What follows belongs to an exercise in optimizing a design on an open flow for small area, a short achievable clock period and few clock cycles; a production flow would make more cautious choices.
Where RTL was checked, it was by simulation tests only, not by an equivalence proof against the original.
Some runs may be left out. An edit can pass the tests and still lose a function that they never use.
For run 1, only the layout was checked, not whether the RTL still works.
Power is estimated from default activity; no workload was simulated.

==> design/flow/design.v <==
package mp_types;
  typedef enum logic [1:0] {
    PREC_INT8  = 2'b00,
    PREC_FP16  = 2'b01,
    PREC_FP32  = 2'b10
  } prec_e;
  localparam int W_INT8 = 8;
  localparam int W_FP16 = 16;  
  localparam int W_FP32 = 32;  
  localparam int W_ACC_INT8 = 32;  
endpackage
module mul11_csa (
  input  logic [10:0] a,
  input  logic [10:0] b,
  output logic [21:0] s,
  output logic [21:0] c
);
  logic pp_0_0;
  logic pp_0_1;
  logic pp_0_2;
  logic pp_0_3;
  logic pp_0_4;
  logic pp_0_5;
  logic pp_0_6;
  logic pp_0_7;
  logic pp_0_8;
  logic pp_0_9;
  logic pp_0_10;
  logic pp_1_0;
  logic pp_1_1;
  logic pp_1_2;
  logic pp_1_3;
  logic pp_1_4;
  logic pp_1_5;
  logic pp_1_6;
  logic pp_1_7;
  logic pp_1_8;
  logic pp_1_9;
  logic pp_1_10;
  logic pp_2_0;
  logic pp_2_1;
  logic pp_2_2;
  logic pp_2_3;
  logic pp_2_4;
  logic pp_2_5;
  logic pp_2_6;
  logic pp_2_7;
  logic pp_2_8;
  logic pp_2_9;
  logic pp_2_10;
  logic pp_3_0;
  logic pp_3_1;
  logic pp_3_2;
  logic pp_3_3;
  logic pp_3_4;
  logic pp_3_5;
  logic pp_3_6;
  logic pp_3_7;
  logic pp_3_8;
  logic pp_3_9;
  logic pp_3_10;
  logic pp_4_0;
  logic pp_4_1;
  logic pp_4_2;
  logic pp_4_3;
  logic pp_4_4;
  logic pp_4_5;
  logic pp_4_6;
  logic pp_4_7;
  logic pp_4_8;
  logic pp_4_9;
  logic pp_4_10;
  logic pp_5_0;
  logic pp_5_1;
  logic pp_5_2;
  logic pp_5_3;
  logic pp_5_4;
  logic pp_5_5;
  logic pp_5_6;
  logic pp_5_7;
  logic pp_5_8;
  logic pp_5_9;
  logic pp_5_10;
  logic pp_6_0;
  logic pp_6_1;
  logic pp_6_2;
  logic pp_6_3;
  logic pp_6_4;
  logic pp_6_5;
  logic pp_6_6;
  logic pp_6_7;
  logic pp_6_8;
  logic pp_6_9;
  logic pp_6_10;
  logic pp_7_0;
  logic pp_7_1;
  logic pp_7_2;
  logic pp_7_3;
  logic pp_7_4;
  logic pp_7_5;
  logic pp_7_6;
  logic pp_7_7;
  logic pp_7_8;
  logic pp_7_9;
  logic pp_7_10;
  logic pp_8_0;
  logic pp_8_1;
  logic pp_8_2;
  logic pp_8_3;
  logic pp_8_4;
  logic pp_8_5;
  logic pp_8_6;
  logic pp_8_7;
  logic pp_8_8;
  logic pp_8_9;
  logic pp_8_10;
  logic pp_9_0;
  logic pp_9_1;
  logic pp_9_2;
  logic pp_9_3;
  logic pp_9_4;
  logic pp_9_5;
  logic pp_9_6;
  logic pp_9_7;
  logic pp_9_8;
  logic pp_9_9;
  logic pp_9_10;
  logic pp_10_0;
  logic pp_10_1;
  logic pp_10_2;
  logic pp_10_3;
  logic pp_10_4;
  logic pp_10_5;
  logic pp_10_6;
  logic pp_10_7;
  logic pp_10_8;
  logic pp_10_9;
  logic pp_10_10;
  logic hs0;
  logic hc0;
  logic fs1;
  logic fc1;
  logic hs2;
  logic hc2;
  logic fs3;
  logic fc3;
  logic hs4;
  logic hc4;
  logic fs5;
  logic fc5;
  logic hs6;
  logic hc6;
  logic fs7;
  logic fc7;
  logic hs8;
  logic hc8;
  logic fs9;
  logic fc9;
  logic fs10;
  logic fc10;
  logic hs11;
  logic hc11;
  logic fs12;
  logic fc12;
  logic fs13;
  logic fc13;
  logic fs14;
  logic fc14;
  logic fs15;
  logic fc15;
  logic fs16;
  logic fc16;
  logic fs17;
  logic fc17;
  logic fs18;
  logic fc18;
  logic fs19;
  logic fc19;
  logic fs20;
  logic fc20;
  logic fs21;
  logic fc21;
  logic fs22;
  logic fc22;
  logic fs23;
  logic fc23;
  logic fs24;
  logic fc24;
  logic fs25;
  logic fc25;
  logic fs26;
  logic fc26;
  logic fs27;
  logic fc27;
  logic fs28;
  logic fc28;
  logic fs29;
  logic fc29;
  logic hs30;
  logic hc30;
  logic fs31;
  logic fc31;
  logic hs32;
  logic hc32;
  logic fs33;
  logic fc33;
  logic fs34;
  logic fc34;
  logic fs35;
  logic fc35;
  logic fs36;
  logic fc36;
  logic fs37;
  logic fc37;
  logic fs38;
  logic fc38;
  logic fs39;
  logic fc39;
  logic fs40;
  logic fc40;
  logic fs41;
  logic fc41;
  logic fs42;
  logic fc42;
  logic fs43;
  logic fc43;
  logic fs44;
  logic fc44;
  logic fs45;
  logic fc45;
  logic fs46;
  logic fc46;
  logic fs47;
  logic fc47;
  logic fs48;
  logic fc48;
  logic fs49;
  logic fc49;
  logic fs50;
  logic fc50;
  logic fs51;
  logic fc51;
  logic fs52;
  logic fc52;
  logic fs53;
  logic fc53;
  logic fs54;
  logic fc54;
  logic fs55;
  logic fc55;
  logic hs56;
  logic hc56;
  logic fs57;
  logic fc57;
  logic fs58;
  logic fc58;
  logic fs59;
  logic fc59;
  logic fs60;
  logic fc60;
  logic fs61;
  logic fc61;
  logic fs62;
  logic fc62;
  logic fs63;
  logic fc63;
  logic fs64;
  logic fc64;
  logic fs65;
  logic fc65;
  logic fs66;
  logic fc66;
  logic fs67;
  logic fc67;
  logic fs68;
  logic fc68;
  logic fs69;
  logic fc69;
  logic fs70;
  logic fc70;
  logic fs71;
  logic fc71;
  logic hs72;
  logic hc72;
  logic fs73;
  logic fc73;
  logic fs74;
  logic fc74;
  logic fs75;
  logic fc75;
  logic fs76;
  logic fc76;
  logic fs77;
  logic fc77;
  logic fs78;
  logic fc78;
  logic fs79;
  logic fc79;
  logic fs80;
  logic fc80;
  logic fs81;
  logic fc81;
  logic fs82;
  logic fc82;
  logic fs83;
  logic fc83;
  logic fs84;
  logic fc84;
  logic fs85;
  logic fc85;
  logic fs86;
  logic fc86;
  logic fs87;
  logic fc87;
  logic fs88;
  logic fc88;
  logic fs89;
  logic fc89;
  assign pp_0_0 = a[0] & b[0];
  assign pp_0_1 = a[0] & b[1];
  assign pp_0_2 = a[0] & b[2];
  assign pp_0_3 = a[0] & b[3];
  assign pp_0_4 = a[0] & b[4];
  assign pp_0_5 = a[0] & b[5];
  assign pp_0_6 = a[0] & b[6];
  assign pp_0_7 = a[0] & b[7];
  assign pp_0_8 = a[0] & b[8];
  assign pp_0_9 = a[0] & b[9];
  assign pp_0_10 = a[0] & b[10];
  assign pp_1_0 = a[1] & b[0];
  assign pp_1_1 = a[1] & b[1];
  assign pp_1_2 = a[1] & b[2];
  assign pp_1_3 = a[1] & b[3];
  assign pp_1_4 = a[1] & b[4];
  assign pp_1_5 = a[1] & b[5];
  assign pp_1_6 = a[1] & b[6];
  assign pp_1_7 = a[1] & b[7];
  assign pp_1_8 = a[1] & b[8];
  assign pp_1_9 = a[1] & b[9];
  assign pp_1_10 = a[1] & b[10];
  assign pp_2_0 = a[2] & b[0];
  assign pp_2_1 = a[2] & b[1];
  assign pp_2_2 = a[2] & b[2];
  assign pp_2_3 = a[2] & b[3];
  assign pp_2_4 = a[2] & b[4];
  assign pp_2_5 = a[2] & b[5];
  assign pp_2_6 = a[2] & b[6];
  assign pp_2_7 = a[2] & b[7];
  assign pp_2_8 = a[2] & b[8];
  assign pp_2_9 = a[2] & b[9];
  assign pp_2_10 = a[2] & b[10];
  assign pp_3_0 = a[3] & b[0];
  assign pp_3_1 = a[3] & b[1];
  assign pp_3_2 = a[3] & b[2];
  assign pp_3_3 = a[3] & b[3];
  assign pp_3_4 = a[3] & b[4];
  assign pp_3_5 = a[3] & b[5];
  assign pp_3_6 = a[3] & b[6];
  assign pp_3_7 = a[3] & b[7];
  assign pp_3_8 = a[3] & b[8];
  assign pp_3_9 = a[3] & b[9];
  assign pp_3_10 = a[3] & b[10];
  assign pp_4_0 = a[4] & b[0];
  assign pp_4_1 = a[4] & b[1];
  assign pp_4_2 = a[4] & b[2];
  assign pp_4_3 = a[4] & b[3];
  assign pp_4_4 = a[4] & b[4];
  assign pp_4_5 = a[4] & b[5];
  assign pp_4_6 = a[4] & b[6];
  assign pp_4_7 = a[4] & b[7];
  assign pp_4_8 = a[4] & b[8];
  assign pp_4_9 = a[4] & b[9];
  assign pp_4_10 = a[4] & b[10];
  assign pp_5_0 = a[5] & b[0];
  assign pp_5_1 = a[5] & b[1];
  assign pp_5_2 = a[5] & b[2];
  assign pp_5_3 = a[5] & b[3];
  assign pp_5_4 = a[5] & b[4];
  assign pp_5_5 = a[5] & b[5];
  assign pp_5_6 = a[5] & b[6];
  assign pp_5_7 = a[5] & b[7];
  assign pp_5_8 = a[5] & b[8];
  assign pp_5_9 = a[5] & b[9];
  assign pp_5_10 = a[5] & b[10];
  assign pp_6_0 = a[6] & b[0];
  assign pp_6_1 = a[6] & b[1];
  assign pp_6_2 = a[6] & b[2];
  assign pp_6_3 = a[6] & b[3];
  assign pp_6_4 = a[6] & b[4];
  assign pp_6_5 = a[6] & b[5];
  assign pp_6_6 = a[6] & b[6];
  assign pp_6_7 = a[6] & b[7];
  assign pp_6_8 = a[6] & b[8];
  assign pp_6_9 = a[6] & b[9];
  assign pp_6_10 = a[6] & b[10];
  assign pp_7_0 = a[7] & b[0];
  assign pp_7_1 = a[7] & b[1];
  assign pp_7_2 = a[7] & b[2];
  assign pp_7_3 = a[7] & b[3];
  assign pp_7_4 = a[7] & b[4];
  assign pp_7_5 = a[7] & b[5];
  assign pp_7_6 = a[7] & b[6];
  assign pp_7_7 = a[7] & b[7];
  assign pp_7_8 = a[7] & b[8];
  assign pp_7_9 = a[7] & b[9];
  assign pp_7_10 = a[7] & b[10];
  assign pp_8_0 = a[8] & b[0];
  assign pp_8_1 = a[8] & b[1];
  assign pp_8_2 = a[8] & b[2];
  assign pp_8_3 = a[8] & b[3];
  assign pp_8_4 = a[8] & b[4];
  assign pp_8_5 = a[8] & b[5];
  assign pp_8_6 = a[8] & b[6];
  assign pp_8_7 = a[8] & b[7];
  assign pp_8_8 = a[8] & b[8];
  assign pp_8_9 = a[8] & b[9];
  assign pp_8_10 = a[8] & b[10];
  assign pp_9_0 = a[9] & b[0];
  assign pp_9_1 = a[9] & b[1];
  assign pp_9_2 = a[9] & b[2];
  assign pp_9_3 = a[9] & b[3];
  assign pp_9_4 = a[9] & b[4];
  assign pp_9_5 = a[9] & b[5];
  assign pp_9_6 = a[9] & b[6];
  assign pp_9_7 = a[9] & b[7];
  assign pp_9_8 = a[9] & b[8];
  assign pp_9_9 = a[9] & b[9];
  assign pp_9_10 = a[9] & b[10];
  assign pp_10_0 = a[10] & b[0];
  assign pp_10_1 = a[10] & b[1];
  assign pp_10_2 = a[10] & b[2];
  assign pp_10_3 = a[10] & b[3];
  assign pp_10_4 = a[10] & b[4];
  assign pp_10_5 = a[10] & b[5];
  assign pp_10_6 = a[10] & b[6];
  assign pp_10_7 = a[10] & b[7];
  assign pp_10_8 = a[10] & b[8];
  assign pp_10_9 = a[10] & b[9];
  assign pp_10_10 = a[10] & b[10];
  assign hs0 = pp_0_9 ^ pp_1_8;
  assign hc0 = pp_0_9 & pp_1_8;
  assign fs1 = pp_0_10 ^ pp_1_9 ^ pp_2_8;
  assign fc1 = (pp_0_10 & pp_1_9) | (pp_0_10 & pp_2_8) | (pp_1_9 & pp_2_8);
  assign hs2 = pp_3_7 ^ pp_4_6;
  assign hc2 = pp_3_7 & pp_4_6;
  assign fs3 = pp_1_10 ^ pp_2_9 ^ pp_3_8;
  assign fc3 = (pp_1_10 & pp_2_9) | (pp_1_10 & pp_3_8) | (pp_2_9 & pp_3_8);
  assign hs4 = pp_4_7 ^ pp_5_6;
  assign hc4 = pp_4_7 & pp_5_6;
  assign fs5 = pp_2_10 ^ pp_3_9 ^ pp_4_8;
  assign fc5 = (pp_2_10 & pp_3_9) | (pp_2_10 & pp_4_8) | (pp_3_9 & pp_4_8);
  assign hs6 = pp_0_6 ^ pp_1_5;
  assign hc6 = pp_0_6 & pp_1_5;
  assign fs7 = pp_0_7 ^ pp_1_6 ^ pp_2_5;
  assign fc7 = (pp_0_7 & pp_1_6) | (pp_0_7 & pp_2_5) | (pp_1_6 & pp_2_5);
  assign hs8 = pp_3_4 ^ pp_4_3;
  assign hc8 = pp_3_4 & pp_4_3;
  assign fs9 = pp_0_8 ^ pp_1_7 ^ pp_2_6;
  assign fc9 = (pp_0_8 & pp_1_7) | (pp_0_8 & pp_2_6) | (pp_1_7 & pp_2_6);
  assign fs10 = pp_3_5 ^ pp_4_4 ^ pp_5_3;
  assign fc10 = (pp_3_5 & pp_4_4) | (pp_3_5 & pp_5_3) | (pp_4_4 & pp_5_3);
  assign hs11 = pp_6_2 ^ pp_7_1;
  assign hc11 = pp_6_2 & pp_7_1;
  assign fs12 = pp_2_7 ^ pp_3_6 ^ pp_4_5;
  assign fc12 = (pp_2_7 & pp_3_6) | (pp_2_7 & pp_4_5) | (pp_3_6 & pp_4_5);
  assign fs13 = pp_5_4 ^ pp_6_3 ^ pp_7_2;
  assign fc13 = (pp_5_4 & pp_6_3) | (pp_5_4 & pp_7_2) | (pp_6_3 & pp_7_2);
  assign fs14 = pp_8_1 ^ pp_9_0 ^ hs0;
  assign fc14 = (pp_8_1 & pp_9_0) | (pp_8_1 & hs0) | (pp_9_0 & hs0);
  assign fs15 = pp_5_5 ^ pp_6_4 ^ pp_7_3;
  assign fc15 = (pp_5_5 & pp_6_4) | (pp_5_5 & pp_7_3) | (pp_6_4 & pp_7_3);
  assign fs16 = pp_8_2 ^ pp_9_1 ^ pp_10_0;
  assign fc16 = (pp_8_2 & pp_9_1) | (pp_8_2 & pp_10_0) | (pp_9_1 & pp_10_0);
  assign fs17 = hc0 ^ fs1 ^ hs2;
  assign fc17 = (hc0 & fs1) | (hc0 & hs2) | (fs1 & hs2);
  assign fs18 = pp_6_5 ^ pp_7_4 ^ pp_8_3;
  assign fc18 = (pp_6_5 & pp_7_4) | (pp_6_5 & pp_8_3) | (pp_7_4 & pp_8_3);
  assign fs19 = pp_9_2 ^ pp_10_1 ^ fc1;
  assign fc19 = (pp_9_2 & pp_10_1) | (pp_9_2 & fc1) | (pp_10_1 & fc1);
  assign fs20 = hc2 ^ fs3 ^ hs4;
  assign fc20 = (hc2 & fs3) | (hc2 & hs4) | (fs3 & hs4);
  assign fs21 = pp_5_7 ^ pp_6_6 ^ pp_7_5;
  assign fc21 = (pp_5_7 & pp_6_6) | (pp_5_7 & pp_7_5) | (pp_6_6 & pp_7_5);
  assign fs22 = pp_8_4 ^ pp_9_3 ^ pp_10_2;
  assign fc22 = (pp_8_4 & pp_9_3) | (pp_8_4 & pp_10_2) | (pp_9_3 & pp_10_2);
  assign fs23 = fc3 ^ hc4 ^ fs5;
  assign fc23 = (fc3 & hc4) | (fc3 & fs5) | (hc4 & fs5);
  assign fs24 = pp_3_10 ^ pp_4_9 ^ pp_5_8;
  assign fc24 = (pp_3_10 & pp_4_9) | (pp_3_10 & pp_5_8) | (pp_4_9 & pp_5_8);
  assign fs25 = pp_6_7 ^ pp_7_6 ^ pp_8_5;
  assign fc25 = (pp_6_7 & pp_7_6) | (pp_6_7 & pp_8_5) | (pp_7_6 & pp_8_5);
  assign fs26 = pp_9_4 ^ pp_10_3 ^ fc5;
  assign fc26 = (pp_9_4 & pp_10_3) | (pp_9_4 & fc5) | (pp_10_3 & fc5);
  assign fs27 = pp_4_10 ^ pp_5_9 ^ pp_6_8;
  assign fc27 = (pp_4_10 & pp_5_9) | (pp_4_10 & pp_6_8) | (pp_5_9 & pp_6_8);
  assign fs28 = pp_7_7 ^ pp_8_6 ^ pp_9_5;
  assign fc28 = (pp_7_7 & pp_8_6) | (pp_7_7 & pp_9_5) | (pp_8_6 & pp_9_5);
  assign fs29 = pp_5_10 ^ pp_6_9 ^ pp_7_8;
  assign fc29 = (pp_5_10 & pp_6_9) | (pp_5_10 & pp_7_8) | (pp_6_9 & pp_7_8);
  assign hs30 = pp_0_4 ^ pp_1_3;
  assign hc30 = pp_0_4 & pp_1_3;
  assign fs31 = pp_0_5 ^ pp_1_4 ^ pp_2_3;
  assign fc31 = (pp_0_5 & pp_1_4) | (pp_0_5 & pp_2_3) | (pp_1_4 & pp_2_3);
  assign hs32 = pp_3_2 ^ pp_4_1;
  assign hc32 = pp_3_2 & pp_4_1;
  assign fs33 = pp_2_4 ^ pp_3_3 ^ pp_4_2;
  assign fc33 = (pp_2_4 & pp_3_3) | (pp_2_4 & pp_4_2) | (pp_3_3 & pp_4_2);
  assign fs34 = pp_5_1 ^ pp_6_0 ^ hs6;
  assign fc34 = (pp_5_1 & pp_6_0) | (pp_5_1 & hs6) | (pp_6_0 & hs6);
  assign fs35 = pp_5_2 ^ pp_6_1 ^ pp_7_0;
  assign fc35 = (pp_5_2 & pp_6_1) | (pp_5_2 & pp_7_0) | (pp_6_1 & pp_7_0);
  assign fs36 = hc6 ^ fs7 ^ hs8;
  assign fc36 = (hc6 & fs7) | (hc6 & hs8) | (fs7 & hs8);
  assign fs37 = pp_8_0 ^ fc7 ^ hc8;
  assign fc37 = (pp_8_0 & fc7) | (pp_8_0 & hc8) | (fc7 & hc8);
  assign fs38 = fs9 ^ fs10 ^ hs11;
  assign fc38 = (fs9 & fs10) | (fs9 & hs11) | (fs10 & hs11);
  assign fs39 = fc9 ^ fc10 ^ hc11;
  assign fc39 = (fc9 & fc10) | (fc9 & hc11) | (fc10 & hc11);
  assign fs40 = fs12 ^ fs13 ^ fs14;
  assign fc40 = (fs12 & fs13) | (fs12 & fs14) | (fs13 & fs14);
  assign fs41 = fc12 ^ fc13 ^ fs15;
  assign fc41 = (fc12 & fc13) | (fc12 & fs15) | (fc13 & fs15);
  assign fs42 = fs16 ^ fc14 ^ fs17;
  assign fc42 = (fs16 & fc14) | (fs16 & fs17) | (fc14 & fs17);
  assign fs43 = fc15 ^ fc16 ^ fs18;
  assign fc43 = (fc15 & fc16) | (fc15 & fs18) | (fc16 & fs18);
  assign fs44 = fc17 ^ fs19 ^ fs20;
  assign fc44 = (fc17 & fs19) | (fc17 & fs20) | (fs19 & fs20);
  assign fs45 = fc18 ^ fs21 ^ fs22;
  assign fc45 = (fc18 & fs21) | (fc18 & fs22) | (fs21 & fs22);
  assign fs46 = fc19 ^ fc20 ^ fs23;
  assign fc46 = (fc19 & fc20) | (fc19 & fs23) | (fc20 & fs23);
  assign fs47 = fc21 ^ fc22 ^ fs24;
  assign fc47 = (fc21 & fc22) | (fc21 & fs24) | (fc22 & fs24);
  assign fs48 = fs25 ^ fc23 ^ fs26;
  assign fc48 = (fs25 & fc23) | (fs25 & fs26) | (fc23 & fs26);
  assign fs49 = pp_10_4 ^ fc24 ^ fc25;
  assign fc49 = (pp_10_4 & fc24) | (pp_10_4 & fc25) | (fc24 & fc25);
  assign fs50 = fs27 ^ fs28 ^ fc26;
  assign fc50 = (fs27 & fs28) | (fs27 & fc26) | (fs28 & fc26);
  assign fs51 = pp_8_7 ^ pp_9_6 ^ pp_10_5;
  assign fc51 = (pp_8_7 & pp_9_6) | (pp_8_7 & pp_10_5) | (pp_9_6 & pp_10_5);
  assign fs52 = fc27 ^ fc28 ^ fs29;
  assign fc52 = (fc27 & fc28) | (fc27 & fs29) | (fc28 & fs29);
  assign fs53 = pp_6_10 ^ pp_7_9 ^ pp_8_8;
  assign fc53 = (pp_6_10 & pp_7_9) | (pp_6_10 & pp_8_8) | (pp_7_9 & pp_8_8);
  assign fs54 = pp_9_7 ^ pp_10_6 ^ fc29;
  assign fc54 = (pp_9_7 & pp_10_6) | (pp_9_7 & fc29) | (pp_10_6 & fc29);
  assign fs55 = pp_7_10 ^ pp_8_9 ^ pp_9_8;
  assign fc55 = (pp_7_10 & pp_8_9) | (pp_7_10 & pp_9_8) | (pp_8_9 & pp_9_8);
  assign hs56 = pp_0_3 ^ pp_1_2;
  assign hc56 = pp_0_3 & pp_1_2;
  assign fs57 = pp_2_2 ^ pp_3_1 ^ pp_4_0;
  assign fc57 = (pp_2_2 & pp_3_1) | (pp_2_2 & pp_4_0) | (pp_3_1 & pp_4_0);
  assign fs58 = pp_5_0 ^ hc30 ^ fs31;
  assign fc58 = (pp_5_0 & hc30) | (pp_5_0 & fs31) | (hc30 & fs31);
  assign fs59 = fc31 ^ hc32 ^ fs33;
  assign fc59 = (fc31 & hc32) | (fc31 & fs33) | (hc32 & fs33);
  assign fs60 = fc33 ^ fs35 ^ fc34;
  assign fc60 = (fc33 & fs35) | (fc33 & fc34) | (fs35 & fc34);
  assign fs61 = fc35 ^ fc36 ^ fs37;
  assign fc61 = (fc35 & fc36) | (fc35 & fs37) | (fc36 & fs37);
  assign fs62 = fc37 ^ fc38 ^ fs39;
  assign fc62 = (fc37 & fc38) | (fc37 & fs39) | (fc38 & fs39);
  assign fs63 = fc39 ^ fs41 ^ fc40;
  assign fc63 = (fc39 & fs41) | (fc39 & fc40) | (fs41 & fc40);
  assign fs64 = fc41 ^ fs43 ^ fc42;
  assign fc64 = (fc41 & fs43) | (fc41 & fc42) | (fs43 & fc42);
  assign fs65 = fc43 ^ fs45 ^ fc44;
  assign fc65 = (fc43 & fs45) | (fc43 & fc44) | (fs45 & fc44);
  assign fs66 = fc45 ^ fs47 ^ fc46;
  assign fc66 = (fc45 & fs47) | (fc45 & fc46) | (fs47 & fc46);
  assign fs67 = fc47 ^ fs49 ^ fc48;
  assign fc67 = (fc47 & fs49) | (fc47 & fc48) | (fs49 & fc48);
  assign fs68 = fs51 ^ fc49 ^ fs52;
  assign fc68 = (fs51 & fc49) | (fs51 & fs52) | (fc49 & fs52);
  assign fs69 = fc51 ^ fs53 ^ fc52;
  assign fc69 = (fc51 & fs53) | (fc51 & fc52) | (fs53 & fc52);
  assign fs70 = pp_10_7 ^ fc53 ^ fs55;
  assign fc70 = (pp_10_7 & fc53) | (pp_10_7 & fs55) | (fc53 & fs55);
  assign fs71 = pp_8_10 ^ pp_9_9 ^ pp_10_8;
  assign fc71 = (pp_8_10 & pp_9_9) | (pp_8_10 & pp_10_8) | (pp_9_9 & pp_10_8);
  assign hs72 = pp_0_2 ^ pp_1_1;
  assign hc72 = pp_0_2 & pp_1_1;
  assign fs73 = pp_2_1 ^ pp_3_0 ^ hs56;
  assign fc73 = (pp_2_1 & pp_3_0) | (pp_2_1 & hs56) | (pp_3_0 & hs56);
  assign fs74 = hc56 ^ fs57 ^ hs30;
  assign fc74 = (hc56 & fs57) | (hc56 & hs30) | (fs57 & hs30);
  assign fs75 = fc57 ^ hs32 ^ fs58;
  assign fc75 = (fc57 & hs32) | (fc57 & fs58) | (hs32 & fs58);
  assign fs76 = fc58 ^ fs59 ^ fs34;
  assign fc76 = (fc58 & fs59) | (fc58 & fs34) | (fs59 & fs34);
  assign fs77 = fc59 ^ fs36 ^ fs60;
  assign fc77 = (fc59 & fs36) | (fc59 & fs60) | (fs36 & fs60);
  assign fs78 = fs38 ^ fc60 ^ fs61;
  assign fc78 = (fs38 & fc60) | (fs38 & fs61) | (fc60 & fs61);
  assign fs79 = fc61 ^ fs62 ^ fs40;
  assign fc79 = (fc61 & fs62) | (fc61 & fs40) | (fs62 & fs40);
  assign fs80 = fc62 ^ fs42 ^ fs63;
  assign fc80 = (fc62 & fs42) | (fc62 & fs63) | (fs42 & fs63);
  assign fs81 = fs44 ^ fc63 ^ fs64;
  assign fc81 = (fs44 & fc63) | (fs44 & fs64) | (fc63 & fs64);
  assign fs82 = fs46 ^ fc64 ^ fs65;
  assign fc82 = (fs46 & fc64) | (fs46 & fs65) | (fc64 & fs65);
  assign fs83 = fs48 ^ fc65 ^ fs66;
  assign fc83 = (fs48 & fc65) | (fs48 & fs66) | (fc65 & fs66);
  assign fs84 = fs50 ^ fc66 ^ fs67;
  assign fc84 = (fs50 & fc66) | (fs50 & fs67) | (fc66 & fs67);
  assign fs85 = fs68 ^ fc50 ^ fc67;
  assign fc85 = (fs68 & fc50) | (fs68 & fc67) | (fc50 & fc67);
  assign fs86 = fs54 ^ fc68 ^ fs69;
  assign fc86 = (fs54 & fc68) | (fs54 & fs69) | (fc68 & fs69);
  assign fs87 = fs70 ^ fc54 ^ fc69;
  assign fc87 = (fs70 & fc54) | (fs70 & fc69) | (fc54 & fc69);
  assign fs88 = fs71 ^ fc55 ^ fc70;
  assign fc88 = (fs71 & fc55) | (fs71 & fc70) | (fc55 & fc70);
  assign fs89 = pp_9_10 ^ pp_10_9 ^ fc71;
  assign fc89 = (pp_9_10 & pp_10_9) | (pp_9_10 & fc71) | (pp_10_9 & fc71);
  assign s[0] = pp_0_0;
  assign c[0] = 1'b0;
  assign s[1] = pp_0_1;
  assign c[1] = pp_1_0;
  assign s[2] = hs72;
  assign c[2] = pp_2_0;
  assign s[3] = hc72;
  assign c[3] = fs73;
  assign s[4] = fc73;
  assign c[4] = fs74;
  assign s[5] = fc74;
  assign c[5] = fs75;
  assign s[6] = fc75;
  assign c[6] = fs76;
  assign s[7] = fc76;
  assign c[7] = fs77;
  assign s[8] = fc77;
  assign c[8] = fs78;
  assign s[9] = fc78;
  assign c[9] = fs79;
  assign s[10] = fc79;
  assign c[10] = fs80;
  assign s[11] = fc80;
  assign c[11] = fs81;
  assign s[12] = fc81;
  assign c[12] = fs82;
  assign s[13] = fc82;
  assign c[13] = fs83;
  assign s[14] = fc83;
  assign c[14] = fs84;
  assign s[15] = fc84;
  assign c[15] = fs85;
  assign s[16] = fc85;
  assign c[16] = fs86;
  assign s[17] = fc86;
  assign c[17] = fs87;
  assign s[18] = fc87;
  assign c[18] = fs88;
  assign s[19] = fc88;
  assign c[19] = fs89;
  assign s[20] = fc89;
  assign c[20] = pp_10_10;
  assign s[21] = 1'b0;
  assign c[21] = 1'b0;
endmodule
module pfx_add #(parameter int W = 8) (
  input  logic [W-1:0] a,
  input  logic [W-1:0] b,
  input  logic         cin,
  output logic [W-1:0] s,
  output logic         cout
);
  localparam int L = $clog2(W);
  logic [(L+1)*W-1:0] g, p;
  logic [W-1:0] p0;
  assign p0 = a ^ b;
  assign g[W-1:0] = (a & b) | {{(W-1){1'b0}}, p0[0] & cin};
  assign p[W-1:0] = p0;
  genvar l, i;
  generate
    for (l = 0; l < L; l++) begin : lv
      for (i = 0; i < W; i++) begin : bt
        if ((i >> l) & 1) begin : cmb
          assign g[(l+1)*W+i] = g[l*W+i] | (p[l*W+i] & g[l*W+((i>>l)<<l)-1]);
          assign p[(l+1)*W+i] = p[l*W+i] & p[l*W+((i>>l)<<l)-1];
        end else begin : pass
          assign g[(l+1)*W+i] = g[l*W+i];
          assign p[(l+1)*W+i] = p[l*W+i];
        end
      end
    end
  endgenerate
  assign s    = p0 ^ {g[L*W +: W-1], cin};
  assign cout = g[L*W+W-1];
endmodule
module pfx_inc #(parameter int W = 8) (
  input  logic [W-1:0] x,
  output logic [W:0]   s
);
  logic [W:0] c;    
  assign c[0] = 1'b1;
  genvar i;
  generate
    for (i = 1; i <= W; i++) begin : cy
      assign c[i] = &x[i-1:0];
    end
  endgenerate
  assign s = {1'b0, x} ^ c;
endmodule
module fp16_mul_a (
  input  logic [15:0] a,
  input  logic [15:0] b,
  output logic [23:0] r
);
  logic        a_max, b_max, a_zero, b_zero, a_nan, b_nan, nan, inf, zero;
  logic [21:0] ts, tc, p;
  logic [5:0]  e0;
  mul11_csa u_tree (.a({1'b1, a[9:0]}), .b({1'b1, b[9:0]}), .s(ts), .c(tc));
  pfx_add #(.W(22)) u_cpa (.a(ts), .b(tc), .cin(1'b0), .s(p), .cout());
  always_comb begin
    a_max  = &a[14:10];
    b_max  = &b[14:10];
    a_zero = ~|a[14:10];
    b_zero = ~|b[14:10];
    a_nan  = a_max & (|a[9:0]);
    b_nan  = b_max & (|b[9:0]);
    nan    = a_nan | b_nan | (a_max & b_zero) | (a_zero & b_max);
    inf    = ~nan & (a_max | b_max);
    zero   = ~nan & ~inf & (a_zero | b_zero);
    e0     = {1'b0, a[14:10]} + {1'b0, b[14:10]};
    r      = {nan, inf, zero, a[15] ^ b[15], e0, |p[8:0], p[21:9]};
  end
endmodule
module fp16_mul_b (
  input  logic [23:0] r,
  output logic [15:0] y
);
  logic        nan, inf, zero, s, st_lo;
  logic [5:0]  e0;
  logic [21:9] p;
  logic        hi, st_hi, inc_lo, inc_hi, ovf;
  logic [10:0] mant;
  logic [11:0] mant_p1, mant_r;
  logic [6:0]  em15, em14, em13, ef;
  assign {nan, inf, zero, s, e0, st_lo, p} = r;
  assign mant = p[21] ? p[21:11] : p[20:10];
  pfx_inc #(.W(11)) u_inc (.x(mant), .s(mant_p1));
  always_comb begin
    hi     = p[21];
    st_hi  = st_lo | p[9];
    inc_lo = p[9]  & (st_lo | p[10]);
    inc_hi = p[10] & (st_hi | p[11]);
    mant_r = (hi ? inc_hi : inc_lo) ? mant_p1 : {1'b0, mant};
    ovf = mant_r[11];
    em15 = {1'b0, e0} - 7'd15;
    em14 = {1'b0, e0} - 7'd14;
    em13 = {1'b0, e0} - 7'd13;
    case ({hi, ovf})
      2'b00:   ef = em15;
      2'b11:   ef = em13;
      default: ef = em14;
    endcase
    if (nan)
      y = 16'h7e00;
    else if (inf)
      y = {s, 5'h1f, 10'h0};
    else if (zero || (hi ? e0 < 6'd15 : e0 < 6'd16))
      y = {s, 15'h0};
    else if (!ef[6] && ef >= 7'd31)
      y = {s, 5'h1f, 10'h0};
    else
      y = {s, ef[4:0], mant_r[9:0]};
  end
endmodule
module fp16_mul (
  input  logic [15:0] a,
  input  logic [15:0] b,
  output logic [15:0] y
);
  logic [23:0] r;
  fp16_mul_a u_a (.a(a), .b(b), .r(r));
  fp16_mul_b u_b (.r(r), .y(y));
endmodule
module fp16_add_align (
  input  logic [15:0] a,
  input  logic [15:0] b,
  output logic [23:0] r
);
  logic        ge, swap, sx, sy, sub;
  logic [4:0]  ex, ey, d, d_ab, d_ba;
  logic        a_zero, b_zero;
  logic        a_nan, b_nan, a_inf, b_inf, nan, inf, zs;
  logic [13:0] ma, mb, mx, my, my_sh, lost;
  logic        sticky;
  logic [14:0] sum;
  pfx_add #(.W(15)) u_cmp (.a(a[14:0]), .b(~b[14:0]), .cin(1'b1), .s(), .cout(ge));
  pfx_add #(.W(15)) u_add (.a({1'b0, mx}), .b({1'b0, my_sh} ^ {15{sub}}), .cin(sub), .s(sum), .cout());
  always_comb begin
    a_zero = ~|a[14:10];
    b_zero = ~|b[14:10];
    a_nan  = (&a[14:10]) & (|a[9:0]);
    b_nan  = (&b[14:10]) & (|b[9:0]);
    a_inf  = (&a[14:10]) & ~(|a[9:0]);
    b_inf  = (&b[14:10]) & ~(|b[9:0]);
    nan    = a_nan | b_nan | (a_inf & b_inf & (a[15] ^ b[15]));
    inf    = a_inf | b_inf;
    zs     = a_zero & b_zero & a[15] & b[15];
    ma   = a_zero ? 14'h0 : {1'b1, a[9:0], 3'b000};
    mb   = b_zero ? 14'h0 : {1'b1, b[9:0], 3'b000};
    d_ab = a[14:10] - b[14:10];
    d_ba = b[14:10] - a[14:10];
    swap = ~ge;
    sub  = a[15] ^ b[15];
    if (swap) begin
      sx = b[15]; ex = b[14:10]; mx = mb; my = ma; d = d_ba;
    end else begin
      sx = a[15]; ex = a[14:10]; mx = ma; my = mb; d = d_ab;
    end
    lost = my & ~(14'h3fff << d);
    if (d >= 5'd14) begin
      my_sh  = 14'h0;
      sticky = |my;
    end else begin
      my_sh  = my >> d;
      sticky = |lost;
    end
    my_sh[0] = my_sh[0] | sticky;
    r = {nan, inf, zs, sx, ex, sum};
  end
endmodule
module fp16_add_norm (
  input  logic [23:0] r,
  output logic [15:0] y
);
  logic        nan, inf, zs, sx;
  logic [4:0]  ex;
  logic [14:0] sum;
  logic [13:0] n;
  logic [3:0]  lz;
  logic [10:0] mant;
  logic        g, st, inc, uf;
  logic [11:0] mant_p1, mant_r;
  logic [5:0]  e;
  pfx_inc #(.W(11)) u_inc (.x(mant), .s(mant_p1));
  always_comb begin
    {nan, inf, zs, sx, ex, sum} = r;
    lz = 4'd0;
    for (int q = 0; q <= 13; q++)
      if (sum[q]) lz = 4'(13 - q);
    if (sum[14]) begin
      n  = {sum[14:2], sum[1] | sum[0]};
      e  = {1'b0, ex} + 6'd1;
      uf = 1'b0;
    end else begin
      n  = sum[13:0] << lz;
      e  = {1'b0, ex} - {2'b00, lz};
      uf = {1'b0, lz} >= ex;
    end
    mant   = n[13:3];
    g      = n[2];
    st     = n[1] | n[0];
    inc    = g & (st | mant[0]);
    mant_r = inc ? mant_p1 : {1'b0, mant};
    e      = e + {5'b0, mant_r[11]};
    if (nan)
      y = 16'h7e00;
    else if (inf)
      y = {sx, 5'h1f, 10'h0};
    else if (sum == 15'h0)
      y = {zs, 15'h0};
    else if (uf)
      y = {sx, 15'h0};
    else if (e >= 6'd31)
      y = {sx, 5'h1f, 10'h0};
    else
      y = {sx, e[4:0], mant_r[9:0]};
  end
endmodule
module gemm_controller (
  input  logic        clk,
  input  logic        rstn,
  input  logic        start,
  input  logic [15:0] M, K, Ncols,
  output logic        done,
  output logic [13:0] addr_A,
  input  logic [31:0] data_A,
  output logic [13:0] addr_B,
  input  logic [31:0] data_B,
  output logic [13:0] addr_C,
  output logic [31:0] data_C,
  output logic        we_C
);
  logic [14:0] n_q;
  logic [13:0] k_q;
  logic        busy, pre, ph, gnew;
  logic [1:0]  bub;                 
  logic [13:0] kl;                  
  logic [13:0] alt_A, alt_B;        
  logic [13:0] col, rb0;            
  logic [14:0] rows_left;           
  logic        more;                
  logic        b_c1v, b_r1v, b_re, b_fin;    
  logic        col_end1, col_end2, c1v, lastcol, r1v, lastrow;
  logic        k_is1, kl_is2, go, issue, s0, s1, s0_new, stop, load0, load1, klast;
  logic [13:0] col_p1, rb1;
  logic        f0_k0, f0_kl;
  logic [5:1]  k0_p;                
  logic        adr_ph, d_ph;        
  logic [5:0]  la;                  
  logic [3:0]  slot0, slot1;        
  logic        wp, rp;              
  logic        q1, q2, q3;          
  logic        w_c1v, w_r1v, w_re, w_fin;
  logic [13:0] wbase, wrow;         
  logic [15:0] a0_r, a1_r, b_r, b1_r;
  logic [23:0] pm0, pm0_c, pm1, pm1_c, mid0, mid0_c, mid1, mid1_c;
  logic [15:0] prod0, prod0_c, prod1, prod1_c, acc0, acc1, y0, y1, acc0_in, acc1_in, dc;
  assign col_p1   = col + 14'd1;
  assign col_end1 = {1'b0, col_p1} == n_q;             
  assign col_end2 = ({1'b0, col_p1} + 15'd1) == n_q;   
  assign c1v      = !col_end1;
  assign lastcol  = col_end1 || col_end2;
  assign r1v      = rows_left != 15'd1;
  assign lastrow  = (rows_left == 15'd1) || (rows_left == 15'd2);
  assign rb1      = rb0 + k_q;
  assign k_is1    = (k_q == 14'd1);
  assign kl_is2   = (kl == 14'd2);
  assign go     = !busy && start;
  assign issue  = busy && !pre && (bub == 2'd0);
  assign s0     = issue && !ph;
  assign s1     = issue && ph;
  assign s0_new = s0 && gnew;
  assign stop   = s0_new && !more;
  assign load0  = s0_new && more;
  assign load1  = s1 && f0_k0;
  assign klast  = gnew ? k_is1 : kl_is2;      
  always_ff @(posedge clk) begin
    if (!rstn) busy <= 1'b0;
    else if (go) busy <= 1'b1;
    else if (stop) busy <= 1'b0;
  end
  always_ff @(posedge clk) begin
    n_q <= Ncols[14:0];
    k_q <= K[13:0];
    pre <= go;
    if (!busy) begin
      rows_left <= M[14:0];
      ph <= 1'b0; gnew <= 1'b1; more <= 1'b1; bub <= 2'd0;
      col <= '0; rb0 <= '0;
    end else begin
      if (bub != 2'd0) bub <= bub - 2'd1;
      if (issue) ph <= ~ph;
      if (s0) begin
        f0_k0 <= gnew;
        f0_kl <= klast;
        kl    <= gnew ? k_q : kl - 14'd1;
      end
      if (load0) begin
        gnew <= 1'b0;
        b_c1v <= c1v; b_r1v <= r1v; b_re <= lastcol; b_fin <= lastcol && lastrow;
      end else if (s1 && f0_kl) begin
        gnew <= 1'b1;
        if (k_is1) bub <= 2'd2;
      end
      if (load1) begin
        if (lastcol) begin
          col <= '0;
          rb0 <= rb0 + {k_q[12:0], 1'b0};
          rows_left <= rows_left - 15'd2;
          if (lastrow) more <= 1'b0;
        end else
          col <= col + 14'd2;
      end
    end
    if (load0) begin
      addr_A <= rb0; addr_B <= col;
    end else if (load1) begin
      addr_A <= rb1; addr_B <= col_p1;
    end else if (issue) begin
      addr_A <= alt_A; addr_B <= alt_B;
    end
    alt_A <= addr_A + 14'd1;
    alt_B <= addr_B + n_q[13:0];
  end
  always_ff @(posedge clk) begin
    adr_ph <= issue && ph;
    d_ph   <= adr_ph;
    k0_p <= {k0_p[4:1], f0_k0};
  end
  always_ff @(posedge clk) begin
    if (!rstn) begin
      la <= '0; wp <= 1'b0; rp <= 1'b0;
      q1 <= 1'b0; q2 <= 1'b0; q3 <= 1'b0;
      we_C <= 1'b0; done <= 1'b0;
    end else begin
      la <= {la[4:0], s0 && !stop && klast};
      if (s0 && !stop && klast) wp <= ~wp;
      if (la[5]) rp <= ~rp;
      q1 <= la[5]; q2 <= q1; q3 <= q2;
      we_C <= la[5] | (q1 & w_r1v) | (q2 & w_c1v) | (q3 & w_r1v & w_c1v);
      done <= q3 & w_fin;
    end
  end
  always_ff @(posedge clk) begin
    if (s0 && !stop && klast) begin
      if (wp) slot1 <= gnew ? {c1v, r1v, lastcol, lastcol && lastrow} : {b_c1v, b_r1v, b_re, b_fin};
      else    slot0 <= gnew ? {c1v, r1v, lastcol, lastcol && lastrow} : {b_c1v, b_r1v, b_re, b_fin};
    end
  end
  always_ff @(posedge clk) begin
    if (la[5]) begin
      {w_c1v, w_r1v, w_re, w_fin} <= rp ? slot1 : slot0;
    end
    if (!rstn || (q3 && w_fin)) begin
      wbase <= '0; wrow <= '0;
    end else if (q3) begin
      if (w_re) begin
        wbase <= wrow + {n_q[12:0], 1'b0};
        wrow  <= wrow + {n_q[12:0], 1'b0};
      end else
        wbase <= wbase + 14'd2;
    end
  end
  always_ff @(posedge clk) begin
    if (la[5])        addr_C <= wbase;
    else if (q1)      addr_C <= wbase + n_q[13:0];
    else if (q2)      addr_C <= wbase + 14'd1;
    else if (q3)      addr_C <= wbase + n_q[13:0] + 14'd1;
  end
  always_ff @(posedge clk) begin
    if (!d_ph) a0_r <= data_A[15:0];
    else       a1_r <= data_A[15:0];
    b_r  <= data_B[15:0];
    b1_r <= b_r;
  end
  fp16_mul_a u_m0a (.a(a0_r), .b(b_r),  .r(pm0_c));
  fp16_mul_b u_m0b (.r(pm0), .y(prod0_c));
  fp16_mul_a u_m1a (.a(a1_r), .b(b1_r), .r(pm1_c));
  fp16_mul_b u_m1b (.r(pm1), .y(prod1_c));
  assign acc0_in = {acc0[15] & ~k0_p[4], acc0[14:10] & {5{~k0_p[4]}}, acc0[9:0]};
  assign acc1_in = {acc1[15] & ~k0_p[5], acc1[14:10] & {5{~k0_p[5]}}, acc1[9:0]};
  fp16_add_align u_al0 (.a(acc0_in), .b(prod0),  .r(mid0_c));
  fp16_add_norm  u_nr0 (.r(mid0), .y(y0));
  fp16_add_align u_al1 (.a(acc1_in), .b(prod1), .r(mid1_c));
  fp16_add_norm  u_nr1 (.r(mid1), .y(y1));
  always_ff @(posedge clk) begin
    pm0    <= pm0_c;
    pm1    <= pm1_c;
    prod0  <= prod0_c;
    prod1  <= prod1_c;
    mid0   <= mid0_c;
    mid1   <= mid1_c;
    acc0   <= y0;
    acc1   <= y1;
    if (q1)      dc <= y1;
    else if (q2) dc <= acc0;
    else if (q3) dc <= acc1;
    else         dc <= y0;
  end
  assign data_C = {16'h0000, dc};
endmodule
==> design/flow/flow/run.sh <==
#!/bin/bash
# The standard layout, with the port buffers made of sky130_fd_sc_hd__buf_2
# (ORFS's buffer_ports otherwise picks clkdlybuf4s50_1, a slow delay cell).
set -euo pipefail
export BUFFER_PORTS_ARGS="-buffer_cell sky130_fd_sc_hd__buf_2"
bash standard.sh > standard.log 2>&1
==> design/flow/standard.sh <==
#!/bin/bash
# synth_recipe.tcl (not shown) runs the flow's synth.tcl, then flattens the netlist and writes it again
# the make line also repeats each setting of config.mk as NAME=value (left out here)
make -C /OpenROAD-flow-scripts/flow DESIGN_CONFIG=/design/flow/config.mk WORK_HOME=/design/flow/orfs CLKGATE_MAP_FILE= SYNTH_SCRIPT=/design/flow/synth_recipe.tcl "${@:-finish}"
==> design/flow/config.mk <==
export PLATFORM = sky130hd
export DESIGN_NAME = gemm_controller
export DESIGN_NICKNAME = gemm_controller
export VERILOG_FILES = /design/flow/design.v
export SDC_FILE = /design/flow/constraint.sdc
export NUM_CORES = 4
export LEC_CHECK = 0
export CAP_MARGIN = 20
export CORE_MARGIN = 2
export CORE_UTILIZATION = 40
export PLACE_DENSITY = 0.6
export SLEW_MARGIN = 20
==> design/flow/constraint.sdc <==
create_clock -name core_clock -period 30.0 [get_ports {clk}]
set_input_delay 6.0000 -clock core_clock [delete_from_list [all_inputs] [get_ports {clk}]]
set_output_delay 6.0000 -clock core_clock [all_outputs]
set_load 0.01 [all_outputs]
run_1/clock_map.png
Scale: 1 px per um.
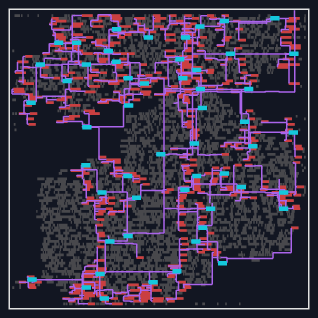
legend:
  cyan:
    item: cells driving clock nets
    count: 53
  purple:
    item: clock wires
    length: 6650 um
  red:
    item: flip-flops
    count: 465
routed clock nets: 54
flops lie: all over the die

run_1/density.png
Scale: 1 px per um. The die is cut into 30 by 30 equal tiles; dark purple is low, yellow is high, 0 to 100% covered.
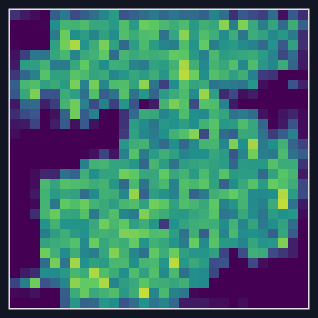
nearly empty tiles: 17%
fullest tile: 92%
mean over tiles: 41%
tiles over 75% full: 6.4%

run_1/met3.png
Scale: 1.5 px per um.
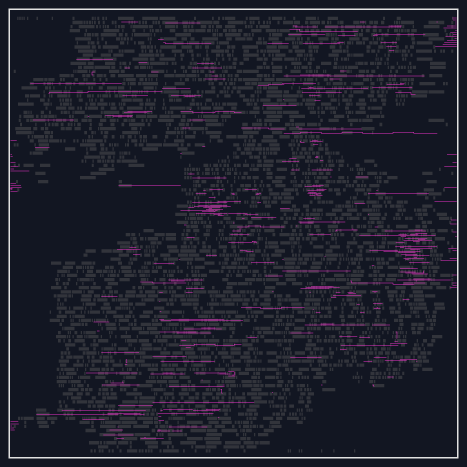
longest straight run: 93.6 um
share of all routed wire: 4.7%
via count: 27300
drt total wl: 87.8 mm
met3 Use GR: 2.49%

==> metrics.md, run 1 <==
| Metric | Value |
|---|---|
| Status | `finished clean` |
| Routed wire per std cell | `17.0 um` |
| Nets | `4511` |
| Leakage power | `16.3 nW` |
| Met2 wire length | `39.7 mm` |
| # DRC | `0` |
| Worst slew pin tran | `1050 ps` |
| Io pins | `191` |
| Hold buffers post-CTS | `0` |
| Multi-input combinational area share | `58.1%` |
| Row cnt | `107` |
| Synth Area in Simple Gates | `17.9%` |
| Post-layout min period | `7310 ps` |
| First-pass GRT wire length | `142 mm` |
| P_int | `2.04 mW` |
| CP Class | `flop to output pin` |
| Worst setup path startpoint | `addr_A[0]` |
| Mapped cell area | `0.0346 sq mm` |
| Fmax | `137 MHz` |
| Reg power frac | `26.3%` |
| Initial Util | `40.5%` |
| Clock transition at path regs | `60 ps` |
| Reg2reg end | `mid1[9]` |
| Fraction of area in registers | `27.7%` |
| Non-CTS buffers | `161` |
| Worst stage delay on the critical path | `500 ps` |
| Die width | `298 um` |
| Post-synthesis average cell area | `8.80 sq um` |
| Tcrit/Tclk final | `24.4%` |
| Peak VDD IR | `0.0565 mV` |
| GRT Util Overall | `19.5%` |
| Heaviest power group | `combinational logic` |
| Vias in the first global route | `26300` |
| Crit start category | `flop` |
| Clock buffer count | `61` |
| Post-Synth Adder-Cell Area | `19.5%` |
| Total grt overflow | `0` |
| Largest net degree at the start of global routing | `58` |
| Combinational share of power | `56.2%` |
| Largest family of logic cells by synthesized area | `adder cells` |
| Buf+Inv Stages, Crit Path | `1` |
| Multi-input gates | `2938` |
| Tap cells | `1144` |
| Most frequent cells in the layout | `nand2_1 (374), inv_1 (342), dfxtp_1 (342)` |
| Grt met2 use | `31.4%` |
| Hpwl dp | `65.5 mm` |
| Worst hold path depth | `0` |
| Async set-or-reset flop fraction in the synthesized netlist | `0%` |
| Sequential cell count | `465` |
| Die Ht | `298 um` |
| Seq/Total Area, Yosys | `30.4%` |
| Max-slew violations | `0` |
| Non-clk buf share | `2.27%` |
| N_diodes | `1` |
| Worst Hold Launch | `k0_p[1]` |
| Core Area | `0.0854 sq mm` |
| Sequential logic power | `0.985 mW` |
| Total CTS buffers | `53` |
| Clk Latency, worst-skew pair | `640 ps` |
| Yosys warnings | `5` |
| Final core utilization | `44.4%` |
| Sw power | `1.71 mW` |
| CTS max path bufs | `3` |
| Comb. pwr | `2.11 mW` |
| Relative slew slack | `29.9%` |
| Post-CTS setup buffers | `0` |
| Max stage delay cell, worst path | `edfxtp_1` |
| Initial antenna violation count | `2` |
| Initial DRC Count | `2067` |
| Critical path endpoint category | `output pin` |
| Post-Synth XOR/XNOR Area | `6.58%` |
| Placed insts | `5056` |
| Post-CTS Resized | `0` |
| Placer Congestion | `0.903` |
| Clock tree root driver cell | `clkbuf_16` |
| WHS | `304 ps` |
| Crit path capture | `addr_A[0]` |
| Critical path depth in cells | `1` |
| Inverters, non-clock | `348` |
| Layer with the highest usage | `met2` |
| Most common cell after layout, fill and taps aside | `nand2_1` |
| Complex-gate fraction of the synthesized area | `14.7%` |
| Cell variety after synth | `89` |
| Synth-to-Final Area Change | `9.78%` |
| Worst min-delay path class | `flop to flop` |
| Placed Area | `0.0362 sq mm` |
| CTS tree | `built` |
| Register area | `0.0105 sq mm` |
| H-tree depth | `2` |
| Sw Ratio | `45.5%` |
| CP max FO | `6` |
| Final WS setup | `22690 ps` |
| Crit Reg-Reg Startpoint | `k0_p[5]` |
| Hold path endpoint | `k0_p[2]` |
| Setup TNS Final | `0 ps` |
| Port buffer count | `138` |
| Worst reg2reg setup slack | `22920 ps` |
| Delay-heaviest family, CP | `flip-flops` |
| Post-synthesis mux area share | `4.82%` |
| Routed wl met3 | `4.16 mm` |
| Top Metal Used | `met4` |
| Final Hold Vio Count | `0` |
| RSZ-0062 raised after global routing | `false` |
| Share of layout cells above drive strength 1 | `8.47%` |
| Final std cells w/o fill | `5157` |
| Final instance area | `0.0380 sq mm` |
| FF+latch count, synth | `465` |
| Total die area | `0.0888 sq mm` |
| Total power | `3.75 mW` |
| Largest cell class by area | `multi-input gates` |
## run 1: state kept, by name, summed over array words and instances, names as in the netlist, 14 cells and up
| name | count |
|---|---|
| mid0 | 24 |
| n_q | 15 |
| kl | 14 |
| prod1 | 16 |
| b1_r | 16 |
| acc0 | 16 |
| acc1 | 16 |
| a1_r | 16 |
| rows_left | 15 |
| prod0 | 16 |
| alt_A | 14 |
| addr_B | 14 |
| addr_C | 14 |
| b_r | 16 |
| k_q | 14 |
| pm1 | 24 |
| dc | 16 |
| a0_r | 16 |
| alt_B | 14 |
| addr_A | 14 |
| pm0 | 24 |
| mid1 | 24 |
## run 1: cell usage after synthesis, drive strengths merged, types with 47 or more instances
cell,count,area share [%]
xnor2,175,4.5
o21ai,228,3.3
dfxtp,344,20
clkbuf,161,1.8
fa,184,11
nand3,130,1.9
mux2i,89,2.6
ha,245,8.9
inv,343,3.7
nor3,95,1.4
nand2,374,4.1
a21oi,233,3.4
edfxtp,121,11
a21o,47,1.0
and2,151,2.7
xor2,84,2.1
nor2,294,3.2
run_1/final_routing.png
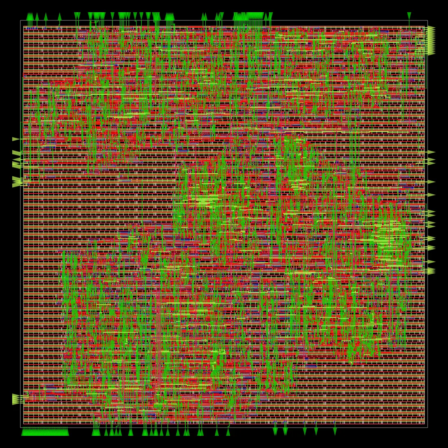

--- run 2 (diff from run 1) ---
--- a/design/flow/design.v
+++ b/design/flow/design.v
@@ -913,7 +913,7 @@
   logic [13:0] wbase, wrow;         
   logic [15:0] a0_r, a1_r, b_r, b1_r;
   logic [23:0] pm0, pm0_c, pm1, pm1_c, mid0, mid0_c, mid1, mid1_c;
-  logic [15:0] prod0, prod0_c, prod1, prod1_c, acc0, acc1, y0, y1, acc0_in, acc1_in, dc;
+  logic [15:0] prod0, prod0_c, prod1, prod1_c, prod1d, acc0, acc1, y0, y1, acc0_in, acc1_in, dc;
   assign col_p1   = col + 14'd1;
   assign col_end1 = {1'b0, col_p1} == n_q;             
   assign col_end2 = ({1'b0, col_p1} + 15'd1) == n_q;   
@@ -996,7 +996,7 @@
       if (s0 && !stop && klast) wp <= ~wp;
       if (la[5]) rp <= ~rp;
       q1 <= la[5]; q2 <= q1; q3 <= q2;
-      we_C <= la[5] | (q1 & w_r1v) | (q2 & w_c1v) | (q3 & w_r1v & w_c1v);
+      we_C <= la[5] | (q1 & w_c1v) | (q2 & w_r1v) | (q3 & w_r1v & w_c1v);
       done <= q3 & w_fin;
     end
   end
@@ -1022,8 +1022,8 @@
   end
   always_ff @(posedge clk) begin
     if (la[5])        addr_C <= wbase;
-    else if (q1)      addr_C <= wbase + n_q[13:0];
-    else if (q2)      addr_C <= wbase + 14'd1;
+    else if (q1)      addr_C <= wbase + 14'd1;
+    else if (q2)      addr_C <= wbase + n_q[13:0];
     else if (q3)      addr_C <= wbase + n_q[13:0] + 14'd1;
   end
   always_ff @(posedge clk) begin
@@ -1036,25 +1036,23 @@
   fp16_mul_b u_m0b (.r(pm0), .y(prod0_c));
   fp16_mul_a u_m1a (.a(a1_r), .b(b1_r), .r(pm1_c));
   fp16_mul_b u_m1b (.r(pm1), .y(prod1_c));
-  assign acc0_in = {acc0[15] & ~k0_p[4], acc0[14:10] & {5{~k0_p[4]}}, acc0[9:0]};
-  assign acc1_in = {acc1[15] & ~k0_p[5], acc1[14:10] & {5{~k0_p[5]}}, acc1[9:0]};
-  fp16_add_align u_al0 (.a(acc0_in), .b(prod0),  .r(mid0_c));
+  assign acc0_in = {y0[15] & ~k0_p[3], y0[14:10] & {5{~k0_p[3]}}, y0[9:0]};
+  assign acc1_in = {y1[15] & ~k0_p[5], y1[14:10] & {5{~k0_p[5]}}, y1[9:0]};
+  fp16_add_align u_al0 (.a(acc0), .b(prod0),  .r(mid0_c));
   fp16_add_norm  u_nr0 (.r(mid0), .y(y0));
-  fp16_add_align u_al1 (.a(acc1_in), .b(prod1), .r(mid1_c));
+  fp16_add_align u_al1 (.a(acc1), .b(prod1d), .r(mid1_c));
   fp16_add_norm  u_nr1 (.r(mid1), .y(y1));
   always_ff @(posedge clk) begin
     pm0    <= pm0_c;
     pm1    <= pm1_c;
     prod0  <= prod0_c;
     prod1  <= prod1_c;
+    prod1d <= prod1;
     mid0   <= mid0_c;
     mid1   <= mid1_c;
-    acc0   <= y0;
-    acc1   <= y1;
-    if (q1)      dc <= y1;
-    else if (q2) dc <= acc0;
-    else if (q3) dc <= acc1;
-    else         dc <= y0;
+    acc0   <= acc0_in;
+    acc1   <= acc1_in;
+    dc     <= (q2 || q3) ? y1 : y0;
   end
   assign data_C = {16'h0000, dc};
 endmodule
run_2/final_routing.png
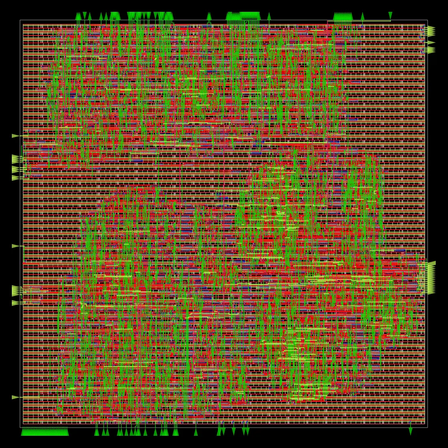
GRT Util Overall: 18.8%
met2 wire length: 38.0 mm

run_2/clock_map.png
Scale: 1 px per um.
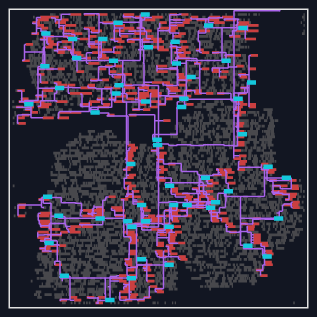
legend:
  red:
    item: flip-flops
    count: 481
  cyan:
    item: cells driving clock nets
    count: 55
  purple:
    item: clock wires
    length: 6730 um
routed clock nets: 56
flops lie: all over the die
Clock power frac: 18.5%
clk pwr: 0.725 mW
Clock Skew: 30.0 ps
Clk Latency, worst-skew pair: 630 ps

==> run 2 against run 1 <==
  * Still clean
  * Count of clock-buffer cells in the layout up 18
  * Non-clock buffer count shrank 7
  * Combinational power up 5%
  * Critical endpoint is now addr_A[11]
  * Highest routed layer unchanged
==> metrics.md, run 2 <==
| Metric | Value |
|---|---|
| Worst stage delay on the critical path | `450 ps (-50 ps)` |
| Drt total wl | `83.6 mm (-4.7%)` |
| Clock transition at path regs | `60 ps (about the same)` |
| CP max FO | `4 (-2)` |
| CTS tree | `built` |
| Top cells by area, synth | `dfxtp_1 (21%), fa_1 (11%), edfxtp_1 (11%)` |
| Placed Area | `0.0359 sq mm (-0.69%)` |
| Status | `finished clean` |
| Fillers | `8364` |
| Tcrit/Tclk final | `24.2% (-0.17 points)` |
| # DRC | `0 (unchanged)` |
| Most frequent cells in the layout | `dfxtp_1 (360), nand2_1 (354), inv_1 (336)` |
| Initial antenna violation count | `1 (-1)` |
| Vias in the first global route | `25700 (-2.0%)` |
| Initial DRC Count | `1469 (-29%)` |
| First-pass GRT wire length | `138 mm (-3.1%)` |
| Routed wire per std cell | `16.6 um (-2.3%)` |
| Total grt overflow | `0 (unchanged)` |
| DR pass1 iterations | `5` |
| Worst reg2reg setup slack | `23720 ps (+800 ps)` |
| Setup TNS Final | `0 ps (unchanged)` |
| Worst Path Required | `24000 ps` |
| Leakage power | `16.5 nW (+1.3%)` |
| Synth-to-Final Area Change | `10.5%` |
| Worst slew pin tran | `1030 ps (-21.5 ps)` |
| Sw power | `1.75 mW (+2.5%)` |
| Max-slew violations | `0 (unchanged)` |
| Crit path capture | `addr_A[11]` |
| Post-layout min period | `7260 ps (-51.6 ps)` |
| Reg2reg end | `mid0[9]` |
| Worst setup path startpoint | `addr_A[11]` |
| WHS | `321 ps (+17.0 ps)` |
| Sequential logic power | `0.987 mW (about the same)` |
| CTS max path bufs | `3 (unchanged)` |
| Yosys warnings | `5 (unchanged)` |
| FF+latch count, synth | `481 (+3.4%)` |
| Peak VDD IR | `0.0563 mV (-0.38%)` |
| Buf+Inv Stages, Crit Path | `1 (unchanged)` |
| Top cells by count, synth | `dfxtp_1 (360), nand2_1 (354), inv_1 (336), nor2_1 (276), ha_1 (247)` |
| Final WS setup | `22740 ps (+51.6 ps)` |
| Post-synthesis average cell area | `9.08 sq um (+3.2%)` |
| Comb. pwr | `2.21 mW (+5%)` |
| Delay-heaviest family, CP | `flip-flops` |
| Most common cell after layout, fill and taps aside | `dfxtp_1` |
| Largest net degree at the start of global routing | `45 (-22%)` |
| Seq/Total Area, Yosys | `31.6% (+1.2 points)` |
| EDFF count, synth | `121` |
| Top-count cell post-synth | `dfxtp_1` |
| Port buffer count | `138 (unchanged)` |
| RSZ-0062 raised after global routing | `false` |
| Hold path endpoint | `prod1d[3]` |
| Share of layout cells above drive strength 1 | `9.76% (+1.3 points)` |
| Worst slack, placed | `22720 ps` |
| Worst min-delay path class | `flop to flop` |
| Mapped cell area | `0.0343 sq mm (-0.75%)` |
| Placed insts | `4924 (-2.6%)` |
| Synth top area share | `21.0% (+1.1 points)` |
| Hold buffers post-CTS | `0 (unchanged)` |
| Post-CTS Resized | `0 (unchanged)` |
| Async set-or-reset flop fraction in the synthesized netlist | `0% (unchanged)` |
| Crit start category | `flop` |
| Critical path depth in cells | `1 (unchanged)` |
| Total CTS buffers | `55 (+3.8%)` |
| Total power | `3.92 mW (+4.6%)` |
| Total die area | `0.0882 sq mm (-0.74%)` |
| Combinational share of power | `56.4% (+0.2 points)` |
| Via count | `26000 (-4.6%)` |
| Cell variety after synth | `106 (+19%)` |
| P_int | `2.17 mW (+6.4%)` |
| Sw Ratio | `44.6% (-0.91 points)` |
| Register area | `0.0108 sq mm (+3.0%)` |
| Relative slew slack | `31.3% (+1.3 points)` |
| Worst Hold Launch | `prod1[3]` |
| Post-CTS setup buffers | `0 (unchanged)` |
| Heaviest power group | `combinational logic` |
| Critical path endpoint category | `output pin` |
| H-tree depth | `2 (unchanged)` |
| Die Ht | `297 um (-0.37%)` |
| Io pins | `191 (unchanged)` |
| Placer Congestion | `0.878 (-2.8%)` |
| Nets | `4383 (-2.8%)` |
| Clock tree root driver cell | `clkbuf_16` |
| Fmax | `138 MHz (+0.71%)` |
| Synth area leader | `dfxtp_1` |
| Hpwl dp | `63.0 mm (-3.8%)` |
| Worst hold path depth | `0 (unchanged)` |
| Final std cells w/o fill | `5029 (-2.5%)` |
| Reg power frac | `25.2% (-1.1 points)` |
| Crit Reg-Reg Startpoint | `prod0[10]` |
| Die width | `297 um (-0.37%)` |
| Final Hold Vio Count | `0 (unchanged)` |
| CP Class | `flop to output pin` |
| Row cnt | `107 (unchanged)` |
| Worst path cell trace | `buf_2` |
| Max stage delay cell, worst path | `edfxtp_1` |
| Final instance area | `0.0379 sq mm (about the same)` |
Testbench counts for the RTL of run 2, summed over its fixed seeds: cycles 38,586.
run_2/density.png
Scale: 1 px per um. The die is cut into 30 by 30 equal tiles; dark purple is low, yellow is high, 0 to 100% covered.
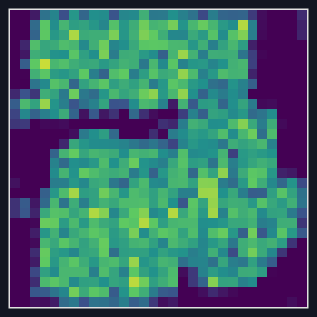
Core Area: 0.0851 sq mm
Initial Util: 40.3%
final core utilization: 44.5%

==> run 2: changes by cell type in the layout (fill, tap and decap cells not counted), sizes merged, moves of 16 or more <==
cell | before | now
clkbuf | 61 | 79
xnor2 | 175 | 154
nand3 | 130 | 111
o21ai | 228 | 188
a21oi | 233 | 213
nand2 | 374 | 356
xor2 | 84 | 104
dfxtp | 344 | 360
==> run 2: kinds of logic (layout without fill, tap and decap cells) <==
group                      count (synthesis)  count (layout)  synth area share [%]
AOI/OAI and AO/OA                        711             711                  13.4
xor gates and xnor gates                 258             258                  6.58
adders and majority gates                431             431                  19.7
buffers and inverters                    507             597                  5.86
DFF                                      481             481                  31.6
muxes                                    142             142                  4.93
other                                      1              17                0.0109
and+or+nand+nor                         1248            1248                  17.9
==> run 2: area by class of cell <==
cell class                 count  share of cell area, %
clock inverter                25                  0.901
sequential                   481                   28.6
multi-input combinational   2806                   56.9
antenna                        1                0.00660
clock buffer                  79                   4.38
inverter                     339                   3.36
timing repair buffer         154                   2.14
tap                         1144                   3.77
==> run 2: metal layers <==
metal	part of all wire, %	GRT usage (%)	vias up
li1	-	-	13100
met1	49	26.7	12400
met2	45	30.7	446
met3	3.6	1.93	96
met4	2.1	4.44	0
met5	0	0	-
run_2/met3.png
Scale: 1.5 px per um.
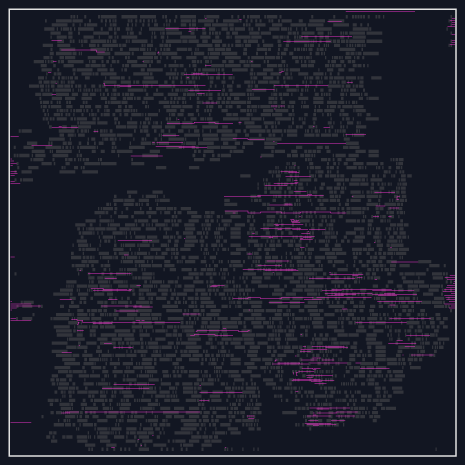

--- run 3 (diff from run 2) ---
--- a/design/flow/design.v
+++ b/design/flow/design.v
@@ -911,6 +911,7 @@
   logic        q1, q2, q3;          
   logic        w_c1v, w_r1v, w_re, w_fin;
   logic [13:0] wbase, wrow;         
+  logic        rst_q;               
   logic [15:0] a0_r, a1_r, b_r, b1_r;
   logic [23:0] pm0, pm0_c, pm1, pm1_c, mid0, mid0_c, mid1, mid1_c;
   logic [15:0] prod0, prod0_c, prod1, prod1_c, prod1d, acc0, acc1, y0, y1, acc0_in, acc1_in, dc;
@@ -975,7 +976,7 @@
       addr_A <= rb0; addr_B <= col;
     end else if (load1) begin
       addr_A <= rb1; addr_B <= col_p1;
-    end else if (issue) begin
+    end else begin
       addr_A <= alt_A; addr_B <= alt_B;
     end
     alt_A <= addr_A + 14'd1;
@@ -1010,7 +1011,8 @@
     if (la[5]) begin
       {w_c1v, w_r1v, w_re, w_fin} <= rp ? slot1 : slot0;
     end
-    if (!rstn || (q3 && w_fin)) begin
+    rst_q <= !rstn;
+    if (rst_q || (q3 && w_fin)) begin
       wbase <= '0; wrow <= '0;
     end else if (q3) begin
       if (w_re) begin
@@ -1021,10 +1023,10 @@
     end
   end
   always_ff @(posedge clk) begin
-    if (la[5])        addr_C <= wbase;
-    else if (q1)      addr_C <= wbase + 14'd1;
-    else if (q2)      addr_C <= wbase + n_q[13:0];
-    else if (q3)      addr_C <= wbase + n_q[13:0] + 14'd1;
+    if (q1)      addr_C <= wbase + 14'd1;
+    else if (q2) addr_C <= wbase + n_q[13:0];
+    else if (q3) addr_C <= wbase + n_q[13:0] + 14'd1;
+    else         addr_C <= wbase;
   end
   always_ff @(posedge clk) begin
     if (!d_ph) a0_r <= data_A[15:0];
run_3/met3.png
Scale: 1.5 px per um.
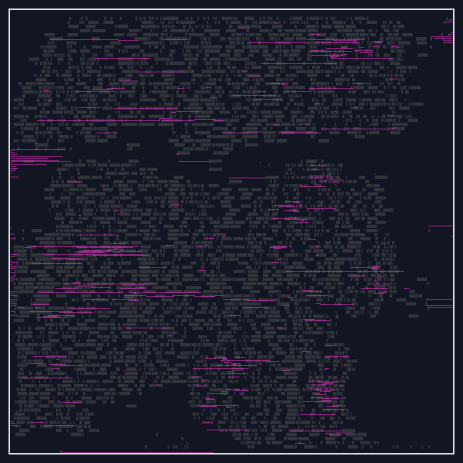
via count: 26500
met3 Use GR: 2.86%
drt total wl: 84.4 mm

run_3/clock_map.png
Scale: 1 px per um.
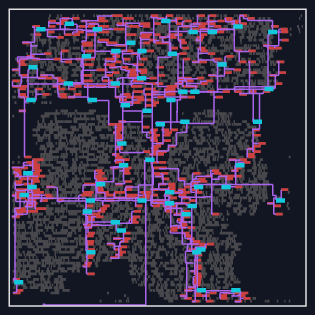
legend:
  red:
    item: flip-flops
    count: 482
  cyan:
    item: cells driving clock nets
    count: 55
  purple:
    item: clock wires
    length: 6790 um
routed clock nets: 56
flops lie: all over the die

run_3/final_routing.png
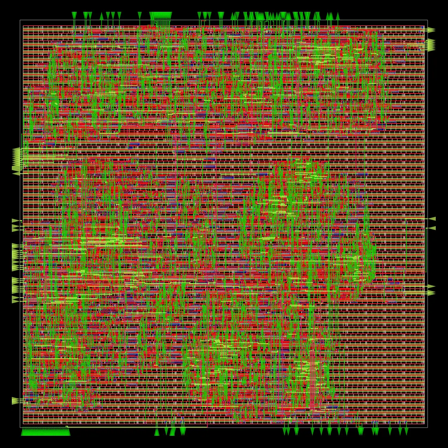
GRT Util Overall: 19.2%
Top Metal Used: met4

==> run 3 against run 2 <==
  * Routed wire length is 0.90% higher
  * Sequential share of layout area shrank 0.64 points
  * Worst setup slack lost 36 ps
  * Fmax down 0.49%
  * Flip-flop and latch count grew 1
  * Worst hold slack got worse by 5.7 ps
  * Via count is 1.9% higher
  * Global-route usage up 0.36 points
  * Largest cell class unchanged
  * Design area down 1.5%
  * Critical endpoint is now addr_A[2]
  * Critical path depth stayed put
==> metrics.md, run 3 <==
| Metric | Value |
|---|---|
| RSZ-0062 raised after global routing | `false` |
| Top cells by count, synth | `nand2_1 (419), dfxtp_1 (403), inv_1 (343), nor2_1 (288), ha_1 (247)` |
| Seq/Total Area, Yosys | `30.8% (-0.82 points)` |
| Register area | `0.0104 sq mm (-3.7%)` |
| Total grt overflow | `0 (unchanged)` |
| Largest cell class by area | `multi-input gates` |
| Total CTS buffers | `55 (unchanged)` |
| Post-Synth XOR/XNOR Area | `6.52% (-0.061 points)` |
| N_diodes | `0 (-1)` |
| Worst slack, placed | `23310 ps (+596 ps)` |
| Clk Latency, worst-skew pair | `610 ps (-20 ps)` |
| Post-synthesis mux area share | `4.80% (-0.13 points)` |
| Die Ht | `295 um (-0.56%)` |
| Post-CTS Resized | `0 (unchanged)` |
| FF+latch count, synth | `482 (+0.21%)` |
| Worst slew pin tran | `1020 ps (-13.0 ps)` |
| Status | `finished clean` |
| Final clock-cell share | `5.05% (-0.24 points)` |
| Clock Skew | `22.4 ps (-7.60 ps)` |
| Crit Reg-Reg Startpoint | `prod0[10]` |
| Complex-gate fraction of the synthesized area | `14.2% (+0.77 points)` |
| CTS tree | `built` |
| Worst reg2reg setup slack | `23270 ps (-450 ps)` |
| Largest family of logic cells by synthesized area | `adder cells` |
| Fillers | `8282 (-0.98%)` |
| Top-count cell post-synth | `nand2_1` |
| Worst Path Required | `24000 ps (about the same)` |
| Vias in the first global route | `25600 (-0.50%)` |
| Total power | `4.10 mW (+4.4%)` |
| Nets | `4447 (+1.5%)` |
| Core Area | `0.0838 sq mm (-1.6%)` |
| Port buffer count | `138 (unchanged)` |
| Delay-heaviest family, CP | `flip-flops` |
| Max-slew violations | `0 (unchanged)` |
| Fmax | `137 MHz (-0.49%)` |
| Largest net degree at the start of global routing | `71 (+58%)` |
| Hpwl dp | `62.7 mm (-0.37%)` |
| Io pins | `191 (unchanged)` |
| Buf+Inv Stages, Crit Path | `1 (unchanged)` |
| # DRC | `0 (unchanged)` |
| Synth top area share | `23.8% (+2.8 points)` |
| Hold path endpoint | `prod1d[3]` |
| Inverters, non-clock | `348 (+2.7%)` |
| Hold buffers post-CTS | `0 (unchanged)` |
| Worst hold path depth | `0 (unchanged)` |
| Synth-to-Final Area Change | `10.1%` |
| Leakage power | `16.4 nW (-0.36%)` |
| Clock buffer count | `76 (-3.8%)` |
| CP max FO | `6 (+2)` |
| Post-Synth Adder-Cell Area | `20.0% (+0.23 points)` |
| Post-synthesis average cell area | `8.81 sq um (-3.0%)` |
| Synth Area in Simple Gates | `17.7% (-0.22 points)` |
| Final WS setup | `22710 ps (-35.6 ps)` |
| Initial antenna violation count | `0 (-1)` |
| Share of layout cells above drive strength 1 | `8.87% (-0.89 points)` |
| Final Hold Vio Count | `0 (unchanged)` |
| Max stage delay cell, worst path | `dfxtp_1` |
| Synth area leader | `dfxtp_1` |
| Placed insts | `4977 (+1.1%)` |
| Row cnt | `106 (-0.93%)` |
| Clock transition at path regs | `60 ps (about the same)` |
| Peak VDD IR | `0.0593 mV (+5.2%)` |
| Clock tree root driver cell | `clkbuf_16` |
| Worst stage delay on the critical path | `470 ps (+20 ps)` |
| Cell variety after synth | `99 (-6.6%)` |
| CTS max path bufs | `3 (unchanged)` |
| Fraction of area in registers | `27.9% (-0.64 points)` |
| Routed wire per std cell | `16.6 um (-0.13%)` |
| Sequential cell count | `482 (+0.21%)` |
| Most common cell after layout, fill and taps aside | `nand2_1` |
| First-pass GRT wire length | `136 mm (-1.3%)` |
| Worst path cell trace | `buf_2` |
| Top cells by area, synth | `dfxtp_1 (24%), fa_1 (11%), ha_1 (9.1%)` |
| Initial DRC Count | `1579 (+7.5%)` |
| Setup TNS Final | `0 ps (unchanged)` |
| Post-CTS setup buffers | `0 (unchanged)` |
| Most frequent cells in the layout | `nand2_1 (419), dfxtp_1 (402), inv_1 (343)` |
| Multi-input gates | `2861 (+2.0%)` |
| Initial Util | `40.5% (+0.18 points)` |
| Async set-or-reset flop fraction in the synthesized netlist | `0% (unchanged)` |
Testbench counts for the RTL of run 3, summed over its fixed seeds: cycles 38,586.
==> run 3: cell count changes in the layout (fill, tap and decap cells not counted), sizes merged, moves of 12 or more <==
cell	previous run	this run
nand2	356	419
a31oi	21	34
edfxtp	121	79
a211oi	23	35
dfxtp	360	403
nand4	33	21
nor2b	37	25
==> run 3: how the worst max path moves through the flow <==
stage / start / end / slack (ps) / depth (start not counted)
floorplan: M[1] / rows_left[1] / 23500 / 1
global placement: addr_A[2] / addr_A[2] / 23340 / 1
detailed placement: prod0[10] / mid0[11] / 23310 / 23
CTS: addr_A[2] / addr_A[2] / 22650 / 1
global route: addr_A[2] / addr_A[2] / 22620 / 1
finish: addr_A[2] / addr_A[2] / 22710 / 1
==> run 3: where the power goes <==
part	internal, mW	switching [mW]
registers	0.834	0.182
logic	0.985	1.40
clock network	0.405	0.288
==> run 3: routing by layer <==
metal,track usage [%],vias up,part of all wire [%]
li1,-,13200,-
met1,26.6,12500,47
met2,30.9,619,45
met3,2.86,135,4.8
met4,5.53,0,2.5
met5,0,-,0
==> run 3: stage by stage <==
stage	area (sq um)	util, %
finish	37400	44.6
global route	37400	44.6
CTS	37400	44.6
detailed placement	35500	42.3
global placement	35500	42.3
floorplan	34000	-
run_3/density.png
Scale: 1 px per um. The die is cut into 30 by 30 equal tiles; dark purple is low, yellow is high, 0 to 100% covered.
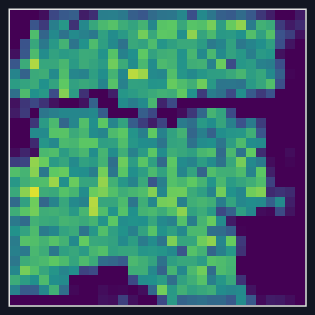

--- run 4 (diff from run 3) ---
--- a/design/flow/design.v
+++ b/design/flow/design.v
@@ -910,7 +910,8 @@
   logic        wp, rp;              
   logic        q1, q2, q3;          
   logic        w_c1v, w_r1v, w_re, w_fin;
-  logic [13:0] wbase, wrow;         
+  logic [13:0] wbase;               
+  logic [3:0]  w_rd;                
   logic        rst_q;               
   logic [15:0] a0_r, a1_r, b_r, b1_r;
   logic [23:0] pm0, pm0_c, pm1, pm1_c, mid0, mid0_c, mid1, mid1_c;
@@ -998,9 +999,13 @@
       if (la[5]) rp <= ~rp;
       q1 <= la[5]; q2 <= q1; q3 <= q2;
       we_C <= la[5] | (q1 & w_c1v) | (q2 & w_r1v) | (q3 & w_r1v & w_c1v);
-      done <= q3 & w_fin;
+      done <= (la[5] & w_rd[0] & ~w_rd[3] & ~w_rd[2]) |
+              (q1 & w_fin & w_c1v & ~w_r1v) |
+              (q2 & w_fin & w_r1v & ~w_c1v) |
+              (q3 & w_fin & w_r1v & w_c1v);
     end
   end
+  assign w_rd = rp ? slot1 : slot0;
   always_ff @(posedge clk) begin
     if (s0 && !stop && klast) begin
       if (wp) slot1 <= gnew ? {c1v, r1v, lastcol, lastcol && lastrow} : {b_c1v, b_r1v, b_re, b_fin};
@@ -1009,18 +1014,13 @@
   end
   always_ff @(posedge clk) begin
     if (la[5]) begin
-      {w_c1v, w_r1v, w_re, w_fin} <= rp ? slot1 : slot0;
+      {w_c1v, w_r1v, w_re, w_fin} <= w_rd;
     end
     rst_q <= !rstn;
-    if (rst_q || (q3 && w_fin)) begin
-      wbase <= '0; wrow <= '0;
-    end else if (q3) begin
-      if (w_re) begin
-        wbase <= wrow + {n_q[12:0], 1'b0};
-        wrow  <= wrow + {n_q[12:0], 1'b0};
-      end else
-        wbase <= wbase + 14'd2;
-    end
+    if (rst_q || (q3 && w_fin))
+      wbase <= '0;
+    else if (q3)
+      wbase <= w_re ? wbase + n_q[13:0] + {12'd0, ~n_q[0], n_q[0]} : wbase + 14'd2;
   end
   always_ff @(posedge clk) begin
     if (q1)      addr_C <= wbase + 14'd1;
run_4/density.png
Scale: 1 px per um. The die is cut into 29 by 29 equal tiles; dark purple is low, yellow is high, 0 to 100% covered.
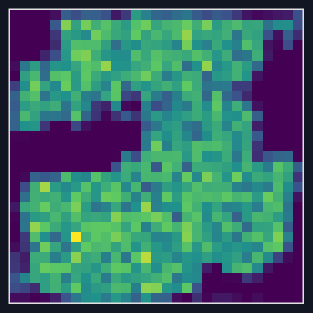
mean over tiles: 41%
nearly empty tiles: 19%
emptiest ninth of the die: middle left
fullest tile: 100%
Core Area: 0.0822 sq mm
final core utilization: 44.5%

run_4/final_routing.png
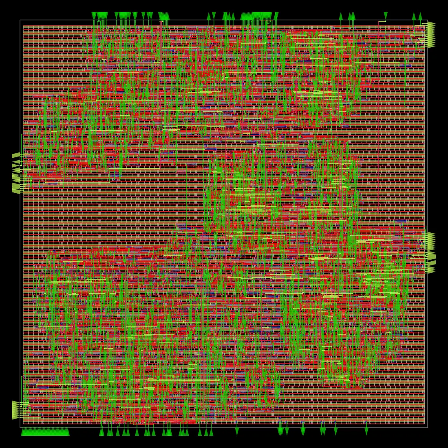
routed wl met3: 3.74 mm
GRT Util Overall: 18.9%

==> run 4 against run 3 <==
  * Still clean
  * Die area is 1.8% lower
  * Clock skew increased by 5.3 ps
  * Global-route usage shrank 0.25 points
  * Routed wire length decreased by 3.5%
  * Flip-flop and latch count shrank 12
==> metrics.md, run 4 <==
| Metric | Value |
|---|---|
| Fmax | `138 MHz (+0.98%)` |
| Clock Skew | `27.7 ps (+5.26 ps)` |
| Total CTS buffers | `54 (-1.8%)` |
| RSZ-0062 raised after global routing | `false` |
| Delay-heaviest family, CP | `flip-flops` |
| Synth area leader | `dfxtp_1` |
| Nets | `4346 (-2.3%)` |
| M1 GR Usage | `27.4% (+0.79 points)` |
| Critical path depth in cells | `1 (unchanged)` |
| Peak VDD IR | `0.0564 mV (-4.8%)` |
| Hold path endpoint | `prod1d[4]` |
| Top cells by area, synth | `dfxtp_1 (24%), fa_1 (11%), ha_1 (8.9%)` |
| Final WS setup | `22780 ps (+70.8 ps)` |
| Total grt overflow | `0 (unchanged)` |
| Worst reg2reg setup slack | `23590 ps (+320 ps)` |
| Largest net degree at the start of global routing | `62 (-13%)` |
| Post-CTS Resized | `0 (unchanged)` |
| Most common cell after layout, fill and taps aside | `dfxtp_1` |
| Initial DRC Count | `1623 (+2.8%)` |
| Placed Area | `0.0348 sq mm (-1.9%)` |
| FF+latch count, synth | `470 (-2.5%)` |
| Port buffer count | `138 (unchanged)` |
| Crit path capture | `addr_A[6]` |
| Clk Latency, worst-skew pair | `620 ps (about the same)` |
| Comb. pwr | `2.33 mW (-3%)` |
| Met2 wire length | `36.7 mm (-4.4%)` |
| Max-slew violations | `0 (unchanged)` |
| Worst stage delay on the critical path | `440 ps (-30 ps)` |
| Initial Util | `40.5% (about the same)` |
| Layer with the highest usage | `met2` |
| Post-CTS setup buffers | `0 (unchanged)` |
| Status | `finished clean` |
| Drt total wl | `81.4 mm (-3.5%)` |
| Grt met2 use | `30.1% (-0.83 points)` |
| Final instance area | `0.0366 sq mm (-2.1%)` |
| Routed wire per std cell | `16.5 um (-0.45%)` |
| Clock transition at path regs | `60 ps (about the same)` |
| Share of layout cells above drive strength 1 | `9.09% (+0.22 points)` |
| Clock tree root driver cell | `clkbuf_16` |
| Worst slew pin tran | `1040 ps (+23.6 ps)` |
| CP max FO | `6 (unchanged)` |
| Hold buffers post-CTS | `0 (unchanged)` |
| Async set-or-reset flop fraction in the synthesized netlist | `0% (unchanged)` |
| Initial antenna violation count | `3 (+3)` |
| Vias in the first global route | `24800 (-3.1%)` |
| Sw power | `1.81 mW (-3.3%)` |
| CTS tree | `built` |
| Worst setup path startpoint | `addr_A[6]` |
| Crit Reg-Reg Startpoint | `prod1d[10]` |
| Worst path cell trace | `buf_2` |
| Placed insts | `4823 (-3.1%)` |
| P_int | `2.17 mW (-2.5%)` |
| Most frequent cells in the layout | `dfxtp_1 (390), nand2_1 (360), inv_1 (336)` |
| Hpwl dp | `61.9 mm (-1.4%)` |
| Heaviest power group | `combinational logic` |
| Sequential logic power | `0.992 mW (about the same)` |
| Post-synthesis average cell area | `8.86 sq um (+0.61%)` |
| Synth top area share | `23.5% (-0.27 points)` |
| Leakage power | `15.9 nW (-3.2%)` |
| Io pins | `191 (unchanged)` |
| Buf+Inv Stages, Crit Path | `1 (unchanged)` |
| Cell variety after synth | `95 (-4.0%)` |
| Met3 Use GR | `2.20% (-0.66 points)` |
| Worst Path Required | `24000 ps (about the same)` |
| Clk pwr | `0.654 mW (-5.5%)` |
| Setup TNS Final | `0 ps (unchanged)` |
| Max stage delay cell, worst path | `dfxtp_1` |
| Sw Ratio | `45.5% (-0.19 points)` |
| CTS max path bufs | `3 (unchanged)` |
| Worst slack, placed | `23340 ps (+32.8 ps)` |
| Final Hold Vio Count | `0 (unchanged)` |
Testbench counts for the RTL of run 4, summed over its fixed seeds: cycles 38,461.
run_4/clock_map.png
Scale: 1 px per um.
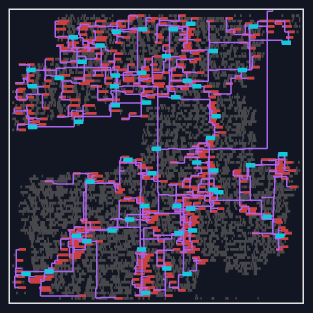
legend:
  purple:
    item: clock wires
    length: 6600 um
  red:
    item: flip-flops
    count: 470
  cyan:
    item: cells driving clock nets
    count: 54
flops lie: all over the die

-- run 4: changes by cell type in the layout (fill, tap and decap cells not counted), moves of 8 or more --
cell      delta
nand2_1     -59
dfxtp_1     -12
nor2_1       -9
mux2i_1     -16
nand2b_1     -8
xnor2_1     +27
nor3_1      +24
o21ai_0     -15
ha_1        -10
-- run 4: final cells by class --
class,count,area [sq um]
clock buffer,71,1500
fill,8072,45700
tap,1070,1340
multi-input combinational,2787,21200
clock inverter,27,268
sequential,470,10200
timing repair buffer,157,845
antenna,1,2.50
inverter,340,1280
-- run 4: kinds of logic (layout without fill, tap and decap cells) --
family	after synthesis	count (layout)	synth area share [%]
AO/OA/AOI/OAI	710	710	13.5
other	1	17	0.0113
flip-flops	470	470	30.6
adder cells (fa/ha/maj)	421	421	20.0
AND/OR/NAND/NOR	1227	1227	17.7
buffers and inverters	516	595	6.11
XOR/XNOR	278	278	7.34
multiplexers	135	135	4.78
-- run 4: worst register-to-register path: cells and delay by family (launching register included) --
kind / cells / cell delay, ps
fa+ha+maj: 4 / 1520
compound gates: 8 / 2080
mux: 1 / 580
flops: 1 / 360
buf+inv: 2 / 590
simple gates: 7 / 1170
run_4/met3.png
Scale: 1.5 px per um.
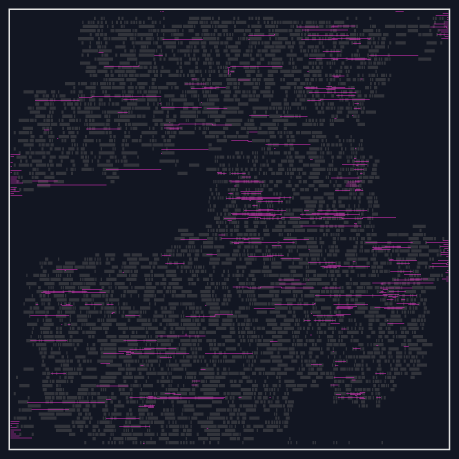

--- run 5 (diff from run 4) ---
--- a/design/flow/design.v
+++ b/design/flow/design.v
@@ -978,10 +978,10 @@
     end else if (load1) begin
       addr_A <= rb1; addr_B <= col_p1;
     end else begin
-      addr_A <= alt_A; addr_B <= alt_B;
+      addr_A <= alt_A + 14'd1; addr_B <= alt_B + n_q[13:0];
     end
-    alt_A <= addr_A + 14'd1;
-    alt_B <= addr_B + n_q[13:0];
+    alt_A <= addr_A;
+    alt_B <= addr_B;
   end
   always_ff @(posedge clk) begin
     adr_ph <= issue && ph;
run_5/met3.png
Scale: 1.5 px per um.
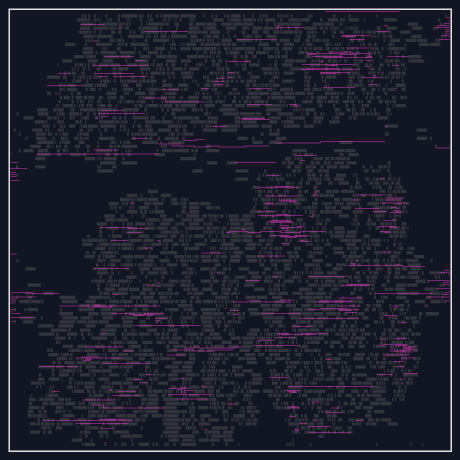
wire length on this layer: 3830 um
nets with wire on the layer: 264
longest straight run: 80.7 um
main direction: horizontal
share of all routed wire: 4.7%
via count: 26500
drt total wl: 82.3 mm
met3 Use GR: 2.40%

run_5/clock_map.png
Scale: 1 px per um.
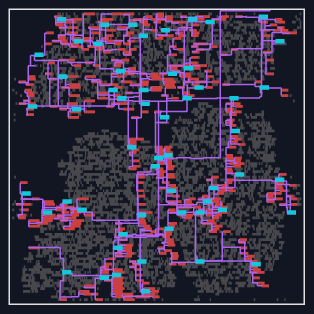
legend:
  purple:
    item: clock wires
    length: 6380 um
  cyan:
    item: cells driving clock nets
    count: 56
  red:
    item: flip-flops
    count: 470
routed clock nets: 57

==> run 5 against run 4 <==
  * Still clean on timing, DRC and antenna
  * Via count grew 2.4%
  * Non-clock buffer count increased by 4
  * Worst hold slack worse by 7.3 ps
  * Combinational power is 3% higher
  * Global-route usage rose by 0.10 points
  * Synthesized area increased by 0.77%
  * Clock power grew 8.4%
  * Die area rose by 0.76%
  * Final cell count grew 1.2%
  * Sequential power barely moved
  * Total power increased by 2.9%
  * Critical path depth stayed put
  * Largest power group unchanged
==> metrics.md, run 5 <==
| Metric | Value |
|---|---|
| Peak VDD IR | `0.0592 mV (+5.0%)` |
| Worst path cell trace | `buf_2` |
| Post-CTS setup buffers | `0 (unchanged)` |
| Area of the multi-input gates | `0.0214 sq mm (+1.0%)` |
| H-tree depth | `2` |
| Worst slack, placed | `23200 ps (-148 ps)` |
| Async set-or-reset flop fraction in the synthesized netlist | `0% (unchanged)` |
| Die width | `294 um` |
| Die Ht | `294 um` |
| Fillers | `8168 (+1.2%)` |
| Total CTS buffers | `56 (+3.7%)` |
| Mapped Cells | `3803` |
| Buf+Inv Stages, Crit Path | `1 (unchanged)` |
| Largest cell class by area | `multi-input gates` |
| Tap cells | `1080 (+0.93%)` |
| Sw Ratio | `45.0% (-0.52 points)` |
| FF+latch count, synth | `470 (unchanged)` |
| Placed insts | `4878 (+1.1%)` |
| Final instance area | `0.0371 sq mm (+1.3%)` |
| N_diodes | `1 (unchanged)` |
| Leakage power | `16.2 nW (+2.0%)` |
| # DRC | `0` |
| Vias per Instance | `5.32` |
| RSZ-0062 raised after global routing | `false` |
| Total grt overflow | `0 (unchanged)` |
| Final core utilization | `44.5% (about the same)` |
| Synth top area share | `23.3% (-0.18 points)` |
| Most frequent cells in the layout | `dfxtp_1 (391), nand2_1 (375), inv_1 (334)` |
| Nets | `4392 (+1.1%)` |
| Most common cell after layout, fill and taps aside | `dfxtp_1` |
| Final clock-cell share | `5.31% (+0.49 points)` |
| Multi-input gates | `2823 (+1.3%)` |
| Inverters, non-clock | `344 (+1.2%)` |
| Register area | `0.0102 sq mm (about the same)` |
| GRT Util Overall | `19.0% (+0.10 points)` |
| Largest net degree at the start of global routing | `51 (-18%)` |
| Post-CTS Resized | `0 (unchanged)` |
| Placer Congestion | `0.893` |
| Io pins | `191 (unchanged)` |
| Yosys warnings | `5` |
| Multi-input combinational area share | `57.7% (-0.14 points)` |
| Initial antenna violation count | `2 (-1)` |
| Top cells by area, synth | `dfxtp_1 (23%), fa_1 (11%), ha_1 (8.8%)` |
| EDFF count, synth | `79` |
| Arrival time at the worst endpoint | `1110 ps` |
| Cell variety after synth | `94 (-1.1%)` |
| Sequential cell count | `470 (unchanged)` |
| Sw power | `1.84 mW (+1.7%)` |
| Top-count cell post-synth | `dfxtp_1` |
| Delay-heaviest family, CP | `flip-flops` |
| CTS tree | `built` |
| Non-clk buf share | `2.33% (+0.022 points)` |
| CTS max path bufs | `3 (unchanged)` |
| Clock tree root driver cell | `clkbuf_16` |
| Comb. pwr | `2.39 mW (+3%)` |
| Share of layout cells above drive strength 1 | `8.92% (-0.17 points)` |
| Initial DRC Count | `1894 (+17%)` |
| P_int | `2.25 mW (+3.9%)` |
| Vias in the first global route | `25300 (+2.2%)` |
| Final WS setup | `22890 ps (+117 ps)` |
| Clock transition at path regs | `60 ps (about the same)` |
| Clock buffer count | `73 (+2.8%)` |
| Worst stage delay on the critical path | `320 ps (-120 ps)` |
| CP max FO | `2 (-4)` |
| Clk Latency, worst-skew pair | `620 ps (about the same)` |
| Final std cells w/o fill | `4982` |
| Crit start category | `flop` |
| Worst Path Required | `24000 ps (about the same)` |
| Synth area leader | `dfxtp_1` |
| Fmax | `141 MHz (+1.6%)` |
| Heaviest power group | `combinational logic` |
| Setup TNS Final | `0 ps (unchanged)` |
| Clock Skew | `27.2 ps (-0.501 ps)` |
| Hold buffers post-CTS | `0 (unchanged)` |
| Clk pwr | `0.709 mW (+8.4%)` |
| Final Hold Vio Count | `0 (unchanged)` |
| Routed wire per std cell | `16.5 um (about the same)` |
| Sequential logic power | `0.994 mW (about the same)` |
| Placed Area | `0.0351 sq mm (+0.79%)` |
| Max-slew violations | `0 (unchanged)` |
| Status | `finished clean` |
| Fraction of area in registers | `27.5% (-0.36 points)` |
| Total die area | `0.0862 sq mm` |
| Worst slew pin tran | `1100 ps (+61.9 ps)` |
| Max stage delay cell, worst path | `dfxtp_1` |
| Post-layout min period | `7110 ps` |
| Reg power frac | `24.3%` |
| Hpwl dp | `62.0 mm (+0.26%)` |
| Post-synthesis average cell area | `8.82 sq um (-0.43%)` |
| Non-CTS buffers | `161 (+2.5%)` |
| Port buffer count | `138 (unchanged)` |
Testbench counts for the RTL of run 5, summed over its fixed seeds: cycles 38,461.
run_5/density.png
Scale: 1 px per um. The die is cut into 29 by 29 equal tiles; dark purple is low, yellow is high, 0 to 100% covered.
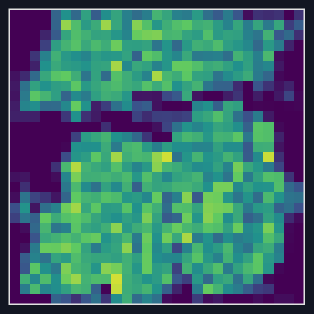
nearly empty tiles: 17%
emptiest ninth of the die: middle left
tiles over 75% full: 7.1%
fullest tile: 93%
Initial Util: 40.3%
Core Area: 0.0833 sq mm

run 5: cell count changes after synthesis, moves of 15 or more:
cell | before | now
nand2_1 | 360 | 376
nor3_1 | 102 | 79
xor2_1 | 103 | 118
o211ai_1 | 8 | 23
xnor2_1 | 174 | 142
mux2_2 | 55 | 36
run 5: kinds of logic after synthesis:
kind of cell | count (synthesis) | synth area share, %
other | 1 | 0.0112
xor gates and xnor gates | 260 | 6.79
muxes | 127 | 4.51
buffers and inverters | 525 | 6.12
adders and majority gates | 421 | 19.8
AOI/OAI and AO/OA | 741 | 14.2
DFF | 470 | 30.4
and+or+nand+nor | 1258 | 18.2
run 5: metal layers:
layer | part of all wire, % | global-route usage [%] | vias to the layer above
met4 | 2.0 | 4.34 | 0
li1 | - | - | 13200
met1 | 48 | 27.2 | 12600
met5 | 0 | 0 | -
met3 | 4.7 | 2.40 | 106
met2 | 45 | 30.6 | 634
run 5: final timing paths:
kind,from,end,slack [ps],depth (start not counted)
worst min-delay path,prod1[7],prod1d[7],320,0
worst max register to register,mid1[3],dc[4],23130,22
worst max-delay path,addr_A[8],addr_A[8],22890,1
worst min register to register,prod1[7],prod1d[7],320,0
run_5/final_routing.png
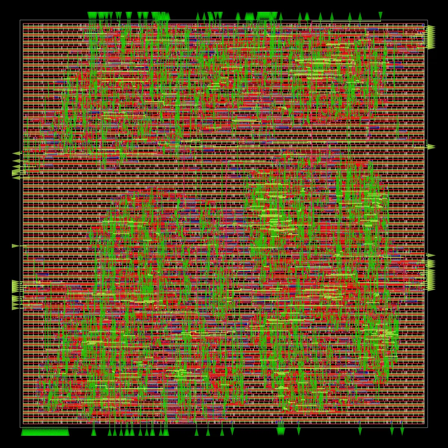

--- run 6 (diff from run 5) ---
--- a/design/flow/design.v
+++ b/design/flow/design.v
@@ -896,6 +896,7 @@
   logic [13:0] kl;                  
   logic [13:0] alt_A, alt_B;        
   logic [13:0] col, rb0;            
+  logic        rstep;               
   logic [14:0] rows_left;           
   logic        more;                
   logic        b_c1v, b_r1v, b_re, b_fin;    
@@ -912,6 +913,7 @@
   logic        w_c1v, w_r1v, w_re, w_fin;
   logic [13:0] wbase;               
   logic [3:0]  w_rd;                
+  logic [13:0] wsum, wnext;
   logic        rst_q;               
   logic [15:0] a0_r, a1_r, b_r, b1_r;
   logic [23:0] pm0, pm0_c, pm1, pm1_c, mid0, mid0_c, mid1, mid1_c;
@@ -947,8 +949,10 @@
     if (!busy) begin
       rows_left <= M[14:0];
       ph <= 1'b0; gnew <= 1'b1; more <= 1'b1; bub <= 2'd0;
-      col <= '0; rb0 <= '0;
+      col <= '0; rb0 <= '0; rstep <= 1'b0;
     end else begin
+      rstep <= 1'b0;
+      if (rstep) rb0 <= rb1;
       if (bub != 2'd0) bub <= bub - 2'd1;
       if (issue) ph <= ~ph;
       if (s0) begin
@@ -966,7 +970,7 @@
       if (load1) begin
         if (lastcol) begin
           col <= '0;
-          rb0 <= rb0 + {k_q[12:0], 1'b0};
+          rb0 <= rb1; rstep <= 1'b1;
           rows_left <= rows_left - 15'd2;
           if (lastrow) more <= 1'b0;
         end else
@@ -1012,6 +1016,8 @@
       else    slot0 <= gnew ? {c1v, r1v, lastcol, lastcol && lastrow} : {b_c1v, b_r1v, b_re, b_fin};
     end
   end
+  assign wsum  = wbase + ((q2 || q3) ? n_q[13:0] : 14'd0) + {13'd0, q1 || q3};
+  assign wnext = wbase + (w_re ? {n_q[13:1], 1'b0} : 14'd0) + 14'd2;
   always_ff @(posedge clk) begin
     if (la[5]) begin
       {w_c1v, w_r1v, w_re, w_fin} <= w_rd;
@@ -1020,13 +1026,8 @@
     if (rst_q || (q3 && w_fin))
       wbase <= '0;
     else if (q3)
-      wbase <= w_re ? wbase + n_q[13:0] + {12'd0, ~n_q[0], n_q[0]} : wbase + 14'd2;
-  end
-  always_ff @(posedge clk) begin
-    if (q1)      addr_C <= wbase + 14'd1;
-    else if (q2) addr_C <= wbase + n_q[13:0];
-    else if (q3) addr_C <= wbase + n_q[13:0] + 14'd1;
-    else         addr_C <= wbase;
+      wbase <= wnext;
+    addr_C <= wsum;
   end
   always_ff @(posedge clk) begin
     if (!d_ph) a0_r <= data_A[15:0];
--- a/design/flow/config.mk
+++ b/design/flow/config.mk
@@ -5,6 +5,7 @@
 export SDC_FILE = /design/flow/constraint.sdc
 export NUM_CORES = 4
 export LEC_CHECK = 0
+export ABC_AREA = 1
 export CAP_MARGIN = 20
 export CORE_MARGIN = 2
 export CORE_UTILIZATION = 40
run_6/final_routing.png
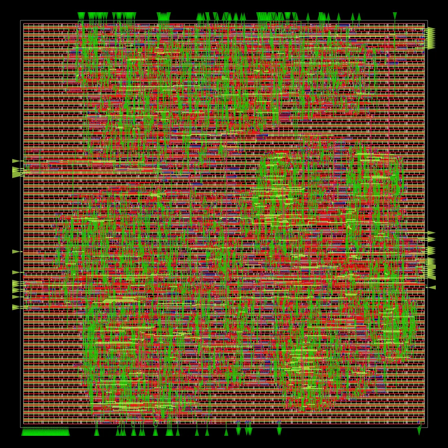
drt total wl: 85.0 mm
GRT Util Overall: 19.6%

run_6/met3.png
Scale: 1.5 px per um.
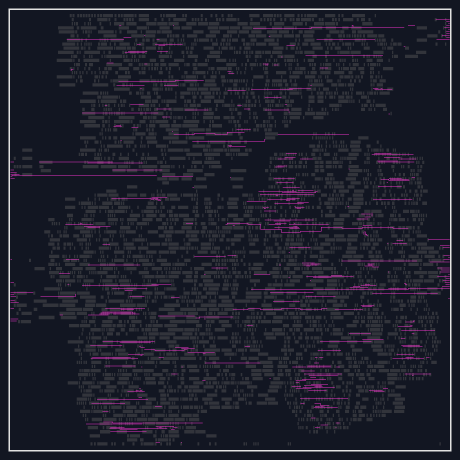
longest straight run: 105 um
share of all routed wire: 4.8%

==> run 6 against run 5 <==
  * Sequential power down 2.6%
  * Still clean on timing, DRC and antenna
  * Core utilization is 0.28 points lower
  * Critical path type unchanged
  * Register-to-register slack gained 380 ps
  * Critical endpoint is now done
  * Via count increased by 4.8%
  * Total power is 0.33% lower
  * Clock skew fell by 6.1 ps
==> metrics.md, run 6 <==
| Metric | Value |
|---|---|
| Most common cell after layout, fill and taps aside | `nand2_1` |
| Die width | `293 um (about the same)` |
| Largest net degree at the start of global routing | `52 (+2.0%)` |
| Seq/Total Area, Yosys | `30.5%` |
| Hold path endpoint | `prod1d[15]` |
| Synth area leader | `dfxtp_1` |
| Share of layout cells above drive strength 1 | `7.74% (-1.2 points)` |
| Status | `finished clean` |
| Final core utilization | `44.2% (-0.28 points)` |
| Crit Reg-Reg Startpoint | `prod0[10]` |
| Die Ht | `293 um (about the same)` |
| Sw Ratio | `49.0% (+3.9 points)` |
| Max stage delay cell, worst path | `dfxtp_1` |
| Port buffer count | `138 (unchanged)` |
| Cells on worst reg2reg path | `20 (-9.1%)` |
| Final instance area | `0.0368 sq mm (-0.64%)` |
| Sw power | `2.00 mW (+8.4%)` |
| CTS max path bufs | `3 (unchanged)` |
| Vias per Instance | `4.97 (-6.7%)` |
| RSZ-0062 raised after global routing | `false` |
| Total die area | `0.0861 sq mm (-0.15%)` |
| Post-layout min period | `7170 ps (+61.7 ps)` |
| Cell variety after synth | `75 (-20%)` |
| Arrival time at the worst endpoint | `1170 ps (+60 ps)` |
| Worst slew pin tran | `948 ps (-154 ps)` |
| P_int | `2.08 mW (-7.5%)` |
| Vias in the first global route | `26700 (+5.2%)` |
| Nets | `5013 (+14%)` |
| Routed wire per std cell | `15.2 um (-8.1%)` |
| Post-CTS Resized | `0 (unchanged)` |
| Most frequent cells in the layout | `nand2_1 (988), inv_1 (708), dfxtp_1 (392)` |
| Initial Util | `40.2% (-0.060 points)` |
| Reg power frac | `23.7% (-0.6 points)` |
| Hpwl dp | `64.9 mm (+4.6%)` |
| Placer Congestion | `0.918 (+2.8%)` |
| EDFF count, synth | `79 (unchanged)` |
| Initial DRC Count | `1812 (-4.3%)` |
| Final Hold Vio Count | `0 (unchanged)` |
| Worst Path Required | `24000 ps (about the same)` |
| Hold buffers post-CTS | `0 (unchanged)` |
| Sequential logic power | `0.968 mW (-2.6%)` |
| CTS tree | `built` |
| Worst slack, placed | `23160 ps (-37.8 ps)` |
| Comb. pwr | `2.43 mW (+2%)` |
| Clock tree root driver cell | `clkbuf_16` |
| Delay-heaviest family, CP | `flip-flops` |
| Synth top area share | `23.4% (+0.095 points)` |
| Mapped Cells | `4401 (+16%)` |
| Yosys warnings | `5 (unchanged)` |
| Buf+Inv Stages, Crit Path | `1 (unchanged)` |
| FF+latch count, synth | `471 (+0.21%)` |
| H-tree depth | `2 (unchanged)` |
| Placed insts | `5493 (+13%)` |
| Setup TNS Final | `0 ps (unchanged)` |
| Reg2reg end | `mid0[9]` |
| Final std cells w/o fill | `5593 (+12%)` |
| Top cells by area, synth | `dfxtp_1 (23%), nand2_1 (11%), fa_1 (11%)` |
| Worst setup path startpoint | `done` |
| Final WS setup | `22830 ps (-61.7 ps)` |
| Total grt overflow | `0 (unchanged)` |
| Fmax | `139 MHz (-0.86%)` |
| Post-CTS setup buffers | `0 (unchanged)` |
| Post-synthesis average cell area | `7.61 sq um (-14%)` |
| Total CTS buffers | `53 (-5.4%)` |
| # DRC | `0 (unchanged)` |
| Top-count cell post-synth | `nand2_1` |
| Worst reg2reg setup slack | `23510 ps (+380 ps)` |
| Worst Hold Launch | `prod1[15]` |
| Worst path cell trace | `buf_2` |
| Heaviest power group | `combinational logic` |
| Io pins | `191 (unchanged)` |
| Clk Latency, worst-skew pair | `620 ps (about the same)` |
| Async set-or-reset flop fraction in the synthesized netlist | `0% (unchanged)` |
| Leakage power | `18.7 nW (+15%)` |
| Worst stage delay on the critical path | `380 ps (+60 ps)` |
| Placed Area | `0.0349 sq mm (-0.39%)` |
| Core Area | `0.0833 sq mm (unchanged)` |
Testbench counts for the RTL of run 6, summed over its fixed seeds: cycles 38,461.
run_6/clock_map.png
Scale: 1 px per um.
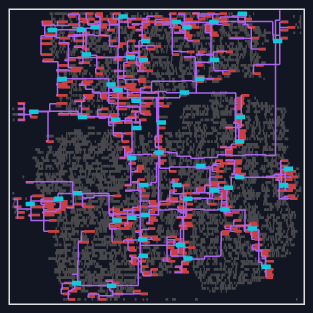
legend:
  purple:
    item: clock wires
    length: 6520 um
  cyan:
    item: cells driving clock nets
    count: 53
  red:
    item: flip-flops
    count: 471
flops lie: all over the die
clk pwr: 0.682 mW
Clock Skew: 21.0 ps
Clock power frac: 16.7%

## run 6: how the worst max path moves through the flow
stage | end | slack (ps) | cells after the start
after global routing | addr_A[3] | 22770 | 1
final | done | 22830 | 1
after CTS | addr_A[1] | 22770 | 1
after detailed placement | done | 23160 | 3
after floorplan | we_C | 23430 | 3
after global placement | done | 23170 | 3
## run 6: kinds of logic (layout without fill, tap and decap cells)
group,Yosys count,in the layout,synth area share [%]
AND/OR/NAND/NOR,1853,1853,23.8
buffers and inverters,878,973,10.3
AO/OA/AOI/OAI,566,566,9.82
flip-flops,471,471,30.5
adder cells (fa/ha/maj),430,430,20.2
XOR/XNOR,188,188,4.94
multiplexers,14,14,0.430
other,1,18,0.0112
## run 6: layout make-up
cell class / count / area [sq um]
Fill cell: 8393 / 46500
Multi-Input combinational cell: 3067 / 19900
Sequential cell: 471 / 10200
Inverter: 728 / 2730
Clock buffer: 67 / 1490
Tap cell: 1080 / 1350
Timing Repair Buffer: 147 / 758
Clock inverter: 31 / 363
Antenna cell: 2 / 5.00
## run 6: routing by layer
metal,vias up,part of all wire (%),global-route usage [%]
met4,0,1.9,4.74
met3,98,4.8,2.44
met5,-,0,0
met1,12900,47,27.2
met2,617,46,32.5
li1,14200,-,-
run_6/density.png
Scale: 1 px per um. The die is cut into 29 by 29 equal tiles; dark purple is low, yellow is high, 0 to 100% covered.
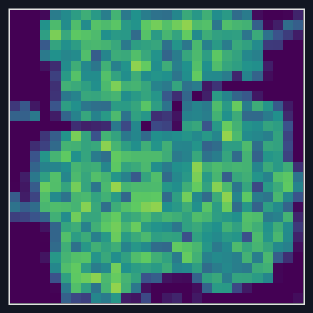

--- run 7 (diff from run 6) ---
--- a/design/flow/config.mk
+++ b/design/flow/config.mk
@@ -5,7 +5,6 @@
 export SDC_FILE = /design/flow/constraint.sdc
 export NUM_CORES = 4
 export LEC_CHECK = 0
-export ABC_AREA = 1
 export CAP_MARGIN = 20
 export CORE_MARGIN = 2
 export CORE_UTILIZATION = 40
run_7/density.png
Scale: 1 px per um. The die is cut into 29 by 29 equal tiles; dark purple is low, yellow is high, 0 to 100% covered.
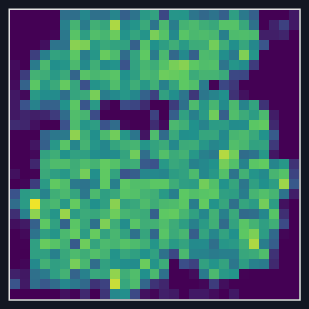
mean over tiles: 42%
emptiest ninth of the die: upper right
fullest tile: 98%
tiles over 75% full: 5.8%
densest ninth of the die: top center
nearly empty tiles: 18%
Initial Util: 40.4%
Core Area: 0.0805 sq mm
final core utilization: 44.8%

run_7/clock_map.png
Scale: 1 px per um.
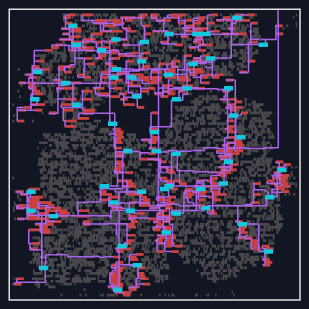
legend:
  cyan:
    item: cells driving clock nets
    count: 55
  red:
    item: flip-flops
    count: 471
  purple:
    item: clock wires
    length: 6510 um
routed clock nets: 56

==> run 7 against run 6 <==
  * Worst setup slack worse by 12 ps
  * Sequential share of layout area up 0.58 points
  * Global-route usage down 0.83 points
  * Critical path type unchanged
  * Largest cell class unchanged
==> metrics.md, run 7 <==
| Metric | Value |
|---|---|
| Vias per Instance | `5.17 (+4.2%)` |
| Non-clk buf share | `2.31% (+0.25 points)` |
| Synth top area share | `24.1% (+0.70 points)` |
| RSZ-0062 raised after global routing | `false` |
| Top cells by area, synth | `dfxtp_1 (24%), fa_1 (11%), ha_1 (9.5%)` |
| Top-count cell post-synth | `dfxtp_1` |
| Largest net degree at the start of global routing | `65 (+25%)` |
| Routed wl met3 | `3.65 mm (-10%)` |
| Reg2reg end | `mid1[14]` |
| Final WS setup | `22820 ps (-12.4 ps)` |
| Post-Synth Adder-Cell Area | `20.8% (+0.64 points)` |
| Total grt overflow | `0 (unchanged)` |
| Crit path capture | `addr_A[7]` |
| Post-CTS setup buffers | `0 (unchanged)` |
| Non-CTS buffers | `157 (+6.8%)` |
| Buf+Inv Stages, Crit Path | `1 (unchanged)` |
| Final clock-cell share | `5.42% (+0.38 points)` |
| Total CTS buffers | `55 (+3.8%)` |
| Vias in the first global route | `24000 (-10%)` |
| Share of layout cells above drive strength 1 | `9.24% (+1.5 points)` |
| Tap cells | `1060 (-1.9%)` |
| Final instance area | `0.0361 sq mm (-2.0%)` |
| Delay-heaviest family, CP | `flip-flops` |
| Cells on worst reg2reg path | `25 (+25%)` |
| Hold buffers post-CTS | `0 (unchanged)` |
| Placed Area | `0.0341 sq mm (-2.4%)` |
| Most frequent cells in the layout | `dfxtp_1 (391), nand2_1 (366), inv_1 (317)` |
| Die width | `289 um (-1.4%)` |
| Io pins | `191 (unchanged)` |
| Total die area | `0.0836 sq mm (-2.9%)` |
| Complex-gate fraction of the synthesized area | `12.4% (+2.6 points)` |
| Worst path cell trace | `buf_2` |
| Relative slew slack | `32.0%` |
| Most common cell after layout, fill and taps aside | `dfxtp_1` |
| Largest cell class by area | `multi-input gates` |
| Clock tree root driver cell | `clkbuf_16` |
| Largest family of logic cells by synthesized area | `adder cells` |
| Synth Area in Simple Gates | `18.0% (-5.8 points)` |
| H-tree depth | `2 (unchanged)` |
| Area of the multi-input gates | `0.0205 sq mm (+3.1%)` |
| Nets | `4241 (-15%)` |
| Top Metal Used | `met4` |
| Final Hold Vio Count | `0 (unchanged)` |
| CTS max path bufs | `3 (unchanged)` |
| Routed wire per std cell | `16.4 um (+8.1%)` |
| Synth area leader | `dfxtp_1` |
| Post-layout min period | `7180 ps (+12.4 ps)` |
| Clk Latency, worst-skew pair | `630 ps (about the same)` |
| Async set-or-reset flop fraction in the synthesized netlist | `0% (unchanged)` |
| Yosys warnings | `5 (unchanged)` |
| CTS tree | `built` |
| WL met1 | `38.5 mm (-4.3%)` |
| Arrival time at the worst endpoint | `1180 ps (about the same)` |
| Met3 Use GR | `2.63% (+0.19 points)` |
| Status | `finished clean` |
| Fraction of area in registers | `28.3% (+0.58 points)` |
| FF+latch count, synth | `471 (unchanged)` |
| Worst slack, placed | `23320 ps (+165 ps)` |
| Drt total wl | `78.9 mm (-7.2%)` |
| Placer Congestion | `0.880 (-4.2%)` |
| Count of final setup violators | `0` |
| Worst stage delay on the critical path | `390 ps (about the same)` |
| Clock buffer count | `66 (-1.5%)` |
| Worst reg2reg setup slack | `23580 ps (+70 ps)` |
| Post-synthesis average cell area | `8.98 sq um (+18%)` |
| Mapped Cells | `3621 (-18%)` |
| Grt met2 use | `29.6% (-2.9 points)` |
| Leakage power | `16.0 nW (-15%)` |
| Worst slew pin tran | `1020 ps (+67.9 ps)` |
| Worst Path Required | `24000 ps (about the same)` |
| Fillers | `7850 (-6.5%)` |
| Worst setup path startpoint | `addr_A[7]` |
| Cell variety after synth | `95 (+27%)` |
| Post-CTS Resized | `0 (unchanged)` |
| Initial DRC Count | `1751 (-3.4%)` |
| M1 GR Usage | `27.0% (-0.16 points)` |
| Register area | `0.0102 sq mm (about the same)` |
| Post-synthesis mux area share | `5.07% (+4.6 points)` |
| Sequential cell count | `471 (unchanged)` |
| # DRC | `0 (unchanged)` |
| Placed insts | `4699 (-14%)` |
| Fmax | `139 MHz (-0.17%)` |
| Critical path depth in cells | `1 (unchanged)` |
| Seq/Total Area, Yosys | `31.4% (+0.91 points)` |
| Setup TNS Final | `0 ps (unchanged)` |
| EDFF count, synth | `79 (unchanged)` |
| N_diodes | `0 (-2)` |
| Layer with the highest usage | `met2` |
run_7/final_routing.png
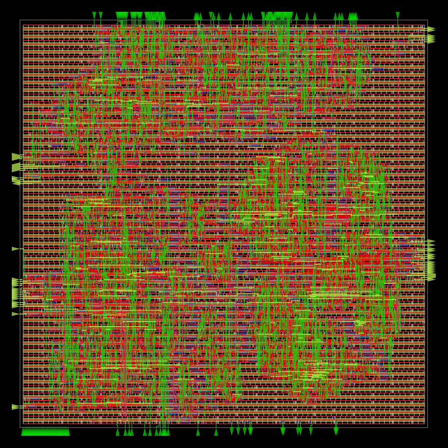
GRT Util Overall: 18.8%
met2 wire length: 35.0 mm
via count: 24900

[run 7: worst min-delay path by stage]
stage / start / slack (ps) / cells after the start / endpoint
after floorplan: adr_ph / 310 / 0 / d_ph
after global placement: prod1[0] / 310 / 0 / prod1d[0]
after detailed placement: prod1[14] / 310 / 0 / prod1d[14]
after CTS: k0_p[4] / 320 / 0 / k0_p[5]
after global routing: prod1[14] / 330 / 0 / prod1d[14]
final: k0_p[4] / 320 / 0 / k0_p[5]
[run 7: report_power, final]
group / leakage [nW] / internal [mW] / total, mW / switching (mW)
clock: 0.965 / 0.416 / 0.707 / 0.291
combinational: 11.0 / 0.974 / 2.32 / 1.35
sequential: 4.02 / 0.822 / 1.01 / 0.185
total: 16.0 / 2.21 / 4.04 / 1.83
[run 7: worst reg2reg max path: cells and delay by family, from the launching register on]
| kind | cells | cell delay (ps) |
|---|---|---|
| buffers and inverters | 2 | 420 |
| AO/OA/AOI/OAI | 10 | 2270 |
| multiplexers | 1 | 720 |
| AND/OR/NAND/NOR | 8 | 1310 |
| XOR/XNOR | 2 | 470 |
| flip-flops | 1 | 390 |
| adder cells (fa/ha/maj) | 2 | 760 |
run_7/met3.png
Scale: 1.5 px per um.
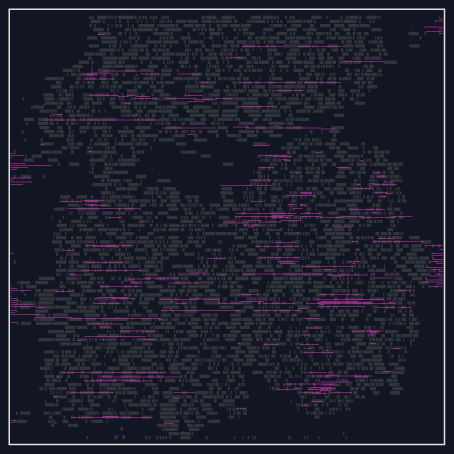

--- run 8 (diff from run 7) ---
--- a/design/flow/design.v
+++ b/design/flow/design.v
@@ -891,7 +891,10 @@
 );
   logic [14:0] n_q;
   logic [13:0] k_q;
-  logic        busy, pre, ph, gnew;
+  logic        busy, ph, gnew;
+  logic        adv1;                
+  logic        k_in1;               
+  logic [3:0]  info_in;             
   logic [1:0]  bub;                 
   logic [13:0] kl;                  
   logic [13:0] alt_A, alt_B;        
@@ -929,7 +932,9 @@
   assign k_is1    = (k_q == 14'd1);
   assign kl_is2   = (kl == 14'd2);
   assign go     = !busy && start;
-  assign issue  = busy && !pre && (bub == 2'd0);
+  assign issue  = busy && (bub == 2'd0);
+  assign k_in1  = (K == 16'd1);
+  assign info_in = {Ncols != 16'd1, M != 16'd1, Ncols <= 16'd2, (Ncols <= 16'd2) && (M <= 16'd2)};
   assign s0     = issue && !ph;
   assign s1     = issue && ph;
   assign s0_new = s0 && gnew;
@@ -945,11 +950,18 @@
   always_ff @(posedge clk) begin
     n_q <= Ncols[14:0];
     k_q <= K[13:0];
-    pre <= go;
+    adv1 <= go;
     if (!busy) begin
       rows_left <= M[14:0];
       ph <= 1'b0; gnew <= 1'b1; more <= 1'b1; bub <= 2'd0;
       col <= '0; rb0 <= '0; rstep <= 1'b0;
+      if (go) begin
+        gnew  <= k_in1;
+        if (k_in1) bub <= 2'd2;
+        f0_k0 <= 1'b1;
+        f0_kl <= k_in1;
+        kl    <= K[13:0];
+      end
     end else begin
       rstep <= 1'b0;
       if (rstep) rb0 <= rb1;
@@ -962,12 +974,14 @@
       end
       if (load0) begin
         gnew <= 1'b0;
-        b_c1v <= c1v; b_r1v <= r1v; b_re <= lastcol; b_fin <= lastcol && lastrow;
       end else if (s1 && f0_kl) begin
         gnew <= 1'b1;
         if (k_is1) bub <= 2'd2;
       end
-      if (load1) begin
+      if (load0 || adv1) begin
+        b_c1v <= c1v; b_r1v <= r1v; b_re <= lastcol; b_fin <= lastcol && lastrow;
+      end
+      if (load1 || adv1) begin
         if (lastcol) begin
           col <= '0;
           rb0 <= rb1; rstep <= 1'b1;
@@ -977,7 +991,11 @@
           col <= col + 14'd2;
       end
     end
-    if (load0) begin
+    if (!rstn || (!busy && !go)) begin
+      addr_A <= '0; addr_B <= '0;
+    end else if (go) begin
+      addr_A <= K[13:0]; addr_B <= 14'd1;
+    end else if (load0) begin
       addr_A <= rb0; addr_B <= col;
     end else if (load1) begin
       addr_A <= rb1; addr_B <= col_p1;
@@ -988,9 +1006,9 @@
     alt_B <= addr_B;
   end
   always_ff @(posedge clk) begin
-    adr_ph <= issue && ph;
-    d_ph   <= adr_ph;
-    k0_p <= {k0_p[4:1], f0_k0};
+    adr_ph <= (issue && ph) || go;
+    d_ph   <= adr_ph && !go;
+    k0_p <= {k0_p[4:1], f0_k0 || go};
   end
   always_ff @(posedge clk) begin
     if (!rstn) begin
@@ -998,8 +1016,8 @@
       q1 <= 1'b0; q2 <= 1'b0; q3 <= 1'b0;
       we_C <= 1'b0; done <= 1'b0;
     end else begin
-      la <= {la[4:0], s0 && !stop && klast};
-      if (s0 && !stop && klast) wp <= ~wp;
+      la <= {la[4:1], la[0] || (go && k_in1), s0 && !stop && klast};
+      if ((s0 && !stop && klast) || (go && k_in1)) wp <= ~wp;
       if (la[5]) rp <= ~rp;
       q1 <= la[5]; q2 <= q1; q3 <= q2;
       we_C <= la[5] | (q1 & w_c1v) | (q2 & w_r1v) | (q3 & w_r1v & w_c1v);
@@ -1011,9 +1029,12 @@
   end
   assign w_rd = rp ? slot1 : slot0;
   always_ff @(posedge clk) begin
-    if (s0 && !stop && klast) begin
-      if (wp) slot1 <= gnew ? {c1v, r1v, lastcol, lastcol && lastrow} : {b_c1v, b_r1v, b_re, b_fin};
-      else    slot0 <= gnew ? {c1v, r1v, lastcol, lastcol && lastrow} : {b_c1v, b_r1v, b_re, b_fin};
+    if (go && k_in1) begin
+      if (wp) slot1 <= info_in;
+      else    slot0 <= info_in;
+    end else if (s0 && !stop && klast) begin
+      if (wp) slot1 <= (gnew || adv1) ? {c1v, r1v, lastcol, lastcol && lastrow} : {b_c1v, b_r1v, b_re, b_fin};
+      else    slot0 <= (gnew || adv1) ? {c1v, r1v, lastcol, lastcol && lastrow} : {b_c1v, b_r1v, b_re, b_fin};
     end
   end
   assign wsum  = wbase + ((q2 || q3) ? n_q[13:0] : 14'd0) + {13'd0, q1 || q3};
run_8/met3.png
Scale: 1.5 px per um.
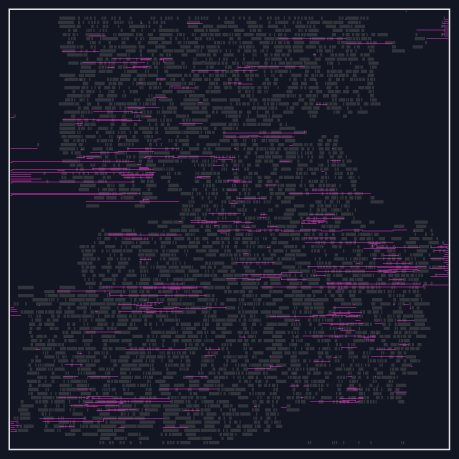
met3 Use GR: 3.53%
via count: 26000
drt total wl: 84.4 mm

run_8/clock_map.png
Scale: 1 px per um.
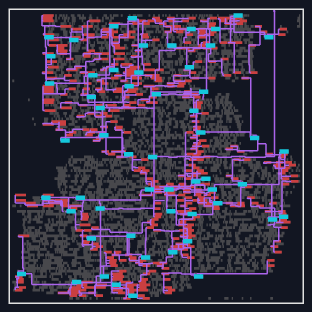
Clock Skew: 21.8 ps
clk pwr: 0.698 mW
Clk Latency, worst-skew pair: 640 ps

run_8/final_routing.png
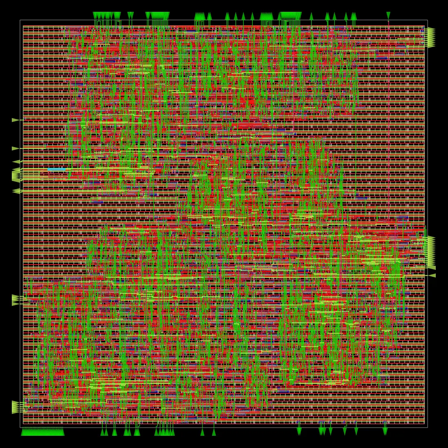
Top Metal Used: met5
Routed wire per std cell: 17.1 um
met2 wire length: 38.7 mm
WL met1: 39.4 mm
GRT Util Overall: 19.7%

==> run 8 against run 7 <==
  * Largest cell class unchanged
  * Design area rose by 1.9%
  * Synthesized area up 2.3%
  * Critical endpoint is now slot1[0]
  * Fmax is 2.7% lower
==> metrics.md, run 8 <==
| Metric | Value |
|---|---|
| Seq/Total Area, Yosys | `30.7% (-0.68 points)` |
| Most frequent cells in the layout | `dfxtp_1 (390), nand2_1 (385), inv_1 (318)` |
| Worst Path Required | `30500 ps (+6500 ps)` |
| Status | `finished clean` |
| Most used cell, CP | `nand2_1` |
| Synth-to-Final Area Change | `10.4%` |
| Top cells by count, synth | `dfxtp_1 (391), nand2_1 (385), inv_1 (318), nor2_1 (291), ha_1 (246)` |
| Nets | `4364 (+2.9%)` |
| CP Class | `primary input to flop` |
| Core Area | `0.0822 sq mm (+2.1%)` |
| Most common cell after layout, fill and taps aside | `dfxtp_1` |
| Peak VDD IR | `0.0602 mV` |
| Post-synthesis average cell area | `8.88 sq um (-1.2%)` |
| Fillers | `8050 (+2.5%)` |
| Post-Synth Adder-Cell Area | `20.3% (-0.50 points)` |
| EDFF count, synth | `80 (+1.3%)` |
| # DRC | `0 (unchanged)` |
| Worst stage delay on the critical path | `440 ps (+50 ps)` |
| Vias per Instance | `5.27 (+1.9%)` |
| Io pins | `191 (unchanged)` |
| Hold buffers post-CTS | `0 (unchanged)` |
| Port buffer count | `142` |
| Cell variety after synth | `91 (-4.2%)` |
| Tcrit/Tclk final | `24.6%` |
| CP max FO | `8` |
| Initial DRC Count | `1561 (-11%)` |
| Placer Congestion | `0.882 (+0.27%)` |
| Clock tree root driver cell | `clkbuf_16` |
| Total CTS buffers | `56 (+1.8%)` |
| Mapped Cells | `3750 (+3.6%)` |
| Top cells by area, synth | `dfxtp_1 (24%), fa_1 (11%), ha_1 (9.2%)` |
| Max stage delay cell, worst path | `nor4_1` |
| Largest family of logic cells by synthesized area | `adder cells` |
| Fmax | `135 MHz (-2.7%)` |
| Relative slew slack | `32.8% (+0.77 points)` |
| Critical path endpoint category | `flop` |
| Worst slew pin tran | `1010 ps (-7.74 ps)` |
| Count of final setup violators | `0 (unchanged)` |
| Final antenna-violating net count | `0` |
| Leakage power | `16.3 nW (+2.3%)` |
| Sequential logic power | `0.981 mW (about the same)` |
| Top-count cell post-synth | `dfxtp_1` |
| Final core utilization | `44.7% (-0.095 points)` |
| Hpwl dp | `63.9 mm` |
| Total die area | `0.0855 sq mm (+2.3%)` |
| CTS tree | `built` |
| Total grt overflow | `0 (unchanged)` |
| H-tree depth | `2 (unchanged)` |
| Comb. pwr | `2.39 mW (+3%)` |
| Post-synthesis mux area share | `5.27% (+0.20 points)` |
| Setup TNS Final | `0 ps (unchanged)` |
| Initial antenna violation count | `4` |
| Crit start category | `primary input` |
| Delay-heaviest family, CP | `simple AND/OR/NAND/NOR gates` |
| Share of layout cells above drive strength 1 | `9.06% (-0.19 points)` |
| FF+latch count, synth | `471 (unchanged)` |
| Combinational share of power | `58.7% (+1.1 points)` |
| Post-CTS Resized | `0 (unchanged)` |
| Clock transition at path regs | `60 ps` |
| Initial Util | `40.5% (+0.087 points)` |
| Worst path cell trace | `buf_2 > nor4_1 > nand2_1 > nor3_1 > nand2_1 > nor2_1 > nand2_1 > a211oi_1 > a21o_1` |
| Complex-gate fraction of the synthesized area | `13.3% (+0.90 points)` |
| Mapped cell area | `0.0333 sq mm` |
| P_int | `2.19 mW (-0.83%)` |
| Sw power | `1.87 mW (+2.6%)` |
| Max-slew violations | `0` |
| Vias in the first global route | `25500 (+6.3%)` |
| Post-CTS setup buffers | `0 (unchanged)` |
| First-pass GRT wire length | `137 mm` |
| Synth Area in Simple Gates | `18.3% (+0.30 points)` |
| DR pass1 iterations | `6` |
| Max-cap violations | `0` |
| Reg power frac | `24.1% (-0.8 points)` |
| Post-Synth XOR/XNOR Area | `6.34%` |
| Die Ht | `292 um` |
| Arrival time at the worst endpoint | `7880 ps (+6700 ps)` |
| Worst min-delay path class | `flop to flop` |
| Pwr Density | `111 mW/mm^2` |
| Die width | `292 um (+1.1%)` |
| Row cnt | `105` |
| Total power | `4.07 mW` |
| Async set-or-reset flop fraction in the synthesized netlist | `0% (unchanged)` |
| Heaviest power group | `combinational logic` |
| RSZ-0062 raised after global routing | `false` |
| Post-layout min period | `7380 ps (+200 ps)` |
| Routed wl met3 | `4.57 mm (+25%)` |
| CTS max path bufs | `3 (unchanged)` |
| Synth area leader | `dfxtp_1` |
| Clock power frac | `17.2% (-0.3 points)` |
| Buf+Inv Stages, Crit Path | `1 (unchanged)` |
| Sw Ratio | `46.1% (+0.85 points)` |
| Final Hold Vio Count | `0 (unchanged)` |
| Total clock sinks | `471` |
| Synth Flop Type | `dfxtp_1` |
| Yosys warnings | `5 (unchanged)` |
| Synth top area share | `23.5% (-0.61 points)` |
| Largest net degree at the start of global routing | `69 (+6.2%)` |
Testbench counts for the RTL of run 8, summed over its fixed seeds: cycles 38,173.
-- run 8: per-layer routing --
metal,vias to the layer above,global-route usage (%)
li1,13000,-
met1,12400,27.0
met2,527,32.2
met3,107,3.53
met4,2,4.62
met5,-,0
-- run 8: path summary, 6_finish.rpt --
| path | to | slack [ps] | start | depth (start not counted) |
|---|---|---|---|---|
| min reg2reg | k0_p[5] | 310 | k0_p[4] | 0 |
| max | slot1[0] | 22620 | K[4] | 9 |
| max reg2reg | mid1[14] | 22970 | prod1d[10] | 28 |
| min | k0_p[5] | 310 | k0_p[4] | 0 |
-- run 8: final cells by class --
class	instances	area, sq um	area share (%)
diodes	1	2.50	0.00681
clock buffers	72	1540	4.20
clock inverters	32	352	0.957
inverters	326	1220	3.33
multi-input cells	2804	21200	57.7
flip-flops and latches	471	10200	27.8
well taps	1070	1340	3.64
repair buffers	160	846	2.30
-- run 8: per-stage QoR --
step / hold WS (ps) / cells / worst slack [ps] / area (sq um)
final: 313 / 4936 / 22620 / 36800
after global routing: 331 / 4935 / 22450 / 36800
after CTS: 316 / 4935 / 22650 / 36700
after detailed placement: 312 / 4831 / 21980 / 34900
after global placement: 311 / 4831 / 21950 / 34900
after floorplan: 310 / 3765 / 22650 / 33300
run_8/density.png
Scale: 1 px per um. The die is cut into 29 by 29 equal tiles; dark purple is low, yellow is high, 0 to 100% covered.
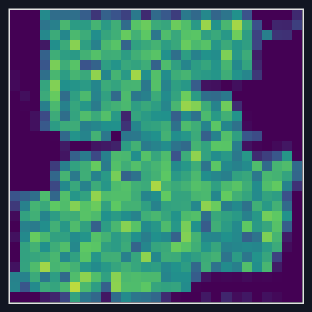

--- run 9 (diff from run 8) ---
--- a/design/flow/design.v
+++ b/design/flow/design.v
@@ -737,38 +737,28 @@
   logic        nan, inf, zero, s, st_lo;
   logic [5:0]  e0;
   logic [21:9] p;
-  logic        hi, st_hi, inc_lo, inc_hi, ovf;
-  logic [10:0] mant;
-  logic [11:0] mant_p1, mant_r;
-  logic [6:0]  em15, em14, em13, ef;
+  logic        hi, st_hi, inc;
+  logic [9:0]  frac;
+  logic [6:0]  ef0;
+  logic [15:0] pk_r;
   assign {nan, inf, zero, s, e0, st_lo, p} = r;
-  assign mant = p[21] ? p[21:11] : p[20:10];
-  pfx_inc #(.W(11)) u_inc (.x(mant), .s(mant_p1));
+  assign hi   = p[21];
+  assign frac = hi ? p[20:11] : p[19:10];
+  assign ef0  = {1'b0, e0} - 7'd15 + {6'd0, hi};
+  pfx_inc #(.W(15)) u_inc (.x({ef0[4:0], frac}), .s(pk_r));
   always_comb begin
-    hi     = p[21];
-    st_hi  = st_lo | p[9];
-    inc_lo = p[9]  & (st_lo | p[10]);
-    inc_hi = p[10] & (st_hi | p[11]);
-    mant_r = (hi ? inc_hi : inc_lo) ? mant_p1 : {1'b0, mant};
-    ovf = mant_r[11];
-    em15 = {1'b0, e0} - 7'd15;
-    em14 = {1'b0, e0} - 7'd14;
-    em13 = {1'b0, e0} - 7'd13;
-    case ({hi, ovf})
-      2'b00:   ef = em15;
-      2'b11:   ef = em13;
-      default: ef = em14;
-    endcase
+    st_hi = st_lo | p[9];
+    inc   = hi ? p[10] & (st_hi | p[11]) : p[9] & (st_lo | p[10]);
     if (nan)
       y = 16'h7e00;
     else if (inf)
       y = {s, 5'h1f, 10'h0};
-    else if (zero || (hi ? e0 < 6'd15 : e0 < 6'd16))
+    else if (zero || ef0[6] || ef0 == 7'd0)
       y = {s, 15'h0};
-    else if (!ef[6] && ef >= 7'd31)
+    else if (ef0 >= 7'd31)
       y = {s, 5'h1f, 10'h0};
     else
-      y = {s, ef[4:0], mant_r[9:0]};
+      y = {s, inc ? pk_r[14:0] : {ef0[4:0], frac}};
   end
 endmodule
 module fp16_mul (
@@ -836,11 +826,10 @@
   logic [14:0] sum;
   logic [13:0] n;
   logic [3:0]  lz;
-  logic [10:0] mant;
   logic        g, st, inc, uf;
-  logic [11:0] mant_p1, mant_r;
   logic [5:0]  e;
-  pfx_inc #(.W(11)) u_inc (.x(mant), .s(mant_p1));
+  logic [15:0] pk_r;
+  pfx_inc #(.W(15)) u_inc (.x({e[4:0], n[12:3]}), .s(pk_r));
   always_comb begin
     {nan, inf, zs, sx, ex, sum} = r;
     lz = 4'd0;
@@ -855,12 +844,9 @@
       e  = {1'b0, ex} - {2'b00, lz};
       uf = {1'b0, lz} >= ex;
     end
-    mant   = n[13:3];
-    g      = n[2];
-    st     = n[1] | n[0];
-    inc    = g & (st | mant[0]);
-    mant_r = inc ? mant_p1 : {1'b0, mant};
-    e      = e + {5'b0, mant_r[11]};
+    g   = n[2];
+    st  = n[1] | n[0];
+    inc = g & (st | n[3]);
     if (nan)
       y = 16'h7e00;
     else if (inf)
@@ -872,7 +858,7 @@
     else if (e >= 6'd31)
       y = {sx, 5'h1f, 10'h0};
     else
-      y = {sx, e[4:0], mant_r[9:0]};
+      y = {sx, inc ? pk_r[14:0] : {e[4:0], n[12:3]}};
   end
 endmodule
 module gemm_controller (
@@ -889,22 +875,20 @@
   output logic [31:0] data_C,
   output logic        we_C
 );
-  logic [14:0] n_q;
+  logic [13:0] n_q;                 
   logic [13:0] k_q;
   logic        busy, ph, gnew;
   logic        adv1;                
-  logic        k_in1;               
-  logic [3:0]  info_in;             
   logic [1:0]  bub;                 
   logic [13:0] kl;                  
   logic [13:0] alt_A, alt_B;        
   logic [13:0] col, rb0;            
   logic        rstep;               
-  logic [14:0] rows_left;           
+  logic [13:0] rows_left;           
   logic        more;                
   logic        b_c1v, b_r1v, b_re, b_fin;    
   logic        col_end1, col_end2, c1v, lastcol, r1v, lastrow;
-  logic        k_is1, kl_is2, go, issue, s0, s1, s0_new, stop, load0, load1, klast;
+  logic        k_is1, kl_is2, go, issue, s0, s1, s0_new, stop, load0, load1, klast, f0_kl1;
   logic [13:0] col_p1, rb1;
   logic        f0_k0, f0_kl;
   logic [5:1]  k0_p;                
@@ -922,19 +906,17 @@
   logic [23:0] pm0, pm0_c, pm1, pm1_c, mid0, mid0_c, mid1, mid1_c;
   logic [15:0] prod0, prod0_c, prod1, prod1_c, prod1d, acc0, acc1, y0, y1, acc0_in, acc1_in, dc;
   assign col_p1   = col + 14'd1;
-  assign col_end1 = {1'b0, col_p1} == n_q;             
-  assign col_end2 = ({1'b0, col_p1} + 15'd1) == n_q;   
+  assign col_end1 = col_p1 == n_q;                     
+  assign col_end2 = (col_p1 + 14'd1) == n_q;           
   assign c1v      = !col_end1;
   assign lastcol  = col_end1 || col_end2;
-  assign r1v      = rows_left != 15'd1;
-  assign lastrow  = (rows_left == 15'd1) || (rows_left == 15'd2);
+  assign r1v      = rows_left != 14'd1;
+  assign lastrow  = (rows_left == 14'd1) || (rows_left == 14'd2);
   assign rb1      = rb0 + k_q;
   assign k_is1    = (k_q == 14'd1);
   assign kl_is2   = (kl == 14'd2);
   assign go     = !busy && start;
   assign issue  = busy && (bub == 2'd0);
-  assign k_in1  = (K == 16'd1);
-  assign info_in = {Ncols != 16'd1, M != 16'd1, Ncols <= 16'd2, (Ncols <= 16'd2) && (M <= 16'd2)};
   assign s0     = issue && !ph;
   assign s1     = issue && ph;
   assign s0_new = s0 && gnew;
@@ -942,25 +924,23 @@
   assign load0  = s0_new && more;
   assign load1  = s1 && f0_k0;
   assign klast  = gnew ? k_is1 : kl_is2;      
+  assign f0_kl1 = adv1 ? k_is1 : f0_kl;       
   always_ff @(posedge clk) begin
     if (!rstn) busy <= 1'b0;
     else if (go) busy <= 1'b1;
     else if (stop) busy <= 1'b0;
   end
   always_ff @(posedge clk) begin
-    n_q <= Ncols[14:0];
+    n_q <= Ncols[13:0];
     k_q <= K[13:0];
     adv1 <= go;
     if (!busy) begin
-      rows_left <= M[14:0];
+      rows_left <= M[13:0];
       ph <= 1'b0; gnew <= 1'b1; more <= 1'b1; bub <= 2'd0;
       col <= '0; rb0 <= '0; rstep <= 1'b0;
       if (go) begin
-        gnew  <= k_in1;
-        if (k_in1) bub <= 2'd2;
+        ph <= 1'b1; gnew <= 1'b0;
         f0_k0 <= 1'b1;
-        f0_kl <= k_in1;
-        kl    <= K[13:0];
       end
     end else begin
       rstep <= 1'b0;
@@ -972,43 +952,43 @@
         f0_kl <= klast;
         kl    <= gnew ? k_q : kl - 14'd1;
       end
+      if (adv1)
+        kl <= k_q;
       if (load0) begin
         gnew <= 1'b0;
-      end else if (s1 && f0_kl) begin
+      end else if (s1 && f0_kl1) begin
         gnew <= 1'b1;
         if (k_is1) bub <= 2'd2;
       end
       if (load0 || adv1) begin
         b_c1v <= c1v; b_r1v <= r1v; b_re <= lastcol; b_fin <= lastcol && lastrow;
       end
-      if (load1 || adv1) begin
+      if (load1) begin
         if (lastcol) begin
           col <= '0;
           rb0 <= rb1; rstep <= 1'b1;
-          rows_left <= rows_left - 15'd2;
+          rows_left <= rows_left - 14'd2;
           if (lastrow) more <= 1'b0;
         end else
           col <= col + 14'd2;
       end
     end
-    if (!rstn || (!busy && !go)) begin
+    if (!busy) begin
       addr_A <= '0; addr_B <= '0;
-    end else if (go) begin
-      addr_A <= K[13:0]; addr_B <= 14'd1;
     end else if (load0) begin
       addr_A <= rb0; addr_B <= col;
     end else if (load1) begin
       addr_A <= rb1; addr_B <= col_p1;
     end else begin
-      addr_A <= alt_A + 14'd1; addr_B <= alt_B + n_q[13:0];
+      addr_A <= alt_A + 14'd1; addr_B <= alt_B + n_q;
     end
     alt_A <= addr_A;
     alt_B <= addr_B;
   end
   always_ff @(posedge clk) begin
-    adr_ph <= (issue && ph) || go;
-    d_ph   <= adr_ph && !go;
-    k0_p <= {k0_p[4:1], f0_k0 || go};
+    adr_ph <= issue && ph;
+    d_ph   <= adr_ph;
+    k0_p <= {k0_p[4:1], f0_k0};
   end
   always_ff @(posedge clk) begin
     if (!rstn) begin
@@ -1016,8 +996,8 @@
       q1 <= 1'b0; q2 <= 1'b0; q3 <= 1'b0;
       we_C <= 1'b0; done <= 1'b0;
     end else begin
-      la <= {la[4:1], la[0] || (go && k_in1), s0 && !stop && klast};
-      if ((s0 && !stop && klast) || (go && k_in1)) wp <= ~wp;
+      la <= {la[4:1], la[0] || (adv1 && k_is1), s0 && !stop && klast};
+      if ((s0 && !stop && klast) || (adv1 && k_is1)) wp <= ~wp;
       if (la[5]) rp <= ~rp;
       q1 <= la[5]; q2 <= q1; q3 <= q2;
       we_C <= la[5] | (q1 & w_c1v) | (q2 & w_r1v) | (q3 & w_r1v & w_c1v);
@@ -1029,15 +1009,12 @@
   end
   assign w_rd = rp ? slot1 : slot0;
   always_ff @(posedge clk) begin
-    if (go && k_in1) begin
-      if (wp) slot1 <= info_in;
-      else    slot0 <= info_in;
-    end else if (s0 && !stop && klast) begin
+    if ((s0 && !stop && klast) || (adv1 && k_is1)) begin
       if (wp) slot1 <= (gnew || adv1) ? {c1v, r1v, lastcol, lastcol && lastrow} : {b_c1v, b_r1v, b_re, b_fin};
       else    slot0 <= (gnew || adv1) ? {c1v, r1v, lastcol, lastcol && lastrow} : {b_c1v, b_r1v, b_re, b_fin};
     end
   end
-  assign wsum  = wbase + ((q2 || q3) ? n_q[13:0] : 14'd0) + {13'd0, q1 || q3};
+  assign wsum  = wbase + ((q2 || q3) ? n_q : 14'd0) + {13'd0, q1 || q3};
   assign wnext = wbase + (w_re ? {n_q[13:1], 1'b0} : 14'd0) + 14'd2;
   always_ff @(posedge clk) begin
     if (la[5]) begin
run_9/density.png
Scale: 1 px per um. The die is cut into 29 by 29 equal tiles; dark purple is low, yellow is high, 0 to 100% covered.
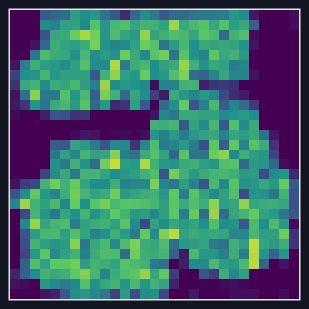
final core utilization: 44.7%
Initial Util: 40.3%

run_9/met3.png
Scale: 1.5 px per um.
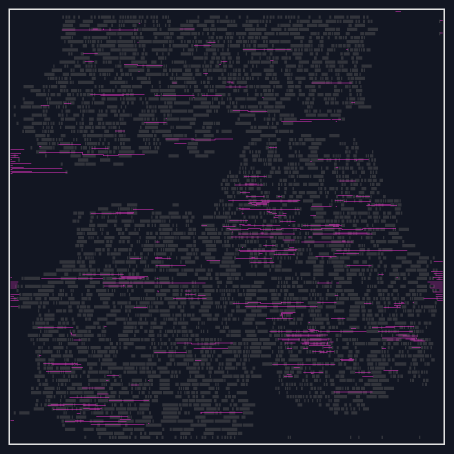
longest straight run: 68.3 um
wire length on this layer: 3450 um
met3 Use GR: 2.38%
drt total wl: 79.3 mm
via count: 25000

==> run 9 against run 8 <==
  * Sequential share of layout area up 0.49 points
  * Design area down 2.1%
  * Count of clock-buffer cells in the layout down 4
  * Worst hold slack better by 12 ps
  * Still clean
  * Die area down 2.3%
  * Core utilization about the same
  * Flip-flop and latch count down 2
  * Critical path type is now flop to output pin
==> metrics.md, run 9 <==
| Metric | Value |
|---|---|
| Total power | `3.96 mW (-2.5%)` |
| Most frequent cells in the layout | `dfxtp_1 (389), nand2_1 (358), inv_1 (324)` |
| Nets | `4233 (-3.0%)` |
| Clock buffer count | `68 (-5.6%)` |
| Total grt overflow | `0 (unchanged)` |
| Synth-to-Final Area Change | `10.7%` |
| Largest cell class by area | `multi-input gates` |
| Arrival time at the worst endpoint | `1180 ps (-6700 ps)` |
| Setup TNS Final | `0 ps (unchanged)` |
| Seq/Total Area, Yosys | `31.4% (+0.62 points)` |
| EDFF count, synth | `80 (unchanged)` |
| Mapped cell area | `0.0325 sq mm (-2.4%)` |
| Max-cap violations | `0 (unchanged)` |
| Relative slew slack | `26.0% (-6.7 points)` |
| Yosys warnings | `5 (unchanged)` |
| Max stage delay cell, worst path | `dfxtp_1` |
| Placed Area | `0.0340 sq mm (-2.3%)` |
| Async set-or-reset flop fraction in the synthesized netlist | `0% (unchanged)` |
| Largest net degree at the start of global routing | `63 (-8.7%)` |
| Total die area | `0.0835 sq mm (-2.3%)` |
| Initial DRC Count | `1606 (+2.9%)` |
| Reg2reg end | `mid1[13]` |
| Final clock-cell share | `5.38% (+0.22 points)` |
| Worst slack, placed | `22840 ps (+864 ps)` |
| Share of layout cells above drive strength 1 | `9.31% (+0.26 points)` |
| Status | `finished clean` |
| Initial antenna violation count | `3 (-1)` |
| Worst min-delay path class | `flop to flop` |
| CP max FO | `2 (-6)` |
| # DRC | `0 (unchanged)` |
| Die Ht | `289 um (-1.2%)` |
| Final std cells w/o fill | `4808 (-2.6%)` |
| Inverters, non-clock | `330 (+1.2%)` |
| Io pins | `191 (unchanged)` |
| Hpwl dp | `60.0 mm (-6.1%)` |
| Most common cell after layout, fill and taps aside | `dfxtp_1` |
| Post-CTS Resized | `0 (unchanged)` |
| CTS tree | `built` |
| Port buffer count | `136 (-4.2%)` |
| Top cells by count, synth | `dfxtp_1 (389), nand2_1 (358), inv_1 (324), nor2_1 (308), ha_1 (232)` |
| Non-CTS buffers | `152 (-5.0%)` |
| FF+latch count, synth | `469 (-0.42%)` |
| Vias in the first global route | `24500 (-3.8%)` |
| Mapped Cells | `3639 (-3.0%)` |
| Total clock sinks | `469 (-0.42%)` |
| First-pass GRT wire length | `129 mm (-5.7%)` |
| Final Hold Vio Count | `0 (unchanged)` |
| GRT Util Overall | `19.0% (-0.68 points)` |
| Worst hold path depth | `0 (unchanged)` |
| Synth top area share | `24.0% (+0.44 points)` |
| Row cnt | `104 (-0.95%)` |
| Core Area | `0.0805 sq mm (-2.1%)` |
| Area of the multi-input gates | `0.0205 sq mm (-3.5%)` |
| Final instance area | `0.0360 sq mm (-2.1%)` |
Testbench counts for the RTL of run 9, summed over its fixed seeds: cycles 38,269.
run_9/clock_map.png
Scale: 1 px per um.
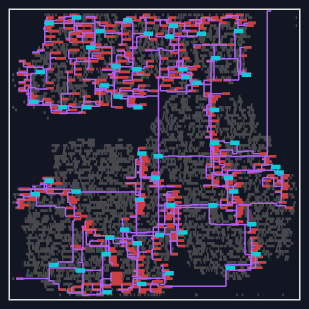
Clock Skew: 30.6 ps
Clock power frac: 17.6%
clk pwr: 0.696 mW
Clk Latency, worst-skew pair: 630 ps

## run 9: worst max path at each step
stage                 end        from
2_1_floorplan       f0_k0       start
3_3_place_gp     mid1[13]  prod1d[10]
3_5_place_dp     mid1[13]  prod1d[10]
4_1_cts        addr_A[11]  addr_A[11]
5_1_grt          mid1[13]  prod1d[10]
6_report       addr_A[11]  addr_A[11]
## run 9: logic make-up after synthesis
kind of cell,count (synthesis),synth area share (%)
and+or+nand+nor,1245,18.5
AOI/OAI and AO/OA,644,12.8
buffers and inverters,490,5.87
DFF,469,31.4
adders and majority gates,416,20.3
xor gates and xnor gates,241,6.52
muxes,133,4.72
other,1,0.0115
## run 9: power by group
part           switching (mW)  leakage (nW)  internal [mW]
Clock                   0.286         0.945          0.411
Combinational            1.35          10.8          0.945
Sequential              0.175          3.99          0.796
Total                    1.81          15.7           2.15
## run 9: per-layer routing
metal / global-route usage, % / vias to the layer above / part of all wire [%]
met5: 0 / - / 0.014
met4: 4.09 / 2 / 1.7
met3: 2.38 / 90 / 4.4
met2: 31.3 / 510 / 46
met1: 26.7 / 11900 / 48
li1: - / 12500 / -
run_9/final_routing.png
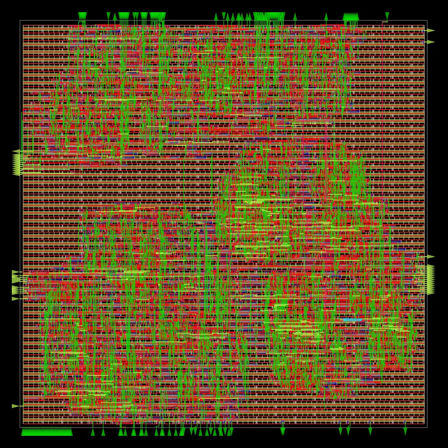

--- run 10 (diff from run 9) ---
--- a/design/flow/design.v
+++ b/design/flow/design.v
@@ -832,15 +832,16 @@
   pfx_inc #(.W(15)) u_inc (.x({e[4:0], n[12:3]}), .s(pk_r));
   always_comb begin
     {nan, inf, zs, sx, ex, sum} = r;
-    lz = 4'd0;
-    for (int q = 0; q <= 13; q++)
-      if (sum[q]) lz = 4'(13 - q);
+    n = sum[13:0];
+    lz[3] = ~|n[13:6]; if (lz[3]) n = {n[5:0], 8'h00};
+    lz[2] = ~|n[13:10]; if (lz[2]) n = {n[9:0], 4'h0};
+    lz[1] = ~|n[13:12]; if (lz[1]) n = {n[11:0], 2'b00};
+    lz[0] = ~n[13];     if (lz[0]) n = {n[12:0], 1'b0};
     if (sum[14]) begin
       n  = {sum[14:2], sum[1] | sum[0]};
       e  = {1'b0, ex} + 6'd1;
       uf = 1'b0;
     end else begin
-      n  = sum[13:0] << lz;
       e  = {1'b0, ex} - {2'b00, lz};
       uf = {1'b0, lz} >= ex;
     end
run_10/final_routing.png
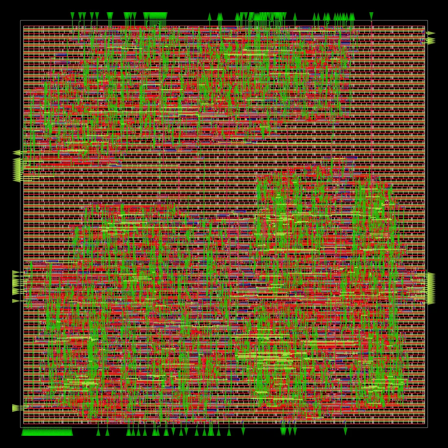
routed wl met3: 3.31 mm
via count: 25200
WL met1: 38.1 mm
met2 wire length: 35.6 mm
drt total wl: 78.7 mm

run_10/density.png
Scale: 1 px per um. The die is cut into 29 by 29 equal tiles; dark purple is low, yellow is high, 0 to 100% covered.
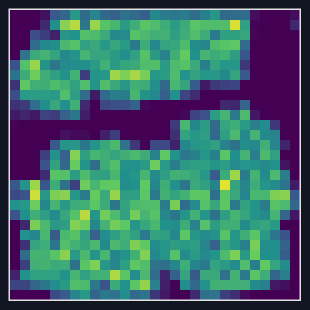
emptiest ninth of the die: upper right
mean over tiles: 41%
nearly empty tiles: 19%
tiles over 75% full: 5.5%
fullest tile: 96%

run_10/met3.png
Scale: 1.5 px per um.
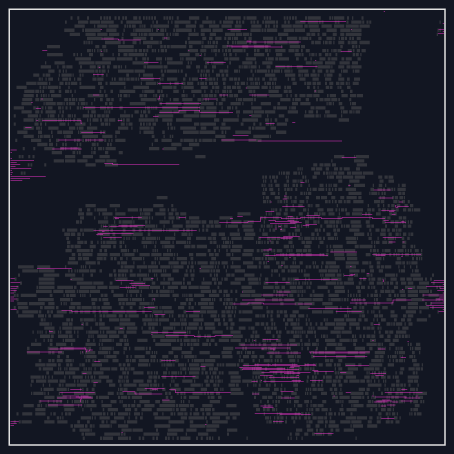
main direction: horizontal
wire length on this layer: 3310 um
longest straight run: 77.5 um
nets with wire on the layer: 211
share of all routed wire: 4.2%

==> run 10 against run 9 <==
  * Still clean
  * Clock power fell by 5.7%
  * Total power rose by 0.85%
  * Sequential power rose by 0.5%
  * Synthesized area rose by 0.38%
  * Worst setup slack improved by 36 ps
  * Routed wire length fell by 0.78%
==> metrics.md, run 10 <==
| Metric | Value |
|---|---|
| Status | `finished clean` |
| Heaviest power group | `combinational logic` |
| FF+latch count, synth | `469 (unchanged)` |
| GRT Util Overall | `18.7% (-0.31 points)` |
| Total die area | `0.0839 sq mm (+0.37%)` |
| M1 GR Usage | `26.3% (-0.41 points)` |
| Reg power frac | `24.4% (about the same)` |
| Largest net degree at the start of global routing | `50 (-21%)` |
| Final core utilization | `44.5% (-0.13 points)` |
| Row cnt | `104 (unchanged)` |
| Vias in the first global route | `24500 (+0.037%)` |
| Die Ht | `290 um (+0.19%)` |
| Io pins | `191 (unchanged)` |
| Top-count cell post-synth | `dfxtp_1` |
| Sw Ratio | `46.2% (+0.47 points)` |
| Area of the multi-input gates | `0.0205 sq mm (+0.27%)` |
| Core Area | `0.0807 sq mm (+0.16%)` |
| Setup TNS Final | `0 ps (unchanged)` |
| Top cells by count, synth | `dfxtp_1 (389), nand2_1 (346), inv_1 (332), nor2_1 (299), ha_1 (232)` |
| Most common cell after layout, fill and taps aside | `dfxtp_1` |
| Max stage delay cell, worst path | `dfxtp_1` |
| Sw power | `1.85 mW (+1.9%)` |
| Mapped Cells | `3664 (+0.69%)` |
| Initial Util | `40.4% (+0.088 points)` |
| Yosys warnings | `5 (unchanged)` |
| Port buffer count | `136 (unchanged)` |
| First-pass GRT wire length | `128 mm (-0.66%)` |
| Clk Latency, worst-skew pair | `610 ps (-20 ps)` |
| Total clock sinks | `469 (unchanged)` |
| Arrival time at the worst endpoint | `1140 ps (-40 ps)` |
| Sequential logic power | `0.976 mW (+0.5%)` |
| CP max FO | `2 (unchanged)` |
| Post-CTS Resized | `0 (unchanged)` |
| Initial DRC Count | `1541 (-4.0%)` |
| Clock power frac | `16.4% (-1.2 points)` |
| Total power | `4.00 mW (+0.85%)` |
| Layer with the highest usage | `met2` |
| H-tree depth | `2` |
| Mapped cell area | `0.0326 sq mm (+0.38%)` |
| Worst slack, placed | `23160 ps (+323 ps)` |
| Worst min-delay path class | `flop to flop` |
| Share of layout cells above drive strength 1 | `8.82% (-0.49 points)` |
| Final instance area | `0.0359 sq mm (-0.12%)` |
| Comb. pwr | `2.37 mW (+3%)` |
| Final Hold Vio Count | `0 (unchanged)` |
| Met3 Use GR | `2.32% (-0.062 points)` |
| CTS tree | `built` |
| Clock Skew | `24.7 ps (-5.96 ps)` |
| Most frequent cells in the layout | `dfxtp_1 (388), nand2_1 (346), inv_1 (332)` |
| Synth top area share | `23.9% (-0.091 points)` |
| Total grt overflow | `0 (unchanged)` |
| Placed Area | `0.0341 sq mm (+0.30%)` |
| Synth-to-Final Area Change | `10.1%` |
| Vias per Instance | `5.23` |
| Worst Path Required | `24000 ps` |
| Grt met2 use | `30.4% (-0.87 points)` |
| Final std cells w/o fill | `4825 (+0.35%)` |
| Hpwl dp | `59.4 mm (-1.1%)` |
| EDFF count, synth | `80 (unchanged)` |
| Clk pwr | `0.656 mW (-5.7%)` |
| Async set-or-reset flop fraction in the synthesized netlist | `0% (unchanged)` |
| Max-cap violations | `0 (unchanged)` |
| # DRC | `0 (unchanged)` |
| P_int | `2.15 mW (about the same)` |
| CTS max path bufs | `3` |
| Die width | `290 um` |
| Relative slew slack | `28.1% (+2.1 points)` |
| Nets | `4252 (+0.45%)` |
Testbench counts for the RTL of run 10, summed over its fixed seeds: cycles 38,269.
==> run 10: cells by family after synthesis <==
| kind of cell | Yosys count | share of synthesized area [%] |
|---|---|---|
| fa+ha+maj | 416 | 20.2 |
| flops | 469 | 31.2 |
| mux | 123 | 4.01 |
| compound gates | 698 | 13.9 |
| buf+inv | 505 | 6.09 |
| simple gates | 1208 | 18.0 |
| xor+xnor | 244 | 6.55 |
| other cells | 1 | 0.0115 |
==> run 10: cell type report <==
cell class	instances	area share, %
Multi-Input combinational cell	2705	57.2
Sequential cell	469	28.4
Clock buffer	77	4.31
Tap cell	1060	3.69
Inverter	340	3.56
Timing Repair Buffer	152	2.23
Clock inverter	22	0.679
==> run 10: final timing paths <==
path,start,end,slack [ps],cells past startpoint
worst max-delay path,addr_A[13],addr_A[13],22860,1
worst min-delay path,prod1[10],prod1d[10],330,0
worst max register to register,prod0[10],mid0[9],23360,22
worst min register to register,prod1[10],prod1d[10],330,0
==> run 10: layer usage <==
metal  vias up  routed length, um  share of wire [%]
li1      12600                  -                  -
met1     12000              38100                 48
met2       507              35600                 45
met3       118               3310                4.2
met4         0               1690                2.1
met5         -                  0                  0
run_10/clock_map.png
Scale: 1 px per um.
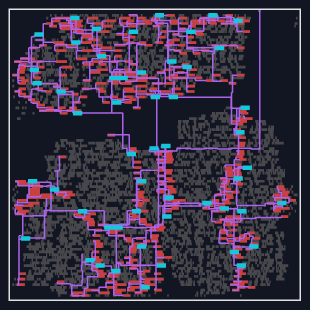

--- run 11 (diff from run 10) ---
--- a/design/flow/design.v
+++ b/design/flow/design.v
@@ -916,7 +916,7 @@
   assign rb1      = rb0 + k_q;
   assign k_is1    = (k_q == 14'd1);
   assign kl_is2   = (kl == 14'd2);
-  assign go     = !busy && start;
+  assign go     = !busy && start && rstn;    
   assign issue  = busy && (bub == 2'd0);
   assign s0     = issue && !ph;
   assign s1     = issue && ph;
run_11/clock_map.png
Scale: 1 px per um.
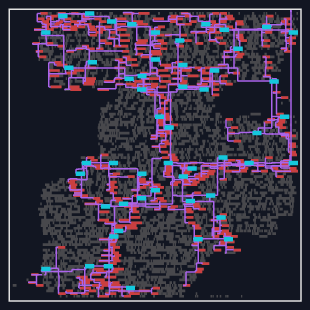
legend:
  purple:
    item: clock wires
    length: 6130 um
  red:
    item: flip-flops
    count: 469
  cyan:
    item: cells driving clock nets
    count: 52
routed clock nets: 53
flops lie: all over the die
clk pwr: 0.650 mW
Clk Latency, worst-skew pair: 600 ps
Clock Skew: 30.7 ps

run_11/density.png
Scale: 1 px per um. The die is cut into 29 by 29 equal tiles; dark purple is low, yellow is high, 0 to 100% covered.
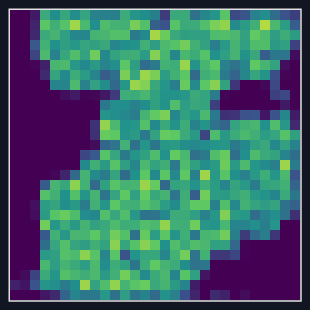
Initial Util: 40.2%
final core utilization: 44.2%

run_11/met3.png
Scale: 1.5 px per um.
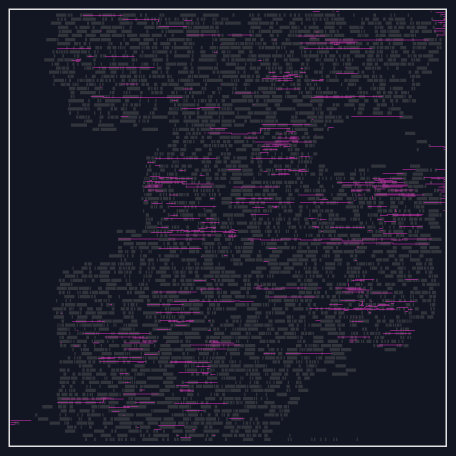
via count: 25400
met3 Use GR: 2.39%
drt total wl: 78.4 mm

==> run 11 against run 10 <==
  * Clock power decreased by 0.9%
  * Still clean on timing, DRC and antenna
  * Sequential share of layout area fell by 0.10 points
  * Final cell count grew 0.25%
  * Synthesized area grew 0.53%
  * Worst hold slack lost 2.4 ps
  * Largest power group unchanged
  * Sequential power up 0.4%
==> metrics.md, run 11 <==
| Metric | Value |
|---|---|
| Status | `finished clean` |
| Post-CTS setup buffers | `0` |
| Final Hold Vio Count | `0 (unchanged)` |
| Vias per Instance | `5.26 (+0.62%)` |
| H-tree depth | `2 (unchanged)` |
| Most common cell after layout, fill and taps aside | `dfxtp_1` |
| Total power | `3.91 mW (-2.3%)` |
| Die width | `290 um (+0.26%)` |
| Cells on worst reg2reg path | `23 (+4.5%)` |
| Share of layout cells above drive strength 1 | `9.13% (+0.31 points)` |
| Hpwl dp | `60.2 mm (+1.4%)` |
| Initial DRC Count | `1722 (+12%)` |
| Cell variety after synth | `102` |
| First-pass GRT wire length | `129 mm (+0.41%)` |
| Total grt overflow | `0 (unchanged)` |
| Io pins | `191 (unchanged)` |
| Complex-gate fraction of the synthesized area | `13.9% (+0.048 points)` |
| Total CTS buffers | `52` |
| Post-CTS Resized | `0 (unchanged)` |
| Register area | `0.0102 sq mm` |
| WHS | `323 ps` |
| Post-synthesis mux area share | `3.91% (-0.094 points)` |
| Worst slack, placed | `23030 ps (-129 ps)` |
| Worst stage delay on the critical path | `370 ps` |
| Worst hold path depth | `0 (unchanged)` |
| Arrival time at the worst endpoint | `1120 ps (-20 ps)` |
| Post-layout min period | `7120 ps` |
| Clock tree root driver cell | `clkbuf_16` |
| Pwr Density | `108 mW/mm^2` |
| Largest net degree at the start of global routing | `44 (-12%)` |
| Delay-heaviest family, CP | `flip-flops` |
| Relative slew slack | `31.3% (+3.2 points)` |
| Crit start category | `flop` |
| Async set-or-reset flop fraction in the synthesized netlist | `0% (unchanged)` |
| Worst min-delay path class | `flop to flop` |
| CTS max path bufs | `3 (unchanged)` |
| Final instance area | `0.0361 sq mm (+0.36%)` |
| Synth area leader | `dfxtp_1` |
| Synth-to-Final Area Change | `9.95%` |
| Top cells by count, synth | `dfxtp_1 (389), nand2_1 (351), inv_1 (322), nor2_1 (311), ha_1 (232)` |
| Clock transition at path regs | `60 ps` |
| Post-Synth Adder-Cell Area | `20.1% (-0.11 points)` |
| Total clock sinks | `469 (unchanged)` |
| Max-cap violations | `0 (unchanged)` |
| Core Area | `0.0816 sq mm (+1.1%)` |
| Top-count cell post-synth | `dfxtp_1` |
| Hold buffers post-CTS | `0` |
| Mapped cell area | `0.0328 sq mm (+0.53%)` |
| Placed Area | `0.0343 sq mm (+0.41%)` |
| N_diodes | `0` |
| Fillers | `7919` |
| Seq/Total Area, Yosys | `31.1%` |
| # DRC | `0 (unchanged)` |
| Leakage power | `15.7 nW` |
| Most frequent cells in the layout | `dfxtp_1 (389), nand2_1 (351), inv_1 (322)` |
| Count of final setup violators | `0` |
| Critical path depth in cells | `1 (unchanged)` |
| CP max FO | `2 (unchanged)` |
| Synth Area in Simple Gates | `18.7% (+0.64 points)` |
| FF+latch count, synth | `469 (unchanged)` |
| Setup TNS Final | `0 ps (unchanged)` |
| Critical path endpoint category | `output pin` |
| Buf+Inv Stages, Crit Path | `1` |
| Nets | `4255 (+0.071%)` |
| Top cells by area, synth | `dfxtp_1 (24%), fa_1 (11%), ha_1 (8.9%)` |
| Initial antenna violation count | `2` |
| CP Class | `flop to output pin` |
| GRT Util Overall | `18.5% (-0.20 points)` |
| Total die area | `0.0843 sq mm (+0.53%)` |
| CTS tree | `built` |
| Peak VDD IR | `0.0580 mV` |
| Post-synthesis average cell area | `8.92 sq um` |
| Placer Congestion | `0.911` |
| EDFF count, synth | `80 (unchanged)` |
| Area of the multi-input gates | `0.0207 sq mm (+0.86%)` |
| Fmax | `141 MHz` |
| Post-Synth XOR/XNOR Area | `6.30% (-0.25 points)` |
| Largest family of logic cells by synthesized area | `adder cells` |
| Tcrit/Tclk final | `23.7%` |
| Row cnt | `105 (+0.96%)` |
| Final antenna-violating net count | `0` |
| Yosys warnings | `5 (unchanged)` |
| Worst path cell trace | `buf_2` |
| Final WS setup | `22880 ps` |
| Synth top area share | `23.7% (-0.13 points)` |
| Port buffer count | `136 (unchanged)` |
| Routed wire per std cell | `16.2 um` |
| Die Ht | `290 um (+0.26%)` |
| Worst Path Required | `24000 ps (about the same)` |
| Max stage delay cell, worst path | `dfxtp_1` |
| Vias in the first global route | `24600 (+0.36%)` |
| Mapped Cells | `3676 (+0.33%)` |
Testbench counts for the RTL of run 11, summed over its fixed seeds: cycles 38,269.
[run 11: final cells by class]
type | count | area share (%)
Inverter | 326 | 3.39
Timing Repair Buffer | 153 | 2.24
Clock buffer | 72 | 4.25
Sequential cell | 469 | 28.3
Clock inverter | 25 | 0.694
Multi-Input combinational cell | 2722 | 57.5
Tap cell | 1070 | 3.71
[run 11: stage by stage]
stage               std cells  util [%]
floorplan                3691         -
global placement         4740      42.0
detailed placement       4740      42.0
CTS                      4837      44.2
global route             4837      44.2
finish                   4837      44.2
[run 11: power breakdown]
group	switching [mW]	total [mW]	internal, mW
logic	1.35	2.28	0.929
clock network	0.265	0.650	0.386
registers	0.179	0.980	0.801
[run 11: path summary, 6_finish.rpt]
path              from  slack, ps         to
min reg2reg   prod1[4]        320  prod1d[4]
max reg2reg  prod0[10]      23570    mid0[9]
min           prod1[4]        320  prod1d[4]
max          addr_B[6]      22880  addr_B[6]
[run 11: layer usage]
layer	vias up	wire length (um)	track usage, %
met5	-	0	0
met4	0	2150	5.41
met3	125	4040	2.39
met2	653	34800	29.4
met1	12000	37400	26.2
li1	12600	-	-
run_11/final_routing.png
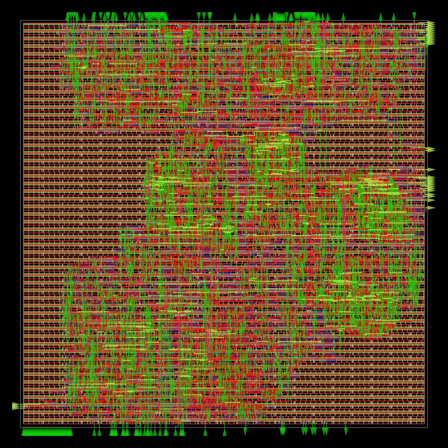

--- run 12 (diff from run 11) ---
--- a/design/flow/config.mk
+++ b/design/flow/config.mk
@@ -8,5 +8,7 @@
 export CAP_MARGIN = 20
 export CORE_MARGIN = 2
 export CORE_UTILIZATION = 40
+export CTS_CLUSTER_DIAMETER = 100
+export CTS_CLUSTER_SIZE = 30
 export PLACE_DENSITY = 0.6
 export SLEW_MARGIN = 20
run_12/final_routing.png
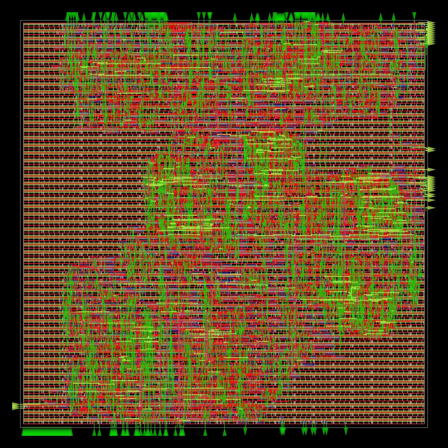
Routed wire per std cell: 16.2 um
WL met1: 37.6 mm
via count: 25200

run_12/density.png
Scale: 1 px per um. The die is cut into 29 by 29 equal tiles; dark purple is low, yellow is high, 0 to 100% covered.
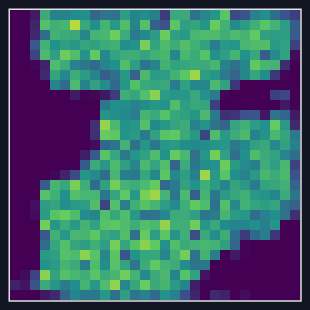
Core Area: 0.0816 sq mm
final core utilization: 43.1%

run_12/met3.png
Scale: 1.5 px per um.
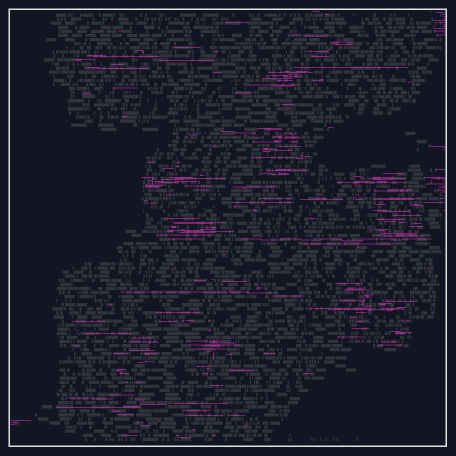
main direction: horizontal
wire length on this layer: 3390 um
drt total wl: 77.6 mm
met3 Use GR: 1.57%

==> run 12 against run 11 <==
  * Still clean
  * Synthesized cell count unchanged
  * Die area is the same
  * Design area decreased by 2.4%
  * Core utilization decreased by 1.1 points
  * Count of clock-buffer cells in the layout shrank 41
  * Via count decreased by 0.86%
  * Sequential share of layout area up 0.70 points
  * Largest power group unchanged
==> metrics.md, run 12 <==
| Metric | Value |
|---|---|
| # DRC | `0 (unchanged)` |
| Pwr Density | `104 mW/mm^2 (-3.8%)` |
| FF+latch count, synth | `469 (unchanged)` |
| Final instance area | `0.0352 sq mm (-2.4%)` |
| Heaviest power group | `combinational logic` |
| Total grt overflow | `0 (unchanged)` |
| Met2 wire length | `34.5 mm (-0.97%)` |
| Clock Skew | `20.8 ps (-9.85 ps)` |
| Final clock-cell share | `2.60% (-2.3 points)` |
| Hpwl dp | `60.2 mm (unchanged)` |
| Area of the multi-input gates | `0.0207 sq mm (unchanged)` |
| Worst path cell trace | `buf_2` |
| Leakage power | `15.3 nW (-2.8%)` |
| Yosys warnings | `5 (unchanged)` |
| Placer Congestion | `0.911 (unchanged)` |
| Nets | `4228 (-0.63%)` |
| Synth top area share | `23.7% (unchanged)` |
| CP max FO | `2 (unchanged)` |
| Status | `finished clean` |
| Layer with the highest usage | `met2` |
| P_int | `1.91 mW (-9.8%)` |
| Largest cell class by area | `multi-input gates` |
| Clock buffer count | `31 (-57%)` |
| Most common cell after layout, fill and taps aside | `dfxtp_1` |
| Row cnt | `105 (unchanged)` |
| Post-CTS Resized | `0 (unchanged)` |
| Worst Path Required | `24000 ps (about the same)` |
| EDFF count, synth | `80 (unchanged)` |
| Placed Area | `0.0343 sq mm (unchanged)` |
| Clock transition at path regs | `110 ps (+50 ps)` |
| Total clock sinks | `469 (unchanged)` |
| Worst min-delay path class | `flop to flop` |
| N_diodes | `0 (unchanged)` |
| Clk Latency, worst-skew pair | `580 ps (-20 ps)` |
| Crit start category | `flop` |
| Initial DRC Count | `1836 (+6.6%)` |
| Vias in the first global route | `24400 (-1.1%)` |
| Clock tree root driver cell | `clkbuf_16` |
| Critical path endpoint category | `output pin` |
| H-tree depth | `1 (-1)` |
| Vias per Instance | `5.27 (+0.22%)` |
| Max stage delay cell, worst path | `dfxtp_1` |
| Io pins | `191 (unchanged)` |
| Mapped Cells | `3676 (unchanged)` |
| CTS tree | `built` |
| Delay-heaviest family, CP | `flip-flops` |
| Seq/Total Area, Yosys | `31.1% (unchanged)` |
| Initial antenna violation count | `2 (unchanged)` |
| Mapped cell area | `0.0328 sq mm (unchanged)` |
| Largest net degree at the start of global routing | `44 (unchanged)` |
| Relative slew slack | `30.8% (-0.54 points)` |
| Synth area leader | `dfxtp_1` |
| Multi-input gates | `2722 (unchanged)` |
| Synth-to-Final Area Change | `7.31%` |
| Peak VDD IR | `0.0581 mV (+0.28%)` |
| Final antenna-violating net count | `0 (unchanged)` |
| Final Hold Vio Count | `0 (unchanged)` |
| Top Metal Used | `met4` |
| Fraction of area in registers | `29.0% (+0.70 points)` |
| First-pass GRT wire length | `128 mm (-0.95%)` |
| Setup TNS Final | `0 ps (unchanged)` |
| Sequential cell count | `469 (unchanged)` |
| Arrival time at the worst endpoint | `1130 ps (about the same)` |
| Worst slack, placed | `23030 ps (unchanged)` |
| Fillers | `7997 (+0.98%)` |
| Sw Ratio | `48.0% (+2.1 points)` |
| Non-CTS buffers | `153 (unchanged)` |
| Top-count cell post-synth | `dfxtp_1` |
## run 12: changes by cell type in the layout (fill, tap and decap cells not counted), moves of 2 or more
cell,before,now
bufinv_16,3,0
clkinvlp_4,3,1
clkbuf_8,7,0
clkinv_16,0,2
clkbuf_1,9,3
clkinv_1,5,2
clkbuf_16,56,27
clkinv_2,8,0
inv_12,0,4
## run 12: final timing paths
path | to | startpoint | slack [ps] | depth (start not counted)
min | prod1d[10] | prod1[10] | 330 | 0
min reg2reg | prod1d[10] | prod1[10] | 330 | 0
max | addr_B[9] | addr_B[9] | 22870 | 1
max reg2reg | mid0[9] | prod0[10] | 23610 | 23
## run 12: logic make-up (layout without fill, tap and decap cells)
family                     count (synthesis)  count (layout)  synth area share [%]
adders and majority gates                416             416                  20.1
muxes                                    115             115                  3.91
buffers and inverters                    500             524                  6.02
other                                      1              16                0.0114
xor gates and xnor gates                 235             235                  6.30
AOI/OAI and AO/OA                        694             694                  13.9
DFF                                      469             469                  31.1
and+or+nand+nor                         1246            1246                  18.7
run_12/clock_map.png
Scale: 1 px per um.
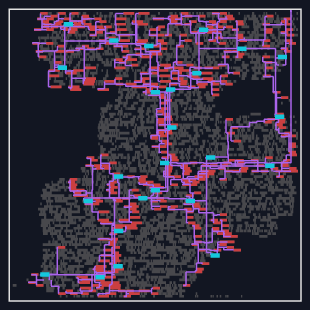

--- run 13 (diff from run 12) ---
--- a/design/flow/config.mk
+++ b/design/flow/config.mk
@@ -8,7 +8,7 @@
 export CAP_MARGIN = 20
 export CORE_MARGIN = 2
 export CORE_UTILIZATION = 40
-export CTS_CLUSTER_DIAMETER = 100
-export CTS_CLUSTER_SIZE = 30
+export CTS_CLUSTER_DIAMETER = 150
+export CTS_CLUSTER_SIZE = 24
 export PLACE_DENSITY = 0.6
 export SLEW_MARGIN = 20
run_13/clock_map.png
Scale: 1 px per um.
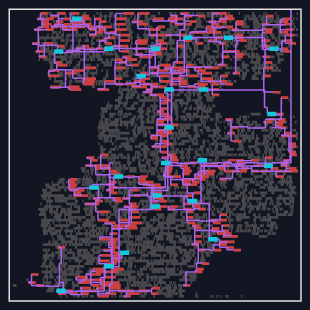
legend:
  purple:
    item: clock wires
    length: 5410 um
  red:
    item: flip-flops
    count: 469
  cyan:
    item: cells driving clock nets
    count: 24
routed clock nets: 25

run_13/density.png
Scale: 1 px per um. The die is cut into 29 by 29 equal tiles; dark purple is low, yellow is high, 0 to 100% covered.
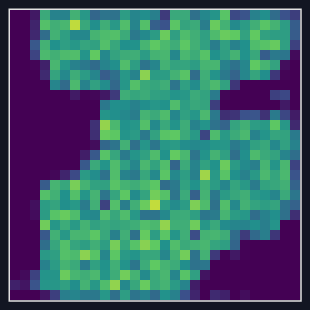
emptiest ninth of the die: middle left
tiles over 75% full: 3.8%
mean over tiles: 40%
nearly empty tiles: 23%
final core utilization: 42.9%

==> run 13 against run 12 <==
  * Fmax rose by 0.22%
  * Core utilization fell by 0.24 points
  * Non-clock buffer count did not move
  * Synthesized cell count did not move
  * Count of clock-buffer cells in the layout rose by 5
  * Design area fell by 0.56%
  * Synthesized area did not move
  * Register-to-register slack barely moved
==> metrics.md, run 13 <==
| Metric | Value |
|---|---|
| Critical path endpoint category | `output pin` |
| Count of final setup violators | `0` |
| EDFF count, synth | `80 (unchanged)` |
| CTS tree | `built` |
| Synth Flop Type | `dfxtp_1` |
| Tcrit/Tclk final | `23.7%` |
| Vias in the first global route | `24300 (-0.18%)` |
| Top cells by count, synth | `dfxtp_1 (389), nand2_1 (351), inv_1 (322), nor2_1 (311), ha_1 (232)` |
| Comb. pwr | `2.27 mW` |
| Total clock sinks | `469 (unchanged)` |
| Total CTS buffers | `24` |
| Seq/Total Area, Yosys | `31.1% (unchanged)` |
| CTS max path bufs | `3` |
| Top cells by area, synth | `dfxtp_1 (24%), fa_1 (11%), ha_1 (8.9%)` |
| Buf+Inv Stages, Crit Path | `1` |
| Initial DRC Count | `1821 (-0.82%)` |
| Most frequent cells in the layout | `dfxtp_1 (389), nand2_1 (351), inv_1 (322)` |
| Nets | `4227 (-0.024%)` |
| Post-CTS setup buffers | `0` |
| Mapped Cells | `3676 (unchanged)` |
| Sw Ratio | `47.8% (-0.15 points)` |
| DR pass1 iterations | `5` |
| H-tree depth | `1 (unchanged)` |
| Clock power frac | `10.1%` |
| Combinational share of power | `62.9%` |
| Placed insts | `4740` |
| Reg power frac | `27.0%` |
| Initial antenna violation count | `1 (-1)` |
| Routed wl met3 | `3.52 mm` |
| Total grt overflow | `0 (unchanged)` |
| Worst path cell trace | `buf_2` |
| # DRC | `0 (unchanged)` |
| Top Metal Used | `met4` |
| Pwr Density | `103 mW/mm^2 (-0.83%)` |
| Row cnt | `105 (unchanged)` |
| Status | `finished clean` |
| Worst stage delay on the critical path | `380 ps` |
| Clk pwr | `0.365 mW` |
| Area of the multi-input gates | `0.0207 sq mm (unchanged)` |
| Final antenna-violating net count | `0 (unchanged)` |
| Final Hold Vio Count | `0 (unchanged)` |
| CP max FO | `2 (unchanged)` |
| Synth-to-Final Area Change | `6.71%` |
| Hpwl dp | `60.2 mm (unchanged)` |
| Crit start category | `flop` |
| Yosys warnings | `5 (unchanged)` |
| Total power | `3.62 mW` |
| Placer Congestion | `0.911 (unchanged)` |
| Port buffer count | `136` |
| Arrival time at the worst endpoint | `1110 ps (-20 ps)` |
| Final std cells w/o fill | `4779` |
| Synth top area share | `23.7% (unchanged)` |
| Max-slew violations | `0` |
| N_diodes | `0 (unchanged)` |
| Mapped cell area | `0.0328 sq mm (unchanged)` |
| Post-CTS Resized | `0 (unchanged)` |
| Worst slew pin tran | `1030 ps` |
| Relative slew slack | `31.1% (+0.26 points)` |
| Worst min-delay path class | `flop to flop` |
| Worst Path Required | `24000 ps (about the same)` |
| Clock Skew | `23.2 ps (+2.38 ps)` |
| Post-layout min period | `7110 ps` |
| Max-cap violations | `0` |
| Leakage power | `15.2 nW (-0.59%)` |
| RSZ-0062 raised after global routing | `false` |
| P_int | `1.89 mW (-1.1%)` |
| GRT Util Overall | `18.2%` |
| Top-count cell post-synth | `dfxtp_1` |
| Delay-heaviest family, CP | `flip-flops` |
| Vias per Instance | `5.26 (-0.19%)` |
| Async set-or-reset flop fraction in the synthesized netlist | `0%` |
| Sw power | `1.73 mW` |
| Grt met2 use | `29.0%` |
| Initial Util | `40.2%` |
| Die Ht | `290 um` |
| Sequential logic power | `0.977 mW` |
| Clk Latency, worst-skew pair | `580 ps (about the same)` |
| Clock tree root driver cell | `clkbuf_16` |
| Setup TNS Final | `0 ps (unchanged)` |
| Fillers | `8023 (+0.33%)` |
| First-pass GRT wire length | `127 mm (-0.37%)` |
| Core Area | `0.0816 sq mm (unchanged)` |
| FF+latch count, synth | `469 (unchanged)` |
| Clock transition at path regs | `90 ps (-20 ps)` |
| Post-synthesis average cell area | `8.92 sq um` |
| Most common cell after layout, fill and taps aside | `dfxtp_1` |
| Largest net degree at the start of global routing | `44 (unchanged)` |
| Max stage delay cell, worst path | `dfxtp_1` |
| Fmax | `141 MHz` |
| Synth area leader | `dfxtp_1` |
| Cell variety after synth | `102` |
| Share of layout cells above drive strength 1 | `7.76%` |
| M1 GR Usage | `26.1%` |
| Met3 Use GR | `1.69% (+0.12 points)` |
| CP Class | `flop to output pin` |
| Io pins | `191 (unchanged)` |
| Peak VDD IR | `0.0579 mV (-0.42%)` |
| Layer with the highest usage | `met2` |
| Register area | `0.0102 sq mm` |
| Heaviest power group | `combinational logic` |
run_13/final_routing.png
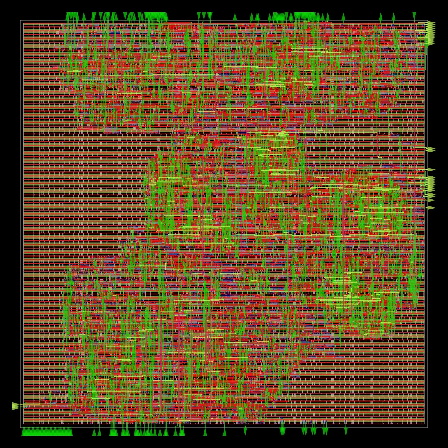
drt total wl: 77.5 mm
via count: 25100
WL met1: 37.5 mm
met2 wire length: 34.3 mm
Routed wire per std cell: 16.2 um

-- run 13: cell counts after synthesis --
Identical to the previous run, type by type.
-- run 13: worst paths after layout --
check	from	endpoint	slack, ps	cells after the start
max	addr_B[9]	addr_B[9]	22890	1
min	prod1[3]	prod1d[3]	330	0
max reg2reg	prod0[10]	mid0[9]	23600	23
min reg2reg	prod1[3]	prod1d[3]	330	0
-- run 13: layout make-up --
type	instances	area share, %
Timing Repair Buffer	153	2.31
Tap cell	1070	3.83
Inverter	326	3.50
Multi-Input combinational cell	2722	59.2
Clock inverter	3	0.118
Clock buffer	36	1.93
Sequential cell	469	29.1
-- run 13: logic make-up after synthesis --
logic type,after synthesis,share of synthesized area [%]
buffers and inverters,500,6.02
xor gates and xnor gates,235,6.30
and+or+nand+nor,1246,18.7
AOI/OAI and AO/OA,694,13.9
adders and majority gates,416,20.1
other,1,0.0114
muxes,115,3.91
DFF,469,31.1
-- run 13: per-stage QoR --
stage,setup WS (ps),hold slack (ps),cell area (sq um)
after floorplan,23430,310,32900
after global placement,23040,310,34300
after detailed placement,23030,312,34300
after CTS,22850,335,35000
after global routing,22830,338,35000
final,22890,333,35000

-- what the ideal ports hide --
In the flow no input, the clock included, has a driving cell. The finished layouts below were timed again as built, in two steps. Step 1, drivers: a clkbuf_16 drives clk and a buf_2 each remaining input, both assumed. Step 2 moves the port delays by t, midway between the first and last clock arrival at a register: inputs arrive t later, outputs are due t later. That takes back most of the time a late clock gives input paths. Three values: ideal ports, drivers, drivers and shift; two values: the first two.
run | t (ns) | slack for setup (ns) | worst data-port slew with drivers (ns)
run 1 | 0.678 | 22.689 / 22.625 / 22.390 | 0.07
run 2 | 0.676 | 22.741 / 22.675 / 22.677 | 0.09
run 3 | 0.665 | 22.705 / 22.647 / 23.268 | 0.05
run 4 | 0.666 | 22.776 / 22.713 / 23.287 | 0.12
run 5 | 0.671 | 22.893 / 22.826 / 23.132 | 0.07
run 6 | 0.680 | 22.831 / 22.763 / 23.128 | 0.12
run 7 | 0.674 | 22.819 / 22.754 / 23.271 | 0.07
run 8 | 0.689 | 22.619 / 22.652 / 21.964 | 0.12
run 9 | 0.677 | 22.819 / 22.754 / 22.834 | 0.06
run 10 | 0.655 | 22.855 / 22.792 / 23.133 | 0.05
run 11 | 0.649 | 22.883 / 22.816 / 23.004 | 0.05
run 12 | 0.645 | 22.870 / 22.802 / 23.022 | 0.06
run 13 | 0.639 | 22.886 / 22.818 / 23.014 | 0.06
After both steps setup and hold are still met in every run listed. The setup slack of run 8, which loses most, moves by +0.033 ns with the drivers and by -0.655 ns with both steps.
